Source: an optimization exercise on an open RTL-to-GDS flow (aim: small area). Production flows keep margins and buffers that such runs may drop. Where RTL was checked, it was by simulation tests only, not by an equivalence proof against the original. Some runs may be left out. An edit can pass the tests and still lose a function that they never use. No functional check of the RTL was part of run 21. No activity file was given, so power comes from the tool's default toggle rates.

run_1/sizing.png
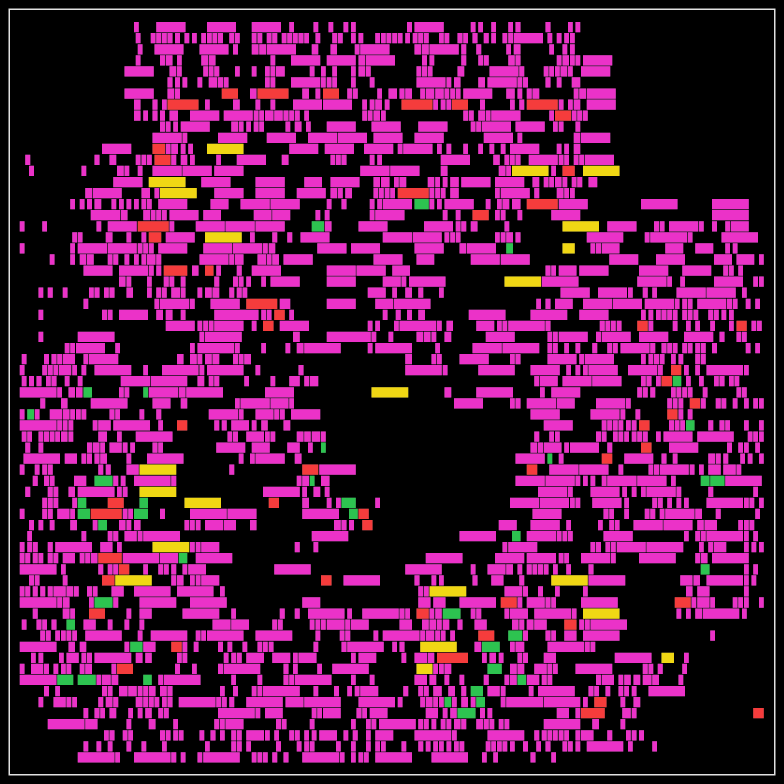
run_1/cts.png
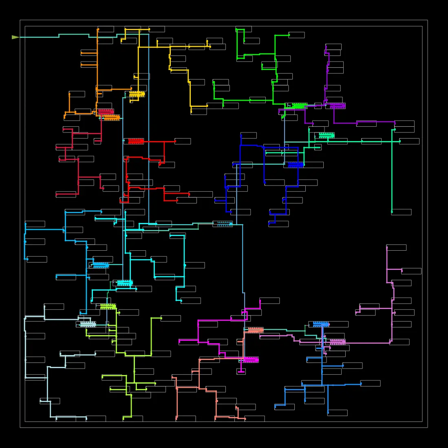
run_1/pinout.png
Scale bar: 50 um. Pins as bars across the die edge, other pins in grey.
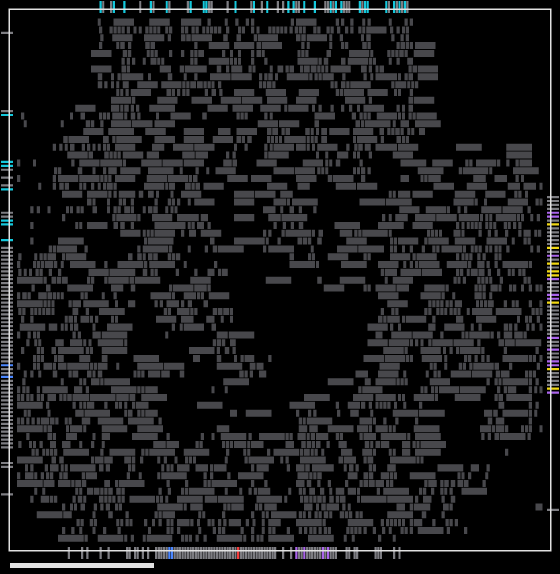
run_1/port_trees.png
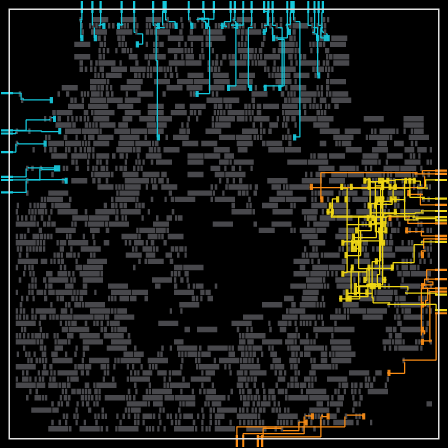
**design.v**
```verilog
`timescale 1ns/1ps
module Delay #(
    parameter NUM_STAGES = 1,
    parameter DATA_WIDTH = 1
)(
    input  wire                  CLK,
    input  wire                  RESET_N,
    input  wire [DATA_WIDTH-1:0] DIN,
    output wire [DATA_WIDTH-1:0] DOUT
);
genvar i;
generate
if (NUM_STAGES == 0)
begin
    assign DOUT = DIN;
end
else if (NUM_STAGES > 0)
begin
    reg [NUM_STAGES*DATA_WIDTH-1:0] din_delay;
    always @(posedge CLK or negedge RESET_N)
    begin
        if(!RESET_N)
        begin
            din_delay[DATA_WIDTH-1:0] <= 0;
        end else
        begin
            din_delay[DATA_WIDTH-1:0] <= DIN;
        end
    end
    for (i=1; i<NUM_STAGES; i=i+1)
	 begin : REGISTER_STAGES
        always @(posedge CLK or negedge RESET_N )
        begin
            if(!RESET_N)
            begin
                din_delay[i*DATA_WIDTH+:DATA_WIDTH] <= 0;
            end else
            begin
                din_delay[i*DATA_WIDTH+:DATA_WIDTH] <= din_delay[(i-1)*DATA_WIDTH+:DATA_WIDTH];
            end
        end
    end
    assign DOUT = din_delay[(NUM_STAGES-1)*DATA_WIDTH+:DATA_WIDTH];
end
endgenerate
endmodule
module ADDF (
    input  a,
    input  b,
    input  c,
    output s,
    output co
);
assign {co, s} = a + b + c;
endmodule
module ADDH (
    input  a,
    input  b,
    output s,
    output co
);
assign {co, s} = a + b;
endmodule
module POPC32 (
    input  [31:0] x,
    output [4:0]  y
);
wire pc_1;
wire pc_2;
wire pc_3;
wire pc_4;
wire pc_5;
wire pc_6;
wire pc_7;
wire pc_8;
wire pc_9;
wire pc_10;
wire pc_11;
wire pc_12;
wire pc_13;
wire pc_14;
wire pc_15;
wire pc_16;
wire pc_17;
wire pc_18;
wire pc_19;
wire pc_20;
wire pc_21;
wire pc_22;
wire pc_23;
wire pc_24;
wire pc_25;
wire pc_26;
wire pc_27;
wire pc_28;
wire pc_29;
wire pc_30;
wire pc_31;
wire pc_32;
wire pc_33;
wire pc_34;
wire pc_35;
wire pc_36;
wire pc_37;
wire pc_38;
wire pc_39;
wire pc_40;
wire pc_41;
wire pc_42;
wire pc_43;
wire pc_44;
wire pc_45;
wire pc_46;
wire pc_47;
wire pc_48;
wire pc_49;
wire pc_50;
wire pc_51;
wire pc_52;
wire pc_53;
wire pc_54;
wire pc_55;
wire pc_56;
wire pc_57;
wire pc_58;
wire pc_59;
wire pc_60;
wire pc_61;
wire pc_62;
ADDF pc_f1 (.a(x[0]), .b(x[1]), .c(x[2]), .s(pc_1), .co(pc_2));
ADDF pc_f2 (.a(x[3]), .b(x[4]), .c(x[5]), .s(pc_3), .co(pc_4));
ADDF pc_f3 (.a(x[6]), .b(x[7]), .c(x[8]), .s(pc_5), .co(pc_6));
ADDF pc_f4 (.a(x[9]), .b(x[10]), .c(x[11]), .s(pc_7), .co(pc_8));
ADDF pc_f5 (.a(x[12]), .b(x[13]), .c(x[14]), .s(pc_9), .co(pc_10));
ADDF pc_f6 (.a(x[15]), .b(x[16]), .c(x[17]), .s(pc_11), .co(pc_12));
ADDF pc_f7 (.a(x[18]), .b(x[19]), .c(x[20]), .s(pc_13), .co(pc_14));
ADDF pc_f8 (.a(x[21]), .b(x[22]), .c(x[23]), .s(pc_15), .co(pc_16));
ADDF pc_f9 (.a(x[24]), .b(x[25]), .c(x[26]), .s(pc_17), .co(pc_18));
ADDF pc_f10 (.a(x[27]), .b(x[28]), .c(x[29]), .s(pc_19), .co(pc_20));
ADDF pc_f11 (.a(x[30]), .b(x[31]), .c(pc_1), .s(pc_21), .co(pc_22));
ADDF pc_f12 (.a(pc_3), .b(pc_5), .c(pc_7), .s(pc_23), .co(pc_24));
ADDF pc_f13 (.a(pc_9), .b(pc_11), .c(pc_13), .s(pc_25), .co(pc_26));
ADDF pc_f14 (.a(pc_15), .b(pc_17), .c(pc_19), .s(pc_27), .co(pc_28));
ADDF pc_f15 (.a(pc_21), .b(pc_23), .c(pc_25), .s(pc_29), .co(pc_30));
ADDH pc_h16 (.a(pc_27), .b(pc_29), .s(pc_31), .co(pc_32));
ADDF pc_f17 (.a(pc_2), .b(pc_4), .c(pc_6), .s(pc_33), .co(pc_34));
ADDF pc_f18 (.a(pc_8), .b(pc_10), .c(pc_12), .s(pc_35), .co(pc_36));
ADDF pc_f19 (.a(pc_14), .b(pc_16), .c(pc_18), .s(pc_37), .co(pc_38));
ADDF pc_f20 (.a(pc_20), .b(pc_22), .c(pc_24), .s(pc_39), .co(pc_40));
ADDF pc_f21 (.a(pc_26), .b(pc_28), .c(pc_33), .s(pc_41), .co(pc_42));
ADDF pc_f22 (.a(pc_35), .b(pc_37), .c(pc_30), .s(pc_43), .co(pc_44));
ADDF pc_f23 (.a(pc_39), .b(pc_41), .c(pc_32), .s(pc_45), .co(pc_46));
ADDH pc_h24 (.a(pc_43), .b(pc_45), .s(pc_47), .co(pc_48));
ADDF pc_f25 (.a(pc_34), .b(pc_36), .c(pc_38), .s(pc_49), .co(pc_50));
ADDF pc_f26 (.a(pc_40), .b(pc_42), .c(pc_49), .s(pc_51), .co(pc_52));
ADDF pc_f27 (.a(pc_44), .b(pc_51), .c(pc_46), .s(pc_53), .co(pc_54));
ADDH pc_h28 (.a(pc_48), .b(pc_53), .s(pc_55), .co(pc_56));
ADDF pc_f29 (.a(pc_50), .b(pc_52), .c(pc_54), .s(pc_57), .co(pc_58));
ADDH pc_h30 (.a(pc_56), .b(pc_57), .s(pc_59), .co(pc_60));
ADDH pc_h31 (.a(pc_58), .b(pc_60), .s(pc_61), .co(pc_62));
assign y = {pc_61, pc_59, pc_55, pc_47, pc_31};
endmodule
module MAC
    (
    input                                   clk     ,
    input                                   rst_n   ,
    output                                  MACMUX_Val,
    output reg [4    -1 : 0] MACMUX_Addr,
    output reg[ 32            -1 : 0] MACMUX_Psum,
    input                                   MUXMAC_Rdy,
    output                                  MACMUX_Empty,
    output                                  MACARB_ReqHelp,
    input                                   ARBMAC_Rst,
    input [ 2                       -1 : 0] PEBMAC_WeiCol,
    input [(
(8192*4*16*16/32) <= (1<<0) ? 0 : (8192*4*16*16/32) <= (1<<1) ? 1 :
(8192*4*16*16/32) <= (1<<2) ? 2 : (8192*4*16*16/32) <= (1<<3) ? 3 :
(8192*4*16*16/32) <= (1<<4) ? 4 : (8192*4*16*16/32) <= (1<<5) ? 5 :
(8192*4*16*16/32) <= (1<<6) ? 6 : (8192*4*16*16/32) <= (1<<7) ? 7 :
(8192*4*16*16/32) <= (1<<8) ? 8 : (8192*4*16*16/32) <= (1<<9) ? 9 :
(8192*4*16*16/32) <= (1<<10) ? 10 : (8192*4*16*16/32) <= (1<<11) ? 11 :
(8192*4*16*16/32) <= (1<<12) ? 12 : (8192*4*16*16/32) <= (1<<13) ? 13 :
(8192*4*16*16/32) <= (1<<14) ? 14 : (8192*4*16*16/32) <= (1<<15) ? 15 :
(8192*4*16*16/32) <= (1<<16) ? 16 : (8192*4*16*16/32) <= (1<<17) ? 17 :
(8192*4*16*16/32) <= (1<<18) ? 18 : (8192*4*16*16/32) <= (1<<19) ? 19 :
(8192*4*16*16/32) <= (1<<20) ? 20 : (8192*4*16*16/32) <= (1<<21) ? 21 :
(8192*4*16*16/32) <= (1<<22) ? 22 : (8192*4*16*16/32) <= (1<<23) ? 23 :
(8192*4*16*16/32) <= (1<<24) ? 24 : (8192*4*16*16/32) <= (1<<25) ? 25 :
(8192*4*16*16/32) <= (1<<26) ? 26 : (8192*4*16*16/32) <= (1<<27) ? 27 :
(8192*4*16*16/32) <= (1<<28) ? 28 : (8192*4*16*16/32) <= (1<<29) ? 29 :
(8192*4*16*16/32) <= (1<<30) ? 30 : (8192*4*16*16/32) <= (1<<31) ? 31 : 32)                        -1 : 0] AddrRowFlgAct,
    input [ (
(8192*4*16*16) <= (1<<0) ? 0 : (8192*4*16*16) <= (1<<1) ? 1 :
(8192*4*16*16) <= (1<<2) ? 2 : (8192*4*16*16) <= (1<<3) ? 3 :
(8192*4*16*16) <= (1<<4) ? 4 : (8192*4*16*16) <= (1<<5) ? 5 :
(8192*4*16*16) <= (1<<6) ? 6 : (8192*4*16*16) <= (1<<7) ? 7 :
(8192*4*16*16) <= (1<<8) ? 8 : (8192*4*16*16) <= (1<<9) ? 9 :
(8192*4*16*16) <= (1<<10) ? 10 : (8192*4*16*16) <= (1<<11) ? 11 :
(8192*4*16*16) <= (1<<12) ? 12 : (8192*4*16*16) <= (1<<13) ? 13 :
(8192*4*16*16) <= (1<<14) ? 14 : (8192*4*16*16) <= (1<<15) ? 15 :
(8192*4*16*16) <= (1<<16) ? 16 : (8192*4*16*16) <= (1<<17) ? 17 :
(8192*4*16*16) <= (1<<18) ? 18 : (8192*4*16*16) <= (1<<19) ? 19 :
(8192*4*16*16) <= (1<<20) ? 20 : (8192*4*16*16) <= (1<<21) ? 21 :
(8192*4*16*16) <= (1<<22) ? 22 : (8192*4*16*16) <= (1<<23) ? 23 :
(8192*4*16*16) <= (1<<24) ? 24 : (8192*4*16*16) <= (1<<25) ? 25 :
(8192*4*16*16) <= (1<<26) ? 26 : (8192*4*16*16) <= (1<<27) ? 27 :
(8192*4*16*16) <= (1<<28) ? 28 : (8192*4*16*16) <= (1<<29) ? 29 :
(8192*4*16*16) <= (1<<30) ? 30 : (8192*4*16*16) <= (1<<31) ? 31 : 32) + 6         -1 : 0] AddrRowAct,
    input [ (
(8192*4) <= (1<<0) ? 0 : (8192*4) <= (1<<1) ? 1 :
(8192*4) <= (1<<2) ? 2 : (8192*4) <= (1<<3) ? 3 :
(8192*4) <= (1<<4) ? 4 : (8192*4) <= (1<<5) ? 5 :
(8192*4) <= (1<<6) ? 6 : (8192*4) <= (1<<7) ? 7 :
(8192*4) <= (1<<8) ? 8 : (8192*4) <= (1<<9) ? 9 :
(8192*4) <= (1<<10) ? 10 : (8192*4) <= (1<<11) ? 11 :
(8192*4) <= (1<<12) ? 12 : (8192*4) <= (1<<13) ? 13 :
(8192*4) <= (1<<14) ? 14 : (8192*4) <= (1<<15) ? 15 :
(8192*4) <= (1<<16) ? 16 : (8192*4) <= (1<<17) ? 17 :
(8192*4) <= (1<<18) ? 18 : (8192*4) <= (1<<19) ? 19 :
(8192*4) <= (1<<20) ? 20 : (8192*4) <= (1<<21) ? 21 :
(8192*4) <= (1<<22) ? 22 : (8192*4) <= (1<<23) ? 23 :
(8192*4) <= (1<<24) ? 24 : (8192*4) <= (1<<25) ? 25 :
(8192*4) <= (1<<26) ? 26 : (8192*4) <= (1<<27) ? 27 :
(8192*4) <= (1<<28) ? 28 : (8192*4) <= (1<<29) ? 29 :
(8192*4) <= (1<<30) ? 30 : (8192*4) <= (1<<31) ? 31 : 32)                                    -1 : 0] AddrBlockWei,
    input [ 32            -1 : 0] MAC_FlgWei,
    input                                   MAC_FlgWei_Val,
    output                                  MAC_AddrFlgAct_Rdy,
    output reg [ (
(8192*4*16*16/32) <= (1<<0) ? 0 : (8192*4*16*16/32) <= (1<<1) ? 1 :
(8192*4*16*16/32) <= (1<<2) ? 2 : (8192*4*16*16/32) <= (1<<3) ? 3 :
(8192*4*16*16/32) <= (1<<4) ? 4 : (8192*4*16*16/32) <= (1<<5) ? 5 :
(8192*4*16*16/32) <= (1<<6) ? 6 : (8192*4*16*16/32) <= (1<<7) ? 7 :
(8192*4*16*16/32) <= (1<<8) ? 8 : (8192*4*16*16/32) <= (1<<9) ? 9 :
(8192*4*16*16/32) <= (1<<10) ? 10 : (8192*4*16*16/32) <= (1<<11) ? 11 :
(8192*4*16*16/32) <= (1<<12) ? 12 : (8192*4*16*16/32) <= (1<<13) ? 13 :
(8192*4*16*16/32) <= (1<<14) ? 14 : (8192*4*16*16/32) <= (1<<15) ? 15 :
(8192*4*16*16/32) <= (1<<16) ? 16 : (8192*4*16*16/32) <= (1<<17) ? 17 :
(8192*4*16*16/32) <= (1<<18) ? 18 : (8192*4*16*16/32) <= (1<<19) ? 19 :
(8192*4*16*16/32) <= (1<<20) ? 20 : (8192*4*16*16/32) <= (1<<21) ? 21 :
(8192*4*16*16/32) <= (1<<22) ? 22 : (8192*4*16*16/32) <= (1<<23) ? 23 :
(8192*4*16*16/32) <= (1<<24) ? 24 : (8192*4*16*16/32) <= (1<<25) ? 25 :
(8192*4*16*16/32) <= (1<<26) ? 26 : (8192*4*16*16/32) <= (1<<27) ? 27 :
(8192*4*16*16/32) <= (1<<28) ? 28 : (8192*4*16*16/32) <= (1<<29) ? 29 :
(8192*4*16*16/32) <= (1<<30) ? 30 : (8192*4*16*16/32) <= (1<<31) ? 31 : 32)-1:0] MAC_AddrFlgAct,
    input                                   MAC_FlgAct_Val,
    input [ 32            -1 : 0] MAC_FlgAct,
    output                                  MAC_AddrAct_Rdy,
    output reg[ (
(8192*4*16*16) <= (1<<0) ? 0 : (8192*4*16*16) <= (1<<1) ? 1 :
(8192*4*16*16) <= (1<<2) ? 2 : (8192*4*16*16) <= (1<<3) ? 3 :
(8192*4*16*16) <= (1<<4) ? 4 : (8192*4*16*16) <= (1<<5) ? 5 :
(8192*4*16*16) <= (1<<6) ? 6 : (8192*4*16*16) <= (1<<7) ? 7 :
(8192*4*16*16) <= (1<<8) ? 8 : (8192*4*16*16) <= (1<<9) ? 9 :
(8192*4*16*16) <= (1<<10) ? 10 : (8192*4*16*16) <= (1<<11) ? 11 :
(8192*4*16*16) <= (1<<12) ? 12 : (8192*4*16*16) <= (1<<13) ? 13 :
(8192*4*16*16) <= (1<<14) ? 14 : (8192*4*16*16) <= (1<<15) ? 15 :
(8192*4*16*16) <= (1<<16) ? 16 : (8192*4*16*16) <= (1<<17) ? 17 :
(8192*4*16*16) <= (1<<18) ? 18 : (8192*4*16*16) <= (1<<19) ? 19 :
(8192*4*16*16) <= (1<<20) ? 20 : (8192*4*16*16) <= (1<<21) ? 21 :
(8192*4*16*16) <= (1<<22) ? 22 : (8192*4*16*16) <= (1<<23) ? 23 :
(8192*4*16*16) <= (1<<24) ? 24 : (8192*4*16*16) <= (1<<25) ? 25 :
(8192*4*16*16) <= (1<<26) ? 26 : (8192*4*16*16) <= (1<<27) ? 27 :
(8192*4*16*16) <= (1<<28) ? 28 : (8192*4*16*16) <= (1<<29) ? 29 :
(8192*4*16*16) <= (1<<30) ? 30 : (8192*4*16*16) <= (1<<31) ? 31 : 32) + 6     -1 : 0] MAC_AddrAct,
    input                                   MAC_Act_Val,
    input [ 8             -1 : 0] MAC_Act,
    output                                  MAC_AddrWei_Rdy,
    output reg[ (
(8192*4) <= (1<<0) ? 0 : (8192*4) <= (1<<1) ? 1 :
(8192*4) <= (1<<2) ? 2 : (8192*4) <= (1<<3) ? 3 :
(8192*4) <= (1<<4) ? 4 : (8192*4) <= (1<<5) ? 5 :
(8192*4) <= (1<<6) ? 6 : (8192*4) <= (1<<7) ? 7 :
(8192*4) <= (1<<8) ? 8 : (8192*4) <= (1<<9) ? 9 :
(8192*4) <= (1<<10) ? 10 : (8192*4) <= (1<<11) ? 11 :
(8192*4) <= (1<<12) ? 12 : (8192*4) <= (1<<13) ? 13 :
(8192*4) <= (1<<14) ? 14 : (8192*4) <= (1<<15) ? 15 :
(8192*4) <= (1<<16) ? 16 : (8192*4) <= (1<<17) ? 17 :
(8192*4) <= (1<<18) ? 18 : (8192*4) <= (1<<19) ? 19 :
(8192*4) <= (1<<20) ? 20 : (8192*4) <= (1<<21) ? 21 :
(8192*4) <= (1<<22) ? 22 : (8192*4) <= (1<<23) ? 23 :
(8192*4) <= (1<<24) ? 24 : (8192*4) <= (1<<25) ? 25 :
(8192*4) <= (1<<26) ? 26 : (8192*4) <= (1<<27) ? 27 :
(8192*4) <= (1<<28) ? 28 : (8192*4) <= (1<<29) ? 29 :
(8192*4) <= (1<<30) ? 30 : (8192*4) <= (1<<31) ? 31 : 32)     -1 : 0] MAC_AddrWei,
    input                                   MAC_Wei_Val,
    input [ 8             -1 : 0] MAC_Wei
);
localparam IDLE    = 2'd0;
localparam WAITFLG = 2'd1;
localparam COMP    = 2'd2;
localparam WAITMUX = 2'd3;
reg  [1:0]  state;
reg  [1:0]  next_state;
reg         state_req;
reg         MAC_Empty;
reg  [4:0]  Cnt_Comp;        
reg         val_comp;        
reg         MAC_Addr_val;
reg         fnh;             
reg         OffAct_nz;       
reg         OffWei_nz;
reg  [31:0] ActFlag, WeiFlag;
reg         MACAW_ValOffset;
reg         MAC_Fnh;
reg  [4:0]  MACAW_OffsetAct;
reg  [4:0]  MACAW_OffsetWei;
wire comp     = state == COMP;
wire data_val = MAC_Wei_Val & MAC_Act_Val;
wire en_mac   = MAC_Addr_val & data_val & ~fnh;
wire pipe     = comp & (~MAC_Addr_val | data_val);
wire MAC_FnhRow = (Cnt_Comp == 5'd16) & MAC_Fnh;
wire done     = (~val_comp & en_mac) | ~MAC_Addr_val;
wire MAC_Sta  = (state == WAITFLG) & MAC_FlgWei_Val & MAC_FlgAct_Val;
always @(*) begin
    case (state)
        IDLE    : next_state = ARBMAC_Rst ? WAITFLG : IDLE;
        WAITFLG : next_state = (MAC_FlgWei_Val & MAC_FlgAct_Val) ? COMP : WAITFLG;
        COMP    : if (MAC_Fnh & done)
                      next_state = MAC_FnhRow ? IDLE : WAITFLG;
                  else if (MAC_Fnh & val_comp & en_mac)
                      next_state = WAITMUX;
                  else
                      next_state = COMP;
        default : next_state = MUXMAC_Rdy ? (MAC_FnhRow ? IDLE : WAITFLG) : WAITMUX;
    endcase
end
always @(posedge clk or negedge rst_n) begin
    if (!rst_n) state <= IDLE;
    else        state <= next_state;
end
assign MAC_AddrFlgAct_Rdy = state == WAITFLG;
assign MACMUX_Val   = (state == WAITMUX) & ~MUXMAC_Rdy;
assign MACMUX_Empty = state == IDLE;
wire next_state_req = state_req ? ~MAC_Empty : ARBMAC_Rst;
always @(posedge clk or negedge rst_n) begin
    if (!rst_n) state_req <= 1'b0;
    else        state_req <= next_state_req;
end
assign MACARB_ReqHelp = ~rst_n | ~next_state_req;
always @(posedge clk or negedge rst_n) begin
    if (!rst_n) MAC_Empty <= 1'b0;
    else        MAC_Empty <= (next_state == IDLE) & (state != IDLE);
end
wire [17:0] flg_inc;
INCR #(.W(18)) u_inc_flg (.a(MAC_AddrFlgAct), .ci(MAC_Sta), .y(flg_inc));
always @(posedge clk or negedge rst_n) begin
    if (!rst_n)          MAC_AddrFlgAct <= 0;
    else if (ARBMAC_Rst) MAC_AddrFlgAct <= AddrRowFlgAct;
    else                 MAC_AddrFlgAct <= flg_inc;
end
wire [4:0] cnt_inc;
INCR #(.W(5)) u_inc_cnt (.a(Cnt_Comp), .ci(MAC_Sta), .y(cnt_inc));
always @(posedge clk) begin
    if (ARBMAC_Rst) Cnt_Comp <= 0;
    else            Cnt_Comp <= cnt_inc;
end
wire [3:0] addr_inc;
INCR #(.W(4)) u_inc_addr (.a(MACMUX_Addr), .ci(MAC_Sta), .y(addr_inc));
always @(posedge clk or negedge rst_n) begin
    if (!rst_n)          MACMUX_Addr <= 0;
    else if (ARBMAC_Rst) MACMUX_Addr <= 4'd0 - PEBMAC_WeiCol;
    else                 MACMUX_Addr <= addr_inc;
end
always @(posedge clk) begin
    if (ARBMAC_Rst)   val_comp <= 1'b0;
    else if (MAC_Sta) val_comp <= ~(MACMUX_Addr[3] & MACMUX_Addr[2] & MACMUX_Addr[1]);
end
wire        ld_act = ARBMAC_Rst;
wire [28:0] act_sum;
ADDR5 #(.W(29)) u_add_act (
    .x  (ld_act ? AddrRowAct : MAC_AddrAct),
    .y  ({5{ld_act}} | ({5{pipe}} & MACAW_OffsetAct)),
    .yh (ld_act),
    .s  (act_sum)
);
always @(posedge clk or negedge rst_n) begin
    if (!rst_n) MAC_AddrAct <= 0;
    else        MAC_AddrAct <= act_sum;
end
wire        ld_wei = ARBMAC_Rst | MAC_Sta;
wire [14:0] wei_sum;
ADDR5 #(.W(15)) u_add_wei (
    .x  (ld_wei ? AddrBlockWei : MAC_AddrWei),
    .y  ({5{ld_wei}} | ({5{pipe}} & MACAW_OffsetWei)),
    .yh (ld_wei),
    .s  (wei_sum)
);
always @(posedge clk or negedge rst_n) begin
    if (!rst_n) MAC_AddrWei <= 0;
    else        MAC_AddrWei <= wei_sum;
end
always @(posedge clk or negedge rst_n) begin
    if (!rst_n)                     MAC_Addr_val <= 1'b0;
    else if (ARBMAC_Rst | MAC_Sta)  MAC_Addr_val <= 1'b0;
    else if (pipe)                  MAC_Addr_val <= MACAW_ValOffset;
end
always @(posedge clk) begin
    if (ARBMAC_Rst | MAC_Sta) fnh <= 1'b1;
    else if (pipe)            fnh <= MAC_Fnh;
end
always @(posedge clk) begin
    if (pipe) begin
        OffAct_nz <= |MACAW_OffsetAct;
        OffWei_nz <= |MACAW_OffsetWei;
    end
end
assign MAC_AddrAct_Rdy = MAC_Addr_val & OffAct_nz;
assign MAC_AddrWei_Rdy = MAC_Addr_val & OffWei_nz;
wire [32:0] T;
assign T[0] = ~pipe;
genvar i;
generate
    for (i = 0; i < 32; i = i + 1) begin : g_t
        assign T[i+1] = T[i] | (ActFlag[i] & WeiFlag[i]);
    end
endgenerate
wire [31:0] keep = T[31:0] & {32{~MAC_Sta}};
wire [4:0]  Offset_Act, Offset_Wei;
POPC32 u_pa (.x(ActFlag & ~T[31:0]), .y(Offset_Act));
POPC32 u_pw (.x(WeiFlag & ~T[31:0]), .y(Offset_Wei));
always @(posedge clk) begin
    ActFlag <= ({32{MAC_Sta}} & MAC_FlgAct) | (keep & ActFlag);
    WeiFlag <= ({32{MAC_Sta}} & MAC_FlgWei) | (keep & WeiFlag);
end
always @(posedge clk) begin
    if (MAC_Sta) begin
        MACAW_ValOffset <= 1'b0;
        MAC_Fnh         <= 1'b0;
    end else if (pipe) begin
        MACAW_ValOffset <= (|ActFlag) | (|WeiFlag);
        MAC_Fnh         <= ~T[32];
    end
end
always @(posedge clk or negedge rst_n) begin
    if (!rst_n) begin
        MACAW_OffsetAct <= 0;
        MACAW_OffsetWei <= 0;
    end else if (pipe) begin
        MACAW_OffsetAct <= Offset_Act;
        MACAW_OffsetWei <= Offset_Wei;
    end
end
wire [31:0] psum_sum;
MACC8 u_macc (
    .a (MAC_Act & {8{en_mac}}),
    .w (MAC_Wei),
    .p (MACMUX_Psum),
    .y (psum_sum)
);
always @(posedge clk or negedge rst_n) begin
    if (!rst_n) MACMUX_Psum <= 0;
    else        MACMUX_Psum <= psum_sum & {32{~MAC_Sta}};
end
endmodule
module INCR #(parameter W = 4) (
    input  [W-1:0] a,
    input          ci,
    output [W-1:0] y
);
wire [W:0] c;
assign c[0] = ci;
genvar k;
generate
    for (k = 0; k < W; k = k + 1) begin : g
        ADDH u (.a(a[k]), .b(c[k]), .s(y[k]), .co(c[k+1]));
    end
endgenerate
endmodule
module ADDR5 #(parameter W = 15) (
    input  [W-1:0] x,
    input  [4:0]   y,
    input          yh,
    output [W-1:0] s
);
wire [5:0] c;
assign c[0] = 1'b0;
genvar k;
generate
    for (k = 0; k < 5; k = k + 1) begin : g_lo
        if (k == 0)
            ADDH u (.a(x[k]), .b(y[k]), .s(s[k]), .co(c[k+1]));
        else
            ADDF u (.a(x[k]), .b(y[k]), .c(c[k]), .s(s[k]), .co(c[k+1]));
    end
endgenerate
wire [W:5] t;
assign t[5] = c[5] ^ yh;
generate
    for (k = 5; k < W; k = k + 1) begin : g_hi
        assign t[k+1] = t[k] & (x[k] ^ yh);
        assign s[k]   = x[k] ^ t[k];
    end
endgenerate
endmodule
module MACC8 (
    input  [7:0]  a,
    input  [7:0]  w,
    input  [31:0] p,
    output [31:0] y
);
wire mc_1;
wire mc_2;
wire mc_3;
wire mc_4;
wire mc_5;
wire mc_6;
wire mc_7;
wire mc_8;
wire mc_9;
wire mc_10;
wire mc_11;
wire mc_12;
wire mc_13;
wire mc_14;
wire mc_15;
wire mc_16;
wire mc_17;
wire mc_18;
wire mc_19;
wire mc_20;
wire mc_21;
wire mc_22;
wire mc_23;
wire mc_24;
wire mc_25;
wire mc_26;
wire mc_27;
wire mc_28;
wire mc_29;
wire mc_30;
wire mc_31;
wire mc_32;
wire mc_33;
wire mc_34;
wire mc_35;
wire mc_36;
wire mc_37;
wire mc_38;
wire mc_39;
wire mc_40;
wire mc_41;
wire mc_42;
wire mc_43;
wire mc_44;
wire mc_45;
wire mc_46;
wire mc_47;
wire mc_48;
wire mc_49;
wire mc_50;
wire mc_51;
wire mc_52;
wire mc_53;
wire mc_54;
wire mc_55;
wire mc_56;
wire mc_57;
wire mc_58;
wire mc_59;
wire mc_60;
wire mc_61;
wire mc_62;
wire mc_63;
wire mc_64;
wire mc_65;
wire mc_66;
wire mc_67;
wire mc_68;
wire mc_69;
wire mc_70;
wire mc_71;
wire mc_72;
wire mc_73;
wire mc_74;
wire mc_75;
wire mc_76;
wire mc_77;
wire mc_78;
wire mc_79;
wire mc_80;
wire mc_81;
wire mc_82;
wire mc_83;
wire mc_84;
wire mc_85;
wire mc_86;
wire mc_87;
wire mc_88;
wire mc_89;
wire mc_90;
wire mc_91;
wire mc_92;
wire mc_93;
wire mc_94;
wire mc_95;
wire mc_96;
wire mc_97;
wire mc_98;
wire mc_99;
wire mc_100;
wire mc_101;
wire mc_102;
wire mc_103;
wire mc_104;
wire mc_105;
wire mc_106;
wire mc_107;
wire mc_108;
wire mc_109;
wire mc_110;
wire mc_111;
wire mc_112;
wire mc_113;
wire mc_114;
wire mc_115;
wire mc_116;
wire mc_117;
wire mc_118;
wire mc_119;
wire mc_120;
wire mc_121;
wire mc_122;
wire mc_123;
wire mc_124;
wire mc_125;
wire mc_126;
wire mc_127;
wire mc_128;
wire mc_129;
wire mc_130;
wire mc_131;
wire mc_132;
wire mc_133;
wire mc_134;
wire mc_135;
wire mc_136;
wire mc_137;
wire mc_138;
wire mc_139;
wire mc_140;
wire mc_141;
wire mc_142;
wire mc_143;
wire mc_144;
wire mc_145;
wire mc_146;
wire mc_147;
wire mc_148;
wire mc_149;
wire mc_150;
wire mc_151;
wire mc_152;
wire mc_153;
wire mc_154;
wire mc_155;
wire mc_156;
wire mc_157;
wire mc_158;
wire mc_159;
wire mc_160;
wire mc_161;
wire mc_162;
wire mc_163;
wire mc_164;
wire mc_165;
wire mc_166;
wire mc_167;
wire mc_168;
wire mc_169;
wire mc_170;
wire mc_171;
wire mc_172;
wire mc_173;
wire mc_174;
wire mc_175;
wire mc_176;
wire mc_177;
wire mc_178;
wire mc_179;
wire mc_180;
wire mc_181;
wire mc_182;
wire mc_183;
wire mc_184;
wire mc_185;
wire mc_186;
wire mc_187;
wire mc_188;
wire mc_189;
wire mc_190;
wire mc_191;
wire mc_192;
wire mc_193;
wire mc_194;
wire mc_195;
wire mc_196;
wire mc_197;
wire mc_198;
wire mc_199;
wire mc_200;
wire mc_201;
wire mc_202;
wire mc_203;
wire mc_204;
wire mc_205;
wire mc_206;
wire mc_207;
wire mc_208;
wire mc_209;
wire mc_210;
wire mc_211;
wire mc_212;
wire mc_213;
wire mc_214;
wire mc_215;
wire mc_216;
wire mc_217;
wire mc_218;
wire mc_219;
wire mc_220;
wire mc_221;
wire mc_222;
wire mc_223;
wire mc_224;
wire mc_225;
wire mc_226;
wire mc_227;
wire mc_228;
wire mc_229;
wire mc_230;
wire mc_231;
wire mc_232;
wire mc_233;
wire mc_234;
assign mc_1 = a[0] & w[0];
assign mc_2 = a[0] & w[1];
assign mc_3 = a[0] & w[2];
assign mc_4 = a[0] & w[3];
assign mc_5 = a[0] & w[4];
assign mc_6 = a[0] & w[5];
assign mc_7 = a[0] & w[6];
assign mc_8 = ~(a[0] & w[7]);
assign mc_9 = a[1] & w[0];
assign mc_10 = a[1] & w[1];
assign mc_11 = a[1] & w[2];
assign mc_12 = a[1] & w[3];
assign mc_13 = a[1] & w[4];
assign mc_14 = a[1] & w[5];
assign mc_15 = a[1] & w[6];
assign mc_16 = ~(a[1] & w[7]);
assign mc_17 = a[2] & w[0];
assign mc_18 = a[2] & w[1];
assign mc_19 = a[2] & w[2];
assign mc_20 = a[2] & w[3];
assign mc_21 = a[2] & w[4];
assign mc_22 = a[2] & w[5];
assign mc_23 = a[2] & w[6];
assign mc_24 = ~(a[2] & w[7]);
assign mc_25 = a[3] & w[0];
assign mc_26 = a[3] & w[1];
assign mc_27 = a[3] & w[2];
assign mc_28 = a[3] & w[3];
assign mc_29 = a[3] & w[4];
assign mc_30 = a[3] & w[5];
assign mc_31 = a[3] & w[6];
assign mc_32 = ~(a[3] & w[7]);
assign mc_33 = a[4] & w[0];
assign mc_34 = a[4] & w[1];
assign mc_35 = a[4] & w[2];
assign mc_36 = a[4] & w[3];
assign mc_37 = a[4] & w[4];
assign mc_38 = a[4] & w[5];
assign mc_39 = a[4] & w[6];
assign mc_40 = ~(a[4] & w[7]);
assign mc_41 = a[5] & w[0];
assign mc_42 = a[5] & w[1];
assign mc_43 = a[5] & w[2];
assign mc_44 = a[5] & w[3];
assign mc_45 = a[5] & w[4];
assign mc_46 = a[5] & w[5];
assign mc_47 = a[5] & w[6];
assign mc_48 = ~(a[5] & w[7]);
assign mc_49 = a[6] & w[0];
assign mc_50 = a[6] & w[1];
assign mc_51 = a[6] & w[2];
assign mc_52 = a[6] & w[3];
assign mc_53 = a[6] & w[4];
assign mc_54 = a[6] & w[5];
assign mc_55 = a[6] & w[6];
assign mc_56 = ~(a[6] & w[7]);
assign mc_57 = ~(a[7] & w[0]);
assign mc_58 = ~(a[7] & w[1]);
assign mc_59 = ~(a[7] & w[2]);
assign mc_60 = ~(a[7] & w[3]);
assign mc_61 = ~(a[7] & w[4]);
assign mc_62 = ~(a[7] & w[5]);
assign mc_63 = ~(a[7] & w[6]);
assign mc_64 = a[7] & w[7];
ADDF mc_f1 (.a(p[1]), .b(mc_2), .c(mc_9), .s(mc_65), .co(mc_66));
ADDF mc_f2 (.a(p[2]), .b(mc_3), .c(mc_10), .s(mc_67), .co(mc_68));
ADDF mc_f3 (.a(mc_17), .b(mc_66), .c(mc_67), .s(mc_69), .co(mc_70));
ADDF mc_f4 (.a(p[3]), .b(mc_4), .c(mc_11), .s(mc_71), .co(mc_72));
ADDF mc_f5 (.a(mc_18), .b(mc_25), .c(mc_68), .s(mc_73), .co(mc_74));
ADDF mc_f6 (.a(mc_71), .b(mc_70), .c(mc_73), .s(mc_75), .co(mc_76));
ADDF mc_f7 (.a(p[4]), .b(mc_5), .c(mc_12), .s(mc_77), .co(mc_78));
ADDF mc_f8 (.a(mc_19), .b(mc_26), .c(mc_33), .s(mc_79), .co(mc_80));
ADDF mc_f9 (.a(mc_72), .b(mc_77), .c(mc_79), .s(mc_81), .co(mc_82));
ADDF mc_f10 (.a(mc_74), .b(mc_81), .c(mc_76), .s(mc_83), .co(mc_84));
ADDF mc_f11 (.a(p[5]), .b(mc_6), .c(mc_13), .s(mc_85), .co(mc_86));
ADDF mc_f12 (.a(mc_20), .b(mc_27), .c(mc_34), .s(mc_87), .co(mc_88));
ADDF mc_f13 (.a(mc_41), .b(mc_78), .c(mc_80), .s(mc_89), .co(mc_90));
ADDF mc_f14 (.a(mc_85), .b(mc_87), .c(mc_82), .s(mc_91), .co(mc_92));
ADDF mc_f15 (.a(mc_89), .b(mc_91), .c(mc_84), .s(mc_93), .co(mc_94));
ADDF mc_f16 (.a(p[6]), .b(mc_7), .c(mc_14), .s(mc_95), .co(mc_96));
ADDF mc_f17 (.a(mc_21), .b(mc_28), .c(mc_35), .s(mc_97), .co(mc_98));
ADDF mc_f18 (.a(mc_42), .b(mc_49), .c(mc_86), .s(mc_99), .co(mc_100));
ADDF mc_f19 (.a(mc_88), .b(mc_95), .c(mc_97), .s(mc_101), .co(mc_102));
ADDF mc_f20 (.a(mc_90), .b(mc_99), .c(mc_101), .s(mc_103), .co(mc_104));
ADDF mc_f21 (.a(mc_92), .b(mc_103), .c(mc_94), .s(mc_105), .co(mc_106));
ADDF mc_f22 (.a(p[7]), .b(mc_8), .c(mc_15), .s(mc_107), .co(mc_108));
ADDF mc_f23 (.a(mc_22), .b(mc_29), .c(mc_36), .s(mc_109), .co(mc_110));
ADDF mc_f24 (.a(mc_43), .b(mc_50), .c(mc_57), .s(mc_111), .co(mc_112));
ADDF mc_f25 (.a(mc_96), .b(mc_98), .c(mc_107), .s(mc_113), .co(mc_114));
ADDF mc_f26 (.a(mc_109), .b(mc_111), .c(mc_100), .s(mc_115), .co(mc_116));
ADDF mc_f27 (.a(mc_102), .b(mc_113), .c(mc_115), .s(mc_117), .co(mc_118));
ADDF mc_f28 (.a(mc_104), .b(mc_117), .c(mc_106), .s(mc_119), .co(mc_120));
assign mc_121 = ~(p[8] ^ mc_16);
assign mc_122 = p[8] | mc_16;
ADDF mc_f29 (.a(mc_23), .b(mc_30), .c(mc_37), .s(mc_123), .co(mc_124));
ADDF mc_f30 (.a(mc_44), .b(mc_51), .c(mc_58), .s(mc_125), .co(mc_126));
ADDF mc_f31 (.a(mc_108), .b(mc_110), .c(mc_112), .s(mc_127), .co(mc_128));
ADDF mc_f32 (.a(mc_121), .b(mc_123), .c(mc_125), .s(mc_129), .co(mc_130));
ADDF mc_f33 (.a(mc_114), .b(mc_127), .c(mc_129), .s(mc_131), .co(mc_132));
ADDF mc_f34 (.a(mc_116), .b(mc_131), .c(mc_118), .s(mc_133), .co(mc_134));
ADDF mc_f35 (.a(p[9]), .b(mc_24), .c(mc_31), .s(mc_135), .co(mc_136));
ADDF mc_f36 (.a(mc_38), .b(mc_45), .c(mc_52), .s(mc_137), .co(mc_138));
ADDF mc_f37 (.a(mc_59), .b(mc_122), .c(mc_124), .s(mc_139), .co(mc_140));
ADDF mc_f38 (.a(mc_126), .b(mc_135), .c(mc_137), .s(mc_141), .co(mc_142));
ADDF mc_f39 (.a(mc_128), .b(mc_130), .c(mc_139), .s(mc_143), .co(mc_144));
ADDF mc_f40 (.a(mc_141), .b(mc_132), .c(mc_143), .s(mc_145), .co(mc_146));
ADDF mc_f41 (.a(p[10]), .b(mc_32), .c(mc_39), .s(mc_147), .co(mc_148));
ADDF mc_f42 (.a(mc_46), .b(mc_53), .c(mc_60), .s(mc_149), .co(mc_150));
ADDF mc_f43 (.a(mc_136), .b(mc_138), .c(mc_147), .s(mc_151), .co(mc_152));
ADDF mc_f44 (.a(mc_149), .b(mc_140), .c(mc_142), .s(mc_153), .co(mc_154));
ADDF mc_f45 (.a(mc_151), .b(mc_144), .c(mc_153), .s(mc_155), .co(mc_156));
ADDF mc_f46 (.a(p[11]), .b(mc_40), .c(mc_47), .s(mc_157), .co(mc_158));
ADDF mc_f47 (.a(mc_54), .b(mc_61), .c(mc_148), .s(mc_159), .co(mc_160));
ADDF mc_f48 (.a(mc_150), .b(mc_157), .c(mc_152), .s(mc_161), .co(mc_162));
ADDF mc_f49 (.a(mc_159), .b(mc_154), .c(mc_161), .s(mc_163), .co(mc_164));
ADDF mc_f50 (.a(p[12]), .b(mc_48), .c(mc_55), .s(mc_165), .co(mc_166));
ADDF mc_f51 (.a(mc_62), .b(mc_158), .c(mc_165), .s(mc_167), .co(mc_168));
ADDF mc_f52 (.a(mc_160), .b(mc_167), .c(mc_162), .s(mc_169), .co(mc_170));
ADDF mc_f53 (.a(p[13]), .b(mc_56), .c(mc_63), .s(mc_171), .co(mc_172));
ADDF mc_f54 (.a(mc_166), .b(mc_171), .c(mc_168), .s(mc_173), .co(mc_174));
ADDF mc_f55 (.a(p[14]), .b(mc_64), .c(mc_172), .s(mc_175), .co(mc_176));
assign mc_177 = ~(p[15] ^ mc_176);
assign mc_178 = p[15] | mc_176;
ADDH mc_h56 (.a(mc_1), .b(p[0]), .s(mc_179), .co(mc_180));
ADDH mc_h57 (.a(mc_65), .b(mc_180), .s(mc_181), .co(mc_182));
ADDH mc_h58 (.a(mc_69), .b(mc_182), .s(mc_183), .co(mc_184));
ADDH mc_h59 (.a(mc_75), .b(mc_184), .s(mc_185), .co(mc_186));
ADDH mc_h60 (.a(mc_83), .b(mc_186), .s(mc_187), .co(mc_188));
ADDH mc_h61 (.a(mc_93), .b(mc_188), .s(mc_189), .co(mc_190));
ADDH mc_h62 (.a(mc_105), .b(mc_190), .s(mc_191), .co(mc_192));
ADDH mc_h63 (.a(mc_119), .b(mc_192), .s(mc_193), .co(mc_194));
ADDF mc_f64 (.a(mc_120), .b(mc_133), .c(mc_194), .s(mc_195), .co(mc_196));
ADDH mc_h65 (.a(mc_134), .b(mc_145), .s(mc_197), .co(mc_198));
ADDF mc_f66 (.a(mc_146), .b(mc_155), .c(mc_198), .s(mc_199), .co(mc_200));
ADDF mc_f67 (.a(mc_156), .b(mc_163), .c(mc_200), .s(mc_201), .co(mc_202));
ADDF mc_f68 (.a(mc_164), .b(mc_169), .c(mc_202), .s(mc_203), .co(mc_204));
ADDF mc_f69 (.a(mc_170), .b(mc_173), .c(mc_204), .s(mc_205), .co(mc_206));
ADDF mc_f70 (.a(mc_174), .b(mc_175), .c(mc_206), .s(mc_207), .co(mc_208));
ADDH mc_h71 (.a(mc_177), .b(mc_208), .s(mc_209), .co(mc_210));
assign mc_211 = ~(mc_134 ^ mc_145);
assign mc_212 = mc_134 | mc_145;
ADDF mc_f72 (.a(mc_146), .b(mc_155), .c(mc_212), .s(mc_213), .co(mc_214));
ADDF mc_f73 (.a(mc_156), .b(mc_163), .c(mc_214), .s(mc_215), .co(mc_216));
ADDF mc_f74 (.a(mc_164), .b(mc_169), .c(mc_216), .s(mc_217), .co(mc_218));
ADDF mc_f75 (.a(mc_170), .b(mc_173), .c(mc_218), .s(mc_219), .co(mc_220));
ADDF mc_f76 (.a(mc_174), .b(mc_175), .c(mc_220), .s(mc_221), .co(mc_222));
ADDH mc_h77 (.a(mc_177), .b(mc_222), .s(mc_223), .co(mc_224));
assign mc_225 = mc_196 ? mc_211 : mc_197;
assign mc_226 = mc_196 ? mc_213 : mc_199;
assign mc_227 = mc_196 ? mc_215 : mc_201;
assign mc_228 = mc_196 ? mc_217 : mc_203;
assign mc_229 = mc_196 ? mc_219 : mc_205;
assign mc_230 = mc_196 ? mc_221 : mc_207;
assign mc_231 = mc_196 ? mc_223 : mc_209;
assign mc_232 = mc_196 ? mc_224 : mc_210;
assign mc_233 = mc_178 & mc_232;
assign mc_234 = ~(mc_178 | mc_232);
wire [16:0] ones, zeros;
assign ones[0] = 1'b1;
assign zeros[0] = 1'b1;
genvar k;
generate for (k = 0; k < 16; k = k + 1) begin : g_hi
    assign ones[k+1]  = ones[k] & p[16+k];
    assign zeros[k+1] = zeros[k] & ~p[16+k];
    assign y[16+k] = p[16+k] ^ ((mc_233 & ones[k]) | (mc_234 & zeros[k]));
end endgenerate
assign y[15:0] = {mc_231, mc_230, mc_229, mc_228, mc_227, mc_226, mc_225, mc_195, mc_193, mc_191, mc_189, mc_187, mc_185, mc_183, mc_181, mc_179};
endmodule
```
**flow/run.sh**
```bash
#!/bin/bash
# Standard layout, with plain buf_1 cells as the port buffers.
set -euo pipefail
export BUFFER_PORTS_ARGS="-buffer_cell sky130_fd_sc_hd__buf_1"
bash standard.sh finish > standard_flow.log 2>&1
```
**standard.sh**
```bash
#!/bin/bash
# synth_recipe.tcl (not shown) runs the flow's synth.tcl, then flattens the netlist and writes it again
# the make line also repeats each setting of config.mk as NAME=value (left out here)
make -C /OpenROAD-flow-scripts/flow DESIGN_CONFIG=/design/flow/config.mk WORK_HOME=/design/flow/orfs CLKGATE_MAP_FILE= SYNTH_SCRIPT=/design/flow/synth_recipe.tcl "${@:-finish}"
```
**config.mk**
```make
export PLATFORM = sky130hd
export DESIGN_NAME = MAC
export DESIGN_NICKNAME = MAC
export VERILOG_FILES = /design/flow/design.v
export SDC_FILE = /design/flow/constraint.sdc
export NUM_CORES = 4
export LEC_CHECK = 0
export ABC_AREA = 1
export CAP_MARGIN = 20
export CORE_MARGIN = 2
export CORE_UTILIZATION = 40
export PLACE_DENSITY = 0.6
export SLEW_MARGIN = 20
export SYNTH_HIERARCHICAL = 1
export SYNTH_MINIMUM_KEEP_SIZE = 0
```
**constraint.sdc**
```tcl
create_clock -name core_clock -period 9.0 [get_ports {clk}]
set_input_delay 1.8000 -clock core_clock [delete_from_list [all_inputs] [get_ports {clk}]]
set_output_delay 1.8000 -clock core_clock [all_outputs]
set_load 0.01 [all_outputs]
```
==> flow_summary.json, run 1 <==
{
  "p_total_uw": 3796,
  "grt_max_degree": 71,
  "drt-met1-wl_um": 15220,
  "multi_input_area_um2": 7762,
  "outcome": "finished clean",
  "end_kind": "flop",
  "p_leak_uw": 0.007987,
  "p_sw_uw": 1641,
  "place_inst": 2299,
  "clk_latency_ns": 0.45,
  "setup_viol": 0,
  "start_util": 0.4051,
  "powerClk_uw": 731,
  "top_power_group": "combinational logic",
  "timing.hold.ws_ns": 0.4280,
  "finalHoldViolCount": 0,
  "dr_wl_met3_um": 2104,
  "cp_data_arrival_time_ns": 8.91,
  "ys.flop_type": "dfrtp_1",
  "instances_no_fill": 2331,
  "cp-start-kind": "input pin",
  "p_int_uw": 2155,
  "synth.mux.area_fraction": 0.0008332,
  "gp_congestion": 0.8972,
  "nFillCells": 3429,
  "synth_commonest_cells": "nand2_1 (505), inv_1 (259), nor2_1 (135), fa_1 (126), dfrtp_1 (113)",
  "via_per_inst": 4.642,
  "layout.nets": 2204,
  "mostFrequentLayoutCells": "nand2_1 (505), inv_1 (259), buf_1 (253), nor2_1 (132), fa_1 (126)",
  "power_density_nw_per_um2": 247.8,
  "hold_class": "flop to flop",
  "clockPowerShare": 0.192,
  "max_clock_freq_mhz": 117.1,
  "reg_top3": "ActFlag (32), MACMUX_Psum (32), WeiFlag (32)",
  "syn_inst": 1658,
  "synth_area_um2": 13520,
  "seqCellArea_um2": 4349,
  "grt_antenna_before_repair": 0,
  "peakVddDrop_uv": 137.0,
  "cpMostUsedCell": "fa_1",
  "antenna_left": 0,
  "fp.dieArea_um2": 35270,
  "avgSynthCellArea_um2": 8.152,
  "cpPeakStageDelay_ns": 0.56,
  "cts_tree": "done",
  "pwr-share-seq": 0.362,
  "drv_slew": 0,
  "highest_layer": "met4",
  "drt_pass1_iterations": 5,
  "worstSetupPathType": "input pin to flop",
  "ys_async_sr_fraction": 0.6011,
  "maxCapViolCount": 0,
  "path_max_fanout": 9,
  "setup_tns_ns": 0,
  "swShare": 0.4324,
  "synth_edf_count": 2,
  "wire_per_inst_um": 14.22,
  "grt_overflow": 0,
  "yosysMostFrequentCell": "nand2_1",
  "cts_resized": 0,
  "yosysWarnings": 7,
  "grt_pass1_wl_um": 54990,
  "n_antenna_cell": 0,
  "clk_pin_slew_ns": 0.07,
  "cts-hold-fix-buffers": 0,
  "finClkSkew_ns": 0.009975,
  "p_comb_frac": 0.446,
  "grt_use_total": 0.1961,
  "drc_errors": 0,
  "wl_um": 33140,
  "grt_util_met2": 0.3118,
  "min_period_ns": 8.540,
  "dp_hpwl_um": 26080,
  "yosys.area.top_type_share": 0.2092,
  "final_util": 0.4592
}
-- sizing.png (at the start) --
x1 and smaller: marked magenta, cells 1769, share 94%. x3 and x4: marked red, cells 54, share 2.9%. x6 and larger: marked yellow, cells 21, share 1.1%. x2: marked green, cells 39, share 2.1%.
Setup WS post-layout: 0.4603 ns
P&R area growth vs syn: 13.37%
post-route cell area: 15320 um^2
Non-clock buffers: 273

-- cts.png (at the start) --
CTS Buf Count: 17
clk root buf: clkbuf_16
seq_cells: 188
clock sinks: 188

-- pinout.png (at the start) --
`AddrBlockWei`: marked purple, pins 15, direction input, edge 11 right, 4 bottom. `MACMUX_Val`: marked red, pins 1, direction output, edge bottom. `MAC_FlgWei`: marked cyan, pins 32, direction input, edge 25 top, 7 left. `MAC_Wei`: marked yellow, pins 8, direction input, edge right. `MACMUX_Addr`: marked blue, pins 4, direction output, edge 2 bottom, 2 left.
Die W: 187.8 um
IO Port Bufs: 255
Die Ht: 187.8 um

-- port_trees.png (at the start) --
`MAC_Wei`: marked yellow, direction input, end cells 64, wire 879 um. `MAC_FlgWei`: marked cyan, direction input, end cells 32, wire 712 um. `AddrBlockWei`: marked orange, direction input, end cells 15, wire 518 um.
IO Count: 256

[run 1: worst paths after layout]
check / start / end / cells past startpoint
min in group asynchronous: rst_n / MAC_AddrWei[14]$_DFF_PN0_ / 1
min: MAC_Empty$_DFF_PN0_ / state_req$_DFF_PN0_ / 1
max: MAC_Wei_Val / MACMUX_Psum[30]$_DFF_PN0_ / 34
min reg2reg: MAC_Empty$_DFF_PN0_ / state_req$_DFF_PN0_ / 1
max reg2reg: MAC_Addr_val$_DFFE_PN0P_ / MACMUX_Psum[30]$_DFF_PN0_ / 33
max in group asynchronous: rst_n / MAC_AddrAct[4]$_DFF_PN0_ / 2
[run 1: cell type report]
cell class                 count  area share
clock buffer                  20     0.02989
clock inverter                12    0.005879
inverter                     266     0.06557
multi-input combinational   1124      0.5066
sequential                   188      0.2838
tap                          448     0.03658
timing repair buffer         273     0.07162
[run 1: Yosys stat by module (local to each module, per instance), excerpt]
| module | area (um^2) | flops+latches | cells |
|---|---|---|---|
| ADDH | 12.51 | 0 | 1 |
| MACC8 | 1324 | 0 | 274 |
| MAC | 7833 | 188 | 1001 |
| ADDF | 20.02 | 0 | 1 |
| POPC32 | 37.54 | 0 | 5 |
run_1/gates.png
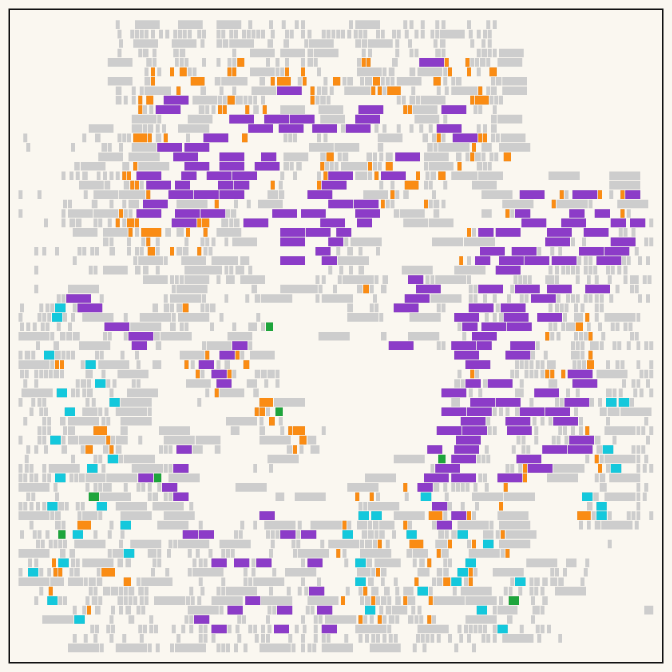

==> run 1 -> run 2 <==
--- a/config.mk
+++ b/config.mk
@@ -10,4 +10,5 @@
 export CORE_MARGIN = 2
 export CORE_UTILIZATION = 40
+export CTS_BUF_LIST = sky130_fd_sc_hd__clkbuf_8
 export PLACE_DENSITY = 0.6
 export SLEW_MARGIN = 20
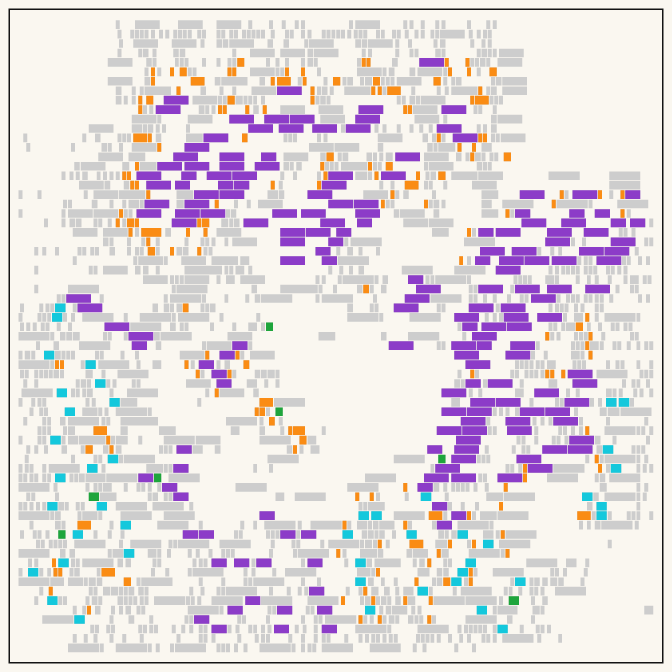
run_2/gates.png
fa/ha/maj cells: marked purple, cells 182, most used fa_1. nor cells: marked orange, cells 174, most used nor2_1, where widely spread. xor and xnor cells: marked cyan, cells 45, most used xor2_1. and/or cells: marked green, cells 7, most used or2_2.
fin cells: 2331
multi-input combinational area share: 0.5128
most common cell after layout, fill and taps aside: nand2_1

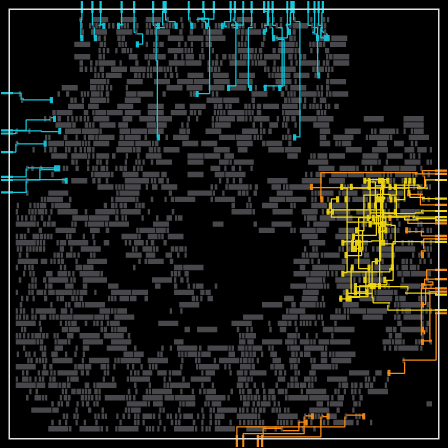
run_2/port_trees.png
`MAC_Wei`: marked yellow, direction input, end cells 64, wire 889 um. `AddrBlockWei`: marked orange, direction input, end cells 15, wire 515 um. `MAC_FlgWei`: marked cyan, direction input, end cells 32, wire 713 um.

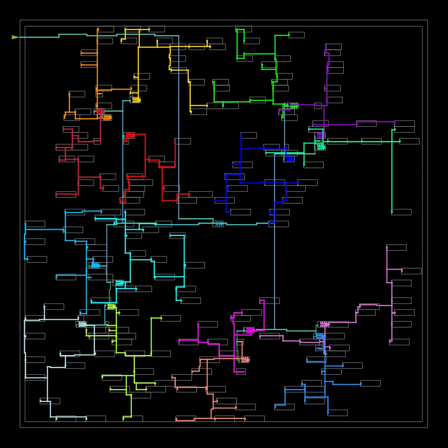
run_2/cts.png
H-tree depth: 4
clk root buf: clkbuf_8

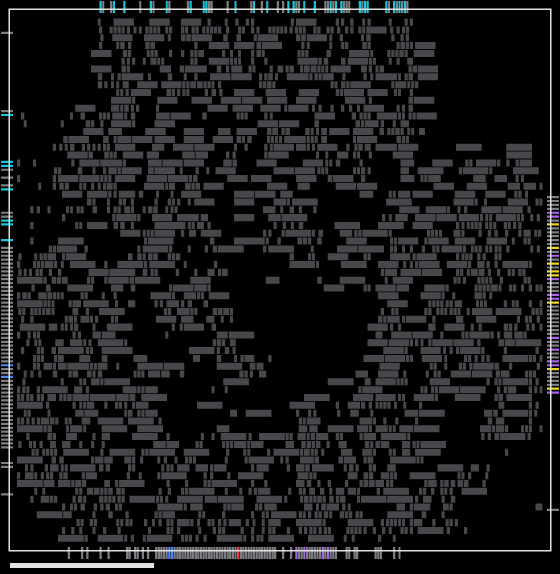
run_2/pinout.png
Scale bar: 50 um. Pins as bars across the die edge, other pins in grey.
`MACMUX_Val`: marked red, pins 1, direction output, edge bottom. `MAC_Wei`: marked yellow, pins 8, direction input, edge right. `AddrBlockWei`: marked purple, pins 15, direction input, edge 11 right, 4 bottom. `MACMUX_Addr`: marked blue, pins 4, direction output, edge 2 bottom, 2 left. `MAC_FlgWei`: marked cyan, pins 32, direction input, edge 25 top, 7 left.
All pins by edge: 84 bottom, 69 left, 52 right, 51 top.

==> flow_summary.json, run 2 <==
{
  "p_total_uw": 3615,
  "clockPowerShare": 0.152,
  "yosysWarnings": 7,
  "mostFrequentLayoutCells": "nand2_1 (505), inv_1 (261), buf_1 (253), nor2_1 (133), fa_1 (126)",
  "drc_errors": 0,
  "min_from": "MAC_Empty$_DFF_PN0_",
  "max_clock_freq_mhz": 117.6,
  "port_buffers": 255,
  "yosys.area.top_type_share": 0.2092,
  "grt_use_total": 0.1954,
  "p_int_uw": 2001,
  "cts-hold-fix-buffers": 0,
  "reg_top3": "ActFlag (32), MACMUX_Psum (32), WeiFlag (32)",
  "cts_tree": "done",
  "swShare": 0.4464,
  "top_power_group": "combinational logic",
  "peakVddDrop_uv": 116.5,
  "via_per_inst": 4.653,
  "powerClk_uw": 551,
  "end_kind": "flop",
  "grt_pass1_wl_um": 54890,
  "drt-met1-wl_um": 15190,
  "highest_layer": "met4",
  "avgSynthCellArea_um2": 8.152,
  "syn_inst": 1658,
  "dr_wl_met3_um": 2071,
  "synth_area_um2": 13520,
  "outcome": "finished clean",
  "cpPeakStageDelay_ns": 0.56,
  "n_tap_cell": 448,
  "cp-start-kind": "input pin",
  "p_sw_uw": 1614,
  "numCtsBuffers": 17,
  "finClkSkew_ns": 0.01567,
  "layout.nets": 2204,
  "drt_pass1_iterations": 4,
  "antenna_left": 0,
  "grt_max_degree": 71,
  "clock_cell_area_share": 0.02389,
  "worstSetupPathType": "input pin to flop",
  "path_max_fanout": 9,
  "maxCapViolCount": 0,
  "worstReg2RegStart": "MAC_Addr_val$_DFFE_PN0P_",
  "pin_count": 256,
  "synth.mux.area_fraction": 0.0008332,
  "cts_resized": 0,
  "wl_um": 33060,
  "clock_sinks": 188,
  "startpoint": "MAC_Wei_Val",
  "nFillCells": 3443,
  "setup_viol": 0,
  "die_w_um": 187.8,
  "crit_cells": 34,
  "drv_slew": 0,
  "cp_data_arrival_time_ns": 8.91,
  "syn2layout_area_growth_pct": 11.97,
  "n_antenna_cell": 0,
  "seqCellArea_um2": 4349,
  "gp_congestion": 0.8972,
  "fp.dieArea_um2": 35270,
  "p_leak_uw": 0.007910,
  "power_density_nw_per_um2": 238.9,
  "seq_area_frac": 0.2874,
  "clk_latency_ns": 0.48,
  "clk_pin_slew_ns": 0.11,
  "ys.flop_type": "dfrtp_1",
  "min_delay_worst_endpoint": "state_req$_DFF_PN0_",
  "pwr-share-seq": 0.379,
  "r2r-end": "MACMUX_Psum[30]$_DFF_PN0_",
  "timing.hold.ws_ns": 0.4329,
  "synth_commonest_cells": "nand2_1 (505), inv_1 (259), nor2_1 (135), fa_1 (126), dfrtp_1 (113)",
  "clkbuf_count": 17,
  "cpMostUsedCell": "fa_1",
  "hold_depth": 1,
  "fp.dieH_um": 187.8,
  "place_inst": 2299,
  "dominant_cells": "multi-input gates",
  "ys_async_sr_fraction": 0.6011,
  "grt_antenna_before_repair": 0,
  "nNonClkInverters": 266,
  "grt_overflow": 0,
  "wire_per_inst_um": 14.18,
  "endpoint": "MACMUX_Psum[30]$_DFF_PN0_",
  "dp_hpwl_um": 26080
}
-- run 2: cell families after synthesis --
kind of cell / count (synthesis)
DFF: 188
muxes: 1
and+or+nand+nor: 779
adders and majority gates: 182
buffers and inverters: 346
xor gates and xnor gates: 45
AOI/OAI and AO/OA: 117
-- run 2: layer usage --
| layer | track usage | vias up |
|---|---|---|
| met1 | 0.2664 | 5126 |
| li1 | - | 5431 |
| met3 | 0.04716 | 28 |
| met4 | 0.05360 | 0 |
| met2 | 0.3111 | 261 |
| met5 | 0 | - |
-- run 2: modules after synthesis (local to each module, per instance), a selection --
module  flops+latches  cells inside  cell area [um^2]
MAC               188          1001              7833
ADDF                0             1             20.02
POPC32              0             5             37.54
ADDH                0             1             12.51
MACC8               0           274              1324
-- run 2: through the flow --
stage	worst slack, ns	TNS [ns]	cell area [um^2]	utilization
floorplan	0.6147	0	13520	-
global placement	0.1023	0	14770	0.4427
detailed placement	-0.07842	-0.1641	14770	0.4427
CTS	0.4529	0	15130	0.4535
global route	0.05440	0	15130	0.4536
finish	0.4984	0	15130	0.4536
==> run 2 -> run 3 <==
==> flow/run.sh (replaced) <==
#!/bin/bash
# Layout flow: the standard flow (standard.sh), with two changes.
# 1. After the standard synthesis, the combinational logic of the netlist is
#    mapped again by ABC for area (amap). Registers, full and half adders and
#    tie cells are kept as they are (same instances, names and cell types).
#    The new netlist is proven equivalent to the standard one with Yosys
#    (equiv_make / equiv_simple / equiv_induct); if that proof fails the
#    standard netlist is kept.
# 2. Port buffers are buf_1 cells.
# Each tool writes its full output to a log_*.log file in this folder.
set -euo pipefail
export BUFFER_PORTS_ARGS="-buffer_cell sky130_fd_sc_hd__buf_1"
YOSYS=$FLOW_HOME/../tools/install/yosys/bin/yosys
R=orfs/results/$FLOW_PLATFORM/MAC/base
LIB=$FLOW_HOME/platforms/$FLOW_PLATFORM/lib/sky130_fd_sc_hd__tt_025C_1v80.lib

bash standard.sh synth > log_1_standard_synth.log 2>&1
cp $R/1_2_yosys.v flow_standard.v

KEEP=$(grep -o 'sky130_fd_sc_hd__\(fa\|ha\|df\|edf\|sdf\|dl\|conb\)[a-z0-9_]*' flow_standard.v | sort -u | tr '\n' ' ')
DONT=$(grep -o 'cell *( *"\?sky130_fd_sc_hd__\(lpflow\|probe\)[a-z0-9_]*' $LIB | sed 's/.*(\s*"\?//' | sort -u | sed 's/^/-dont_use /' | tr '\n' ' ')
printf 'strash\ndch -f\namap\n' > remap.abc
cat > remap.ys <<EOF
read_liberty -ignore_miss_func $LIB
read_verilog flow_standard.v
hierarchy -top $FLOW_TOP
setattr -mod -set keep_hierarchy 1 $KEEP
flatten
opt_clean
abc -liberty $LIB -script remap.abc $DONT
opt_clean -purge
hilomap -singleton -hicell sky130_fd_sc_hd__conb_1 HI -locell sky130_fd_sc_hd__conb_1 LO
insbuf -buf sky130_fd_sc_hd__buf_1 A X
splitnets
opt_clean -purge
stat -liberty $LIB
write_verilog -noattr -noexpr -nohex -nodec -selected flow_remap_all.v
EOF
$YOSYS -l log_2_remap.log -q -s remap.ys > /dev/null 2>&1
awk -v top="$FLOW_TOP" '$1=="module" && $2 ~ "^"top"[ (]*" {on=1} on {print} on && /^endmodule/ {on=0}' flow_remap_all.v > flow_remap.v

cat > equiv.ys <<EOF
read_liberty -ignore_miss_func $LIB
read_verilog flow_standard.v
rename $FLOW_TOP gold
read_verilog flow_remap.v
rename $FLOW_TOP gate
flatten gold gate
async2sync
opt_clean
equiv_make gold gate equiv
equiv_simple -undef
equiv_induct -undef
equiv_status -assert
EOF
if $YOSYS -l log_3_equiv.log -q -s equiv.ys > /dev/null 2>&1; then
  echo "remapped netlist proven equivalent; using it"
  cp flow_remap.v $R/1_2_yosys.v
else
  echo "equivalence proof failed; keeping the standard netlist"
fi
touch $R/1_2_yosys.v
bash standard.sh synth > log_4_synth_odb.log 2>&1
bash standard.sh finish > log_5_finish.log 2>&1
--- a/config.mk
+++ b/config.mk
@@ -10,5 +10,4 @@
 export CORE_MARGIN = 2
 export CORE_UTILIZATION = 40
-export CTS_BUF_LIST = sky130_fd_sc_hd__clkbuf_8
 export PLACE_DENSITY = 0.6
 export SLEW_MARGIN = 20
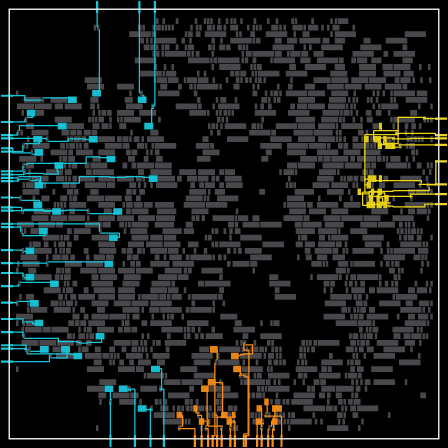
run_3/port_trees.png
`AddrBlockWei`: marked orange, direction input, end cells 17, wire 313 um. `MAC_Wei`: marked yellow, direction input, end cells 22, wire 332 um. `MAC_FlgWei`: marked cyan, direction input, end cells 32, wire 864 um.

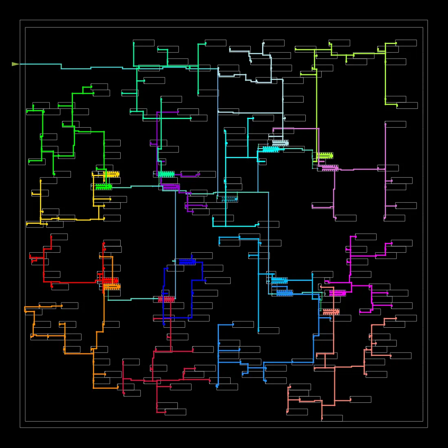
run_3/cts.png
clk root buf: clkbuf_16

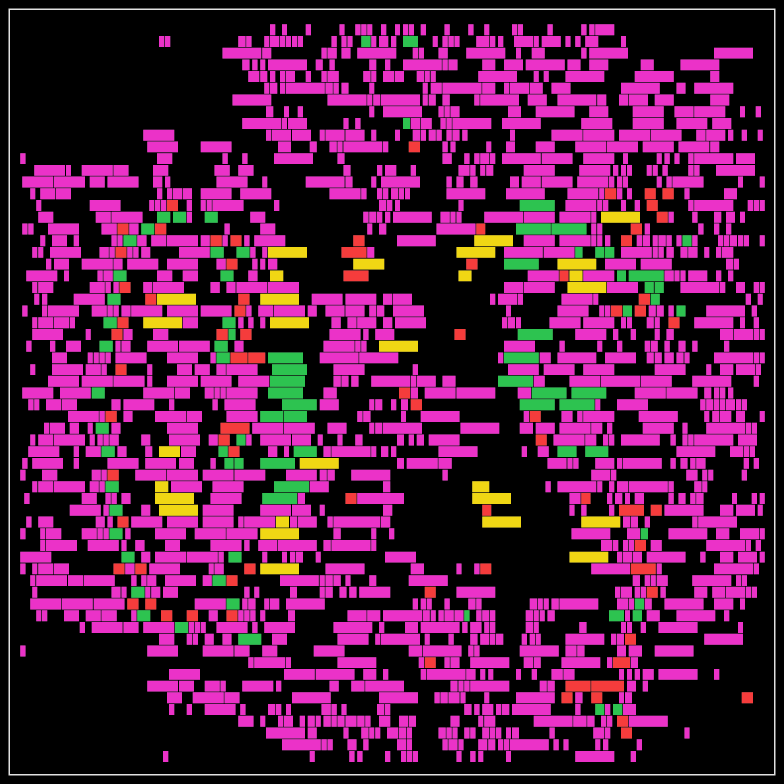
run_3/sizing.png
x1 and smaller: marked magenta, cells 1302, share 88%. x3 and x4: marked red, cells 76, share 5.1%. x6 and larger: marked yellow, cells 28, share 1.9%. x2: marked green, cells 79, share 5.3%.
post-route cell area: 14510 um^2
P&R area growth vs syn: 20.80%

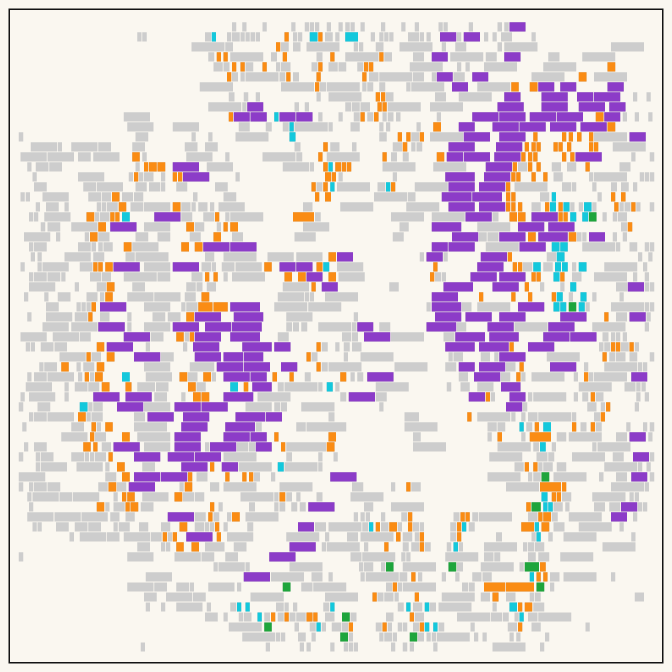
run_3/gates.png
nor cells: marked orange, cells 279, most used nor2_1, where widely spread. fa/ha/maj cells: marked purple, cells 182, most used fa_1. and/or cells: marked green, cells 13, most used and3_1. nand cells: marked cyan, cells 59, most used nand2_1.
most common cell after layout, fill and taps aside: buf_1
fin cells: 1876

==> flow_summary.json, run 3 <==
{
  "outcome": "finished clean",
  "dr_wl_met3_um": 1511,
  "pin_count": 256,
  "grt_pass1_wl_um": 49890,
  "first_global_vias": 9717,
  "finClkSkew_ns": 0.01740,
  "pwr-share-seq": 0.369,
  "cp-start-kind": "input pin",
  "mostFrequentLayoutCells": "buf_1 (253), nor2_1 (190), clkinv_1 (116), dfrtp_1 (113), fa_1 (106)",
  "power_density_nw_per_um2": 263.1,
  "vias": 9706,
  "grt_max_degree": 70,
  "drt_iter0_drc": 499,
  "die_w_um": 177.3,
  "grt_antenna_before_repair": 1,
  "swShare": 0.3992,
  "startpoint": "MAC_Wei_Val",
  "dp_hpwl_um": 24550,
  "timing.final.ws_setup_ns": 0.4049,
  "cts-hold-fix-buffers": 0,
  "r2r-end": "MACMUX_Psum[30]$_DFF_PN0_",
  "cts_buffer_depth": 2,
  "syn_inst": 1234,
  "gp_congestion": 0.8868,
  "cpMostUsedCell": "a21oi_2",
  "fp.dieArea_um2": 31430,
  "rsz0062_at_grt": "yes",
  "drc_errors": 0,
  "clock_sinks": 188,
  "max_clock_freq_mhz": 116.3,
  "worst_slew_pin_slew_ns": 0.9227,
  "wl_um": 31350,
  "cpPeakStageDelay_ns": 0.48,
  "finalHoldViolCount": 0,
  "hold_depth": 2,
  "clk_pin_slew_ns": 0.08,
  "worstSetupPathType": "input pin to flop",
  "reg_top3": "ActFlag (32), MACMUX_Psum (32), WeiFlag (32)",
  "synth_area_um2": 12010,
  "grt_use_total": 0.2022,
  "rrSetupSlack_ns": 1.28,
  "cp_data_arrival_time_ns": 8.89,
  "endpoint": "MACAW_OffsetWei[4]$_DFFE_PN0N_",
  "hold_class": "flop to flop",
  "drive_above_1_share": 0.1232,
  "grt_overflow": 0,
  "port_buffers": 255,
  "cp_top_family": "compound AO/OA/AOI/OAI gates",
  "worstReg2RegStart": "MAC_Addr_val$_DFFE_PN0P_",
  "setup_tns_ns": 0,
  "drt-met1-wl_um": 13730,
  "clk_latency_ns": 0.43,
  "layout.nets": 1806,
  "finalCritPeriodShare": 0.9550,
  "num_rows": 63,
  "setup_viol": 0,
  "htree_levels": 4,
  "end_kind": "flop",
  "min_period_ns": 8.595,
  "cp_slowest_cell": "fa_1",
  "p_total_uw": 3818,
  "dr_wl_met2_um": 15440,
  "highest_layer": "met4",
  "path_max_fanout": 3,
  "post-place-ws_ns": -0.2007,
  "maxCapViolCount": 0,
  "start_util": 0.4053,
  "drt_pass1_iterations": 5,
  "min_delay_worst_endpoint": "val_comp$_SDFFE_PP0P_",
  "p_leak_uw": 0.005949,
  "maxSlewHeadroom": 0.3848,
  "wire_per_inst_um": 16.71,
  "p_int_uw": 2294,
  "placed_area_um2": 13710,
  "avgSynthCellArea_um2": 9.734,
  "clockPowerShare": 0.199,
  "numCtsBuffers": 17,
  "path_buf_inv": 2,
  "peakVddDrop_uv": 132.4,
  "drv_slew": 0,
  "fp.dieH_um": 177.3,
  "crit_cells": 43,
  "antenna_left": 0,
  "final_util": 0.4896,
  "yosysWarnings": 7,
  "timing.hold.ws_ns": 0.4432,
  "min_from": "val_comp$_SDFFE_PP0P_",
  "p_comb_frac": 0.432,
  "r2r_cells": 32,
  "place_inst": 1833,
  "core_um2": 29640,
  "cts_tree": "done",
  "required_ns": 9.29,
  "via_per_inst": 5.174,
  "p_sw_uw": 1524
}
## run 3: cell type report
type	instances	area, um^2
diodes	1	2.502
clock buffers	21	493.0
clock inverters	11	87.58
fillers	2870	15130
inverters	120	454.2
multi-input cells	828	7178
flip-flops and latches	188	4349
well taps	390	488.0
repair buffers	317	1458
## run 3: metal layers
layer / up-vias / track usage
met5: - / 0
met1: 4712 / 0.2673
met2: 242 / 0.3444
met4: 0 / 0.05294
li1: 4716 / -
met3: 36 / 0.03449
## run 3: repair_timing
action                                  4_1_cts  5_1_grt
buffers inserted                              0        9
hold endpoints to repair                      0        0
endpoints found under the setup margin        0        6
resized for setup                             0       39
## run 3: power groups by stage
| stage | clock [uW] | sequential [uW] | combinational, uW |
|---|---|---|---|
| 2_1_floorplan | 0 | 1340 | 1230 |
| 6_report | 760 | 1410 | 1650 |
| 3_3_place_gp | 0 | 1420 | 1570 |
| 4_1_cts | 784 | 1410 | 1630 |
| 3_5_place_dp | 0 | 1430 | 1620 |
| 5_1_grt | 814 | 1450 | 1880 |
## run 3: tightest hold or removal path, cell delays in order, from the launching register on
cell	delay [ns]
dfxtp_1	0.30
clkinv_1	0.05
a21oi_1	0.05
run_3/pinout.png
Scale bar: 50 um. Pins as bars across the die edge, other pins in grey.
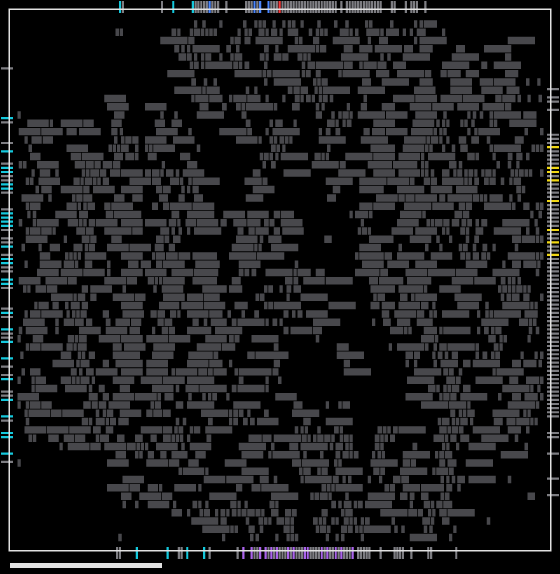

==> run 3 -> run 4 <==
--- a/design.v
+++ b/design.v
@@ -130,28 +130,28 @@
 ADDF pc_f1 (.a(x[0]), .b(x[1]), .c(x[2]), .s(pc_1), .co(pc_2));
 ADDF pc_f2 (.a(x[3]), .b(x[4]), .c(x[5]), .s(pc_3), .co(pc_4));
-ADDF pc_f3 (.a(x[6]), .b(x[7]), .c(x[8]), .s(pc_5), .co(pc_6));
-ADDF pc_f4 (.a(x[9]), .b(x[10]), .c(x[11]), .s(pc_7), .co(pc_8));
-ADDF pc_f5 (.a(x[12]), .b(x[13]), .c(x[14]), .s(pc_9), .co(pc_10));
-ADDF pc_f6 (.a(x[15]), .b(x[16]), .c(x[17]), .s(pc_11), .co(pc_12));
-ADDF pc_f7 (.a(x[18]), .b(x[19]), .c(x[20]), .s(pc_13), .co(pc_14));
-ADDF pc_f8 (.a(x[21]), .b(x[22]), .c(x[23]), .s(pc_15), .co(pc_16));
-ADDF pc_f9 (.a(x[24]), .b(x[25]), .c(x[26]), .s(pc_17), .co(pc_18));
-ADDF pc_f10 (.a(x[27]), .b(x[28]), .c(x[29]), .s(pc_19), .co(pc_20));
-ADDF pc_f11 (.a(x[30]), .b(x[31]), .c(pc_1), .s(pc_21), .co(pc_22));
-ADDF pc_f12 (.a(pc_3), .b(pc_5), .c(pc_7), .s(pc_23), .co(pc_24));
-ADDF pc_f13 (.a(pc_9), .b(pc_11), .c(pc_13), .s(pc_25), .co(pc_26));
-ADDF pc_f14 (.a(pc_15), .b(pc_17), .c(pc_19), .s(pc_27), .co(pc_28));
-ADDF pc_f15 (.a(pc_21), .b(pc_23), .c(pc_25), .s(pc_29), .co(pc_30));
+ADDF pc_f3 (.a(x[6]), .b(pc_1), .c(x[7]), .s(pc_5), .co(pc_6));
+ADDF pc_f4 (.a(x[8]), .b(x[9]), .c(pc_3), .s(pc_7), .co(pc_8));
+ADDF pc_f5 (.a(x[10]), .b(x[11]), .c(pc_5), .s(pc_9), .co(pc_10));
+ADDF pc_f6 (.a(x[12]), .b(x[13]), .c(pc_7), .s(pc_11), .co(pc_12));
+ADDF pc_f7 (.a(x[14]), .b(x[15]), .c(pc_9), .s(pc_13), .co(pc_14));
+ADDF pc_f8 (.a(x[16]), .b(x[17]), .c(pc_11), .s(pc_15), .co(pc_16));
+ADDF pc_f9 (.a(x[18]), .b(x[19]), .c(pc_13), .s(pc_17), .co(pc_18));
+ADDF pc_f10 (.a(x[20]), .b(x[21]), .c(pc_15), .s(pc_19), .co(pc_20));
+ADDF pc_f11 (.a(x[22]), .b(x[23]), .c(pc_17), .s(pc_21), .co(pc_22));
+ADDF pc_f12 (.a(x[24]), .b(x[25]), .c(pc_19), .s(pc_23), .co(pc_24));
+ADDF pc_f13 (.a(x[26]), .b(x[27]), .c(pc_21), .s(pc_25), .co(pc_26));
+ADDF pc_f14 (.a(x[28]), .b(x[29]), .c(pc_23), .s(pc_27), .co(pc_28));
+ADDF pc_f15 (.a(x[30]), .b(x[31]), .c(pc_25), .s(pc_29), .co(pc_30));
 ADDH pc_h16 (.a(pc_27), .b(pc_29), .s(pc_31), .co(pc_32));
 ADDF pc_f17 (.a(pc_2), .b(pc_4), .c(pc_6), .s(pc_33), .co(pc_34));
-ADDF pc_f18 (.a(pc_8), .b(pc_10), .c(pc_12), .s(pc_35), .co(pc_36));
-ADDF pc_f19 (.a(pc_14), .b(pc_16), .c(pc_18), .s(pc_37), .co(pc_38));
-ADDF pc_f20 (.a(pc_20), .b(pc_22), .c(pc_24), .s(pc_39), .co(pc_40));
-ADDF pc_f21 (.a(pc_26), .b(pc_28), .c(pc_33), .s(pc_41), .co(pc_42));
-ADDF pc_f22 (.a(pc_35), .b(pc_37), .c(pc_30), .s(pc_43), .co(pc_44));
-ADDF pc_f23 (.a(pc_39), .b(pc_41), .c(pc_32), .s(pc_45), .co(pc_46));
-ADDH pc_h24 (.a(pc_43), .b(pc_45), .s(pc_47), .co(pc_48));
+ADDF pc_f18 (.a(pc_8), .b(pc_10), .c(pc_33), .s(pc_35), .co(pc_36));
+ADDF pc_f19 (.a(pc_12), .b(pc_14), .c(pc_35), .s(pc_37), .co(pc_38));
+ADDF pc_f20 (.a(pc_16), .b(pc_18), .c(pc_37), .s(pc_39), .co(pc_40));
+ADDF pc_f21 (.a(pc_20), .b(pc_22), .c(pc_39), .s(pc_41), .co(pc_42));
+ADDF pc_f22 (.a(pc_24), .b(pc_26), .c(pc_41), .s(pc_43), .co(pc_44));
+ADDF pc_f23 (.a(pc_28), .b(pc_30), .c(pc_43), .s(pc_45), .co(pc_46));
+ADDH pc_h24 (.a(pc_32), .b(pc_45), .s(pc_47), .co(pc_48));
 ADDF pc_f25 (.a(pc_34), .b(pc_36), .c(pc_38), .s(pc_49), .co(pc_50));
-ADDF pc_f26 (.a(pc_40), .b(pc_42), .c(pc_49), .s(pc_51), .co(pc_52));
+ADDF pc_f26 (.a(pc_40), .b(pc_49), .c(pc_42), .s(pc_51), .co(pc_52));
 ADDF pc_f27 (.a(pc_44), .b(pc_51), .c(pc_46), .s(pc_53), .co(pc_54));
 ADDH pc_h28 (.a(pc_48), .b(pc_53), .s(pc_55), .co(pc_56));
@@ -408,16 +408,16 @@
 assign MAC_AddrAct_Rdy = MAC_Addr_val & OffAct_nz;
 assign MAC_AddrWei_Rdy = MAC_Addr_val & OffWei_nz;
-wire [32:0] T;
-assign T[0] = ~pipe;
+wire [32:0] S;
+assign S[0] = 1'b0;
 genvar i;
 generate
-    for (i = 0; i < 32; i = i + 1) begin : g_t
-        assign T[i+1] = T[i] | (ActFlag[i] & WeiFlag[i]);
+    for (i = 0; i < 32; i = i + 1) begin : g_s
+        assign S[i+1] = S[i] | (ActFlag[i] & WeiFlag[i]);
     end
 endgenerate
-wire [31:0] keep = T[31:0] & {32{~MAC_Sta}};
+wire [31:0] keep = (S[31:0] | {32{~pipe}}) & {32{~MAC_Sta}};
 wire [4:0]  Offset_Act, Offset_Wei;
-POPC32 u_pa (.x(ActFlag & ~T[31:0]), .y(Offset_Act));
-POPC32 u_pw (.x(WeiFlag & ~T[31:0]), .y(Offset_Wei));
+POPC32 u_pa (.x(ActFlag & ~S[31:0]), .y(Offset_Act));
+POPC32 u_pw (.x(WeiFlag & ~S[31:0]), .y(Offset_Wei));
 always @(posedge clk) begin
     ActFlag <= ({32{MAC_Sta}} & MAC_FlgAct) | (keep & ActFlag);
@@ -430,5 +430,5 @@
     end else if (pipe) begin
         MACAW_ValOffset <= (|ActFlag) | (|WeiFlag);
-        MAC_Fnh         <= ~T[32];
+        MAC_Fnh         <= ~S[32];
     end
 end
--- a/flow/run.sh
+++ b/flow/run.sh
@@ -20,5 +20,5 @@
 KEEP=$(grep -o 'sky130_fd_sc_hd__\(fa\|ha\|df\|edf\|sdf\|dl\|conb\)[a-z0-9_]*' flow_standard.v | sort -u | tr '\n' ' ')
 DONT=$(grep -o 'cell *( *"\?sky130_fd_sc_hd__\(lpflow\|probe\)[a-z0-9_]*' $LIB | sed 's/.*(\s*"\?//' | sort -u | sed 's/^/-dont_use /' | tr '\n' ' ')
-printf 'strash\ndch -f\namap\n' > remap.abc
+printf 'strash\namap\n' > remap.abc
 cat > remap.ys <<EOF
 read_liberty -ignore_miss_func $LIB
--- a/config.mk
+++ b/config.mk
@@ -10,4 +10,5 @@
 export CORE_MARGIN = 2
 export CORE_UTILIZATION = 40
+export CTS_BUF_LIST = sky130_fd_sc_hd__clkbuf_8
 export PLACE_DENSITY = 0.6
 export SLEW_MARGIN = 20
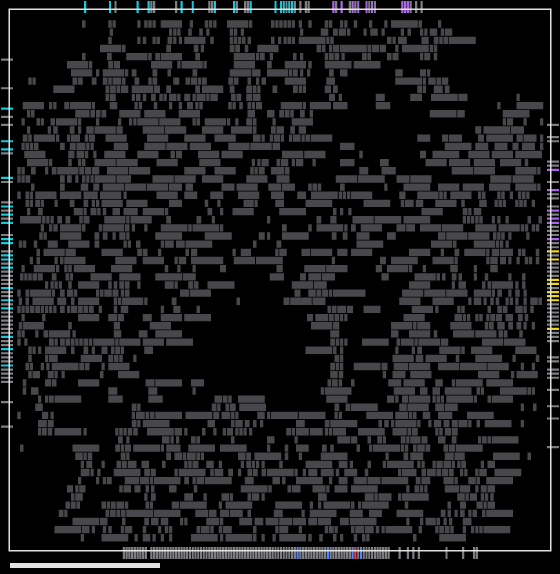
run_4/pinout.png
Scale bar: 50 um. Pins as bars across the die edge, other pins in grey.
`MAC_FlgWei`: marked cyan, pins 32, direction input, edge 18 left, 14 top. `MACMUX_Val`: marked red, pins 1, direction output, edge bottom. `MACMUX_Addr`: marked blue, pins 4, direction output, edge bottom. `AddrBlockWei`: marked purple, pins 15, direction input, edge 9 top, 6 right. `MAC_Wei`: marked yellow, pins 8, direction input, edge right.
All pins by edge: 104 bottom, 54 left, 53 right, 45 top.
Die Ht: 180.1 um
Die W: 180.1 um

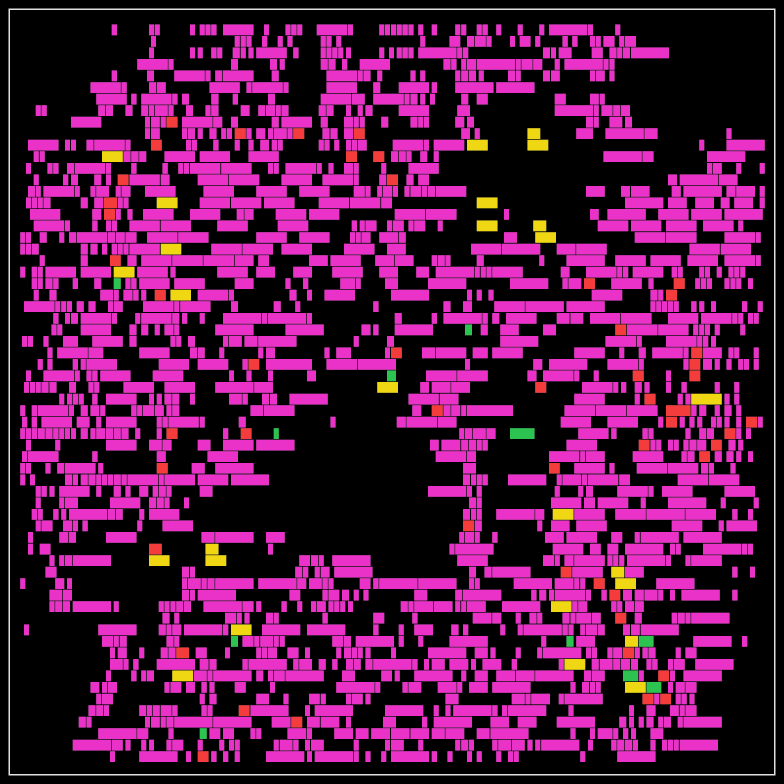
run_4/sizing.png
x2: marked green, cells 11, share 0.68%. x1 and smaller: marked magenta, cells 1520, share 95%. x3 and x4: marked red, cells 51, share 3.2%. x6 and larger: marked yellow, cells 26, share 1.6%.
Non-clock buffers: 302
post-route cell area: 14270 um^2
Setup WS post-layout: 0.5039 ns
P&R area growth vs syn: 14.99%

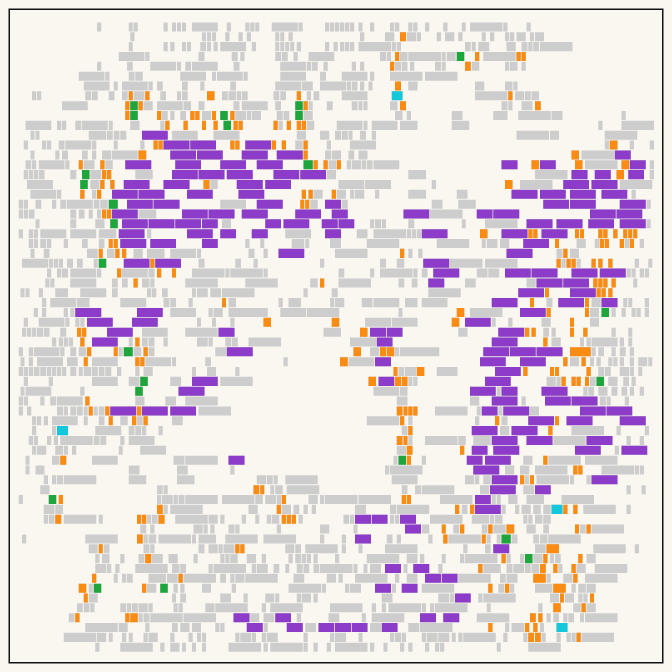
run_4/gates.png
nor cells: marked orange, cells 250, most used nor2_1, where widely spread. and/or cells: marked green, cells 24, most used or2_0, where widely spread. fa/ha/maj cells: marked purple, cells 182, most used fa_1. xor and xnor cells: marked cyan, cells 4, where widely spread.
fin cells: 2005
multi-input combinational area share: 0.5000

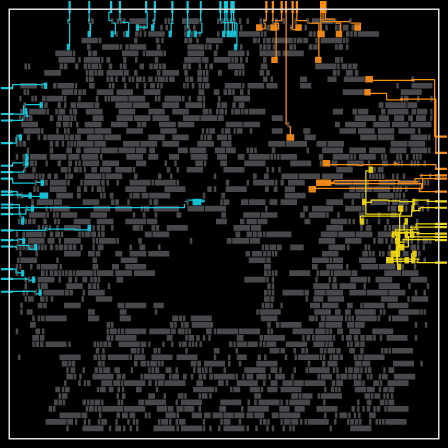
run_4/port_trees.png
`AddrBlockWei`: marked orange, direction input, end cells 15, wire 506 um. `MAC_Wei`: marked yellow, direction input, end cells 22, wire 296 um. `MAC_FlgWei`: marked cyan, direction input, end cells 32, wire 455 um.

==> flow_summary.json, run 4 <==
{
  "pwr-share-seq": 0.294,
  "n_tap_cell": 396,
  "cp_slowest_cell": "fa_1",
  "grt_antenna_before_repair": 1,
  "min_period_ns": 8.496,
  "maxSlewHeadroom": 0.3565,
  "required_ns": 9.43,
  "placed_area_um2": 13880,
  "grt_overflow": 0,
  "postCtsSetupBuffers": 0,
  "drive_above_1_share": 0.05473,
  "r2r_cells": 32,
  "syn_inst": 1372,
  "r2r-end": "MACAW_OffsetWei[4]$_DFFE_PN0P_",
  "num-multi-input-gates": 928,
  "p_sw_uw": 1810,
  "grt_use_total": 0.2039,
  "yosysWarnings": 7,
  "start_util": 0.4056,
  "rsz0062_at_grt": "no",
  "cts_root_buf": "clkbuf_8",
  "end_kind": "flop",
  "fp.dieArea_um2": 32440,
  "top_usage_layer": "met2",
  "outcome": "finished clean",
  "grt_pass1_wl_um": 53220,
  "drt_iter0_drc": 608,
  "pin_count": 256,
  "cpPeakStageDelay_ns": 0.54,
  "nNonClkInverters": 158,
  "seq_cells": 188,
  "worst_slew_pin_slew_ns": 0.9652,
  "p_comb_frac": 0.572,
  "cts_buffer_depth": 2,
  "drv_slew": 0,
  "p_int_uw": 2323,
  "drc_errors": 0,
  "clock_sinks": 188,
  "min_from": "MAC_Empty$_DFF_PN0_",
  "finalCritPeriodShare": 0.9440,
  "wire_per_inst_um": 15.96,
  "multi_input_area_um2": 7133,
  "path_max_fanout": 22,
  "cpMostUsedCell": "fa_1",
  "num_rows": 64,
  "p_total_uw": 4133,
  "dp_hpwl_um": 24910,
  "grt_max_degree": 96,
  "synth_area_um2": 12410,
  "place_inst": 1972,
  "max_clock_freq_mhz": 117.7,
  "drt_pass1_iterations": 7,
  "startpoint": "MAC_Act_Val",
  "gp_congestion": 0.9270,
  "htree_levels": 4,
  "mostFrequentLayoutCells": "buf_1 (253), nor2_1 (199), clkinv_1 (156), o21ai_0 (147), fa_1 (126)",
  "wl_um": 32010,
  "cp_data_arrival_time_ns": 8.92,
  "endpoint": "MACMUX_Psum[31]$_DFF_PN0_",
  "p_leak_uw": 0.006008,
  "clkbuf_count": 20,
  "nFillCells": 3034,
  "power_density_nw_per_um2": 289.7,
  "n_antenna_cell": 1,
  "layout.nets": 1929,
  "dominant_cells": "multi-input gates",
  "final_common_cell": "buf_1",
  "grtUsageMet1": 0.2744,
  "first_global_vias": 10480,
  "cp-start-kind": "input pin",
  "cts_resized": 0,
  "clockPowerShare": 0.133,
  "grt_util_met2": 0.3364,
  "clock_cell_area_share": 0.02552,
  "seqCellArea_um2": 4349,
  "setup_viol": 0,
  "maxCapViolCount": 0,
  "buf_share": 0.09305,
  "finClkSkew_ns": 0.02317,
  "finalHoldViolCount": 0,
  "core_um2": 30590,
  "port_buffers": 255,
  "clk_pin_slew_ns": 0.11,
  "rrSetupSlack_ns": 0.85,
  "hold_depth": 1,
  "final_util": 0.4664,
  "worstReg2RegStart": "WeiFlag[0]$_DFF_P_",
  "min_delay_worst_endpoint": "state_req$_DFF_PN0_",
  "reg_top3": "ActFlag (32), MACMUX_Psum (32), WeiFlag (32)",
  "clk_latency_ns": 0.51,
  "via_per_inst": 5.123,
  "swShare": 0.4379,
  "hold_class": "flop to flop",
  "antenna_left": 0,
  "numCtsBuffers": 17,
  "timing.hold.ws_ns": 0.4853,
  "met3_usage": 0.04143,
  "worstSetupPathType": "input pin to flop",
  "cts_tree": "done",
  "avgSynthCellArea_um2": 9.043,
  "vias": 10270,
  "cts-hold-fix-buffers": 0,
  "peakVddDrop_uv": 169.2,
  "seq_area_frac": 0.3049
}
-- run 4: per-layer routing --
| metal | share of wire | vias to the layer above | wire length (um) |
|---|---|---|---|
| li1 | - | 5034 | - |
| met1 | 0.45 | 4924 | 14340 |
| met3 | 0.057 | 25 | 1839 |
| met5 | 0 | - | 0 |
| met4 | 0.014 | 0 | 441 |
| met2 | 0.48 | 288 | 15390 |
-- run 4: worst max-delay path: cells and delay by family --
kind,cells,cell delay [ns]
adder cells (fa/ha/maj),12,4.49
AND/OR/NAND/NOR,14,1.81
buffers and inverters,4,0.45
AO/OA/AOI/OAI,2,0.38
-- run 4: power by group through the flow --
stage                     registers [uW]  clock network (uW)  logic (uW)
after floorplan                     1190                   0        1710
after global placement              1230                   0        2320
after detailed placement            1230                   0        2390
after CTS                           1210                 572        2400
after global routing                1250                 605        2750
final                               1220                 552        2370
-- run 4: through the flow --
step	setup slack (ns)	TNS, ns
after floorplan	0.05055	0
after global placement	0.04390	0
after detailed placement	-0.1366	-0.2252
after CTS	0.3925	0
after global routing	0.04037	0
final	0.5039	0
==> run 4 -> run 5 <==
--- a/flow/run.sh
+++ b/flow/run.sh
@@ -20,5 +20,5 @@
 KEEP=$(grep -o 'sky130_fd_sc_hd__\(fa\|ha\|df\|edf\|sdf\|dl\|conb\)[a-z0-9_]*' flow_standard.v | sort -u | tr '\n' ' ')
 DONT=$(grep -o 'cell *( *"\?sky130_fd_sc_hd__\(lpflow\|probe\)[a-z0-9_]*' $LIB | sed 's/.*(\s*"\?//' | sort -u | sed 's/^/-dont_use /' | tr '\n' ' ')
-printf 'strash\namap\n' > remap.abc
+printf 'strash\ndch -f\namap\n' > remap.abc
 cat > remap.ys <<EOF
 read_liberty -ignore_miss_func $LIB
==> flow_summary.json, run 5 <==
{
  "outcome": "finished clean",
  "drt_iter0_drc": 481,
  "final_util": 0.4764,
  "power_density_nw_per_um2": 403.2,
  "gp_congestion": 0.8591,
  "post-place-ws_ns": -0.2282,
  "setup_tns_ns": 0,
  "port_buffers": 255,
  "finClkSkew_ns": 0.01836,
  "grt_max_degree": 70,
  "timing.hold.ws_ns": 0.4536,
  "via_per_inst": 5.041,
  "worst_slew_pin_slew_ns": 0.9465,
  "hold_class": "flop to flop",
  "layout.nets": 1893,
  "rrSetupSlack_ns": 0.76,
  "grt_use_total": 0.2020,
  "fp.dieArea_um2": 31700,
  "num_rows": 63,
  "path_max_fanout": 7,
  "finalCritPeriodShare": 0.9601,
  "crit_cells": 33,
  "cp_data_arrival_time_ns": 9.04,
  "grt_antenna_before_repair": 4,
  "endpoint": "MACMUX_Psum[31]$_DFF_PN0_",
  "placed_area_um2": 13600,
  "max_clock_freq_mhz": 115.7,
  "maxSlewHeadroom": 0.3690,
  "cp_top_family": "adder cells",
  "vias": 9901,
  "setup_viol": 0,
  "first_global_vias": 9905,
  "reg_top3": "ActFlag (32), MACMUX_Psum (32), WeiFlag (32)",
  "min_from": "MAC_Empty$_DFF_PN0_",
  "core_um2": 29720,
  "start_util": 0.4077,
  "numCtsBuffers": 17,
  "yosysWarnings": 7,
  "drt_pass1_iterations": 5,
  "hold_depth": 1,
  "worstReg2RegStart": "ActFlag[0]$_DFF_P_",
  "min_period_ns": 8.641,
  "p_leak_uw": 0.005828,
  "synth_area_um2": 12120,
  "startpoint": "MAC_Act_Val",
  "cpMostUsedCell": "fa_1",
  "cp-start-kind": "input pin",
  "drc_errors": 0,
  "worstSetupPathType": "input pin to flop",
  "clk_latency_ns": 0.48,
  "end_kind": "flop",
  "antenna_left": 0,
  "cpPeakStageDelay_ns": 0.51,
  "finalHoldViolCount": 0,
  "grt_overflow": 0,
  "path_buf_inv": 4,
  "htree_levels": 4,
  "wire_per_inst_um": 15.84,
  "grt_pass1_wl_um": 49850,
  "drv_slew": 0,
  "cts_buffer_depth": 2,
  "clk_pin_slew_ns": 0.11,
  "wl_um": 31100,
  "cts_tree": "done",
  "r2r_cells": 38,
  "required_ns": 9.40,
  "avgSynthCellArea_um2": 9.075,
  "clock_sinks": 188,
  "mostFrequentLayoutCells": "buf_1 (253), nor2_1 (219), o21ai_0 (141), clkinv_1 (134), fa_1 (117)",
  "peakVddDrop_uv": 290.3,
  "place_inst": 1926,
  "dp_hpwl_um": 24490,
  "drive_above_1_share": 0.07634,
  "pin_count": 256,
  "final_common_cell": "buf_1",
  "p_total_uw": 5709,
  "maxCapViolCount": 0,
  "cp_slowest_cell": "fa_1",
  "min_delay_worst_endpoint": "state_req$_DFF_PN0_",
  "r2r-end": "MACAW_OffsetAct[4]$_DFFE_PN0P_",
  "syn_inst": 1335
}
run 5: changes by cell type in the layout (fill, tap and decap cells not counted), moves of 12 or more:
cell	previous run	this run
a21oi_1	16	58
a22o_1	36	0
a22oi_1	47	20
clkinv_1	156	134
nand2_1	116	77
nor2_1	199	219
nor3_1	23	11
o21bai_1	2	14
o22a_1	2	29
run 5: routing by layer:
layer / GRT usage / part of all wire
met1: 0.2643 / 0.44
met2: 0.3304 / 0.48
met3: 0.04838 / 0.061
met4: 0.06557 / 0.022
met5: 0 / 0.0016
run 5: where the power goes:
part           total, uW  internal, uW  switching [uW]
logic               3740          1670            2070
clock network        611           267             344
registers           1360          1150             210
run 5: layout make-up:
type,count,area (um^2)
diodes,2,5.005
clock buffers,18,247.7
clock inverters,14,178.9
fillers,2858,15560
inverters,136,511.7
multi-input cells,913,7025
flip-flops and latches,188,4349
well taps,390,488.0
repair buffers,303,1353
run 5: timing repair:
item	CTS	global route
endpoints found under the setup margin	0	9
hold buffers	0	0
buffers inserted	0	3
gates resized for setup	0	30
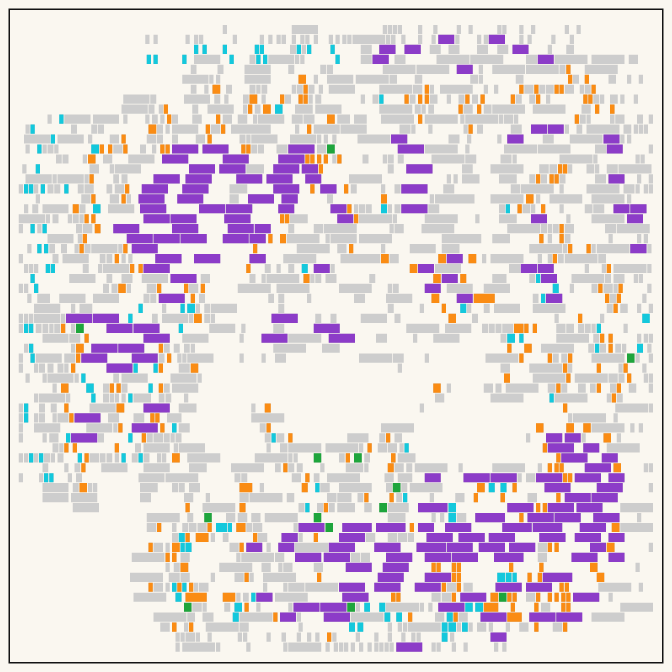
run_5/gates.png
fa/ha/maj cells: marked purple, cells 182, most used fa_1, where widely spread. nor cells: marked orange, cells 277, most used nor2_1, where widely spread. and/or cells: marked green, cells 13, most used and3_1. nand cells: marked cyan, cells 114, most used nand2_1, where widely spread.
multi-input combinational area share: 0.4962
fin cells: 1964

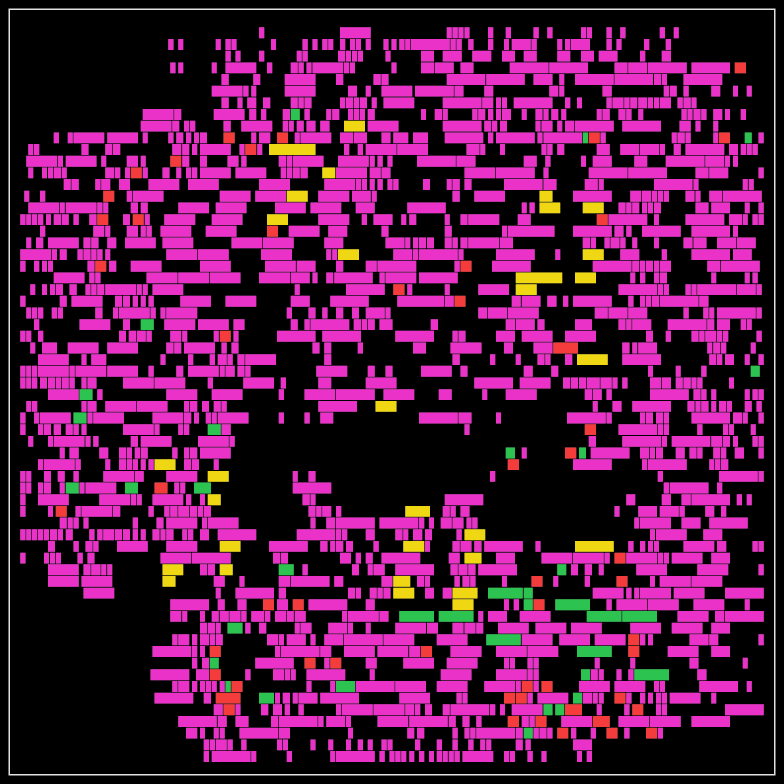
run_5/sizing.png
x1 and smaller: marked magenta, cells 1452, share 92%. x2: marked green, cells 36, share 2.3%. x6 and larger: marked yellow, cells 31, share 2.0%. x3 and x4: marked red, cells 53, share 3.4%.
Non-clock buffers: 303
post-route cell area: 14160 um^2
P&R area growth vs syn: 16.86%
Setup WS post-layout: 0.3595 ns

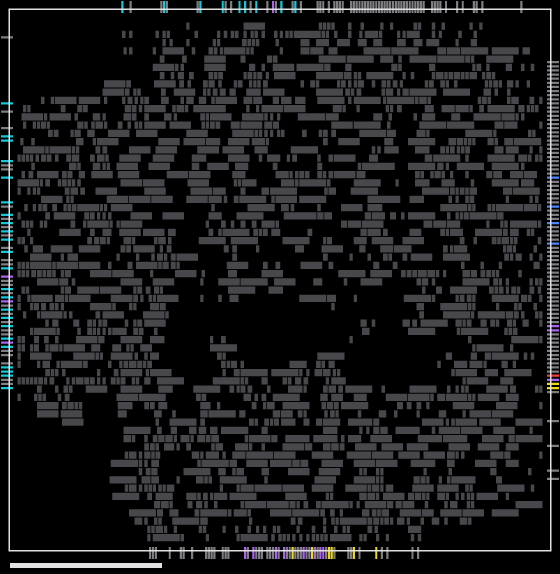
run_5/pinout.png
Scale bar: 50 um. Pins as bars across the die edge, other pins in grey.
`MAC_FlgWei`: marked cyan, pins 32, direction input, edge 23 left, 9 top. `AddrBlockWei`: marked purple, pins 15, direction input, edge 8 bottom, 3 right, 3 left, 1 top. `MAC_Wei`: marked yellow, pins 8, direction input, edge 6 bottom, 2 right. `MACMUX_Val`: marked red, pins 1, direction output, edge right. `MACMUX_Addr`: marked blue, pins 4, direction output, edge right.
Die W: 178.0 um
Die Ht: 178.0 um

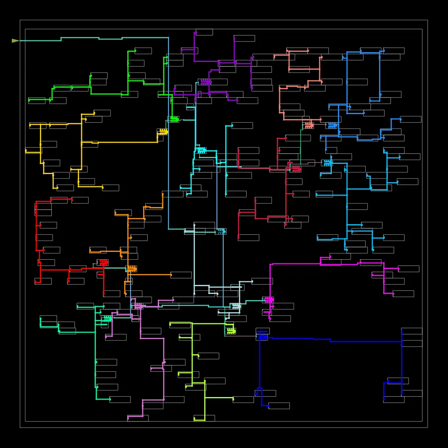
run_5/cts.png
clk root buf: clkbuf_8

run_5/port_trees.png
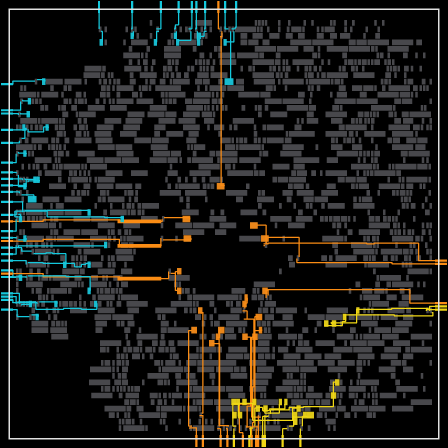

==> run 5 -> run 6 <==
--- a/config.mk
+++ b/config.mk
@@ -11,4 +11,5 @@
 export CORE_UTILIZATION = 40
 export CTS_BUF_LIST = sky130_fd_sc_hd__clkbuf_8
+export GPL_TIMING_DRIVEN = 0
 export PLACE_DENSITY = 0.6
 export SLEW_MARGIN = 20
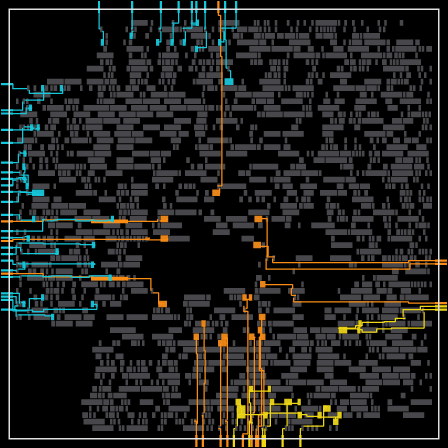
run_6/port_trees.png
`AddrBlockWei`: marked orange, direction input, end cells 19, wire 925 um. `MAC_FlgWei`: marked cyan, direction input, end cells 32, wire 611 um. `MAC_Wei`: marked yellow, direction input, end cells 22, wire 268 um.

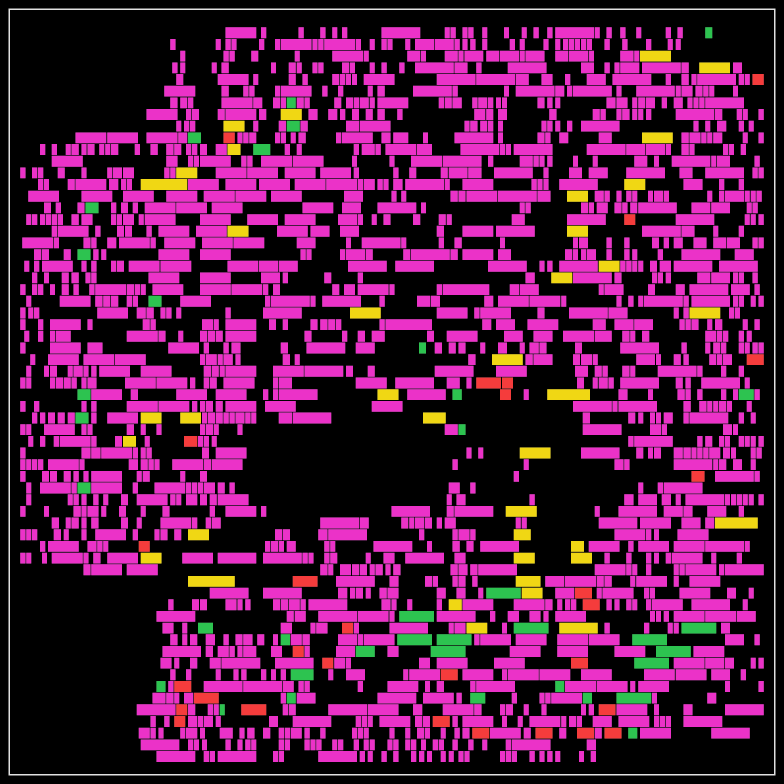
run_6/sizing.png
x2: marked green, cells 37, share 2.3%. x6 and larger: marked yellow, cells 38, share 2.3%. x1 and smaller: marked magenta, cells 1537, share 94%. x3 and x4: marked red, cells 29, share 1.8%.
Non-clock buffers: 371
Setup WS post-layout: 0.3738 ns
P&R area growth vs syn: 19.98%
post-route cell area: 14540 um^2

==> flow_summary.json, run 6 <==
{
  "p_total_uw": 5737,
  "cts_tree": "done",
  "final_common_cell": "buf_1",
  "place_inst": 1990,
  "max_clock_freq_mhz": 115.9,
  "required_ns": 9.41,
  "die_w_um": 178.0,
  "swShare": 0.4606,
  "p_leak_uw": 0.005910,
  "seqCellArea_um2": 4349,
  "start_util": 0.4077,
  "grt_use_total": 0.2035,
  "drt_iter0_drc": 552,
  "grt_antenna_before_repair": 3,
  "instances_no_fill": 2033,
  "htree_levels": 4,
  "r2r-end": "MACAW_OffsetAct[4]$_DFFE_PN0P_",
  "drive_above_1_share": 0.06338,
  "p_int_uw": 3094,
  "num_rows": 63,
  "min_delay_worst_endpoint": "MACMUX_Psum[31]$_DFF_PN0_",
  "setup_tns_ns": 0,
  "cp_data_arrival_time_ns": 9.03,
  "worst_slew_pin_slew_ns": 0.8341,
  "path_buf_inv": 4,
  "worstReg2RegStart": "ActFlag[0]$_DFF_P_",
  "pin_count": 256,
  "numCtsBuffers": 17,
  "p_sw_uw": 2642,
  "min_from": "MACMUX_Psum[31]$_DFF_PN0_",
  "peakVddDrop_uv": 298.1,
  "wl_um": 31550,
  "clockPowerShare": 0.104,
  "synth_area_um2": 12120,
  "cts_buffer_depth": 2,
  "placed_area_um2": 13840,
  "power_density_nw_per_um2": 394.6,
  "cp_slowest_cell": "fa_1",
  "yosysWarnings": 7,
  "clock_sinks": 188,
  "cpMostUsedCell": "fa_2",
  "via_per_inst": 5.024,
  "grt_util_met2": 0.3401,
  "drt_pass1_iterations": 5,
  "r2r_cells": 38,
  "finClkSkew_ns": 0.01532,
  "layout.nets": 1962,
  "maxCapViolCount": 0,
  "startpoint": "MAC_Wei_Val",
  "pwr-share-seq": 0.237,
  "cp_top_family": "adder cells",
  "met3_usage": 0.03815,
  "grt_pass1_wl_um": 50380,
  "fp.dieH_um": 178.0,
  "worstSetupPathType": "input pin to flop",
  "rrSetupSlack_ns": 0.57,
  "p_comb_frac": 0.659,
  "mostFrequentLayoutCells": "buf_1 (351), nor2_1 (217), o21ai_0 (138), clkinv_1 (131), fa_1 (115)",
  "drv_slew": 0,
  "vias": 10210,
  "clk_latency_ns": 0.48,
  "timing.hold.ws_ns": 0.4673,
  "grtUsageMet1": 0.2704,
  "syn_inst": 1335,
  "drc_errors": 0,
  "post-place-ws_ns": -1.168,
  "maxSlewHeadroom": 0.4409,
  "min_period_ns": 8.626,
  "gp_congestion": 0.8181,
  "clk_pin_slew_ns": 0.10,
  "end_kind": "flop",
  "final_util": 0.4892,
  "fp.dieArea_um2": 31700,
  "multi_input_area_um2": 7133,
  "avgSynthCellArea_um2": 9.075,
  "outcome": "finished clean",
  "cts_root_buf": "clkbuf_8",
  "core_um2": 29720,
  "grt_overflow": 0,
  "grt_max_degree": 73,
  "cp-start-kind": "input pin",
  "hold_depth": 1,
  "nFillCells": 2956,
  "first_global_vias": 10100,
  "antenna_left": 0,
  "crit_cells": 35,
  "wire_per_inst_um": 15.52,
  "cts-hold-fix-buffers": 0,
  "top_usage_layer": "met2",
  "hold_class": "flop to flop",
  "reg_top3": "ActFlag (32), MACMUX_Psum (32), WeiFlag (32)",
  "finalCritPeriodShare": 0.9585,
  "dp_hpwl_um": 24560,
  "endpoint": "MACMUX_Psum[31]$_DFF_PN0_",
  "path_max_fanout": 7,
  "setup_viol": 0,
  "cpPeakStageDelay_ns": 0.49,
  "port_buffers": 255,
  "finalHoldViolCount": 0
}
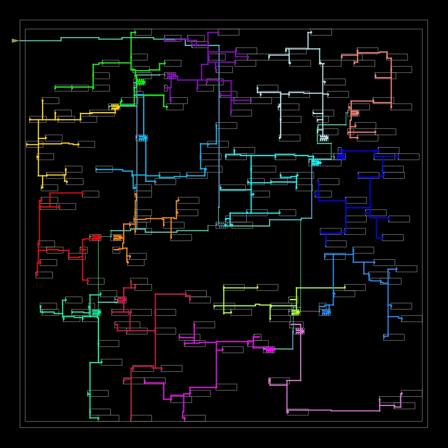
run_6/cts.png

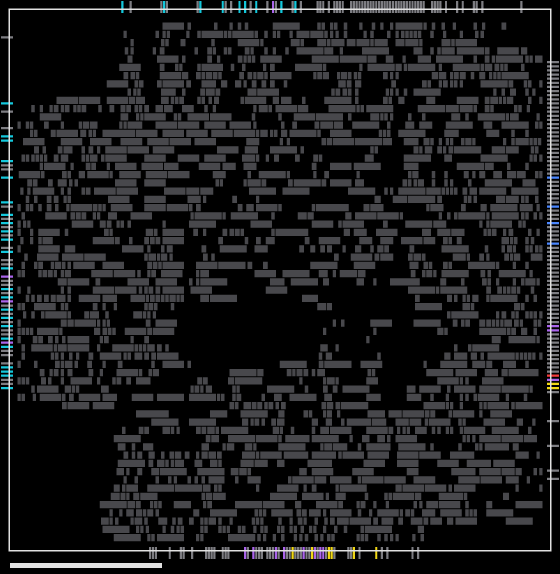
run_6/pinout.png
Scale bar: 50 um. Pins as bars across the die edge, other pins in grey.
`MACMUX_Val`: marked red, pins 1, direction output, edge right. `MACMUX_Addr`: marked blue, pins 4, direction output, edge right. `AddrBlockWei`: marked purple, pins 15, direction input, edge 8 bottom, 3 right, 3 left, 1 top. `MAC_FlgWei`: marked cyan, pins 32, direction input, edge 23 left, 9 top. `MAC_Wei`: marked yellow, pins 8, direction input, edge 6 bottom, 2 right.

[run 6: cell count changes in the layout (fill, tap and decap cells not counted), sizes merged]
cell      before  now
buf          300  369
clkbuf        21   20
clkinv       138  136
clkinvlp       1    4
inv            9    8
nor3          16   17
[run 6: repair_timing]
item	in CTS	in global routing
buffers inserted	1	6
cloned	1	1
setup endpoints to repair	10	13
gates resized for setup	7	51
pin swaps	1	14
[run 6: metal layers]
layer  share of wire  routed length [um]
met5         0.00086                  27
met4           0.015                 484
met3           0.060                1905
met2            0.48               15230
met1            0.44               13900
[run 6: layout make-up]
class	count	share of cell area
antenna	2	0.0003443
buffer	98	0.02531
clock buffer	18	0.01704
clock inverter	14	0.01110
inverter	136	0.03589
multi-input combinational	914	0.4907
sequential	188	0.2992
tap	390	0.03357
timing repair buffer	273	0.08685
[run 6: power by group through the flow]
stage / Combinational (uW) / Sequential [uW] / Clock [uW]
after floorplan: 2710 / 1320 / 0
after global routing: 4390 / 1400 / 650
after CTS: 3770 / 1350 / 618
final: 3780 / 1360 / 595
after global placement: 3630 / 1360 / 0
after detailed placement: 3720 / 1370 / 0
==> run 6 -> run 7 <==
--- a/flow/run.sh
+++ b/flow/run.sh
@@ -11,4 +11,5 @@
 set -euo pipefail
 export BUFFER_PORTS_ARGS="-buffer_cell sky130_fd_sc_hd__buf_1"
+export CTS_ARGS="-sink_clustering_enable -repair_clock_nets -buf_list sky130_fd_sc_hd__clkbuf_8 -dont_use_dummy_load"
 YOSYS=$FLOW_HOME/../tools/install/yosys/bin/yosys
 R=orfs/results/$FLOW_PLATFORM/MAC/base
--- a/config.mk
+++ b/config.mk
@@ -11,5 +11,4 @@
 export CORE_UTILIZATION = 40
 export CTS_BUF_LIST = sky130_fd_sc_hd__clkbuf_8
-export GPL_TIMING_DRIVEN = 0
 export PLACE_DENSITY = 0.6
 export SLEW_MARGIN = 20
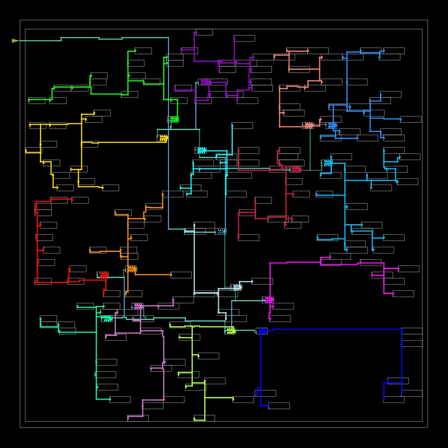
run_7/cts.png

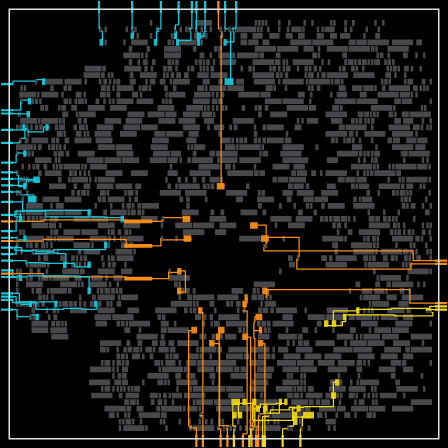
run_7/port_trees.png
`AddrBlockWei`: marked orange, direction input, end cells 19, wire 980 um. `MAC_Wei`: marked yellow, direction input, end cells 22, wire 298 um. `MAC_FlgWei`: marked cyan, direction input, end cells 32, wire 616 um.

==> flow_summary.json, run 7 <==
{
  "required_ns": 9.31,
  "p_comb_frac": 0.675,
  "cpPeakStageDelay_ns": 0.51,
  "port_buffers": 255,
  "htree_levels": 4,
  "crit_cells": 32,
  "pwr-share-seq": 0.246,
  "rrSetupSlack_ns": 0.74,
  "timing.hold.ws_ns": 0.4200,
  "final_area_um2": 13970,
  "p_int_uw": 2985,
  "yosysWarnings": 7,
  "drv_slew": 0,
  "placed_area_um2": 13600,
  "clockPowerShare": 0.080,
  "clk_latency_ns": 0.47,
  "via_per_inst": 5.076,
  "synth_area_um2": 12120,
  "fp.dieArea_um2": 31700,
  "outcome": "finished clean",
  "setup_viol": 0,
  "finClkSkew_ns": 0.04503,
  "startpoint": "MAC_Act_Val",
  "cts_root_buf": "clkbuf_8",
  "top_usage_layer": "met2",
  "start_util": 0.4077,
  "syn_inst": 1335,
  "min_from": "MAC_Empty$_DFF_PN0_",
  "cp-start-kind": "input pin",
  "power_density_nw_per_um2": 395.8,
  "layout.nets": 1893,
  "final_util": 0.4700,
  "cts_tree": "done",
  "min_delay_worst_endpoint": "state_req$_DFF_PN0_",
  "worst_slew_pin_slew_ns": 0.9308,
  "peakVddDrop_uv": 296.8,
  "clock_sinks": 188,
  "grt_pass1_wl_um": 49510,
  "p_sw_uw": 2543,
  "hold_class": "flop to flop",
  "grt_util_met2": 0.3298,
  "cpMostUsedCell": "fa_1",
  "syn2layout_area_growth_pct": 15.29,
  "vias": 9889,
  "maxSlewHeadroom": 0.3795,
  "pin_count": 256,
  "finalHoldViolCount": 0,
  "endpoint": "MACMUX_Psum[30]$_DFF_PN0_",
  "fp.dieH_um": 178.0,
  "cp_data_arrival_time_ns": 8.97,
  "place_inst": 1926,
  "grt_max_degree": 70,
  "cts_buffer_depth": 2,
  "wire_per_inst_um": 15.91,
  "grt_overflow": 0,
  "comb_cell_power_uw": 3730,
  "worstSetupPathType": "input pin to flop",
  "max_clock_freq_mhz": 115.4,
  "top_power_group": "combinational logic",
  "p_total_uw": 5529,
  "drc_errors": 0,
  "cp_slowest_cell": "fa_1",
  "r2r-end": "MACAW_OffsetWei[4]$_DFFE_PN0P_",
  "dp_hpwl_um": 24490,
  "powerClk_uw": 441,
  "path_buf_inv": 4,
  "final_common_cell": "buf_1",
  "gp_congestion": 0.8591,
  "core_um2": 29720,
  "clk_pin_slew_ns": 0.11,
  "worstReg2RegStart": "ActFlag[0]$_DFF_P_",
  "first_global_vias": 9878,
  "drive_above_1_share": 0.06872,
  "antenna_left": 0
}
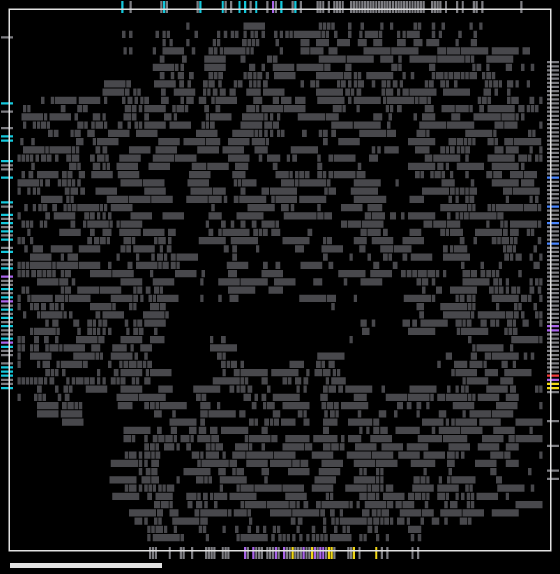
run_7/pinout.png
Scale bar: 50 um. Pins as bars across the die edge, other pins in grey.
`MAC_Wei`: marked yellow, pins 8, direction input, edge 6 bottom, 2 right. `MAC_FlgWei`: marked cyan, pins 32, direction input, edge 23 left, 9 top. `AddrBlockWei`: marked purple, pins 15, direction input, edge 8 bottom, 3 right, 3 left, 1 top. `MACMUX_Val`: marked red, pins 1, direction output, edge right. `MACMUX_Addr`: marked blue, pins 4, direction output, edge right.

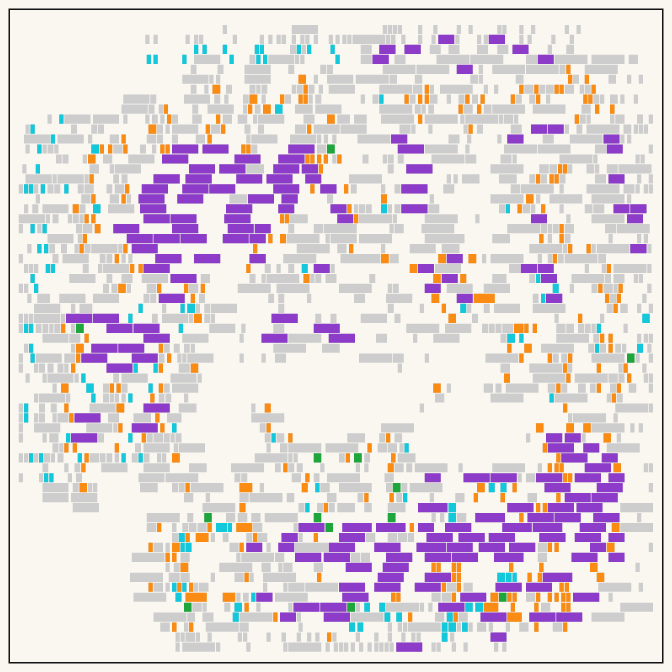
run_7/gates.png
fa/ha/maj cells: marked purple, cells 182, most used fa_1, where widely spread. nor cells: marked orange, cells 277, most used nor2_1, where widely spread. nand cells: marked cyan, cells 114, most used nand2_1, where widely spread. and/or cells: marked green, cells 13, most used and3_1.
multi-input combinational area share: 0.5033
fin cells: 1948

run 7: cell count changes in the layout (fill, tap and decap cells not counted), sizes merged, moves of 2 or more:
cell	before	now
clkinvlp	4	0
inv	8	2
clkinv	136	134
buf	369	300
bufinv	2	0
run 7: final cells by class:
class                      count  area (um^2)
tap                          390        488.0
antenna                        1        2.502
sequential                   188         4349
clock buffer                  17        234.0
fill                        2864        15750
timing repair buffer         303         1353
multi-input combinational    913         7030
inverter                     136        511.7
run 7: per-layer routing:
metal | wire (um) | share of wire | vias up
met1 | 13590 | 0.44 | 4722
met3 | 1910 | 0.062 | 43
met5 | 30 | 0.00097 | -
met2 | 14770 | 0.48 | 243
li1 | - | - | 4875
met4 | 685 | 0.022 | 6
run 7: timing repair:
| action | 4_1_cts | 5_1_grt |
|---|---|---|
| hold buffers | 0 | 0 |
| setup endpoints to repair | 0 | 9 |
| buffers inserted | 0 | 3 |
| resized for setup | 0 | 31 |
run 7: metrics by stage:
step,TNS [ns],setup WS [ns]
global route,-0.09499,-0.06282
detailed placement,-0.5097,-0.2282
global placement,-0.05757,-0.05432
finish,0,0.3376
CTS,0,0.1903
floorplan,-0.02794,-0.02794
==> run 7 -> run 8 <==
--- a/design.v
+++ b/design.v
@@ -339,7 +339,6 @@
 end
 assign MACARB_ReqHelp = ~rst_n | ~next_state_req;
-always @(posedge clk or negedge rst_n) begin
-    if (!rst_n) MAC_Empty <= 1'b0;
-    else        MAC_Empty <= (next_state == IDLE) & (state != IDLE);
+always @(posedge clk) begin
+    MAC_Empty <= (next_state == IDLE) & (state != IDLE);
 end
 wire [17:0] flg_inc;
@@ -416,14 +415,15 @@
     end
 endgenerate
-wire [31:0] keep = (S[31:0] | {32{~pipe}}) & {32{~MAC_Sta}};
+wire        wf   = state == WAITFLG;
+wire [31:0] keep = (S[31:0] | {32{~pipe}}) & {32{~wf}};
 wire [4:0]  Offset_Act, Offset_Wei;
 POPC32 u_pa (.x(ActFlag & ~S[31:0]), .y(Offset_Act));
 POPC32 u_pw (.x(WeiFlag & ~S[31:0]), .y(Offset_Wei));
 always @(posedge clk) begin
-    ActFlag <= ({32{MAC_Sta}} & MAC_FlgAct) | (keep & ActFlag);
-    WeiFlag <= ({32{MAC_Sta}} & MAC_FlgWei) | (keep & WeiFlag);
+    ActFlag <= ({32{wf}} & MAC_FlgAct) | (keep & ActFlag);
+    WeiFlag <= ({32{wf}} & MAC_FlgWei) | (keep & WeiFlag);
 end
 always @(posedge clk) begin
-    if (MAC_Sta) begin
+    if (wf) begin
         MACAW_ValOffset <= 1'b0;
         MAC_Fnh         <= 1'b0;
--- a/config.mk
+++ b/config.mk
@@ -9,7 +9,7 @@
 export CAP_MARGIN = 20
 export CORE_MARGIN = 2
-export CORE_UTILIZATION = 40
+export CORE_UTILIZATION = 60
 export CTS_BUF_LIST = sky130_fd_sc_hd__clkbuf_8
-export PLACE_DENSITY = 0.6
+export PLACE_DENSITY = 0.75
 export SLEW_MARGIN = 20
 export SYNTH_HIERARCHICAL = 1
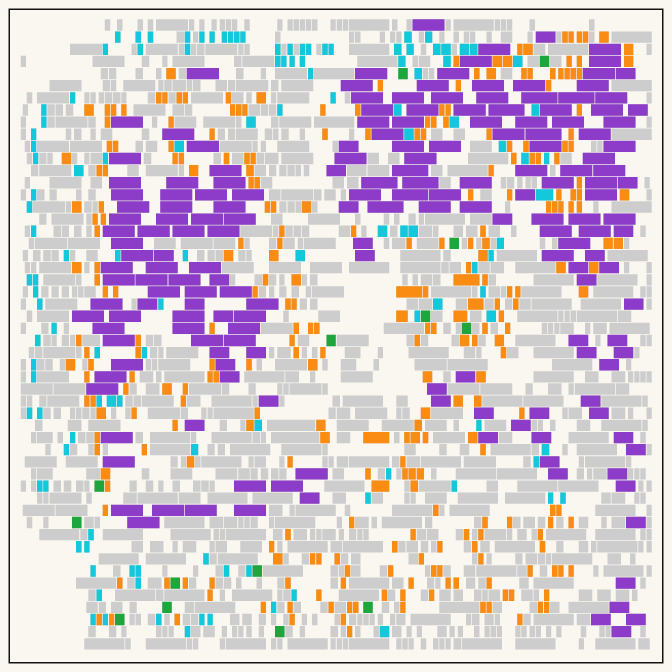
run_8/gates.png
fa/ha/maj cells: marked purple, cells 182, most used fa_1. nand cells: marked cyan, cells 123, most used nand2_1, where widely spread. and/or cells: marked green, cells 14. nor cells: marked orange, cells 278, most used nor2_1, where widely spread.
fin cells: 1823
multi-input combinational area share: 0.5129

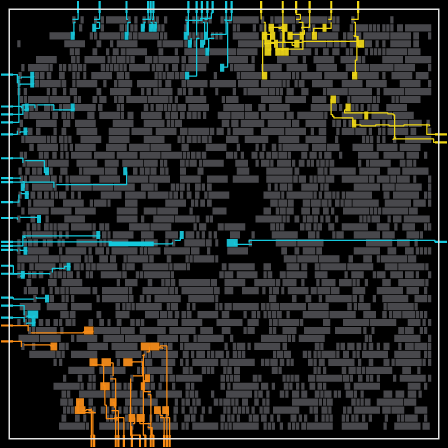
run_8/port_trees.png
`MAC_Wei`: marked yellow, direction input, end cells 22, wire 277 um. `MAC_FlgWei`: marked cyan, direction input, end cells 32, wire 554 um. `AddrBlockWei`: marked orange, direction input, end cells 18, wire 321 um.

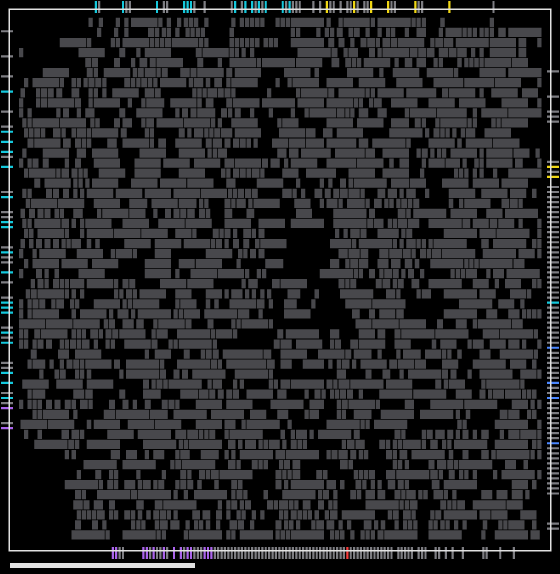
run_8/pinout.png
Scale bar: 50 um. Pins as bars across the die edge, other pins in grey.
`MAC_Wei`: marked yellow, pins 8, direction input, edge 6 top, 2 right. `AddrBlockWei`: marked purple, pins 15, direction input, edge 13 bottom, 2 left. `MAC_FlgWei`: marked cyan, pins 32, direction input, edge 18 left, 13 top, 1 right. `MACMUX_Val`: marked red, pins 1, direction output, edge bottom. `MACMUX_Addr`: marked blue, pins 4, direction output, edge right.
All pins by edge: 93 bottom, 73 right, 49 top, 41 left.
Die W: 146.2 um
Die Ht: 146.2 um

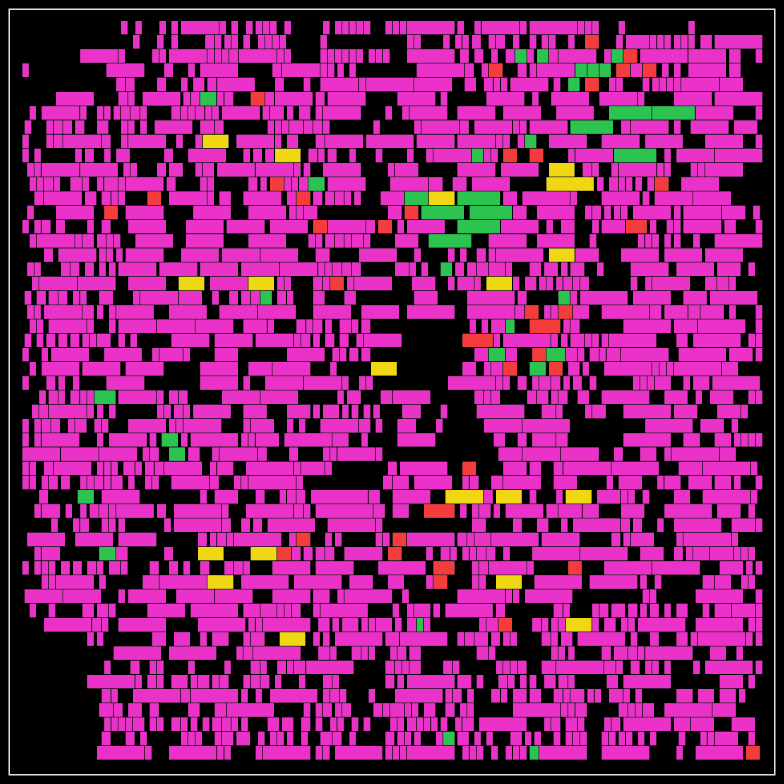
run_8/sizing.png
x1 and smaller: marked magenta, cells 1460, share 94%. x2: marked green, cells 36, share 2.3%. x6 and larger: marked yellow, cells 19, share 1.2%. x3 and x4: marked red, cells 37, share 2.4%.
Non-clock buffers: 288
P&R area growth vs syn: 13.15%
post-route cell area: 13720 um^2
Setup WS post-layout: 0.3996 ns

==> flow_summary.json, run 8 <==
{
  "cts_buffer_depth": 2,
  "final_common_cell": "buf_1",
  "wl_um": 28190,
  "pwr-share-seq": 0.273,
  "path_max_fanout": 7,
  "cp_slowest_cell": "fa_1",
  "setup_viol": 0,
  "r2r-end": "MACAW_OffsetAct[4]$_DFFE_PN0P_",
  "drc_errors": 0,
  "endpoint": "MACMUX_Psum[31]$_DFF_PN0_",
  "cp_data_arrival_time_ns": 8.96,
  "multi_input_area_um2": 7038,
  "clk_latency_ns": 0.48,
  "p_leak_uw": 0.005726,
  "cts_root_buf": "clkbuf_8",
  "finClkSkew_ns": 0.04426,
  "finalCritPeriodShare": 0.9556,
  "r2r_cells": 38,
  "powerClk_uw": 435,
  "clock_cell_area_share": 0.01705,
  "place_inst": 1801,
  "worstSetupPathType": "input pin to flop",
  "timing.hold.ws_ns": 0.4633,
  "power_density_nw_per_um2": 368.2,
  "maxSlewHeadroom": 0.3174,
  "port_buffers": 255,
  "outcome": "finished clean",
  "seqCellArea_um2": 4344,
  "nNonClkInverters": 140,
  "cp-start-kind": "input pin",
  "clk_pin_slew_ns": 0.09,
  "num-multi-input-gates": 919,
  "reg_top3": "ActFlag (32), MACMUX_Psum (32), WeiFlag (32)",
  "synth_area_um2": 12130,
  "antenna_left": 0,
  "first_global_vias": 9882,
  "post-place-ws_ns": -0.09234,
  "comb_cell_power_uw": 3240,
  "startpoint": "MAC_Act_Val",
  "drt_pass1_iterations": 4,
  "htree_levels": 4,
  "finalHoldViolCount": 0,
  "min_period_ns": 8.600,
  "numCtsBuffers": 17,
  "cts-hold-fix-buffers": 0,
  "p_int_uw": 2714,
  "required_ns": 9.36,
  "p_total_uw": 5053,
  "worst_slew_pin_slew_ns": 1.018,
  "swShare": 0.4628,
  "cpMostUsedCell": "fa_1",
  "buf_share": 0.09035,
  "wire_per_inst_um": 15.46,
  "dp_hpwl_um": 21980,
  "nFillCells": 1697,
  "cpPeakStageDelay_ns": 0.46,
  "top_power_group": "combinational logic",
  "cts_tree": "done",
  "clkbuf_count": 17,
  "yosysWarnings": 7,
  "rrSetupSlack_ns": 0.68,
  "dominant_cells": "multi-input gates",
  "n_antenna_cell": 1,
  "end_kind": "flop",
  "final_util": 0.6848,
  "hold_class": "flop to flop",
  "setup_tns_ns": 0,
  "dr_wl_met3_um": 1348,
  "p_sw_uw": 2339,
  "gp_congestion": 0.8776,
  "fp.dieArea_um2": 21370,
  "postCtsSetupBuffers": 0
}
==> run 8: worst min path at each step <==
| stage | depth (start not counted) | endpoint | slack, ns | startpoint |
|---|---|---|---|---|
| final | 1 | state_req$_DFF_PN0_ | 0.46 | MAC_Empty$_DFF_P_ |
| after global routing | 1 | state_req$_DFF_PN0_ | 0.48 | MAC_Empty$_DFF_P_ |
| after detailed placement | 2 | val_comp$_SDFFE_PP0P_ | 0.44 | val_comp$_SDFFE_PP0P_ |
| after floorplan | 1 | state_req$_DFF_PN0_ | 0.41 | MAC_Empty$_DFF_P_ |
| after global placement | 1 | state_req$_DFF_PN0_ | 0.43 | MAC_Empty$_DFF_P_ |
| after CTS | 1 | state_req$_DFF_PN0_ | 0.46 | MAC_Empty$_DFF_P_ |
==> run 8: worst max-delay path, delay by kind of cell <==
| family | cells | cell delay [ns] |
|---|---|---|
| and+or+nand+nor | 15 | 1.67 |
| AOI/OAI and AO/OA | 3 | 0.48 |
| adders and majority gates | 13 | 4.36 |
| buffers and inverters | 6 | 0.62 |
==> run 8: metal layers <==
layer / up-vias / global-route usage
li1: 4860 / -
met1: 4798 / 0.3403
met2: 296 / 0.4767
met3: 63 / 0.04969
met4: 2 / 0.09806
met5: - / 0
run_8/cts.png
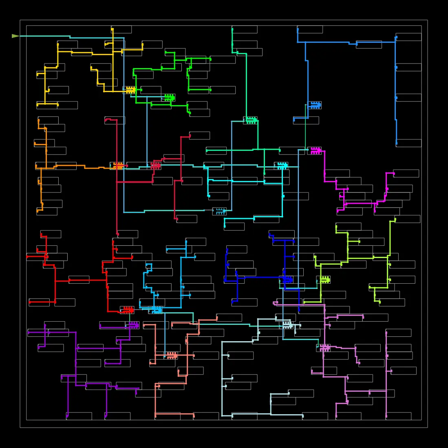

==> run 8 -> run 9 <==
--- a/config.mk
+++ b/config.mk
@@ -9,7 +9,7 @@
 export CAP_MARGIN = 20
 export CORE_MARGIN = 2
-export CORE_UTILIZATION = 60
+export CORE_UTILIZATION = 40
 export CTS_BUF_LIST = sky130_fd_sc_hd__clkbuf_8
-export PLACE_DENSITY = 0.75
+export PLACE_DENSITY = 0.6
 export SLEW_MARGIN = 20
 export SYNTH_HIERARCHICAL = 1
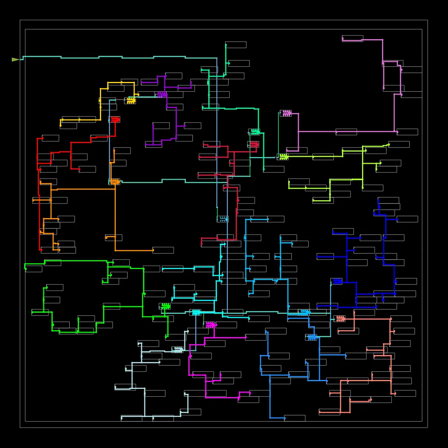
run_9/cts.png

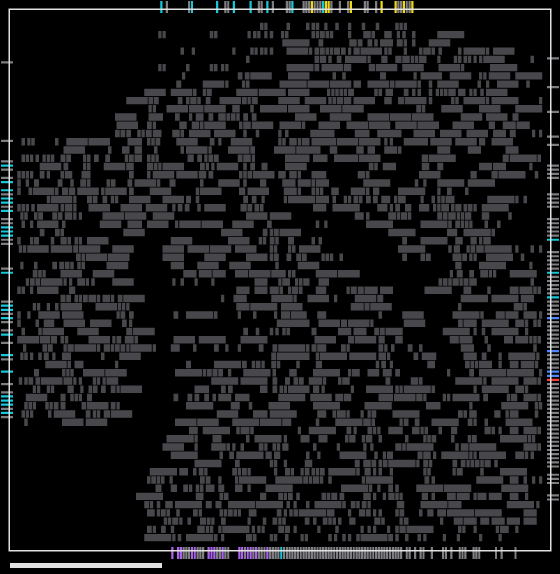
run_9/pinout.png
Scale bar: 50 um. Pins as bars across the die edge, other pins in grey.
`MAC_Wei`: marked yellow, pins 8, direction input, edge top. `MAC_FlgWei`: marked cyan, pins 32, direction input, edge 20 left, 8 top, 3 right, 1 bottom. `AddrBlockWei`: marked purple, pins 15, direction input, edge bottom. `MACMUX_Val`: marked red, pins 1, direction output, edge right. `MACMUX_Addr`: marked blue, pins 4, direction output, edge right.
Die W: 178.1 um
Die Ht: 178.1 um

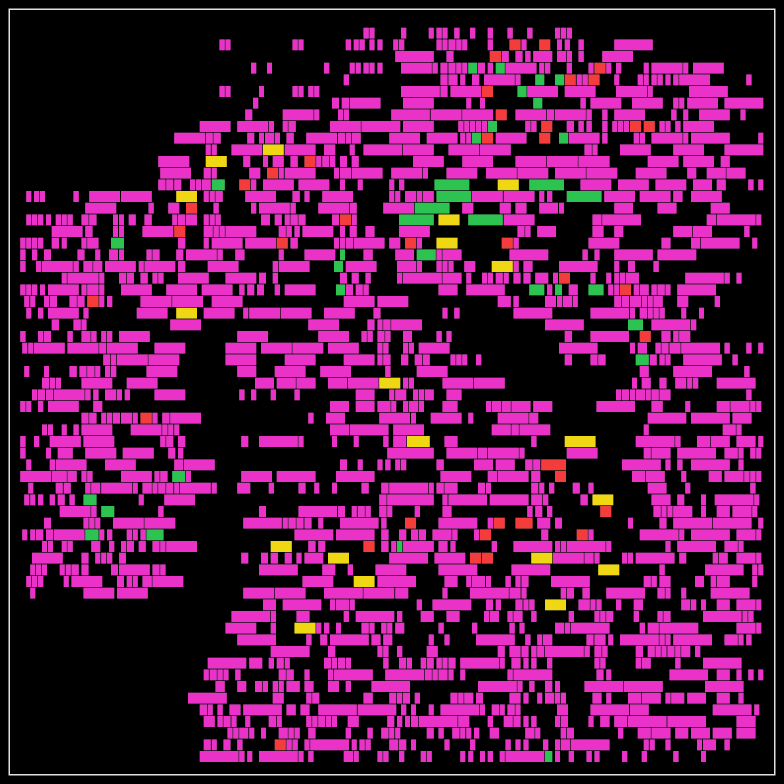
run_9/sizing.png
x3 and x4: marked red, cells 39, share 2.5%. x2: marked green, cells 34, share 2.2%. x6 and larger: marked yellow, cells 19, share 1.2%. x1 and smaller: marked magenta, cells 1465, share 94%.
Non-clock buffers: 293
post-route cell area: 13870 um^2
P&R area growth vs syn: 14.34%
Setup WS post-layout: 0.4467 ns

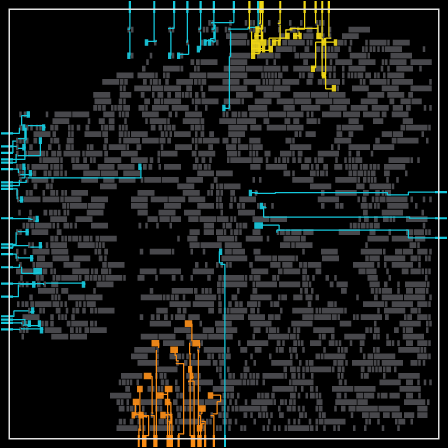
run_9/port_trees.png
`AddrBlockWei`: marked orange, direction input, end cells 18, wire 384 um. `MAC_FlgWei`: marked cyan, direction input, end cells 32, wire 836 um. `MAC_Wei`: marked yellow, direction input, end cells 22, wire 233 um.

==> flow_summary.json, run 9 <==
{
  "outcome": "finished clean",
  "grt_use_total": 0.1921,
  "finalHoldViolCount": 0,
  "cts_resized": 0,
  "final_util": 0.4666,
  "swShare": 0.4631,
  "powerClk_uw": 445,
  "multi_input_area_um2": 7004,
  "p_comb_frac": 0.641,
  "drive_above_1_share": 0.05909,
  "layout.nets": 1893,
  "drc_errors": 0,
  "peakVddDrop_uv": 200.8,
  "cts_buffer_depth": 2,
  "post-place-ws_ns": -0.09957,
  "grt_max_degree": 70,
  "dr_wl_met2_um": 14540,
  "maxCapViolCount": 0,
  "clk_latency_ns": 0.49,
  "powerSeq_uw": 1380,
  "path_buf_inv": 5,
  "top_power_group": "combinational logic",
  "highest_layer": "met4",
  "cp_top_family": "adder cells",
  "timing.hold.ws_ns": 0.4192,
  "met3_usage": 0.03069,
  "fp.dieArea_um2": 31730,
  "clk_pin_slew_ns": 0.11,
  "end_kind": "flop",
  "path_max_fanout": 14,
  "p_total_uw": 5077,
  "postCtsSetupBuffers": 0,
  "maxSlewHeadroom": 0.5276,
  "first_global_vias": 9672,
  "avgSynthCellArea_um2": 9.017,
  "port_buffers": 255,
  "num_rows": 63,
  "numCtsBuffers": 17,
  "finClkSkew_ns": 0.05274,
  "grt_antenna_before_repair": 1,
  "cp-start-kind": "input pin",
  "drt-met1-wl_um": 13010,
  "via_per_inst": 5.020,
  "place_inst": 1930,
  "hold_class": "flop to flop",
  "cpPeakStageDelay_ns": 0.50,
  "p_int_uw": 2726,
  "nFillCells": 2900,
  "gp_congestion": 0.8245,
  "vias": 9779,
  "drt_pass1_iterations": 5,
  "placed_area_um2": 13600,
  "cp_slowest_cell": "fa_1",
  "core_um2": 29720,
  "antenna_left": 0,
  "max_clock_freq_mhz": 116.9,
  "htree_levels": 4,
  "pin_count": 256,
  "min_period_ns": 8.553,
  "instances_no_fill": 1948,
  "grt_overflow": 0,
  "worst_slew_pin_slew_ns": 0.7085,
  "top_usage_layer": "met2",
  "grt_pass1_wl_um": 47750,
  "p_leak_uw": 0.005735,
  "yosysWarnings": 7,
  "finalCritPeriodShare": 0.9504,
  "cts_tree": "done",
  "synth_area_um2": 12130,
  "syn_inst": 1345,
  "clock_sinks": 188,
  "final_common_cell": "buf_1",
  "p_sw_uw": 2351,
  "rsz0062_at_grt": "no",
  "grtUsageMet1": 0.2509,
  "power_density_nw_per_um2": 366.1,
  "clockPowerShare": 0.088,
  "wire_per_inst_um": 15.20,
  "mostFrequentLayoutCells": "buf_1 (253), nor2_1 (222), o21ai_0 (142), clkinv_1 (137), fa_1 (119)",
  "drv_slew": 0,
  "pwr-share-seq": 0.271,
  "cpMostUsedCell": "fa_1",
  "setup_tns_ns": 0,
  "cts-hold-fix-buffers": 0,
  "cp_data_arrival_time_ns": 8.96,
  "grt_util_met2": 0.3248,
  "worstSetupPathType": "input pin to flop",
  "drt_iter0_drc": 528,
  "seqCellArea_um2": 4344,
  "setup_viol": 0,
  "comb_cell_power_uw": 3260,
  "start_util": 0.4081,
  "dp_hpwl_um": 23440,
  "wl_um": 29610,
  "reg_top3": "ActFlag (32), MACMUX_Psum (32), WeiFlag (32)",
  "dr_wl_met3_um": 1324,
  "required_ns": 9.41,
  "cts_root_buf": "clkbuf_8"
}
==> run 9: cell types whose count changed in the layout (fill, tap and decap cells not counted), sizes merged <==
cell    delta
buf        +6
clkbuf     -1
clkinv     -1
inv        +1
==> run 9: worst paths after layout <==
check                      slack [ns]  cells after the start                        endpoint               start
min in group asynchronous        1.34                      1             state_req$_DFF_PN0_               rst_n
hold / removal                   0.42                      1             state_req$_DFF_PN0_   MAC_Empty$_DFF_P_
max in group asynchronous        6.62                      2        MACMUX_Psum[2]$_DFF_PN0_               rst_n
hold reg to reg                  0.42                      1             state_req$_DFF_PN0_   MAC_Empty$_DFF_P_
setup / recovery                 0.45                     35       MACMUX_Psum[31]$_DFF_PN0_         MAC_Act_Val
setup reg to reg                 0.84                     38  MACAW_OffsetAct[4]$_DFFE_PN0P_  WeiFlag[0]$_DFF_P_
==> run 9: layout make-up <==
cell class / instances / share of cell area
Antenna cell: 1 / 0.0001805
Clock buffer: 17 / 0.01687
Inverter: 140 / 0.03799
Multi-Input combinational cell: 919 / 0.5051
Sequential cell: 188 / 0.3133
Tap cell: 390 / 0.03519
Timing Repair Buffer: 293 / 0.09140
==> run 9 -> run 10 <==
--- a/flow/run.sh
+++ b/flow/run.sh
@@ -11,5 +11,5 @@
 set -euo pipefail
 export BUFFER_PORTS_ARGS="-buffer_cell sky130_fd_sc_hd__buf_1"
-export CTS_ARGS="-sink_clustering_enable -repair_clock_nets -buf_list sky130_fd_sc_hd__clkbuf_8 -dont_use_dummy_load"
+export CTS_ARGS="-sink_clustering_enable -repair_clock_nets -buf_list {sky130_fd_sc_hd__clkbuf_4 sky130_fd_sc_hd__clkbuf_8} -dont_use_dummy_load"
 YOSYS=$FLOW_HOME/../tools/install/yosys/bin/yosys
 R=orfs/results/$FLOW_PLATFORM/MAC/base
==> flow_summary.json, run 10 <==
{
  "mostFrequentLayoutCells": "buf_1 (253), nor2_1 (222), o21ai_0 (142), clkinv_1 (137), fa_1 (119)",
  "syn_inst": 1345,
  "cpMostUsedCell": "fa_1",
  "crit_cells": 35,
  "r2r_cells": 38,
  "synth_area_um2": 12130,
  "multi_input_area_um2": 7004,
  "cts_root_buf": "clkbuf_8",
  "drt_pass1_iterations": 5,
  "maxCapViolCount": 0,
  "clock_sinks": 188,
  "grt_util_met2": 0.3248,
  "wl_um": 29610,
  "core_um2": 29720,
  "required_ns": 9.41,
  "grt_use_total": 0.1921,
  "rrSetupSlack_ns": 0.84,
  "dr_wl_met2_um": 14540,
  "port_buffers": 255,
  "num_rows": 63,
  "vias": 9779,
  "cts_buffer_depth": 2,
  "min_delay_worst_endpoint": "state_req$_DFF_PN0_",
  "outcome": "finished clean",
  "max_clock_freq_mhz": 116.9,
  "cts_tree": "done",
  "finalCritPeriodShare": 0.9504,
  "layout.nets": 1893,
  "antenna_left": 0,
  "cp_slowest_cell": "fa_1",
  "start_util": 0.4081,
  "fp.dieH_um": 178.1,
  "end_kind": "flop",
  "grtUsageMet1": 0.2509,
  "worstReg2RegStart": "WeiFlag[0]$_DFF_P_",
  "final_common_cell": "buf_1",
  "htree_levels": 4,
  "grt_overflow": 0,
  "drive_above_1_share": 0.05909,
  "fp.dieArea_um2": 31730,
  "placed_area_um2": 13600,
  "rsz0062_at_grt": "no",
  "grt_max_degree": 70,
  "clk_pin_slew_ns": 0.11,
  "yosysWarnings": 7,
  "die_w_um": 178.1,
  "timing.hold.ws_ns": 0.4192,
  "cp-start-kind": "input pin",
  "syn2layout_area_growth_pct": 14.34,
  "numCtsBuffers": 17,
  "via_per_inst": 5.020,
  "path_max_fanout": 14,
  "met3_usage": 0.03069,
  "dr_wl_met3_um": 1324,
  "hold_depth": 1,
  "path_buf_inv": 5,
  "drv_slew": 0,
  "p_sw_uw": 2351,
  "min_from": "MAC_Empty$_DFF_P_",
  "p_comb_frac": 0.641,
  "drc_errors": 0,
  "r2r-end": "MACAW_OffsetAct[4]$_DFFE_PN0P_",
  "p_leak_uw": 0.005735,
  "pwr-share-seq": 0.271,
  "setup_viol": 0,
  "min_period_ns": 8.553,
  "top_usage_layer": "met2",
  "reg_top3": "ActFlag (32), MACMUX_Psum (32), WeiFlag (32)",
  "peakVddDrop_uv": 200.8,
  "power_density_nw_per_um2": 366.1,
  "finalHoldViolCount": 0,
  "worst_slew_pin_slew_ns": 0.7085,
  "grt_antenna_before_repair": 1,
  "final_area_um2": 13870,
  "grt_pass1_wl_um": 47750,
  "worstSetupPathType": "input pin to flop",
  "swShare": 0.4631,
  "finClkSkew_ns": 0.05274,
  "cp_data_arrival_time_ns": 8.96,
  "cpPeakStageDelay_ns": 0.50,
  "dp_hpwl_um": 23440,
  "endpoint": "MACMUX_Psum[31]$_DFF_PN0_",
  "clk_latency_ns": 0.49,
  "pin_count": 256,
  "hold_class": "flop to flop",
  "highest_layer": "met4",
  "first_global_vias": 9672,
  "p_int_uw": 2726,
  "gp_congestion": 0.8245,
  "drt-met1-wl_um": 13010,
  "startpoint": "MAC_Act_Val",
  "drt_iter0_drc": 528,
  "maxSlewHeadroom": 0.5276,
  "seqCellArea_um2": 4344,
  "avgSynthCellArea_um2": 9.017,
  "nFillCells": 2900,
  "clockPowerShare": 0.088,
  "wire_per_inst_um": 15.20,
  "postCtsSetupBuffers": 0,
  "cp_top_family": "adder cells"
}
run 10: metrics by stage:
step	instances	setup WS (ns)	utilization	total power, uW	TNS (ns)
global placement	1929	0.04735	0.4571	4615	0
global route	1948	0.01211	0.4666	5673	0
CTS	1947	0.2612	0.4655	5147	0
finish	1948	0.4467	0.4666	5077	0
detailed placement	1930	-0.09957	0.4576	4684	-0.09957
floorplan	1345	0.01079	-	3707	0
run 10: power by group through the flow:
stage | clock network, uW | registers, uW | logic (uW)
2_1_floorplan | 0 | 1330 | 2370
3_5_place_dp | 0 | 1390 | 3290
3_3_place_gp | 0 | 1380 | 3230
6_report | 445 | 1380 | 3260
5_1_grt | 495 | 1420 | 3760
4_1_cts | 469 | 1370 | 3300
run 10: cell type report:
cell class                      instances  share of cell area
Timing Repair Buffer                  293             0.09140
Tap cell                              390             0.03519
Multi-Input combinational cell        919              0.5051
Clock buffer                           17             0.01687
Inverter                              140             0.03799
Antenna cell                            1           0.0001805
Sequential cell                       188              0.3133
run 10: timing repair:
action | CTS | global route
resized for setup | 0 | 13
hold buffers | 0 | 0
setup endpoints to repair | 0 | 6
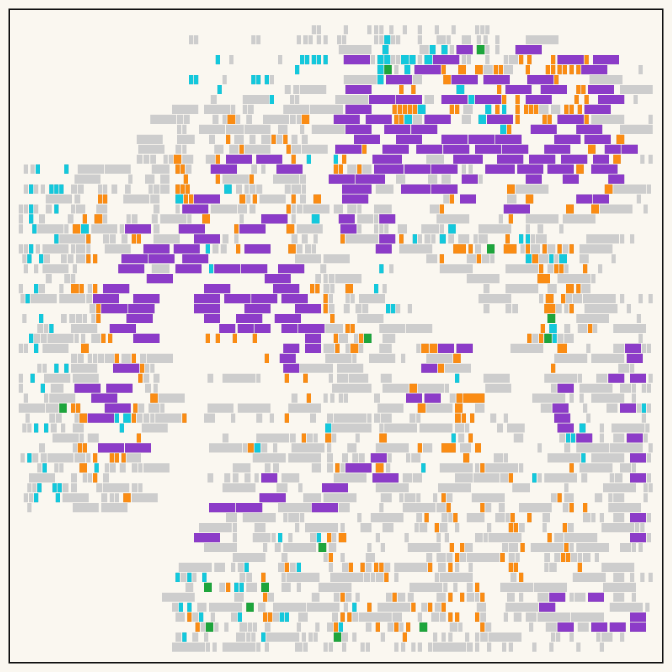
run_10/gates.png
fa/ha/maj cells: marked purple, cells 182, most used fa_1. nor cells: marked orange, cells 278, most used nor2_1, where widely spread. and/or cells: marked green, cells 14. nand cells: marked cyan, cells 123, most used nand2_1, where widely spread.
multi-input combinational area share: 0.5051
fin cells: 1948

==> run 10 -> run 11 <==
--- a/design.v
+++ b/design.v
@@ -295,6 +295,6 @@
 reg         state_req;
 reg         MAC_Empty;
-reg  [4:0]  Cnt_Comp;        
-reg         val_comp;        
+reg  [1:0]  wei_col;         
+reg         cnt_any;         
 reg         MAC_Addr_val;
 reg         fnh;             
@@ -310,5 +310,6 @@
 wire en_mac   = MAC_Addr_val & data_val & ~fnh;
 wire pipe     = comp & (~MAC_Addr_val | data_val);
-wire MAC_FnhRow = (Cnt_Comp == 5'd16) & MAC_Fnh;
+wire MAC_FnhRow = (MACMUX_Addr == 4'd0 - {2'b00, wei_col}) & cnt_any & MAC_Fnh;
+wire val_comp = cnt_any & (MACMUX_Addr != 4'd0) & (MACMUX_Addr != 4'd15);
 wire done     = (~val_comp & en_mac) | ~MAC_Addr_val;
 wire MAC_Sta  = (state == WAITFLG) & MAC_FlgWei_Val & MAC_FlgAct_Val;
@@ -349,9 +350,11 @@
     else                 MAC_AddrFlgAct <= flg_inc;
 end
-wire [4:0] cnt_inc;
-INCR #(.W(5)) u_inc_cnt (.a(Cnt_Comp), .ci(MAC_Sta), .y(cnt_inc));
 always @(posedge clk) begin
-    if (ARBMAC_Rst) Cnt_Comp <= 0;
-    else            Cnt_Comp <= cnt_inc;
+    if (ARBMAC_Rst) begin
+        wei_col <= PEBMAC_WeiCol;
+        cnt_any <= 1'b0;
+    end else if (MAC_Sta) begin
+        cnt_any <= 1'b1;
+    end
 end
 wire [3:0] addr_inc;
@@ -362,8 +365,4 @@
     else                 MACMUX_Addr <= addr_inc;
 end
-always @(posedge clk) begin
-    if (ARBMAC_Rst)   val_comp <= 1'b0;
-    else if (MAC_Sta) val_comp <= ~(MACMUX_Addr[3] & MACMUX_Addr[2] & MACMUX_Addr[1]);
-end
 wire        ld_act = ARBMAC_Rst;
 wire [28:0] act_sum;
--- a/flow/run.sh
+++ b/flow/run.sh
@@ -11,5 +11,5 @@
 set -euo pipefail
 export BUFFER_PORTS_ARGS="-buffer_cell sky130_fd_sc_hd__buf_1"
-export CTS_ARGS="-sink_clustering_enable -repair_clock_nets -buf_list {sky130_fd_sc_hd__clkbuf_4 sky130_fd_sc_hd__clkbuf_8} -dont_use_dummy_load"
+export CTS_ARGS="-sink_clustering_enable -repair_clock_nets -buf_list sky130_fd_sc_hd__clkbuf_8 -dont_use_dummy_load"
 YOSYS=$FLOW_HOME/../tools/install/yosys/bin/yosys
 R=orfs/results/$FLOW_PLATFORM/MAC/base
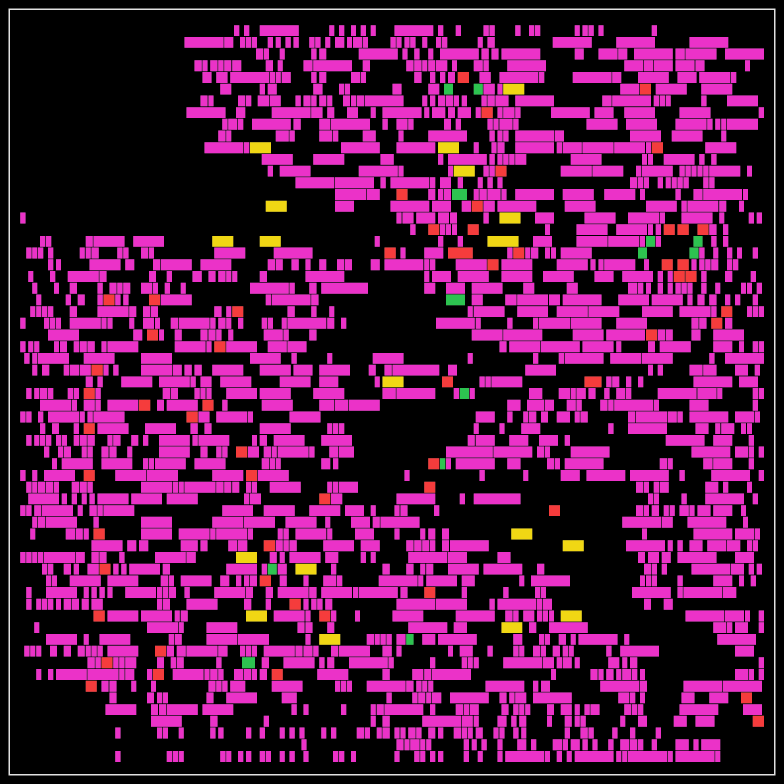
run_11/sizing.png
x3 and x4: marked red, cells 58, share 3.7%. x6 and larger: marked yellow, cells 18, share 1.1%. x2: marked green, cells 13, share 0.83%. x1 and smaller: marked magenta, cells 1478, share 94%.
post-route cell area: 13850 um^2
Non-clock buffers: 311
Setup WS post-layout: 0.4459 ns

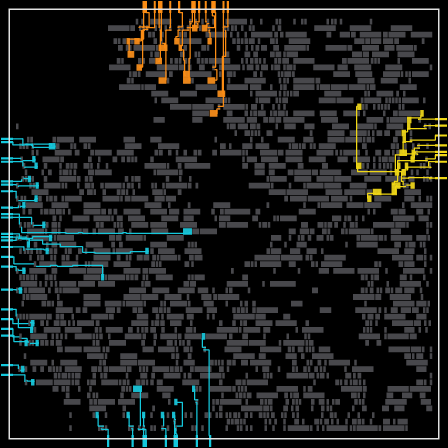
run_11/port_trees.png
`MAC_FlgWei`: marked cyan, direction input, end cells 32, wire 594 um. `AddrBlockWei`: marked orange, direction input, end cells 18, wire 368 um. `MAC_Wei`: marked yellow, direction input, end cells 22, wire 242 um.

==> flow_summary.json, run 11 <==
{
  "port_buffers": 255,
  "cp_data_arrival_time_ns": 8.93,
  "n_antenna_cell": 0,
  "worstReg2RegStart": "WeiFlag[0]$_DFF_P_",
  "finalCritPeriodShare": 0.9505,
  "hold_depth": 1,
  "cts_tree": "done",
  "first_global_vias": 9920,
  "layout.nets": 1899,
  "wire_per_inst_um": 15.76,
  "grt_antenna_before_repair": 0,
  "gp_congestion": 0.8669,
  "cts-hold-fix-buffers": 0,
  "cp_top_family": "adder cells",
  "setup_tns_ns": 0,
  "p_total_uw": 4846,
  "grt_pass1_wl_um": 49810,
  "antenna_left": 0,
  "dp_hpwl_um": 24420,
  "instances_no_fill": 1957,
  "maxSlewHeadroom": 0.2831,
  "cp-start-kind": "input pin",
  "wl_um": 30840,
  "mostFrequentLayoutCells": "buf_1 (253), nor2_1 (223), clkinv_1 (143), o21ai_0 (140), fa_1 (126)",
  "required_ns": 9.38,
  "drt_iter0_drc": 539,
  "crit_cells": 34,
  "min_from": "MAC_Empty$_DFF_P_",
  "worstSetupPathType": "input pin to flop",
  "finClkSkew_ns": 0.04971,
  "p_leak_uw": 0.005754,
  "syn2layout_area_growth_pct": 14.97,
  "drt_pass1_iterations": 5,
  "htree_levels": 4,
  "finalHoldViolCount": 0,
  "end_kind": "flop",
  "cpPeakStageDelay_ns": 0.48,
  "outcome": "finished clean",
  "rrSetupSlack_ns": 0.65,
  "vias": 9896,
  "synth_area_um2": 12040,
  "via_per_inst": 5.057,
  "min_period_ns": 8.554,
  "max_clock_freq_mhz": 116.9,
  "num_rows": 63,
  "drv_slew": 0,
  "place_inst": 1939,
  "cts_buffer_depth": 2,
  "hold_class": "flop to flop",
  "reg_top3": "ActFlag (32), MACMUX_Psum (32), WeiFlag (32)",
  "drive_above_1_share": 0.05680,
  "path_max_fanout": 14,
  "maxCapViolCount": 0,
  "startpoint": "MAC_Act_Val",
  "power_density_nw_per_um2": 350.0,
  "pin_count": 256,
  "grt_overflow": 0,
  "final_common_cell": "buf_1",
  "cpMostUsedCell": "fa_1",
  "peakVddDrop_uv": 208.9,
  "core_um2": 29640,
  "drc_errors": 0,
  "fp.dieArea_um2": 31510,
  "path_buf_inv": 2,
  "cp_slowest_cell": "fa_1",
  "cts_root_buf": "clkbuf_8",
  "start_util": 0.4063,
  "final_util": 0.4672,
  "worst_slew_pin_slew_ns": 1.069,
  "syn_inst": 1337,
  "numCtsBuffers": 17,
  "post-place-ws_ns": -0.2459,
  "yosysWarnings": 7,
  "clk_pin_slew_ns": 0.10,
  "grt_max_degree": 70,
  "min_delay_worst_endpoint": "state_req$_DFF_PN0_",
  "r2r-end": "MACAW_OffsetWei[4]$_DFFE_PN0P_",
  "clk_latency_ns": 0.49,
  "r2r_cells": 38,
  "grt_use_total": 0.2030,
  "endpoint": "MACMUX_Psum[31]$_DFF_PN0_",
  "setup_viol": 0,
  "avgSynthCellArea_um2": 9.007
}
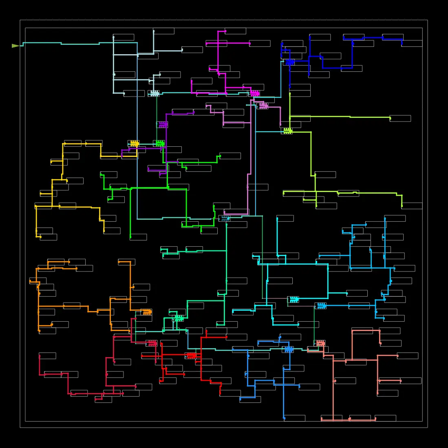
run_11/cts.png
seq_cells: 185
clock sinks: 185

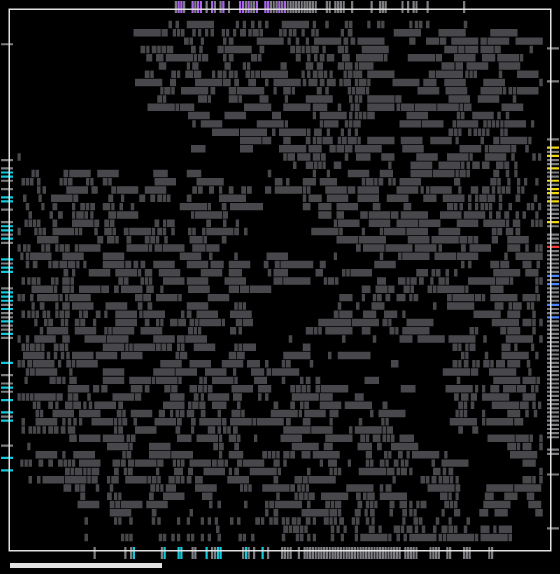
run_11/pinout.png
Scale bar: 50 um. Pins as bars across the die edge, other pins in grey.
`MAC_Wei`: marked yellow, pins 8, direction input, edge right. `MACMUX_Addr`: marked blue, pins 4, direction output, edge right. `MACMUX_Val`: marked red, pins 1, direction output, edge right. `MAC_FlgWei`: marked cyan, pins 32, direction input, edge 23 left, 9 bottom. `AddrBlockWei`: marked purple, pins 15, direction input, edge top.
Die Ht: 177.5 um
Die W: 177.5 um

## run 11: repair_timing
item,4_1_cts,5_1_grt
setup endpoints to repair,0,8
gates resized for setup,0,13
hold endpoints to repair,0,0
setup buffers,0,1
## run 11: through the flow
stage | hold WS, ns | cell area (um^2)
floorplan | 0.4138 | 12050
global placement | 0.4523 | 13570
detailed placement | 0.4542 | 13570
CTS | 0.4705 | 13810
global route | 0.4943 | 13850
finish | 0.4669 | 13850
## run 11: per-layer routing
metal	global-route usage	part of all wire	up-vias
li1	-	-	4879
met1	0.2655	0.44	4753
met2	0.3458	0.49	235
met3	0.03470	0.047	29
met4	0.05874	0.015	0
met5	0	0	-
## run 11: layout make-up
type	instances	area, um^2
Multi-Input combinational cell	910	6884
Inverter	144	540.5
Fill cell	2979	15790
Timing Repair Buffer	311	1395
Clock buffer	17	234.0
Sequential cell	185	4304
Tap cell	390	488.0
## run 11: where the power goes
part	internal, uW	switching (uW)	total (uW)	leakage (uW)
registers	1140	218	1360	0.00194
logic	1320	1720	3040	0.00369
clock network	168	281	449	0.000122
total	2630	2220	4850	0.00575
==> run 11 -> run 12 <==
--- a/flow/run.sh
+++ b/flow/run.sh
@@ -63,3 +63,5 @@
 touch $R/1_2_yosys.v
 bash standard.sh synth > log_4_synth_odb.log 2>&1
-bash standard.sh finish > log_5_finish.log 2>&1
+PLAT_DONT=$(sed -n '/^export DONT_USE_CELLS/,/^#/p' $FLOW_HOME/platforms/$FLOW_PLATFORM/config.mk | grep -o 'sky130_fd_sc_hd__[a-z0-9_]*' | tr '\n' ' ')
+MORE="sky130_fd_sc_hd__buf_4 sky130_fd_sc_hd__buf_6 sky130_fd_sc_hd__buf_8 sky130_fd_sc_hd__buf_12 sky130_fd_sc_hd__buf_16 sky130_fd_sc_hd__bufbuf_8 sky130_fd_sc_hd__bufbuf_16"
+bash standard.sh "DONT_USE_CELLS=$PLAT_DONT $MORE" finish > log_5_finish.log 2>&1
==> flow_summary.json, run 12 <==
{
  "worstSetupPathType": "input pin to flop",
  "final_common_cell": "buf_1",
  "setup_viol": 0,
  "grt_antenna_before_repair": 2,
  "wl_um": 31320,
  "htree_levels": 4,
  "gp_congestion": 0.8833,
  "r2r_cells": 38,
  "power_density_nw_per_um2": 350.9,
  "path_max_fanout": 9,
  "cts_tree": "done",
  "nNonClkInverters": 144,
  "numCtsBuffers": 17,
  "timing.hold.ws_ns": 0.4530,
  "hold_depth": 1,
  "drt_iter0_drc": 484,
  "p_comb_frac": 0.626,
  "synth_area_um2": 12040,
  "final_area_um2": 13750,
  "vias": 9916,
  "n_tap_cell": 390,
  "cp_top_family": "adder cells",
  "wire_per_inst_um": 15.85,
  "rsz0062_at_grt": "no",
  "comb_cell_power_uw": 3020,
  "p_sw_uw": 2233,
  "core_um2": 29640,
  "grt_overflow": 0,
  "cp_data_arrival_time_ns": 8.86,
  "start_util": 0.4063,
  "seq_cells": 185,
  "cp_slowest_cell": "fa_1",
  "syn2layout_area_growth_pct": 14.18,
  "place_inst": 1955,
  "drc_errors": 0,
  "syn_inst": 1337,
  "buf_share": 0.09472,
  "required_ns": 9.30,
  "p_int_uw": 2592,
  "rrSetupSlack_ns": 0.67,
  "p_leak_uw": 0.005700,
  "drive_above_1_share": 0.05114,
  "fp.dieH_um": 177.5,
  "peakVddDrop_uv": 231.2,
  "finalHoldViolCount": 0,
  "grt_pass1_wl_um": 50800,
  "n_antenna_cell": 2,
  "layout.nets": 1916,
  "min_delay_worst_endpoint": "state_req$_DFF_PN0_",
  "avgSynthCellArea_um2": 9.007,
  "signal_buffers": 328,
  "p_total_uw": 4825,
  "setup_tns_ns": 0,
  "min_period_ns": 8.555,
  "clk_latency_ns": 0.47,
  "dp_hpwl_um": 24970,
  "cts-hold-fix-buffers": 0,
  "dominant_cells": "multi-input gates",
  "num_rows": 63,
  "yosysWarnings": 7,
  "post-place-ws_ns": -0.2679,
  "port_buffers": 255,
  "min_from": "MAC_Empty$_DFF_P_",
  "die_w_um": 177.5,
  "top_power_group": "combinational logic",
  "cp-start-kind": "input pin",
  "max_clock_freq_mhz": 116.9,
  "powerSeq_uw": 1360,
  "maxSlewHeadroom": 0.3186,
  "via_per_inst": 5.018,
  "end_kind": "flop",
  "clkbuf_count": 17,
  "seq_area_frac": 0.3130,
  "r2r-end": "MACAW_OffsetAct[4]$_DFFE_PN0P_",
  "multi_input_area_um2": 6877,
  "powerClk_uw": 441,
  "finalCritPeriodShare": 0.9505,
  "timing.final.ws_setup_ns": 0.4452,
  "cpPeakStageDelay_ns": 0.46,
  "hold_class": "flop to flop",
  "reg_top3": "ActFlag (32), MACMUX_Psum (32), WeiFlag (32)",
  "grt_use_total": 0.2061,
  "worstReg2RegStart": "WeiFlag[0]$_DFF_P_",
  "outcome": "finished clean",
  "cts_root_buf": "clkbuf_8",
  "path_buf_inv": 5,
  "drt_pass1_iterations": 4,
  "final_util": 0.4639,
  "clock_sinks": 185,
  "num-multi-input-gates": 910,
  "worst_slew_pin_slew_ns": 1.022,
  "maxCapViolCount": 0,
  "first_global_vias": 10160,
  "mostFrequentLayoutCells": "buf_1 (275), nor2_1 (227), clkinv_1 (143), o21ai_0 (141), fa_1 (126)",
  "cpMostUsedCell": "fa_1",
  "placed_area_um2": 13470,
  "fp.dieArea_um2": 31510,
  "finClkSkew_ns": 0.04020,
  "clk_pin_slew_ns": 0.11,
  "drv_slew": 0,
  "antenna_left": 0,
  "pin_count": 256,
  "grt_max_degree": 47,
  "pwr-share-seq": 0.283,
  "clockPowerShare": 0.091,
  "nFillCells": 2975,
  "cts_buffer_depth": 2,
  "clock_cell_area_share": 0.01702,
  "swShare": 0.4629,
  "seqCellArea_um2": 4304
}
run 12: worst max path at each step:
stage                             startpoint                             end  slack, ns  cells past startpoint
final                            MAC_Act_Val       MACMUX_Psum[31]$_DFF_PN0_       0.45                     37
after global routing      WeiFlag[0]$_DFF_P_  MACAW_OffsetAct[4]$_DFFE_PN0P_      0.004                     38
after CTS                        MAC_Act_Val       MACMUX_Psum[31]$_DFF_PN0_       0.24                     37
after detailed placement         MAC_Act_Val       MACMUX_Psum[31]$_DFF_PN0_      -0.27                     37
after global placement           MAC_Act_Val       MACMUX_Psum[31]$_DFF_PN0_     -0.002                     35
after floorplan                  MAC_Act_Val       MACMUX_Psum[31]$_DFF_PN0_       0.02                     31
run 12: routing by layer:
| layer | global-route usage | part of all wire | vias to the layer above |
|---|---|---|---|
| met5 | 0 | 0 | - |
| met4 | 0.07001 | 0.025 | 0 |
| met3 | 0.04049 | 0.055 | 42 |
| met2 | 0.3450 | 0.48 | 266 |
| met1 | 0.2669 | 0.44 | 4701 |
| li1 | - | - | 4907 |
run 12: timing repair:
action	4_1_cts	5_1_grt
setup buffers	0	1
resized for setup	0	9
endpoints found under the hold margin	0	0
endpoints found under the setup margin	0	8
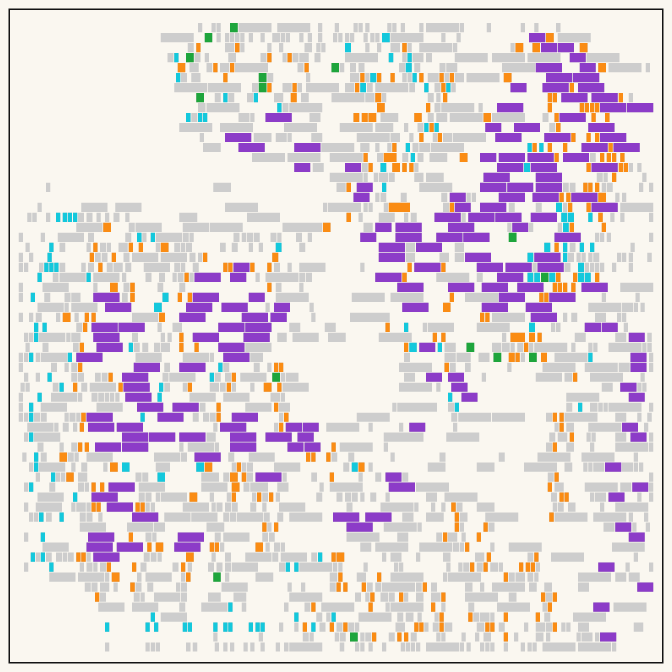
run_12/gates.png
nand cells: marked cyan, cells 120, most used nand2_1, where widely spread. and/or cells: marked green, cells 15, most used or2_0. nor cells: marked orange, cells 273, most used nor2_1, where widely spread. fa/ha/maj cells: marked purple, cells 178, most used fa_1.
fin cells: 1976
multi-input combinational area share: 0.5001

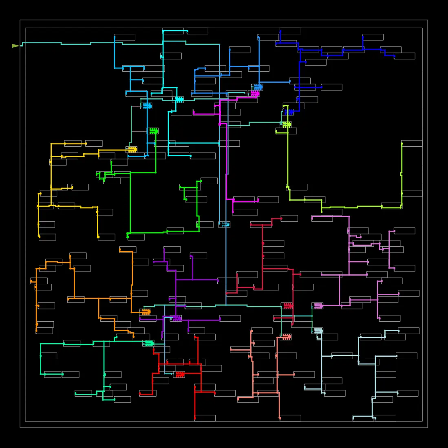
run_12/cts.png

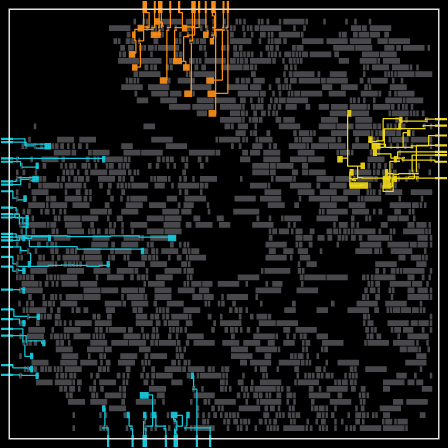
run_12/port_trees.png
`MAC_Wei`: marked yellow, direction input, end cells 22, wire 354 um. `MAC_FlgWei`: marked cyan, direction input, end cells 32, wire 591 um. `AddrBlockWei`: marked orange, direction input, end cells 18, wire 373 um.

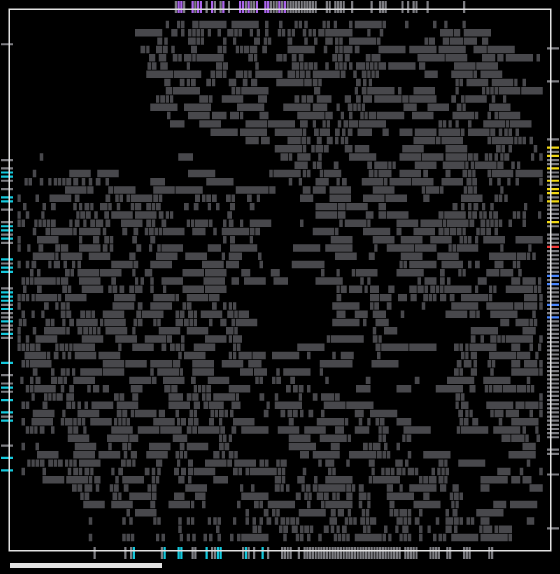
run_12/pinout.png
Scale bar: 50 um. Pins as bars across the die edge, other pins in grey.
`MACMUX_Addr`: marked blue, pins 4, direction output, edge right. `MACMUX_Val`: marked red, pins 1, direction output, edge right. `MAC_Wei`: marked yellow, pins 8, direction input, edge right. `MAC_FlgWei`: marked cyan, pins 32, direction input, edge 23 left, 9 bottom. `AddrBlockWei`: marked purple, pins 15, direction input, edge top.

==> run 12 -> run 13 <==
--- a/flow/run.sh
+++ b/flow/run.sh
@@ -7,5 +7,7 @@
 #    (equiv_make / equiv_simple / equiv_induct); if that proof fails the
 #    standard netlist is kept.
-# 2. Port buffers are buf_1 cells.
+# 2. Port buffers are buf_1 cells; clock tree: clkbuf_8, no dummy loads;
+#    after synthesis the buffers buf_4 and larger are not used (smaller
+#    buffers instead), on top of the platform's own dont-use list.
 # Each tool writes its full output to a log_*.log file in this folder.
 set -euo pipefail
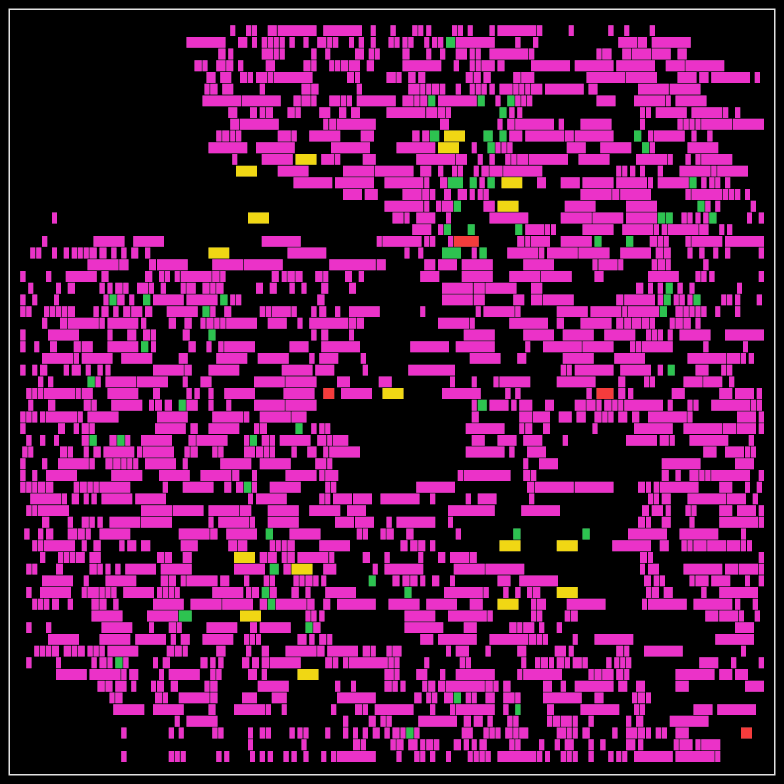
run_13/sizing.png
x2: marked green, cells 60, share 3.8%. x1 and smaller: marked magenta, cells 1503, share 95%. x6 and larger: marked yellow, cells 17, share 1.1%. x3 and x4: marked red, cells 4, share 0.25%.
Setup WS post-layout: 0.4452 ns
Non-clock buffers: 328
post-route cell area: 13750 um^2

==> flow_summary.json, run 13 <==
{
  "place_inst": 1955,
  "finalHoldViolCount": 0,
  "antenna_left": 0,
  "numCtsBuffers": 17,
  "comb_cell_power_uw": 3020,
  "cp_top_family": "adder cells",
  "pwr-share-seq": 0.283,
  "clock_sinks": 185,
  "max_clock_freq_mhz": 116.9,
  "core_um2": 29640,
  "mostFrequentLayoutCells": "buf_1 (275), nor2_1 (227), clkinv_1 (143), o21ai_0 (141), fa_1 (126)",
  "setup_tns_ns": 0,
  "cp_slowest_cell": "fa_1",
  "via_per_inst": 5.018,
  "hold_class": "flop to flop",
  "post-place-ws_ns": -0.2679,
  "clk_pin_slew_ns": 0.11,
  "drv_slew": 0,
  "powerClk_uw": 441,
  "syn2layout_area_growth_pct": 14.18,
  "instances_no_fill": 1976,
  "grtUsageMet1": 0.2669,
  "powerSeq_uw": 1360,
  "cpPeakStageDelay_ns": 0.46,
  "final_common_cell": "buf_1",
  "met3_usage": 0.04049,
  "wl_um": 31320,
  "timing.hold.ws_ns": 0.4530,
  "fp.dieArea_um2": 31510,
  "cts_tree": "done",
  "drive_above_1_share": 0.05114,
  "pin_count": 256,
  "p_leak_uw": 0.005700,
  "reg_top3": "ActFlag (32), MACMUX_Psum (32), WeiFlag (32)",
  "dr_wl_met3_um": 1734,
  "swShare": 0.4629,
  "highest_layer": "met4",
  "yosysWarnings": 7,
  "worst_slew_pin_slew_ns": 1.022,
  "finalCritPeriodShare": 0.9505,
  "dr_wl_met2_um": 15160,
  "synth_area_um2": 12040,
  "end_kind": "flop",
  "nFillCells": 2975,
  "grt_pass1_wl_um": 50800,
  "vias": 9916,
  "dp_hpwl_um": 24970,
  "cts_root_buf": "clkbuf_8",
  "drt-met1-wl_um": 13650,
  "grt_util_met2": 0.3450,
  "cpMostUsedCell": "fa_1",
  "min_period_ns": 8.555,
  "path_max_fanout": 9,
  "power_density_nw_per_um2": 350.9,
  "top_usage_layer": "met2",
  "clockPowerShare": 0.091,
  "port_buffers": 255,
  "drt_iter0_drc": 484,
  "finClkSkew_ns": 0.04020,
  "p_comb_frac": 0.626,
  "num_rows": 63,
  "setup_viol": 0,
  "outcome": "finished clean",
  "postCtsSetupBuffers": 0,
  "cp_data_arrival_time_ns": 8.86,
  "p_int_uw": 2592,
  "cts_resized": 0,
  "die_w_um": 177.5,
  "first_global_vias": 10160,
  "grt_max_degree": 47,
  "drc_errors": 0,
  "path_buf_inv": 5,
  "grt_overflow": 0,
  "cp-start-kind": "input pin",
  "grt_antenna_before_repair": 2,
  "p_sw_uw": 2233,
  "cts_buffer_depth": 2,
  "gp_congestion": 0.8833,
  "cts-hold-fix-buffers": 0,
  "worstSetupPathType": "input pin to flop",
  "required_ns": 9.30,
  "drt_pass1_iterations": 4,
  "clk_latency_ns": 0.47,
  "grt_use_total": 0.2061,
  "layout.nets": 1916,
  "start_util": 0.4063,
  "rsz0062_at_grt": "no",
  "p_total_uw": 4825,
  "syn_inst": 1337,
  "maxSlewHeadroom": 0.3186,
  "avgSynthCellArea_um2": 9.007,
  "top_power_group": "combinational logic",
  "wire_per_inst_um": 15.85,
  "peakVddDrop_uv": 231.2,
  "fp.dieH_um": 177.5
}
[run 13: worst paths after layout]
check / startpoint / to / slack (ns) / cells after the start
max: MAC_Act_Val / MACMUX_Psum[31]$_DFF_PN0_ / 0.45 / 37
min reg2reg: MAC_Empty$_DFF_P_ / state_req$_DFF_PN0_ / 0.45 / 1
max reg2reg: WeiFlag[0]$_DFF_P_ / MACAW_OffsetAct[4]$_DFFE_PN0P_ / 0.67 / 38
max in group asynchronous: rst_n / MAC_AddrWei[5]$_DFF_PN0_ / 5.87 / 3
min: MAC_Empty$_DFF_P_ / state_req$_DFF_PN0_ / 0.45 / 1
min in group asynchronous: rst_n / MAC_AddrAct[26]$_DFF_PN0_ / 1.19 / 1
[run 13: layout make-up]
type                       instances  area, um^2  share of cell area
multi-input combinational        910        6877              0.5001
sequential                       185        4304              0.3130
timing repair buffer             328        1303             0.09472
inverter                         144       540.5             0.03931
tap                              390       488.0             0.03549
clock buffer                      17       234.0             0.01702
antenna                            2       5.005           0.0003640
[run 13: worst reg2reg max path, delay by kind of cell (launching register included)]
kind,cells,cell delay (ns)
flops,1,0.35
simple gates,3,0.48
compound gates,27,4.61
fa+ha+maj,7,2.64
buf+inv,1,0.14
==> run 13 -> run 14 <==
--- a/config.mk
+++ b/config.mk
@@ -9,7 +9,7 @@
 export CAP_MARGIN = 20
 export CORE_MARGIN = 2
-export CORE_UTILIZATION = 40
+export CORE_UTILIZATION = 55
 export CTS_BUF_LIST = sky130_fd_sc_hd__clkbuf_8
-export PLACE_DENSITY = 0.6
+export PLACE_DENSITY = 0.7
 export SLEW_MARGIN = 20
 export SYNTH_HIERARCHICAL = 1
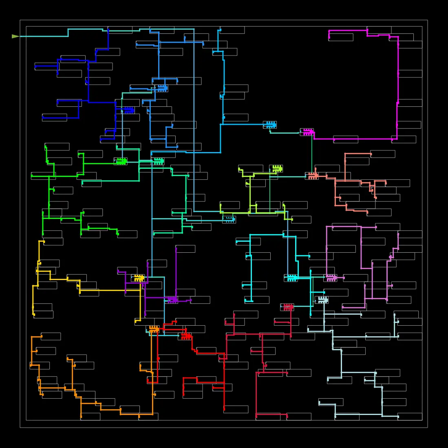
run_14/cts.png

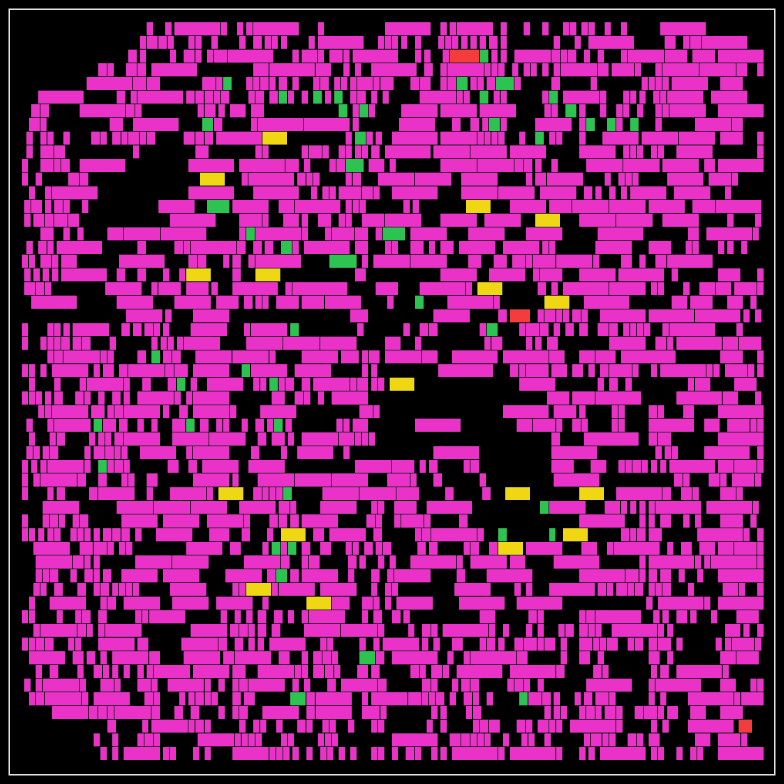
run_14/sizing.png
x6 and larger: marked yellow, cells 17, share 1.1%. x3 and x4: marked red, cells 3, share 0.19%. x2: marked green, cells 46, share 2.9%. x1 and smaller: marked magenta, cells 1507, share 96%.
P&R area growth vs syn: 12.65%
post-route cell area: 13570 um^2
Non-clock buffers: 316
Setup WS post-layout: 0.5148 ns

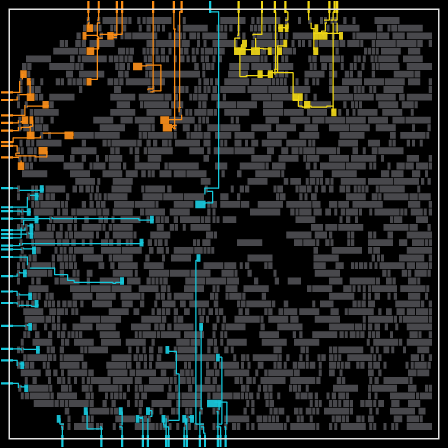
run_14/port_trees.png
`MAC_Wei`: marked yellow, direction input, end cells 22, wire 229 um. `AddrBlockWei`: marked orange, direction input, end cells 18, wire 321 um. `MAC_FlgWei`: marked cyan, direction input, end cells 32, wire 634 um.

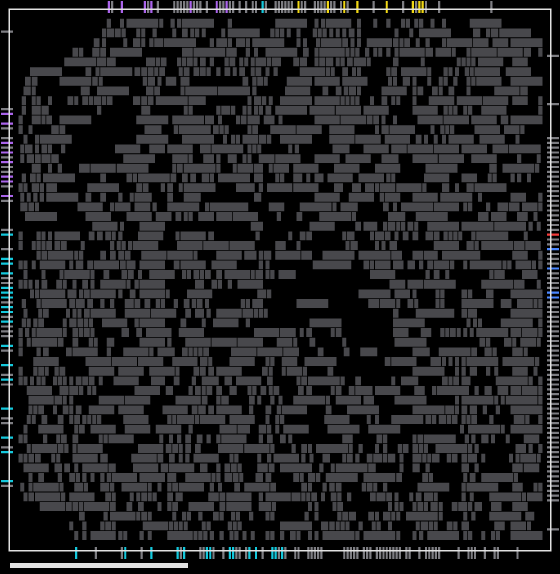
run_14/pinout.png
Scale bar: 50 um. Pins as bars across the die edge, other pins in grey.
`MAC_Wei`: marked yellow, pins 8, direction input, edge top. `MACMUX_Val`: marked red, pins 1, direction output, edge right. `MACMUX_Addr`: marked blue, pins 4, direction output, edge right. `MAC_FlgWei`: marked cyan, pins 32, direction input, edge 17 left, 14 bottom, 1 top. `AddrBlockWei`: marked purple, pins 15, direction input, edge 8 left, 7 top.
Die Ht: 152.0 um
Die W: 152.0 um

==> flow_summary.json, run 14 <==
{
  "grt_use_total": 0.2559,
  "powerClk_uw": 431,
  "synth_area_um2": 12040,
  "wire_per_inst_um": 15.52,
  "dr_wl_met3_um": 1380,
  "clk_pin_slew_ns": 0.09,
  "max_clock_freq_mhz": 117.9,
  "drv_slew": 0,
  "gp_congestion": 0.9134,
  "numCtsBuffers": 17,
  "worst_slew_pin_slew_ns": 1.043,
  "clockPowerShare": 0.091,
  "cpPeakStageDelay_ns": 0.54,
  "met3_usage": 0.03765,
  "reg_top3": "ActFlag (32), MACMUX_Psum (32), WeiFlag (32)",
  "wl_um": 28780,
  "finClkSkew_ns": 0.04078,
  "dp_hpwl_um": 22820,
  "finalHoldViolCount": 0,
  "post-place-ws_ns": -0.1934,
  "yosysWarnings": 7,
  "drive_above_1_share": 0.04196,
  "syn_inst": 1337,
  "highest_layer": "met4",
  "pin_count": 256,
  "p_leak_uw": 0.005641,
  "grt_pass1_wl_um": 47790,
  "timing.hold.ws_ns": 0.4401,
  "cts_buffer_depth": 2,
  "end_kind": "flop",
  "first_global_vias": 9867,
  "min_period_ns": 8.485,
  "cp_data_arrival_time_ns": 8.81,
  "drt-met1-wl_um": 12930,
  "swShare": 0.4602,
  "via_per_inst": 5.363,
  "hold_class": "flop to flop",
  "maxCapViolCount": 0,
  "grt_max_degree": 50,
  "placed_area_um2": 13260,
  "comb_cell_power_uw": 2940,
  "drt_iter0_drc": 527,
  "p_sw_uw": 2181,
  "worstSetupPathType": "input pin to flop",
  "p_int_uw": 2558,
  "avgSynthCellArea_um2": 9.007,
  "port_buffers": 255,
  "peakVddDrop_uv": 206.0,
  "instances_no_fill": 1855,
  "path_max_fanout": 5,
  "path_buf_inv": 1,
  "top_power_group": "combinational logic",
  "cp_slowest_cell": "fa_1",
  "clk_latency_ns": 0.47,
  "antenna_left": 0,
  "setup_tns_ns": 0,
  "place_inst": 1832,
  "pwr-share-seq": 0.288,
  "grtUsageMet1": 0.3435,
  "grt_util_met2": 0.4228,
  "clock_sinks": 185,
  "setup_viol": 0,
  "cts_tree": "done",
  "p_comb_frac": 0.621,
  "outcome": "finished clean",
  "cts_root_buf": "clkbuf_8",
  "cp-start-kind": "input pin",
  "final_util": 0.6255,
  "maxSlewHeadroom": 0.3007,
  "drt_pass1_iterations": 4,
  "htree_levels": 4,
  "fp.dieArea_um2": 23090,
  "grt_antenna_before_repair": 2,
  "required_ns": 9.32,
  "finalCritPeriodShare": 0.9428,
  "mostFrequentLayoutCells": "buf_1 (285), nor2_1 (225), clkinv_1 (143), o21ai_0 (140), fa_1 (126)",
  "num_rows": 54,
  "layout.nets": 1905,
  "nFillCells": 2001,
  "power_density_nw_per_um2": 349.4,
  "final_common_cell": "buf_1",
  "vias": 9948,
  "cts-hold-fix-buffers": 0,
  "dr_wl_met2_um": 13590,
  "top_usage_layer": "met2",
  "p_total_uw": 4740,
  "drc_errors": 0,
  "powerSeq_uw": 1370,
  "grt_overflow": 0
}
==> run 14: path summary, 6_finish.rpt <==
check,start,endpoint,slack [ns],cells after the start
max,MAC_Act_Val,MACMUX_Psum[31]$_DFF_PN0_,0.51,32
max reg2reg,ActFlag[0]$_DFF_P_,MACAW_OffsetAct[4]$_DFFE_PN0P_,0.67,38
max in group asynchronous,rst_n,MACMUX_Psum[14]$_DFF_PN0_,6.49,2
min,MAC_Empty$_DFF_P_,state_req$_DFF_PN0_,0.44,1
min in group asynchronous,rst_n,MAC_AddrFlgAct[10]$_DFF_PN0_,1.27,1
min reg2reg,MAC_Empty$_DFF_P_,state_req$_DFF_PN0_,0.44,1
==> run 14: layout make-up <==
class / instances / area, um^2 / area share
multi-input combinational: 911 / 6905 / 0.5090
sequential: 185 / 4304 / 0.3173
timing repair buffer: 316 / 1227 / 0.09047
inverter: 144 / 540.5 / 0.03984
tap: 280 / 350.3 / 0.02582
clock buffer: 17 / 234.0 / 0.01725
antenna: 2 / 5.005 / 0.0003689
==> run 14: timing repair <==
item,CTS,global route
endpoints found under the setup margin,0,9
resized for setup,0,15
setup buffers,0,3
hold endpoints to repair,0,0
==> run 14 -> run 15 <==
--- a/flow/run.sh
+++ b/flow/run.sh
@@ -13,5 +13,5 @@
 set -euo pipefail
 export BUFFER_PORTS_ARGS="-buffer_cell sky130_fd_sc_hd__buf_1"
-export CTS_ARGS="-sink_clustering_enable -repair_clock_nets -buf_list sky130_fd_sc_hd__clkbuf_8 -dont_use_dummy_load"
+export CTS_ARGS="-sink_clustering_enable -repair_clock_nets -buf_list sky130_fd_sc_hd__clkbuf_8 -sink_clustering_size 24 -dont_use_dummy_load"
 YOSYS=$FLOW_HOME/../tools/install/yosys/bin/yosys
 R=orfs/results/$FLOW_PLATFORM/MAC/base
--- a/config.mk
+++ b/config.mk
@@ -9,7 +9,7 @@
 export CAP_MARGIN = 20
 export CORE_MARGIN = 2
-export CORE_UTILIZATION = 55
+export CORE_UTILIZATION = 40
 export CTS_BUF_LIST = sky130_fd_sc_hd__clkbuf_8
-export PLACE_DENSITY = 0.7
+export PLACE_DENSITY = 0.6
 export SLEW_MARGIN = 20
 export SYNTH_HIERARCHICAL = 1
==> flow_summary.json, run 15 <==
{
  "yosysWarnings": 7,
  "cp_data_arrival_time_ns": 8.86,
  "placed_area_um2": 13470,
  "numCtsBuffers": 17,
  "top_power_group": "combinational logic",
  "mostFrequentLayoutCells": "buf_1 (275), nor2_1 (227), clkinv_1 (143), o21ai_0 (141), fa_1 (126)",
  "instances_no_fill": 1976,
  "powerSeq_uw": 1360,
  "timing.hold.ws_ns": 0.4530,
  "syn2layout_area_growth_pct": 14.18,
  "grt_max_degree": 47,
  "nNonClkInverters": 144,
  "start_util": 0.4063,
  "antenna_left": 0,
  "comb_cell_power_uw": 3020,
  "core_um2": 29640,
  "die_w_um": 177.5,
  "max_clock_freq_mhz": 116.9,
  "buf_share": 0.09472,
  "clk_latency_ns": 0.47,
  "cts_buffer_depth": 2,
  "multi_input_area_um2": 6877,
  "swShare": 0.4629,
  "cts_tree": "done",
  "powerClk_uw": 441,
  "n_tap_cell": 390,
  "dominant_cells": "multi-input gates",
  "via_per_inst": 5.018,
  "place_inst": 1955,
  "port_buffers": 255,
  "pin_count": 256,
  "p_sw_uw": 2233,
  "htree_levels": 4,
  "drive_above_1_share": 0.05114,
  "seq_cells": 185,
  "min_period_ns": 8.555,
  "p_leak_uw": 0.005700,
  "outcome": "finished clean",
  "final_common_cell": "buf_1",
  "grt_antenna_before_repair": 2,
  "syn_inst": 1337,
  "multi_input_area_share": 0.5001,
  "cp_top_family": "adder cells",
  "required_ns": 9.30,
  "setup_viol": 0,
  "clkbuf_count": 17,
  "synth_area_um2": 12040,
  "p_int_uw": 2592,
  "clock_cell_area_share": 0.01702,
  "maxCapViolCount": 0,
  "wire_per_inst_um": 15.85,
  "power_density_nw_per_um2": 350.9,
  "signal_buffers": 328,
  "nFillCells": 2975,
  "fp.dieArea_um2": 31510,
  "avgSynthCellArea_um2": 9.007,
  "p_total_uw": 4825,
  "drt_pass1_iterations": 4,
  "worstSetupPathType": "input pin to flop",
  "drv_slew": 0,
  "n_antenna_cell": 2,
  "drt_iter0_drc": 484,
  "num-multi-input-gates": 910,
  "maxSlewHeadroom": 0.3186,
  "grt_pass1_wl_um": 50800,
  "timing.final.ws_setup_ns": 0.4452,
  "p_comb_frac": 0.626,
  "reg_top3": "ActFlag (32), MACMUX_Psum (32), WeiFlag (32)",
  "seqCellArea_um2": 4304,
  "pwr-share-seq": 0.283,
  "final_util": 0.4639,
  "cpPeakStageDelay_ns": 0.46,
  "finalHoldViolCount": 0,
  "cp_slowest_cell": "fa_1",
  "dp_hpwl_um": 24970,
  "rsz0062_at_grt": "no",
  "grt_overflow": 0,
  "vias": 9916,
  "fp.dieH_um": 177.5,
  "layout.nets": 1916,
  "seq_area_frac": 0.3130,
  "grt_use_total": 0.2061,
  "clockPowerShare": 0.091,
  "clock_sinks": 185,
  "worst_slew_pin_slew_ns": 1.022,
  "path_max_fanout": 9,
  "path_buf_inv": 5,
  "hold_class": "flop to flop",
  "cts-hold-fix-buffers": 0,
  "finClkSkew_ns": 0.04020,
  "setup_tns_ns": 0,
  "clk_pin_slew_ns": 0.11,
  "cts_root_buf": "clkbuf_8",
  "post-place-ws_ns": -0.2679,
  "gp_congestion": 0.8833,
  "wl_um": 31320,
  "cpMostUsedCell": "fa_1",
  "cp-start-kind": "input pin",
  "drc_errors": 0,
  "finalCritPeriodShare": 0.9505,
  "final_area_um2": 13750,
  "end_kind": "flop",
  "first_global_vias": 10160,
  "num_rows": 63,
  "peakVddDrop_uv": 231.2
}
-- run 15: worst paths after layout --
path	start	endpoint	slack [ns]	cells after the start
setup reg to reg	WeiFlag[0]$_DFF_P_	MACAW_OffsetAct[4]$_DFFE_PN0P_	0.67	38
hold / removal	MAC_Empty$_DFF_P_	state_req$_DFF_PN0_	0.45	1
hold reg to reg	MAC_Empty$_DFF_P_	state_req$_DFF_PN0_	0.45	1
setup / recovery	MAC_Act_Val	MACMUX_Psum[31]$_DFF_PN0_	0.45	37
min in group asynchronous	rst_n	MAC_AddrAct[26]$_DFF_PN0_	1.19	1
max in group asynchronous	rst_n	MAC_AddrWei[5]$_DFF_PN0_	5.87	3
-- run 15: what timing repair did --
action / CTS / global route
gates resized for setup: 0 / 9
buffers inserted: 0 / 1
setup endpoints to repair: 0 / 8
-- run 15: layer usage --
| layer | track usage | part of all wire | wire (um) | vias to the layer above |
|---|---|---|---|---|
| li1 | - | - | - | 4907 |
| met1 | 0.2669 | 0.44 | 13650 | 4701 |
| met2 | 0.3450 | 0.48 | 15160 | 266 |
| met3 | 0.04049 | 0.055 | 1734 | 42 |
| met4 | 0.07001 | 0.025 | 781 | 0 |
| met5 | 0 | 0 | 0 | - |
==> run 15 -> run 16 <==
--- a/design.v
+++ b/design.v
@@ -301,5 +301,7 @@
 reg         OffAct_nz;       
 reg         OffWei_nz;
-reg  [31:0] ActFlag, WeiFlag;
+reg  [31:0] nActFlag, nWeiFlag;
+wire [31:0] ActFlag = ~nActFlag;
+wire [31:0] WeiFlag = ~nWeiFlag;
 reg         MACAW_ValOffset;
 reg         MAC_Fnh;
@@ -420,6 +422,6 @@
 POPC32 u_pw (.x(WeiFlag & ~S[31:0]), .y(Offset_Wei));
 always @(posedge clk) begin
-    ActFlag <= ({32{wf}} & MAC_FlgAct) | (keep & ActFlag);
-    WeiFlag <= ({32{wf}} & MAC_FlgWei) | (keep & WeiFlag);
+    nActFlag <= ~(({32{wf}} & MAC_FlgAct) | (keep & ActFlag));
+    nWeiFlag <= ~(({32{wf}} & MAC_FlgWei) | (keep & WeiFlag));
 end
 always @(posedge clk) begin
--- a/flow/run.sh
+++ b/flow/run.sh
@@ -13,5 +13,5 @@
 set -euo pipefail
 export BUFFER_PORTS_ARGS="-buffer_cell sky130_fd_sc_hd__buf_1"
-export CTS_ARGS="-sink_clustering_enable -repair_clock_nets -buf_list sky130_fd_sc_hd__clkbuf_8 -sink_clustering_size 24 -dont_use_dummy_load"
+export CTS_ARGS="-sink_clustering_enable -repair_clock_nets -buf_list sky130_fd_sc_hd__clkbuf_8 -dont_use_dummy_load"
 YOSYS=$FLOW_HOME/../tools/install/yosys/bin/yosys
 R=orfs/results/$FLOW_PLATFORM/MAC/base
--- a/config.mk
+++ b/config.mk
@@ -9,7 +9,7 @@
 export CAP_MARGIN = 20
 export CORE_MARGIN = 2
-export CORE_UTILIZATION = 40
+export CORE_UTILIZATION = 55
 export CTS_BUF_LIST = sky130_fd_sc_hd__clkbuf_8
-export PLACE_DENSITY = 0.6
+export PLACE_DENSITY = 0.7
 export SLEW_MARGIN = 20
 export SYNTH_HIERARCHICAL = 1
==> flow_summary.json, run 16 <==
{
  "reg_top3": "MACMUX_Psum (32), nActFlag (32), nWeiFlag (32)",
  "mostFrequentLayoutCells": "nor2_1 (282), buf_1 (271), fa_1 (125), dfrtp_1 (112), a21oi_1 (98)",
  "seq_area_frac": 0.3209,
  "drt_pass1_iterations": 5,
  "power_density_nw_per_um2": 354.3,
  "htree_levels": 4,
  "synth_area_um2": 11910,
  "n_antenna_cell": 2,
  "rrSetupSlack_ns": 0.60,
  "final_util": 0.6342,
  "syn_inst": 1297,
  "seq_cells": 185,
  "p_sw_uw": 2185,
  "clk_latency_ns": 0.48,
  "multi_input_area_um2": 6949,
  "start_util": 0.5630,
  "grt_pass1_wl_um": 46840,
  "startpoint": "MAC_Act_Val",
  "clock_cell_area_share": 0.01744,
  "setup_tns_ns": 0,
  "post-place-ws_ns": -0.3539,
  "drive_above_1_share": 0.05256,
  "p_leak_uw": 0.005607,
  "numCtsBuffers": 17,
  "seqCellArea_um2": 4305,
  "via_per_inst": 5.442,
  "n_tap_cell": 275,
  "hold_class": "flop to flop",
  "drc_errors": 0,
  "cp_slowest_cell": "fa_1",
  "grt_max_degree": 45,
  "wire_per_inst_um": 16.25,
  "cts_resized": 0,
  "wl_um": 29230,
  "swShare": 0.4598,
  "dp_hpwl_um": 23170,
  "crit_cells": 33,
  "cpPeakStageDelay_ns": 0.55,
  "finClkSkew_ns": 0.04628,
  "maxCapViolCount": 0,
  "powerClk_uw": 432,
  "worst_slew_pin_slew_ns": 0.9886,
  "grt_antenna_before_repair": 1,
  "cts-hold-fix-buffers": 0,
  "clkbuf_count": 17,
  "endpoint": "MACMUX_Psum[31]$_DFF_PN0_",
  "pwr-share-seq": 0.300,
  "syn2layout_area_growth_pct": 12.66,
  "required_ns": 9.38,
  "avgSynthCellArea_um2": 9.182,
  "drv_slew": 0,
  "p_total_uw": 4753,
  "maxSlewHeadroom": 0.3409,
  "worstSetupPathType": "input pin to flop",
  "powerSeq_uw": 1430,
  "p_comb_frac": 0.609,
  "timing.hold.ws_ns": 0.4219,
  "cp_data_arrival_time_ns": 8.93,
  "clk_pin_slew_ns": 0.11,
  "cts_tree": "done",
  "finalCritPeriodShare": 0.9494,
  "nFillCells": 1855,
  "setup_viol": 0,
  "nNonClkInverters": 100,
  "clockPowerShare": 0.091,
  "port_buffers": 255,
  "outcome": "finished clean",
  "placed_area_um2": 13110,
  "vias": 9790,
  "top_power_group": "combinational logic",
  "fp.dieArea_um2": 22850,
  "max_clock_freq_mhz": 117.0,
  "finalHoldViolCount": 0,
  "path_buf_inv": 5,
  "layout.nets": 1854,
  "gp_congestion": 0.9160,
  "drt_iter0_drc": 466,
  "cp_top_family": "adder cells",
  "end_kind": "flop",
  "r2r_cells": 34,
  "grt_overflow": 0,
  "comb_cell_power_uw": 2890,
  "peakVddDrop_uv": 232.0,
  "cpMostUsedCell": "fa_1",
  "p_int_uw": 2568,
  "num-multi-input-gates": 914,
  "first_global_vias": 9653,
  "clock_sinks": 185,
  "place_inst": 1777,
  "buf_share": 0.08971,
  "cp-start-kind": "input pin",
  "worstReg2RegStart": "nWeiFlag[0]$_DFF_P_",
  "cts_buffer_depth": 2,
  "r2r-end": "MACAW_OffsetAct[4]$_DFFE_PN0P_",
  "min_period_ns": 8.544,
  "cts_root_buf": "clkbuf_8",
  "pin_count": 256,
  "antenna_left": 0,
  "path_max_fanout": 6,
  "postCtsSetupBuffers": 0,
  "num_rows": 53,
  "grt_use_total": 0.2644,
  "core_um2": 21150,
  "dominant_cells": "multi-input gates",
  "rsz0062_at_grt": "no",
  "yosysWarnings": 7
}
==> run 16: cell count changes in the layout (fill, tap and decap cells not counted), moves of 5 or more <==
cell	change
nand4_1	+13
nand2_1	-55
nand2_2	+5
o21ai_0	-62
buf_2	-18
a21oi_1	+40
o21bai_1	-6
o221ai_1	+15
nor2_1	+55
clkinv_1	-46
nor4_1	-11
==> run 16: worst min-delay path by stage <==
stage / start / end / cells after the start
after CTS: MAC_Empty$_DFF_P_ / state_req$_DFF_PN0_ / 1
final: MAC_Empty$_DFF_P_ / state_req$_DFF_PN0_ / 1
after global placement: MAC_Empty$_DFF_P_ / state_req$_DFF_PN0_ / 1
after detailed placement: MAC_Empty$_DFF_P_ / state_req$_DFF_PN0_ / 1
after floorplan: MAC_Empty$_DFF_P_ / state_req$_DFF_PN0_ / 1
after global routing: MAC_Empty$_DFF_P_ / state_req$_DFF_PN0_ / 1
==> run 16: metal layers <==
layer,vias up,GRT usage,share of wire
li1,4804,-,-
met1,4659,0.3521,0.44
met2,275,0.4318,0.49
met3,52,0.04940,0.045
met4,0,0.1028,0.029
met5,-,0,0
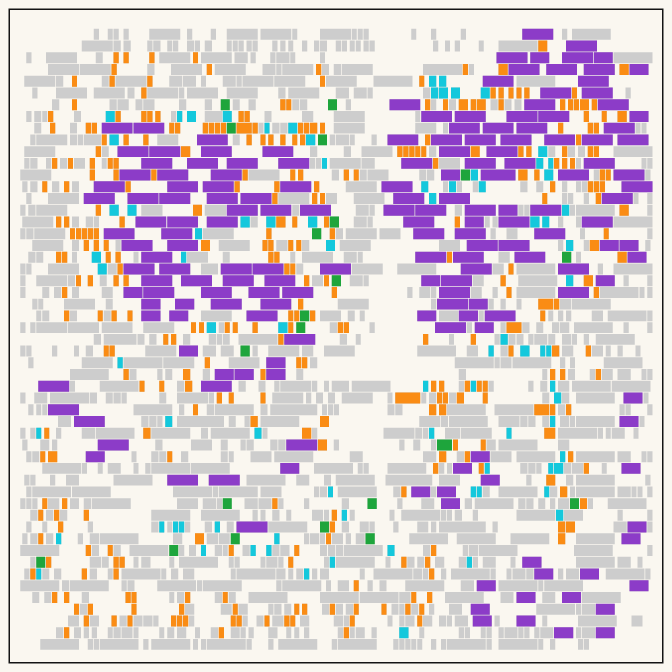
run_16/gates.png
and/or cells: marked green, cells 21, most used or2_0. fa/ha/maj cells: marked purple, cells 178, most used fa_1. nor cells: marked orange, cells 326, most used nor2_1, where widely spread. nand cells: marked cyan, cells 82, most used nand2_1, where widely spread.
multi-input combinational area share: 0.5180
fin cells: 1799
most common cell after layout, fill and taps aside: nor2_1

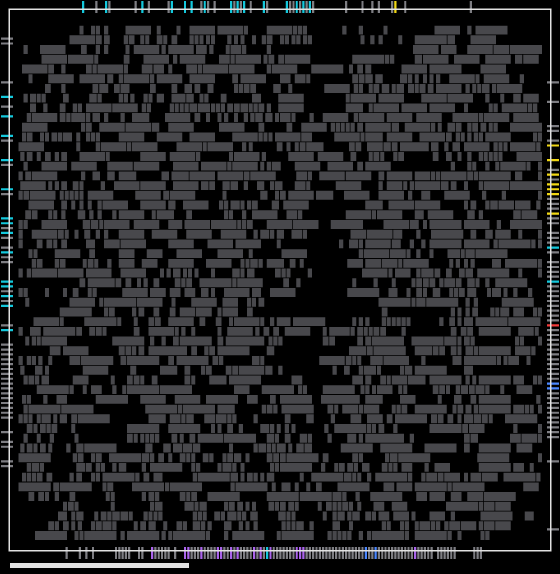
run_16/pinout.png
Scale bar: 50 um. Pins as bars across the die edge, other pins in grey.
`MACMUX_Addr`: marked blue, pins 4, direction output, edge 2 bottom, 2 right. `MAC_FlgWei`: marked cyan, pins 32, direction input, edge 15 top, 14 left, 2 right, 1 bottom. `MACMUX_Val`: marked red, pins 1, direction output, edge right. `MAC_Wei`: marked yellow, pins 8, direction input, edge 7 right, 1 top. `AddrBlockWei`: marked purple, pins 15, direction input, edge bottom.
All pins by edge: 103 bottom, 63 right, 50 left, 40 top.
Die W: 151.2 um
Die Ht: 151.2 um

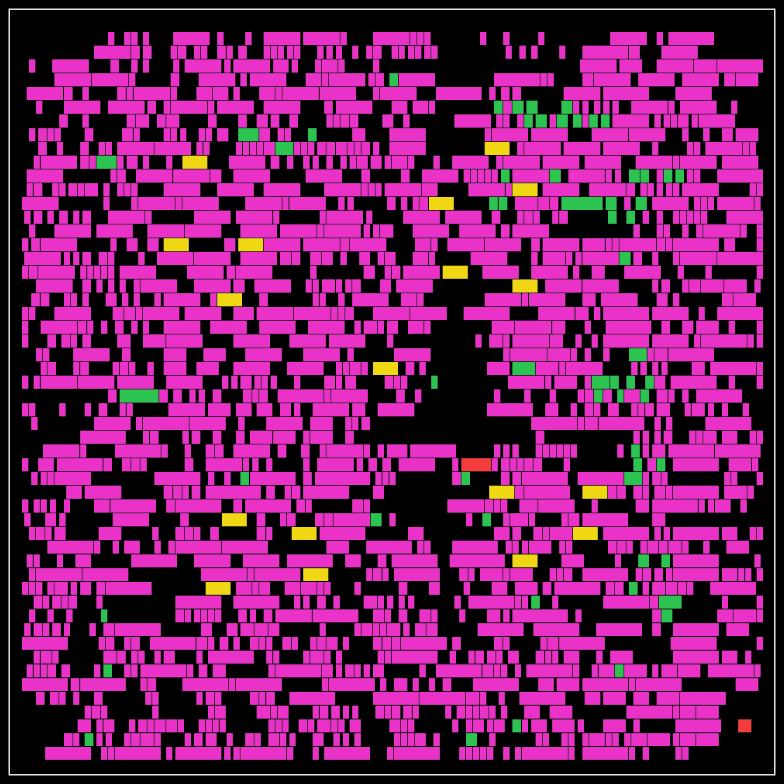
run_16/sizing.png
x6 and larger: marked yellow, cells 18, share 1.2%. x3 and x4: marked red, cells 2, share 0.13%. x2: marked green, cells 60, share 3.9%. x1 and smaller: marked magenta, cells 1442, share 95%.
Setup WS post-layout: 0.4557 ns
Non-clock buffers: 306
post-route cell area: 13420 um^2

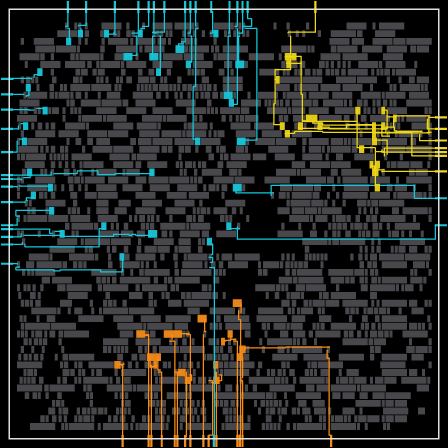
run_16/port_trees.png
`AddrBlockWei`: marked orange, direction input, end cells 17, wire 541 um. `MAC_FlgWei`: marked cyan, direction input, end cells 32, wire 896 um. `MAC_Wei`: marked yellow, direction input, end cells 22, wire 470 um.

==> run 16 -> run 17 <==
--- a/config.mk
+++ b/config.mk
@@ -9,7 +9,7 @@
 export CAP_MARGIN = 20
 export CORE_MARGIN = 2
-export CORE_UTILIZATION = 55
+export CORE_UTILIZATION = 40
 export CTS_BUF_LIST = sky130_fd_sc_hd__clkbuf_8
-export PLACE_DENSITY = 0.7
+export PLACE_DENSITY = 0.6
 export SLEW_MARGIN = 20
 export SYNTH_HIERARCHICAL = 1
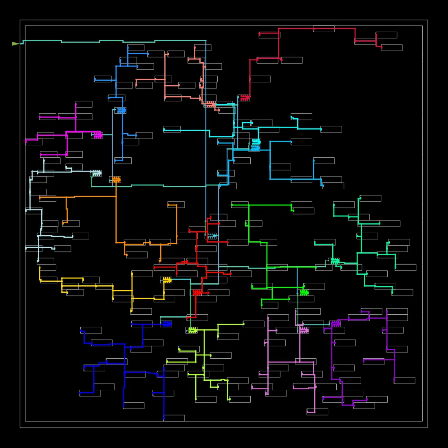
run_17/cts.png

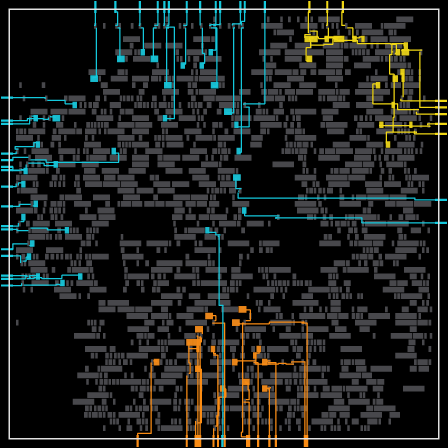
run_17/port_trees.png
`MAC_FlgWei`: marked cyan, direction input, end cells 32, wire 1010 um. `MAC_Wei`: marked yellow, direction input, end cells 22, wire 331 um. `AddrBlockWei`: marked orange, direction input, end cells 17, wire 644 um.

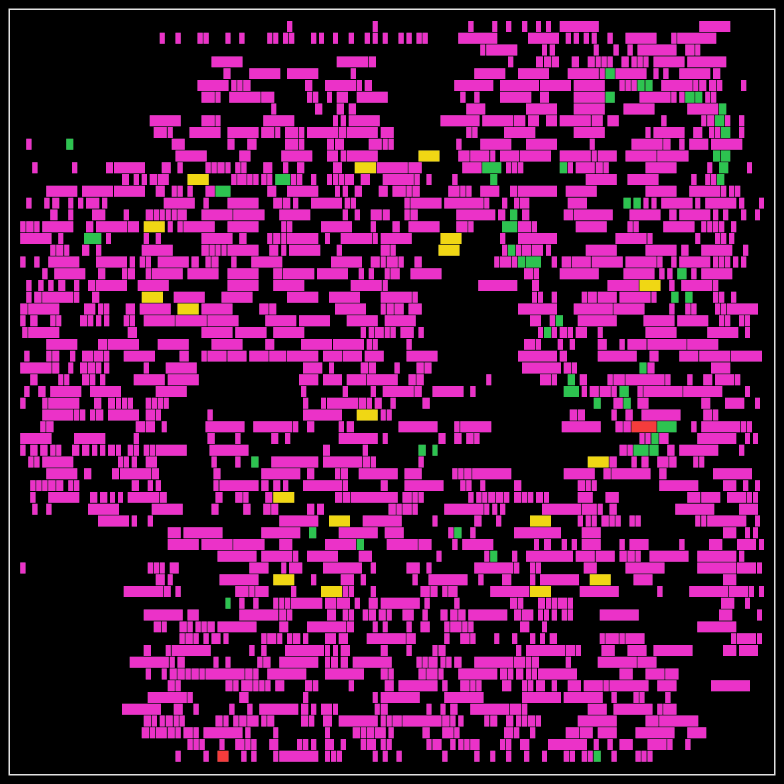
run_17/sizing.png
x6 and larger: marked yellow, cells 18, share 1.2%. x2: marked green, cells 51, share 3.4%. x3 and x4: marked red, cells 2, share 0.13%. x1 and smaller: marked magenta, cells 1448, share 95%.
P&R area growth vs syn: 13.76%
Non-clock buffers: 303
post-route cell area: 13550 um^2
Setup WS post-layout: 0.4750 ns

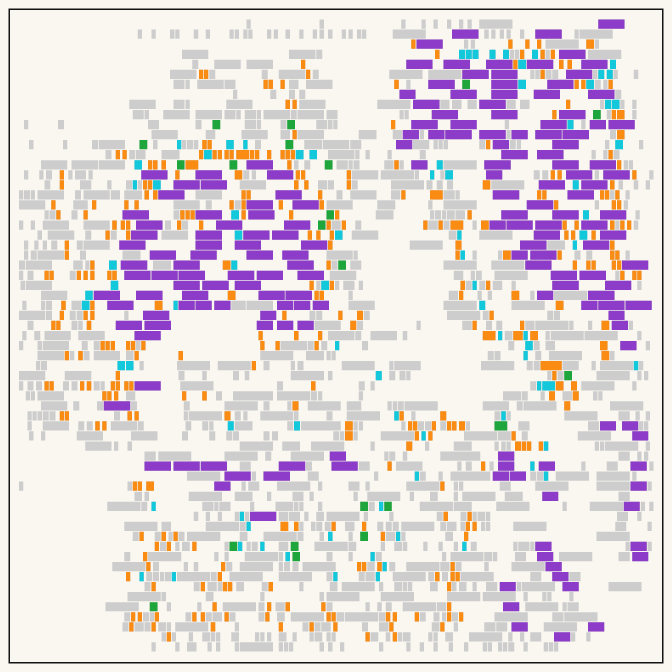
run_17/gates.png
nor cells: marked orange, cells 326, most used nor2_1, where widely spread. nand cells: marked cyan, cells 82, most used nand2_1, where widely spread. fa/ha/maj cells: marked purple, cells 178, most used fa_1. and/or cells: marked green, cells 21, most used or2_0.
multi-input combinational area share: 0.5125
fin cells: 1915

==> flow_summary.json, run 17 <==
{
  "outcome": "finished clean",
  "comb_cell_power_uw": 2860,
  "worstReg2RegStart": "nActFlag[0]$_DFF_P_",
  "cpPeakStageDelay_ns": 0.53,
  "htree_levels": 4,
  "numCtsBuffers": 17,
  "maxCapViolCount": 0,
  "timing.hold.ws_ns": 0.4444,
  "first_global_vias": 9622,
  "start_util": 0.4040,
  "core_um2": 29480,
  "clockPowerShare": 0.093,
  "endpoint": "MACMUX_Psum[30]$_DFF_PN0_",
  "cp-start-kind": "input pin",
  "p_comb_frac": 0.605,
  "mostFrequentLayoutCells": "nor2_1 (285), buf_1 (271), fa_1 (126), dfrtp_1 (112)",
  "min_period_ns": 8.525,
  "powerClk_uw": 441,
  "p_leak_uw": 0.005594,
  "syn_inst": 1297,
  "setup_tns_ns": 0,
  "grt_max_degree": 51,
  "cts_buffer_depth": 2,
  "placed_area_um2": 13250,
  "clk_latency_ns": 0.47,
  "drv_slew": 0,
  "peakVddDrop_uv": 204.2,
  "worstSetupPathType": "input pin to flop",
  "hold_class": "flop to flop",
  "max_clock_freq_mhz": 117.3,
  "p_total_uw": 4722,
  "avgSynthCellArea_um2": 9.182,
  "drive_above_1_share": 0.04674,
  "gp_congestion": 0.8916,
  "end_kind": "flop",
  "clock_sinks": 185,
  "startpoint": "MAC_Act_Val",
  "drt_pass1_iterations": 4,
  "cpMostUsedCell": "fa_1",
  "antenna_left": 0,
  "finClkSkew_ns": 0.02645,
  "hold_depth": 1,
  "cts-hold-fix-buffers": 0,
  "place_inst": 1891,
  "cp_data_arrival_time_ns": 8.92,
  "pwr-share-seq": 0.301,
  "grt_antenna_before_repair": 6,
  "swShare": 0.4616,
  "path_max_fanout": 9,
  "required_ns": 9.39,
  "drt_iter0_drc": 565,
  "power_density_nw_per_um2": 348.5,
  "grt_pass1_wl_um": 50040,
  "die_w_um": 176.5,
  "r2r_cells": 34,
  "p_int_uw": 2542,
  "wire_per_inst_um": 16.35,
  "worst_slew_pin_slew_ns": 1.055,
  "fp.dieH_um": 176.5,
  "grt_use_total": 0.2054,
  "port_buffers": 255,
  "p_sw_uw": 2179,
  "layout.nets": 1851,
  "min_from": "MAC_Empty$_DFF_P_",
  "cts_tree": "done",
  "vias": 9678,
  "drc_errors": 0,
  "cts_root_buf": "clkbuf_8",
  "powerSeq_uw": 1420,
  "min_delay_worst_endpoint": "state_req$_DFF_PN0_",
  "finalHoldViolCount": 0,
  "synth_area_um2": 11910,
  "wl_um": 31320,
  "setup_viol": 0,
  "num_rows": 63,
  "r2r-end": "MACAW_OffsetAct[4]$_DFFE_PN0P_",
  "yosysWarnings": 7,
  "final_common_cell": "nor2_1",
  "fp.dieArea_um2": 31170,
  "grt_overflow": 0,
  "pin_count": 256,
  "dp_hpwl_um": 25040,
  "maxSlewHeadroom": 0.2965,
  "rrSetupSlack_ns": 0.77,
  "top_power_group": "combinational logic",
  "clk_pin_slew_ns": 0.10,
  "via_per_inst": 5.054,
  "reg_top3": "MACMUX_Psum (32), nActFlag (32), nWeiFlag (32)",
  "finalCritPeriodShare": 0.9472,
  "cp_slowest_cell": "fa_1"
}
run 17: timing repair:
item	4_1_cts	5_1_grt
gates resized for setup	0	14
setup buffers	0	1
hold endpoints to repair	0	0
endpoints found under the setup margin	0	8
run 17: critical path: cells and delay by family:
kind	cells	cell delay, ns
adders and majority gates	11	4.29
and+or+nand+nor	14	1.93
buffers and inverters	5	0.66
AOI/OAI and AO/OA	2	0.25
run 17: area by class of cell:
cell class / count / area, um^2
diodes: 6 / 15.01
clock buffers: 17 / 234.0
fillers: 2958 / 15930
inverters: 100 / 375.4
multi-input cells: 914 / 6943
flip-flops and latches: 185 / 4304
well taps: 390 / 488.0
repair buffers: 303 / 1189
run 17: routing by layer:
layer	vias to the layer above	part of all wire	track usage
li1	4781	-	-
met1	4617	0.44	0.2728
met2	245	0.49	0.3403
met3	35	0.052	0.03962
met4	0	0.019	0.06267
met5	-	0	0
run 17: metrics by stage:
| stage | utilization | setup slack (ns) |
|---|---|---|
| finish | 0.4596 | 0.4750 |
| global route | 0.4594 | -0.01118 |
| CTS | 0.4572 | 0.3005 |
| detailed placement | 0.4493 | -0.2128 |
| global placement | 0.4493 | -0.1156 |
| floorplan | - | 0.02369 |
run_17/pinout.png
Scale bar: 50 um. Pins as bars across the die edge, other pins in grey.
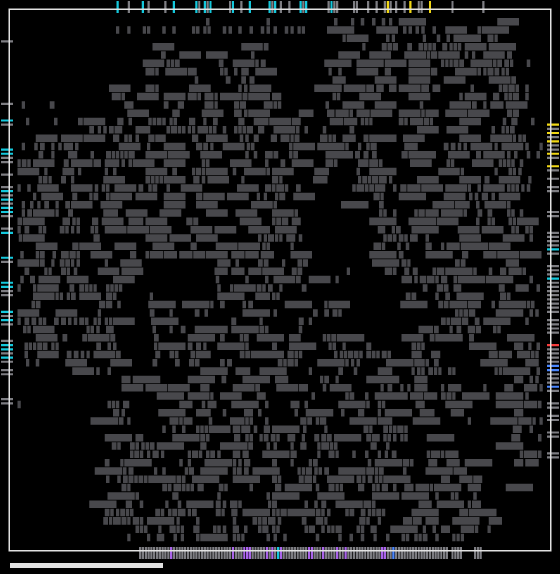

==> run 17 -> run 18 <==
--- a/flow/run.sh
+++ b/flow/run.sh
@@ -23,5 +23,5 @@
 KEEP=$(grep -o 'sky130_fd_sc_hd__\(fa\|ha\|df\|edf\|sdf\|dl\|conb\)[a-z0-9_]*' flow_standard.v | sort -u | tr '\n' ' ')
 DONT=$(grep -o 'cell *( *"\?sky130_fd_sc_hd__\(lpflow\|probe\)[a-z0-9_]*' $LIB | sed 's/.*(\s*"\?//' | sort -u | sed 's/^/-dont_use /' | tr '\n' ' ')
-printf 'strash\ndch -f\namap\n' > remap.abc
+printf 'strash\ndch -f\namap\nstrash\ndch -f\namap\n' > remap.abc
 cat > remap.ys <<EOF
 read_liberty -ignore_miss_func $LIB
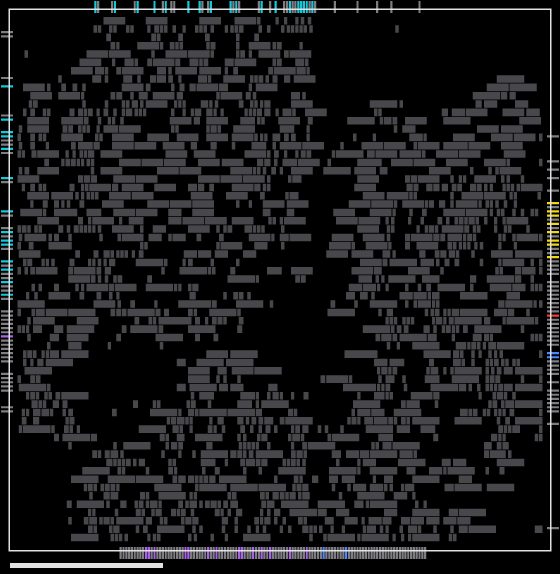
run_18/pinout.png
Scale bar: 50 um. Pins as bars across the die edge, other pins in grey.
`MACMUX_Addr`: marked blue, pins 4, direction output, edge 2 bottom, 2 right. `MAC_Wei`: marked yellow, pins 8, direction input, edge right. `MAC_FlgWei`: marked cyan, pins 32, direction input, edge 18 top, 14 left. `AddrBlockWei`: marked purple, pins 15, direction input, edge 14 bottom, 1 left. `MACMUX_Val`: marked red, pins 1, direction output, edge right.
All pins by edge: 109 bottom, 54 right, 52 left, 41 top.
Die W: 176.2 um
Die Ht: 176.2 um

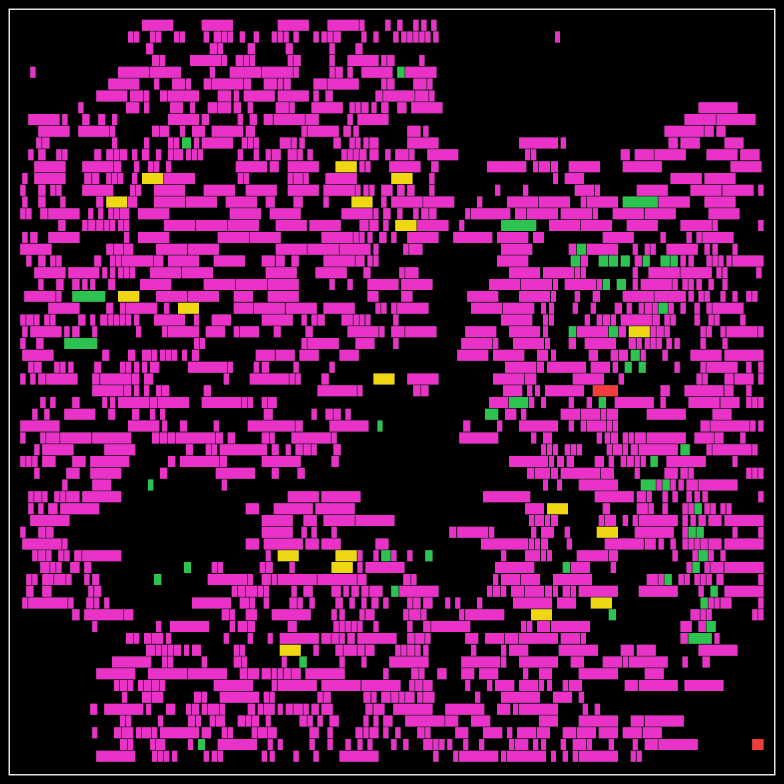
run_18/sizing.png
x3 and x4: marked red, cells 2, share 0.13%. x1 and smaller: marked magenta, cells 1444, share 95%. x2: marked green, cells 50, share 3.3%. x6 and larger: marked yellow, cells 18, share 1.2%.
Setup WS post-layout: 0.4695 ns
P&R area growth vs syn: 13.66%
post-route cell area: 13480 um^2
Non-clock buffers: 304

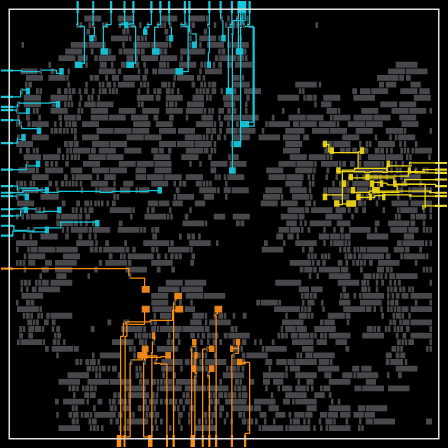
run_18/port_trees.png
`MAC_FlgWei`: marked cyan, direction input, end cells 32, wire 760 um. `AddrBlockWei`: marked orange, direction input, end cells 18, wire 704 um. `MAC_Wei`: marked yellow, direction input, end cells 22, wire 368 um.

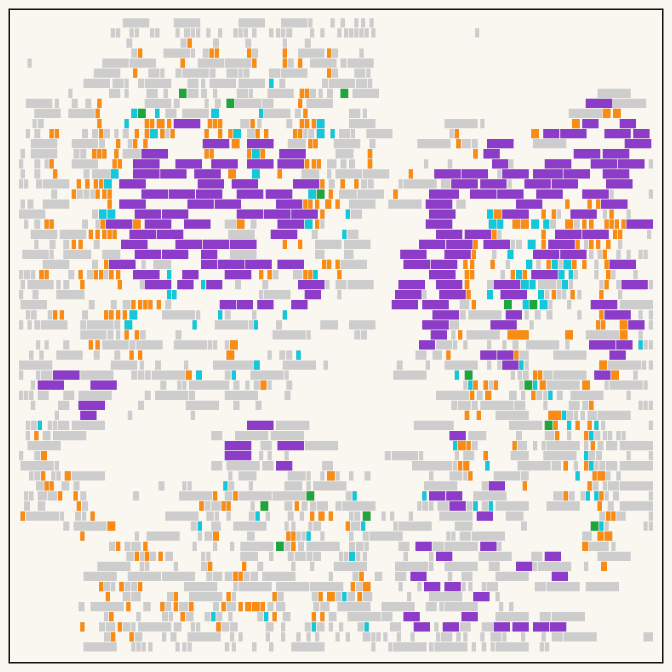
run_18/gates.png
nor cells: marked orange, cells 322, most used nor2_1, where widely spread. fa/ha/maj cells: marked purple, cells 178, most used fa_1. nand cells: marked cyan, cells 90, most used nand2_1, where widely spread. and/or cells: marked green, cells 15, most used and3_1.
fin cells: 1905
multi-input combinational area share: 0.5116

==> flow_summary.json, run 18 <==
{
  "outcome": "finished clean",
  "grt_max_degree": 37,
  "cts_resized": 0,
  "power_density_nw_per_um2": 347.7,
  "drt-met1-wl_um": 13810,
  "grt_overflow": 0,
  "p_sw_uw": 2158,
  "cpPeakStageDelay_ns": 0.54,
  "clockPowerShare": 0.094,
  "p_total_uw": 4688,
  "n_antenna_cell": 1,
  "dr_wl_met2_um": 15390,
  "powerClk_uw": 442,
  "port_buffers": 255,
  "maxSlewHeadroom": 0.3491,
  "p_comb_frac": 0.603,
  "post-place-ws_ns": -0.1597,
  "dp_hpwl_um": 25050,
  "highest_layer": "met4",
  "cp_top_family": "adder cells",
  "wire_per_inst_um": 16.44,
  "layout.nets": 1846,
  "cp_data_arrival_time_ns": 8.92,
  "cts_buffer_depth": 2,
  "finalHoldViolCount": 0,
  "worst_slew_pin_slew_ns": 0.9763,
  "fp.dieArea_um2": 31050,
  "clk_latency_ns": 0.47,
  "drt_pass1_iterations": 5,
  "grt_util_met2": 0.3431,
  "grt_use_total": 0.2054,
  "antenna_left": 0,
  "top_power_group": "combinational logic",
  "cts-hold-fix-buffers": 0,
  "required_ns": 9.39,
  "nNonClkInverters": 98,
  "path_buf_inv": 4,
  "wl_um": 31320,
  "n_tap_cell": 390,
  "worstReg2RegStart": "nActFlag[0]$_DFF_P_",
  "drc_errors": 0,
  "mostFrequentLayoutCells": "nor2_1 (277), buf_1 (277), fa_1 (124), dfrtp_1 (112), clkinv_1 (96)",
  "drive_above_1_share": 0.04624,
  "swShare": 0.4604,
  "avgSynthCellArea_um2": 9.189,
  "vias": 9821,
  "dominant_cells": "multi-input gates",
  "path_max_fanout": 8,
  "numCtsBuffers": 17,
  "seq_area_frac": 0.3194,
  "max_clock_freq_mhz": 117.2,
  "dr_wl_met3_um": 1469,
  "grt_pass1_wl_um": 50230,
  "seq_cells": 185,
  "clk_pin_slew_ns": 0.10,
  "maxCapViolCount": 0,
  "cts_tree": "done",
  "met3_usage": 0.03661,
  "min_from": "MAC_Empty$_DFF_P_",
  "via_per_inst": 5.155,
  "pwr-share-seq": 0.302,
  "worstSetupPathType": "input pin to flop",
  "synth_area_um2": 11860,
  "seqCellArea_um2": 4307,
  "core_um2": 29400,
  "grt_antenna_before_repair": 2,
  "multi_input_area_um2": 6898,
  "grtUsageMet1": 0.2741,
  "place_inst": 1886,
  "finalCritPeriodShare": 0.9478,
  "min_period_ns": 8.531,
  "clkbuf_count": 17,
  "first_global_vias": 9769,
  "p_leak_uw": 0.005630,
  "num-multi-input-gates": 910,
  "clock_cell_area_share": 0.01735,
  "peakVddDrop_uv": 209.4,
  "num_rows": 63,
  "start_util": 0.4035,
  "htree_levels": 4,
  "buf_share": 0.08797,
  "powerSeq_uw": 1420,
  "top_usage_layer": "met2",
  "comb_cell_power_uw": 2830,
  "drv_slew": 0,
  "hold_class": "flop to flop",
  "reg_top3": "MACMUX_Psum (32), nActFlag (32), nWeiFlag (32)",
  "nFillCells": 2933,
  "yosysWarnings": 7,
  "syn_inst": 1291,
  "cp_slowest_cell": "fa_1",
  "cp-start-kind": "input pin",
  "p_int_uw": 2529,
  "setup_viol": 0
}
[run 18: worst reg2reg max path, delay by kind of cell, from the launching register on]
kind	cells	cell delay, ns
AO/OA/AOI/OAI	15	2.91
adder cells (fa/ha/maj)	7	2.59
flip-flops	1	0.40
AND/OR/NAND/NOR	12	2.12
[run 18: worst paths after layout]
kind | endpoint | cells after the start
max | MACMUX_Psum[31]$_DFF_PN0_ | 37
min | state_req$_DFF_PN0_ | 1
max reg2reg | MACAW_OffsetWei[4]$_DFFE_PN0P_ | 34
min reg2reg | state_req$_DFF_PN0_ | 1
max in group asynchronous | MACMUX_Psum[11]$_DFF_PN0_ | 2
min in group asynchronous | MACMUX_Psum[31]$_DFF_PN0_ | 1
[run 18: stage by stage]
| stage | util | setup TNS, ns | area, um^2 | hold slack, ns |
|---|---|---|---|---|
| floorplan | - | 0 | 11910 | 0.4138 |
| finish | 0.4586 | 0 | 13480 | 0.4335 |
| CTS | 0.4571 | 0 | 13440 | 0.4366 |
| global route | 0.4585 | 0 | 13480 | 0.4730 |
| global placement | 0.4491 | -0.07953 | 13210 | 0.4260 |
| detailed placement | 0.4492 | -0.3319 | 13210 | 0.4394 |
==> run 18 -> run 19 <==
--- a/flow/run.sh
+++ b/flow/run.sh
@@ -2,5 +2,5 @@
 # Layout flow: the standard flow (standard.sh), with two changes.
 # 1. After the standard synthesis, the combinational logic of the netlist is
-#    mapped again by ABC for area (amap). Registers, full and half adders and
+#    mapped again by ABC for area (amap, twice). Registers, full and half adders and
 #    tie cells are kept as they are (same instances, names and cell types).
 #    The new netlist is proven equivalent to the standard one with Yosys
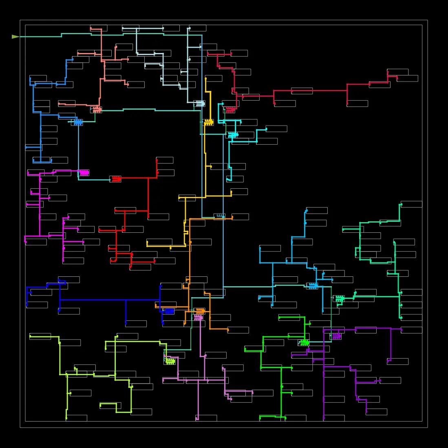
run_19/cts.png

==> flow_summary.json, run 19 <==
{
  "outcome": "finished clean",
  "drt_pass1_iterations": 5,
  "buf_share": 0.08797,
  "n_antenna_cell": 1,
  "pin_count": 256,
  "htree_levels": 4,
  "synth_area_um2": 11860,
  "die_w_um": 176.2,
  "top_power_group": "combinational logic",
  "n_tap_cell": 390,
  "seq_cells": 185,
  "comb_cell_power_uw": 2830,
  "drc_errors": 0,
  "signal_buffers": 304,
  "path_buf_inv": 4,
  "pwr-share-seq": 0.302,
  "cp-start-kind": "input pin",
  "wire_per_inst_um": 16.44,
  "cp_data_arrival_time_ns": 8.92,
  "num_rows": 63,
  "powerClk_uw": 442,
  "place_inst": 1886,
  "num-multi-input-gates": 910,
  "via_per_inst": 5.155,
  "drt_iter0_drc": 549,
  "rsz0062_at_grt": "no",
  "grt_use_total": 0.2054,
  "worst_slew_pin_slew_ns": 0.9763,
  "numCtsBuffers": 17,
  "power_density_nw_per_um2": 347.7,
  "seqCellArea_um2": 4307,
  "layout.nets": 1846,
  "port_buffers": 255,
  "clk_pin_slew_ns": 0.10,
  "cts_buffer_depth": 2,
  "maxSlewHeadroom": 0.3491,
  "min_from": "MAC_Empty$_DFF_P_",
  "core_um2": 29400,
  "multi_input_area_um2": 6898,
  "met3_usage": 0.03661,
  "finalCritPeriodShare": 0.9478,
  "dominant_cells": "multi-input gates",
  "grtUsageMet1": 0.2741,
  "r2r-end": "MACAW_OffsetWei[4]$_DFFE_PN0P_",
  "peakVddDrop_uv": 209.4,
  "seq_area_frac": 0.3194,
  "grt_util_met2": 0.3431,
  "instances_no_fill": 1905,
  "fp.dieH_um": 176.2,
  "yosysWarnings": 7,
  "finalHoldViolCount": 0,
  "multi_input_area_share": 0.5116,
  "startpoint": "MAC_Act_Val",
  "hold_class": "flop to flop",
  "wl_um": 31320,
  "drv_slew": 0,
  "clock_sinks": 185,
  "cp_slowest_cell": "fa_1",
  "syn_inst": 1291,
  "top_usage_layer": "met2",
  "cts_tree": "done",
  "nFillCells": 2933,
  "path_max_fanout": 8,
  "dr_wl_met2_um": 15390,
  "grt_overflow": 0,
  "highest_layer": "met4",
  "powerSeq_uw": 1420,
  "grt_pass1_wl_um": 50230,
  "dp_hpwl_um": 25050,
  "gp_congestion": 0.8738,
  "rrSetupSlack_ns": 0.88,
  "first_global_vias": 9769,
  "clkbuf_count": 17,
  "fp.dieArea_um2": 31050,
  "end_kind": "flop",
  "cts-hold-fix-buffers": 0,
  "nNonClkInverters": 98,
  "p_comb_frac": 0.603,
  "dr_wl_met3_um": 1469,
  "reg_top3": "MACMUX_Psum (32), nActFlag (32), nWeiFlag (32)",
  "maxCapViolCount": 0,
  "worstSetupPathType": "input pin to flop",
  "avgSynthCellArea_um2": 9.189,
  "clockPowerShare": 0.094,
  "cpPeakStageDelay_ns": 0.54,
  "worstReg2RegStart": "nActFlag[0]$_DFF_P_",
  "r2r_cells": 34,
  "cp_top_family": "adder cells",
  "drive_above_1_share": 0.04624,
  "cts_root_buf": "clkbuf_8",
  "p_leak_uw": 0.005630,
  "grt_max_degree": 37,
  "min_period_ns": 8.531,
  "swShare": 0.4604,
  "grt_antenna_before_repair": 2,
  "max_clock_freq_mhz": 117.2,
  "finClkSkew_ns": 0.03148,
  "crit_cells": 37,
  "p_int_uw": 2529,
  "start_util": 0.4035,
  "setup_viol": 0,
  "final_area_um2": 13480,
  "required_ns": 9.39,
  "endpoint": "MACMUX_Psum[31]$_DFF_PN0_",
  "antenna_left": 0,
  "vias": 9821,
  "clock_cell_area_share": 0.01735,
  "syn2layout_area_growth_pct": 13.66,
  "placed_area_um2": 13210,
  "drt-met1-wl_um": 13810,
  "clk_latency_ns": 0.47,
  "p_sw_uw": 2158,
  "mostFrequentLayoutCells": "nor2_1 (277), buf_1 (277), fa_1 (124), dfrtp_1 (112), clkinv_1 (96)"
}
[run 19: how the worst min path moves through the flow]
stage,cells past startpoint,end
3_5_place_dp,1,state_req$_DFF_PN0_
3_3_place_gp,1,state_req$_DFF_PN0_
4_1_cts,1,state_req$_DFF_PN0_
6_report,1,state_req$_DFF_PN0_
2_1_floorplan,1,state_req$_DFF_PN0_
5_1_grt,1,state_req$_DFF_PN0_
[run 19: stage by stage]
step / power, uW / utilization / TNS [ns] / setup slack, ns / hold slack (ns)
3_5_place_dp: 4269 / 0.4492 / -0.3319 / -0.1597 / 0.4394
5_1_grt: 5235 / 0.4585 / 0 / 0.006882 / 0.4730
3_3_place_gp: 4220 / 0.4491 / -0.07953 / -0.05492 / 0.4260
2_1_floorplan: 3440 / - / 0 / 0.001370 / 0.4138
4_1_cts: 4726 / 0.4571 / 0 / 0.3516 / 0.4366
6_report: 4688 / 0.4586 / 0 / 0.4695 / 0.4335
[run 19: what timing repair did]
item                                    in CTS  in global routing
resized for setup                            0                 14
setup buffers                                0                  1
endpoints found under the setup margin       0                  7
==> run 19 -> run 20 <==
--- a/flow/run.sh
+++ b/flow/run.sh
@@ -2,5 +2,5 @@
 # Layout flow: the standard flow (standard.sh), with two changes.
 # 1. After the standard synthesis, the combinational logic of the netlist is
-#    mapped again by ABC for area (amap, twice). Registers, full and half adders and
+#    mapped again by ABC for area (amap). Registers, full and half adders and
 #    tie cells are kept as they are (same instances, names and cell types).
 #    The new netlist is proven equivalent to the standard one with Yosys
@@ -23,5 +23,5 @@
 KEEP=$(grep -o 'sky130_fd_sc_hd__\(fa\|ha\|df\|edf\|sdf\|dl\|conb\)[a-z0-9_]*' flow_standard.v | sort -u | tr '\n' ' ')
 DONT=$(grep -o 'cell *( *"\?sky130_fd_sc_hd__\(lpflow\|probe\)[a-z0-9_]*' $LIB | sed 's/.*(\s*"\?//' | sort -u | sed 's/^/-dont_use /' | tr '\n' ' ')
-printf 'strash\ndch -f\namap\nstrash\ndch -f\namap\n' > remap.abc
+printf 'strash\ndch -f\namap\n' > remap.abc
 cat > remap.ys <<EOF
 read_liberty -ignore_miss_func $LIB
@@ -67,3 +67,3 @@
 PLAT_DONT=$(sed -n '/^export DONT_USE_CELLS/,/^#/p' $FLOW_HOME/platforms/$FLOW_PLATFORM/config.mk | grep -o 'sky130_fd_sc_hd__[a-z0-9_]*' | tr '\n' ' ')
 MORE="sky130_fd_sc_hd__buf_4 sky130_fd_sc_hd__buf_6 sky130_fd_sc_hd__buf_8 sky130_fd_sc_hd__buf_12 sky130_fd_sc_hd__buf_16 sky130_fd_sc_hd__bufbuf_8 sky130_fd_sc_hd__bufbuf_16"
-bash standard.sh "DONT_USE_CELLS=$PLAT_DONT $MORE" finish > log_5_finish.log 2>&1
+bash standard.sh "DONT_USE_CELLS=$PLAT_DONT $MORE" REMOVE_ABC_BUFFERS=1 finish > log_5_finish.log 2>&1
--- a/config.mk
+++ b/config.mk
@@ -9,7 +9,7 @@
 export CAP_MARGIN = 20
 export CORE_MARGIN = 2
-export CORE_UTILIZATION = 40
+export CORE_UTILIZATION = 55
 export CTS_BUF_LIST = sky130_fd_sc_hd__clkbuf_8
-export PLACE_DENSITY = 0.6
+export PLACE_DENSITY = 0.7
 export SLEW_MARGIN = 20
 export SYNTH_HIERARCHICAL = 1
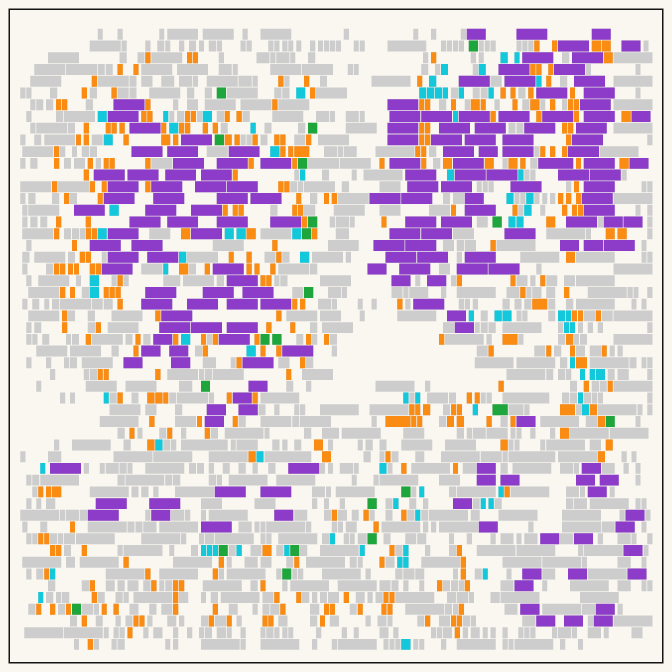
run_20/gates.png
nand cells: marked cyan, cells 82, most used nand2_1, where widely spread. nor cells: marked orange, cells 326, most used nor2_1, where widely spread. fa/ha/maj cells: marked purple, cells 178, most used fa_1, where widely spread. and/or cells: marked green, cells 21, most used or2_0.
multi-input combinational area share: 0.5154
fin cells: 1806

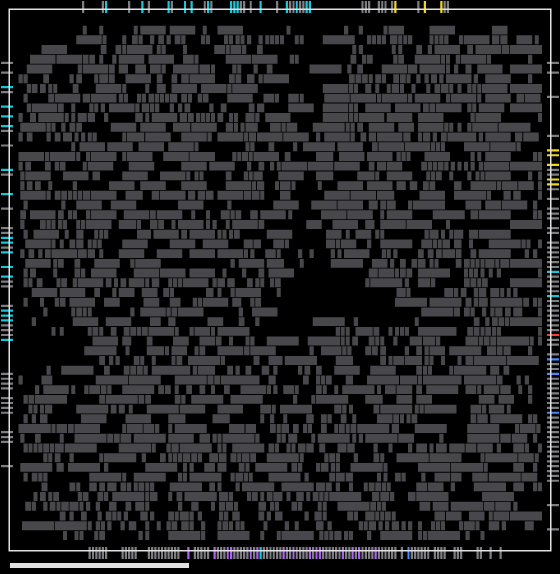
run_20/pinout.png
Scale bar: 50 um. Pins as bars across the die edge, other pins in grey.
`MACMUX_Addr`: marked blue, pins 4, direction output, edge 3 right, 1 bottom. `MAC_FlgWei`: marked cyan, pins 32, direction input, edge 15 left, 14 top, 2 right, 1 bottom. `MACMUX_Val`: marked red, pins 1, direction output, edge right. `MAC_Wei`: marked yellow, pins 8, direction input, edge 5 right, 3 top. `AddrBlockWei`: marked purple, pins 15, direction input, edge bottom.
Die W: 151.2 um
Die Ht: 151.2 um

==> flow_summary.json, run 20 <==
{
  "outcome": "finished clean",
  "end_kind": "flop",
  "worst_slew_pin_slew_ns": 0.9815,
  "finClkSkew_ns": 0.04137,
  "cts-hold-fix-buffers": 0,
  "place_inst": 1783,
  "grt_overflow": 0,
  "mostFrequentLayoutCells": "nor2_1 (283), buf_1 (276), fa_1 (125), dfrtp_1 (112), a21oi_1 (98)",
  "maxSlewHeadroom": 0.3457,
  "multi_input_area_um2": 6919,
  "required_ns": 9.37,
  "p_sw_uw": 2172,
  "drv_slew": 0,
  "dp_hpwl_um": 23320,
  "timing.hold.ws_ns": 0.4445,
  "port_buffers": 255,
  "n_antenna_cell": 0,
  "powerSeq_uw": 1420,
  "drt_iter0_drc": 350,
  "final_area_um2": 13420,
  "gp_congestion": 0.9137,
  "seqCellArea_um2": 4304,
  "core_um2": 21150,
  "antenna_left": 0,
  "cts_root_buf": "clkbuf_8",
  "yosysWarnings": 7,
  "met3_usage": 0.04548,
  "grt_use_total": 0.2608,
  "dr_wl_met2_um": 14430,
  "grt_util_met2": 0.4382,
  "syn2layout_area_growth_pct": 12.72,
  "finalHoldViolCount": 0,
  "wl_um": 29210,
  "peakVddDrop_uv": 233.0,
  "worstSetupPathType": "input pin to flop",
  "wire_per_inst_um": 16.18,
  "setup_tns_ns": 0,
  "postCtsSetupBuffers": 0,
  "start_util": 0.5630,
  "p_comb_frac": 0.606,
  "p_leak_uw": 0.005620,
  "via_per_inst": 5.465,
  "power_density_nw_per_um2": 351.7,
  "drive_above_1_share": 0.04768,
  "clk_pin_slew_ns": 0.10,
  "powerClk_uw": 437,
  "final_util": 0.6346,
  "maxCapViolCount": 0,
  "setup_viol": 0,
  "drt-met1-wl_um": 12410,
  "clockPowerShare": 0.093,
  "pwr-share-seq": 0.301,
  "syn_inst": 1297,
  "hold_class": "flop to flop",
  "grt_pass1_wl_um": 46490,
  "drt_pass1_iterations": 5,
  "p_int_uw": 2549,
  "cts_buffer_depth": 2,
  "grtUsageMet1": 0.3422,
  "dr_wl_met3_um": 1510,
  "htree_levels": 4,
  "clk_latency_ns": 0.46,
  "drc_errors": 0,
  "fp.dieArea_um2": 22850,
  "reg_top3": "MACMUX_Psum (32), nActFlag (32), nWeiFlag (32)",
  "pin_count": 256,
  "p_total_uw": 4721,
  "swShare": 0.4601,
  "top_power_group": "combinational logic",
  "placed_area_um2": 13100,
  "timing.final.ws_setup_ns": 0.2335,
  "numCtsBuffers": 17
}
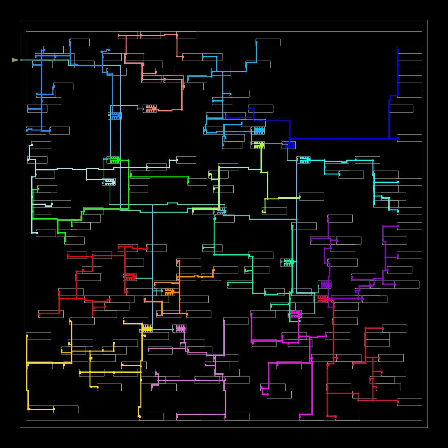
run_20/cts.png

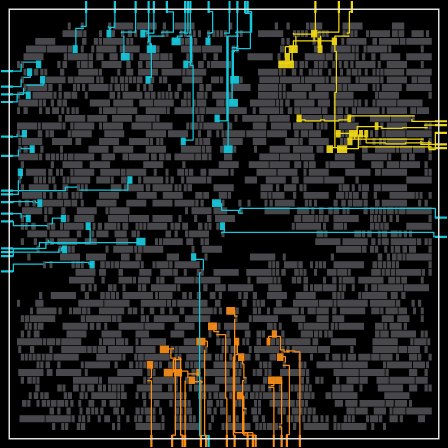
run_20/port_trees.png
`AddrBlockWei`: marked orange, direction input, end cells 17, wire 494 um. `MAC_FlgWei`: marked cyan, direction input, end cells 32, wire 900 um. `MAC_Wei`: marked yellow, direction input, end cells 22, wire 355 um.

==> run 20: cell count changes in the layout (fill, tap and decap cells not counted), moves of 5 or more <==
cell / delta
or2_0: +7
a22o_1: -29
buf_2: +10
o22a_1: +29
nand2_2: -5
nand2_1: -9
nor2_1: +6
a21oi_1: +13
o21ai_0: -10
o21bai_1: +6
==> run 20: cell type report <==
type / instances / share of cell area
timing repair buffer: 315 / 0.09293
sequential: 185 / 0.3206
multi-input combinational: 914 / 0.5154
clock buffer: 17 / 0.01743
inverter: 100 / 0.02796
tap: 275 / 0.02563
==> run 20: path summary, 6_finish.rpt <==
path | startpoint | cells past startpoint | slack [ns] | end
max | MAC_Act_Val | 34 | 0.23 | MACMUX_Psum[31]$_DFF_PN0_
min | MAC_Empty$_DFF_P_ | 1 | 0.44 | state_req$_DFF_PN0_
max reg2reg | nActFlag[0]$_DFF_P_ | 34 | 0.78 | MACAW_OffsetAct[4]$_DFFE_PN0P_
min reg2reg | MAC_Empty$_DFF_P_ | 1 | 0.44 | state_req$_DFF_PN0_
max in group asynchronous | rst_n | 2 | 6.66 | MACMUX_Psum[13]$_DFF_PN0_
min in group asynchronous | rst_n | 1 | 1.22 | MAC_AddrFlgAct[7]$_DFF_PN0_
==> run 20 -> run 21 <==
--- a/design.v
+++ b/design.v
@@ -713,26 +713,4 @@
 wire mc_211;
 wire mc_212;
-wire mc_213;
-wire mc_214;
-wire mc_215;
-wire mc_216;
-wire mc_217;
-wire mc_218;
-wire mc_219;
-wire mc_220;
-wire mc_221;
-wire mc_222;
-wire mc_223;
-wire mc_224;
-wire mc_225;
-wire mc_226;
-wire mc_227;
-wire mc_228;
-wire mc_229;
-wire mc_230;
-wire mc_231;
-wire mc_232;
-wire mc_233;
-wire mc_234;
 assign mc_1 = a[0] & w[0];
 assign mc_2 = a[0] & w[1];
@@ -867,5 +845,5 @@
 ADDH mc_h63 (.a(mc_119), .b(mc_192), .s(mc_193), .co(mc_194));
 ADDF mc_f64 (.a(mc_120), .b(mc_133), .c(mc_194), .s(mc_195), .co(mc_196));
-ADDH mc_h65 (.a(mc_134), .b(mc_145), .s(mc_197), .co(mc_198));
+ADDF mc_f65 (.a(mc_134), .b(mc_145), .c(mc_196), .s(mc_197), .co(mc_198));
 ADDF mc_f66 (.a(mc_146), .b(mc_155), .c(mc_198), .s(mc_199), .co(mc_200));
 ADDF mc_f67 (.a(mc_156), .b(mc_163), .c(mc_200), .s(mc_201), .co(mc_202));
@@ -874,22 +852,6 @@
 ADDF mc_f70 (.a(mc_174), .b(mc_175), .c(mc_206), .s(mc_207), .co(mc_208));
 ADDH mc_h71 (.a(mc_177), .b(mc_208), .s(mc_209), .co(mc_210));
-assign mc_211 = ~(mc_134 ^ mc_145);
-assign mc_212 = mc_134 | mc_145;
-ADDF mc_f72 (.a(mc_146), .b(mc_155), .c(mc_212), .s(mc_213), .co(mc_214));
-ADDF mc_f73 (.a(mc_156), .b(mc_163), .c(mc_214), .s(mc_215), .co(mc_216));
-ADDF mc_f74 (.a(mc_164), .b(mc_169), .c(mc_216), .s(mc_217), .co(mc_218));
-ADDF mc_f75 (.a(mc_170), .b(mc_173), .c(mc_218), .s(mc_219), .co(mc_220));
-ADDF mc_f76 (.a(mc_174), .b(mc_175), .c(mc_220), .s(mc_221), .co(mc_222));
-ADDH mc_h77 (.a(mc_177), .b(mc_222), .s(mc_223), .co(mc_224));
-assign mc_225 = mc_196 ? mc_211 : mc_197;
-assign mc_226 = mc_196 ? mc_213 : mc_199;
-assign mc_227 = mc_196 ? mc_215 : mc_201;
-assign mc_228 = mc_196 ? mc_217 : mc_203;
-assign mc_229 = mc_196 ? mc_219 : mc_205;
-assign mc_230 = mc_196 ? mc_221 : mc_207;
-assign mc_231 = mc_196 ? mc_223 : mc_209;
-assign mc_232 = mc_196 ? mc_224 : mc_210;
-assign mc_233 = mc_178 & mc_232;
-assign mc_234 = ~(mc_178 | mc_232);
+assign mc_211 = mc_178 & mc_210;
+assign mc_212 = ~(mc_178 | mc_210);
 wire [16:0] ones, zeros;
 assign ones[0] = 1'b1;
@@ -899,6 +861,6 @@
     assign ones[k+1]  = ones[k] & p[16+k];
     assign zeros[k+1] = zeros[k] & ~p[16+k];
-    assign y[16+k] = p[16+k] ^ ((mc_233 & ones[k]) | (mc_234 & zeros[k]));
+    assign y[16+k] = p[16+k] ^ ((mc_211 & ones[k]) | (mc_212 & zeros[k]));
 end endgenerate
-assign y[15:0] = {mc_231, mc_230, mc_229, mc_228, mc_227, mc_226, mc_225, mc_195, mc_193, mc_191, mc_189, mc_187, mc_185, mc_183, mc_181, mc_179};
+assign y[15:0] = {mc_209, mc_207, mc_205, mc_203, mc_201, mc_199, mc_197, mc_195, mc_193, mc_191, mc_189, mc_187, mc_185, mc_183, mc_181, mc_179};
 endmodule
--- a/flow/run.sh
+++ b/flow/run.sh
@@ -2,5 +2,5 @@
 # Layout flow: the standard flow (standard.sh), with two changes.
 # 1. After the standard synthesis, the combinational logic of the netlist is
-#    mapped again by ABC for area (amap). Registers, full and half adders and
+#    mapped again by ABC for area (amap, twice). Registers, full and half adders and
 #    tie cells are kept as they are (same instances, names and cell types).
 #    The new netlist is proven equivalent to the standard one with Yosys
@@ -23,5 +23,5 @@
 KEEP=$(grep -o 'sky130_fd_sc_hd__\(fa\|ha\|df\|edf\|sdf\|dl\|conb\)[a-z0-9_]*' flow_standard.v | sort -u | tr '\n' ' ')
 DONT=$(grep -o 'cell *( *"\?sky130_fd_sc_hd__\(lpflow\|probe\)[a-z0-9_]*' $LIB | sed 's/.*(\s*"\?//' | sort -u | sed 's/^/-dont_use /' | tr '\n' ' ')
-printf 'strash\ndch -f\namap\n' > remap.abc
+printf 'strash\ndch -f\namap\nstrash\ndch -f\namap\n' > remap.abc
 cat > remap.ys <<EOF
 read_liberty -ignore_miss_func $LIB
@@ -67,3 +67,3 @@
 PLAT_DONT=$(sed -n '/^export DONT_USE_CELLS/,/^#/p' $FLOW_HOME/platforms/$FLOW_PLATFORM/config.mk | grep -o 'sky130_fd_sc_hd__[a-z0-9_]*' | tr '\n' ' ')
 MORE="sky130_fd_sc_hd__buf_4 sky130_fd_sc_hd__buf_6 sky130_fd_sc_hd__buf_8 sky130_fd_sc_hd__buf_12 sky130_fd_sc_hd__buf_16 sky130_fd_sc_hd__bufbuf_8 sky130_fd_sc_hd__bufbuf_16"
-bash standard.sh "DONT_USE_CELLS=$PLAT_DONT $MORE" REMOVE_ABC_BUFFERS=1 finish > log_5_finish.log 2>&1
+bash standard.sh "DONT_USE_CELLS=$PLAT_DONT $MORE" finish > log_5_finish.log 2>&1
--- a/config.mk
+++ b/config.mk
@@ -9,7 +9,7 @@
 export CAP_MARGIN = 20
 export CORE_MARGIN = 2
-export CORE_UTILIZATION = 55
+export CORE_UTILIZATION = 40
 export CTS_BUF_LIST = sky130_fd_sc_hd__clkbuf_8
-export PLACE_DENSITY = 0.7
+export PLACE_DENSITY = 0.6
 export SLEW_MARGIN = 20
 export SYNTH_HIERARCHICAL = 1
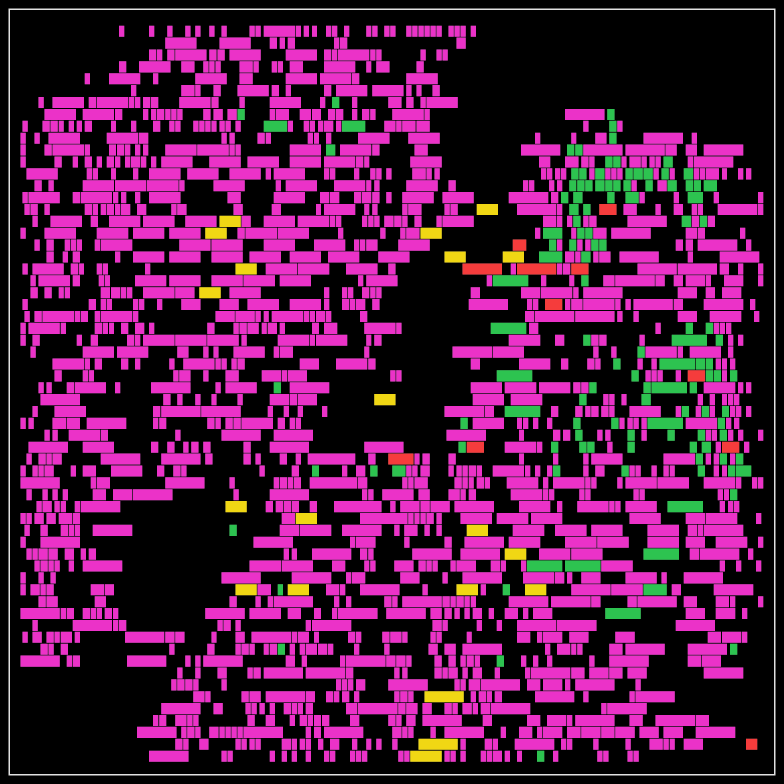
run_21/sizing.png
x6 and larger: marked yellow, cells 20, share 1.3%. x3 and x4: marked red, cells 11, share 0.71%. x2: marked green, cells 123, share 7.9%. x1 and smaller: marked magenta, cells 1402, share 90%.
Setup WS post-layout: -0.6362 ns
post-route cell area: 13770 um^2
P&R area growth vs syn: 17.96%
Non-clock buffers: 367

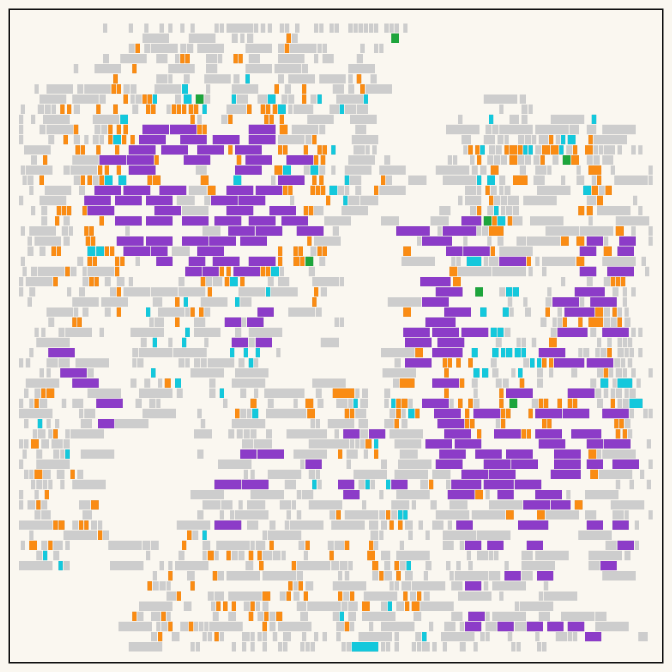
run_21/gates.png
fa/ha/maj cells: marked purple, cells 171, most used fa_1. nor cells: marked orange, cells 326, most used nor2_1, where widely spread. nand cells: marked cyan, cells 94, most used nand2_1, where widely spread. and/or cells: marked green, cells 7, most used and3_1.
multi-input combinational area share: 0.4986
fin cells: 1942
most common cell after layout, fill and taps aside: buf_1

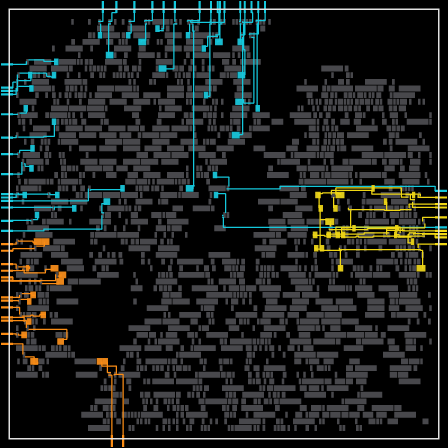
run_21/port_trees.png
`MAC_FlgWei`: marked cyan, direction input, end cells 32, wire 944 um. `AddrBlockWei`: marked orange, direction input, end cells 16, wire 272 um. `MAC_Wei`: marked yellow, direction input, end cells 22, wire 493 um.

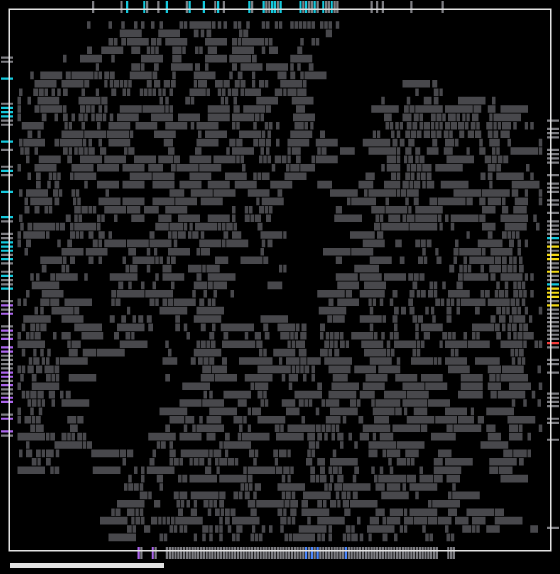
run_21/pinout.png
Scale bar: 50 um. Pins as bars across the die edge, other pins in grey.
`MAC_Wei`: marked yellow, pins 8, direction input, edge right. `AddrBlockWei`: marked purple, pins 15, direction input, edge 13 left, 2 bottom. `MAC_FlgWei`: marked cyan, pins 32, direction input, edge 16 top, 14 left, 2 right. `MACMUX_Addr`: marked blue, pins 4, direction output, edge bottom. `MACMUX_Val`: marked red, pins 1, direction output, edge right.
All pins by edge: 103 bottom, 57 right, 56 left, 40 top.
Die Ht: 174.9 um
Die W: 174.9 um

==> flow_summary.json, run 21 <==
{
  "finalHoldViolCount": 0,
  "path_max_fanout": 5,
  "grt_use_total": 0.2089,
  "clk_latency_ns": 0.46,
  "htree_levels": 4,
  "p_comb_frac": 0.594,
  "cts_resized": 7,
  "r2r-end": "MACMUX_Psum[24]$_DFF_PN0_",
  "maxCapViolCount": 0,
  "drc_errors": 0,
  "grt_antenna_before_repair": 3,
  "mostFrequentLayoutCells": "buf_1 (280), nor2_1 (265), dfrtp_1 (112), fa_1 (109), clkinv_1 (91)",
  "seq_cells": 185,
  "p_sw_uw": 2087,
  "powerClk_uw": 439,
  "endpoint": "MACMUX_Psum[24]$_DFF_PN0_",
  "setup_tns_ns": -3.392,
  "cts-hold-fix-buffers": 0,
  "drt_pass1_iterations": 5,
  "seq_area_frac": 0.3125,
  "setup_viol": 9,
  "required_ns": 9.28,
  "startpoint": "MAC_Act_Val",
  "syn_inst": 1270,
  "cp_top_family": "adder cells",
  "grt_pass1_wl_um": 50880,
  "drv_slew": 0,
  "yosysWarnings": 7,
  "start_util": 0.4068,
  "p_total_uw": 4575,
  "num-multi-input-gates": 894,
  "num_rows": 62,
  "gp_congestion": 0.9018,
  "port_buffers": 255,
  "max_clock_freq_mhz": 103.8,
  "synth_area_um2": 11680,
  "power_density_nw_per_um2": 332.1,
  "worstSetupPathType": "input pin to flop",
  "nNonClkInverters": 93,
  "clock_sinks": 185,
  "fp.dieArea_um2": 30580,
  "powerSeq_uw": 1420,
  "swShare": 0.4561,
  "comb_cell_power_uw": 2720,
  "n_tap_cell": 384,
  "cpPeakStageDelay_ns": 0.44,
  "first_global_vias": 9821,
  "antenna_left": 0,
  "so.violations": "setup timing",
  "postCtsSetupBuffers": 32,
  "cp_data_arrival_time_ns": 9.92,
  "clk_pin_slew_ns": 0.09,
  "seqCellArea_um2": 4304,
  "cts_tree": "done",
  "clkbuf_count": 17,
  "buf_share": 0.1110,
  "p_leak_uw": 0.005809,
  "cts_root_buf": "clkbuf_8",
  "crit_cells": 43,
  "min_period_ns": 9.636,
  "grt_max_degree": 43,
  "drive_above_1_share": 0.09897,
  "placed_area_um2": 13260,
  "cpMostUsedCell": "fa_2",
  "hold_class": "flop to flop",
  "clock_cell_area_share": 0.01699,
  "wl_um": 31220,
  "drt_iter0_drc": 507,
  "outcome": "finished with violations",
  "nFillCells": 2863,
  "n_antenna_cell": 2,
  "finalCritPeriodShare": 1.071,
  "cp_slowest_cell": "fa_1",
  "pin_count": 256,
  "layout.nets": 1881,
  "clockPowerShare": 0.096,
  "p_int_uw": 2488,
  "dp_hpwl_um": 24610,
  "timing.hold.ws_ns": 0.4578,
  "pwr-share-seq": 0.310,
  "top_power_group": "combinational logic",
  "rrSetupSlack_ns": 0.24,
  "dominant_cells": "multi-input gates",
  "worstReg2RegStart": "MAC_Addr_val$_DFFE_PN0P_",
  "finClkSkew_ns": 0.03906,
  "cp-start-kind": "input pin",
  "reg_top3": "MACMUX_Psum (32), nActFlag (32), nWeiFlag (32)",
  "place_inst": 1893,
  "timing.final.ws_setup_ns": -0.6362,
  "maxSlewHeadroom": 0.3670,
  "avgSynthCellArea_um2": 9.195,
  "cts_buffer_depth": 2,
  "peakVddDrop_uv": 218.9,
  "vias": 9794,
  "multi_input_area_um2": 6868,
  "wire_per_inst_um": 16.07,
  "core_um2": 28700,
  "numCtsBuffers": 17,
  "end_kind": "flop",
  "path_buf_inv": 11,
  "rsz0062_at_grt": "yes",
  "worst_slew_pin_slew_ns": 0.9495,
  "r2r_cells": 42,
  "grt_overflow": 0,
  "via_per_inst": 5.043
}
[run 21: stage by stage]
stage | utilization | worst slack (ns)
6_report | 0.4799 | -0.6362
5_1_grt | 0.4797 | -0.9916
4_1_cts | 0.4755 | -0.6689
3_5_place_dp | 0.4619 | -1.215
3_3_place_gp | 0.4617 | -1.086
2_1_floorplan | - | -0.9519
[run 21: metal layers]
metal  share of wire  GRT usage
met1            0.45     0.2858
met2            0.49     0.3437
met3           0.045    0.04025
met4           0.018    0.05069
met5         0.00051          0
[run 21: worst min path at each step]
| stage | startpoint | end | slack, ns | depth (start not counted) |
|---|---|---|---|---|
| floorplan | MAC_Empty$_DFF_P_ | state_req$_DFF_PN0_ | 0.41 | 1 |
| global placement | MAC_Empty$_DFF_P_ | state_req$_DFF_PN0_ | 0.44 | 1 |
| detailed placement | MAC_Empty$_DFF_P_ | state_req$_DFF_PN0_ | 0.45 | 1 |
| CTS | MAC_Empty$_DFF_P_ | state_req$_DFF_PN0_ | 0.46 | 1 |
| global route | MAC_Empty$_DFF_P_ | state_req$_DFF_PN0_ | 0.50 | 1 |
| finish | MAC_Empty$_DFF_P_ | state_req$_DFF_PN0_ | 0.46 | 1 |

## re-timing with driven ports
In the flow no input, the clock included, has a driving cell. The finished layouts below were timed again as built, in two steps. Step 1 sets driving cells, clkbuf_16 on the clock port and buf_2 on the other inputs (assumed; they add their load-dependent delay and slew). Step 2 moves the port delays by t, midway between the first and last clock arrival at a register: inputs arrive t later, outputs are due t later. That takes back most of the time a late clock gives input paths. a / b / c = no drivers / after step 1 / after step 2; a / b = the first two.
| run | t (ns) | setup WS [ns] | worst setup path after step 2 | slew at the worst register clock pin (ns) | pins driven straight from the clock port |
|---|---|---|---|---|---|
| run 1 | 0.495 | 0.460 / 0.492 / -0.003 | input to register | 0.08 / 0.08 | 1 |
| run 2 | 0.524 | 0.498 / 0.526 / 0.001 | input to register | 0.11 / 0.11 | 1 |
| run 3 | 0.470 | 0.405 / 0.425 / -0.045 | input to register | 0.08 / 0.08 | 1 |
| run 4 | 0.540 | 0.504 / 0.524 / -0.016 | input to register | 0.11 / 0.11 | 1 |
| run 5 | 0.512 | 0.359 / 0.379 / -0.132 | input to register | 0.11 / 0.11 | 1 |
| run 6 | 0.520 | 0.374 / 0.398 / -0.122 | input to register | 0.11 / 0.11 | 1 |
| run 7 | 0.496 | 0.338 / 0.357 / -0.139 | input to register | 0.11 / 0.11 | 1 |
| run 8 | 0.504 | 0.400 / 0.416 / -0.088 | input to register | 0.11 / 0.11 | 1 |
| run 9 | 0.510 | 0.447 / 0.466 / -0.043 | input to register | 0.12 / 0.12 | 1 |
| run 10 | 0.510 | 0.447 / 0.466 / -0.043 | input to register | 0.12 / 0.12 | 1 |
| run 11 | 0.510 | 0.446 / 0.467 / -0.043 | input to register | 0.12 / 0.12 | 1 |
| run 12 | 0.502 | 0.445 / 0.470 / -0.032 | input to register | 0.11 / 0.11 | 1 |
| run 13 | 0.502 | 0.445 / 0.470 / -0.032 | input to register | 0.11 / 0.11 | 1 |
| run 14 | 0.489 | 0.515 / 0.532 / 0.043 | input to register | 0.11 / 0.11 | 1 |
| run 15 | 0.502 | 0.445 / 0.470 / -0.032 | input to register | 0.11 / 0.11 | 1 |
| run 16 | 0.497 | 0.456 / 0.473 / -0.024 | input to register | 0.12 / 0.12 | 1 |
| run 17 | 0.508 | 0.475 / 0.494 / -0.014 | input to register | 0.11 / 0.11 | 1 |
| run 18 | 0.501 | 0.469 / 0.494 / -0.007 | input to register | 0.10 / 0.10 | 1 |
| run 19 | 0.501 | 0.469 / 0.494 / -0.007 | input to register | 0.10 / 0.10 | 1 |
| run 20 | 0.489 | 0.234 / 0.253 / -0.235 | input to register | 0.12 / 0.12 | 1 |
| run 21 | 0.487 | -0.636 / -0.646 / -1.133 | input to register | 0.11 / 0.11 | 1 |
Met with ideal ports but missed after step 2: setup timing in 18 of these runs. For run 4, which loses most, drivers alone change the setup slack by +0.020 ns; drivers and shift together by -0.520 ns.
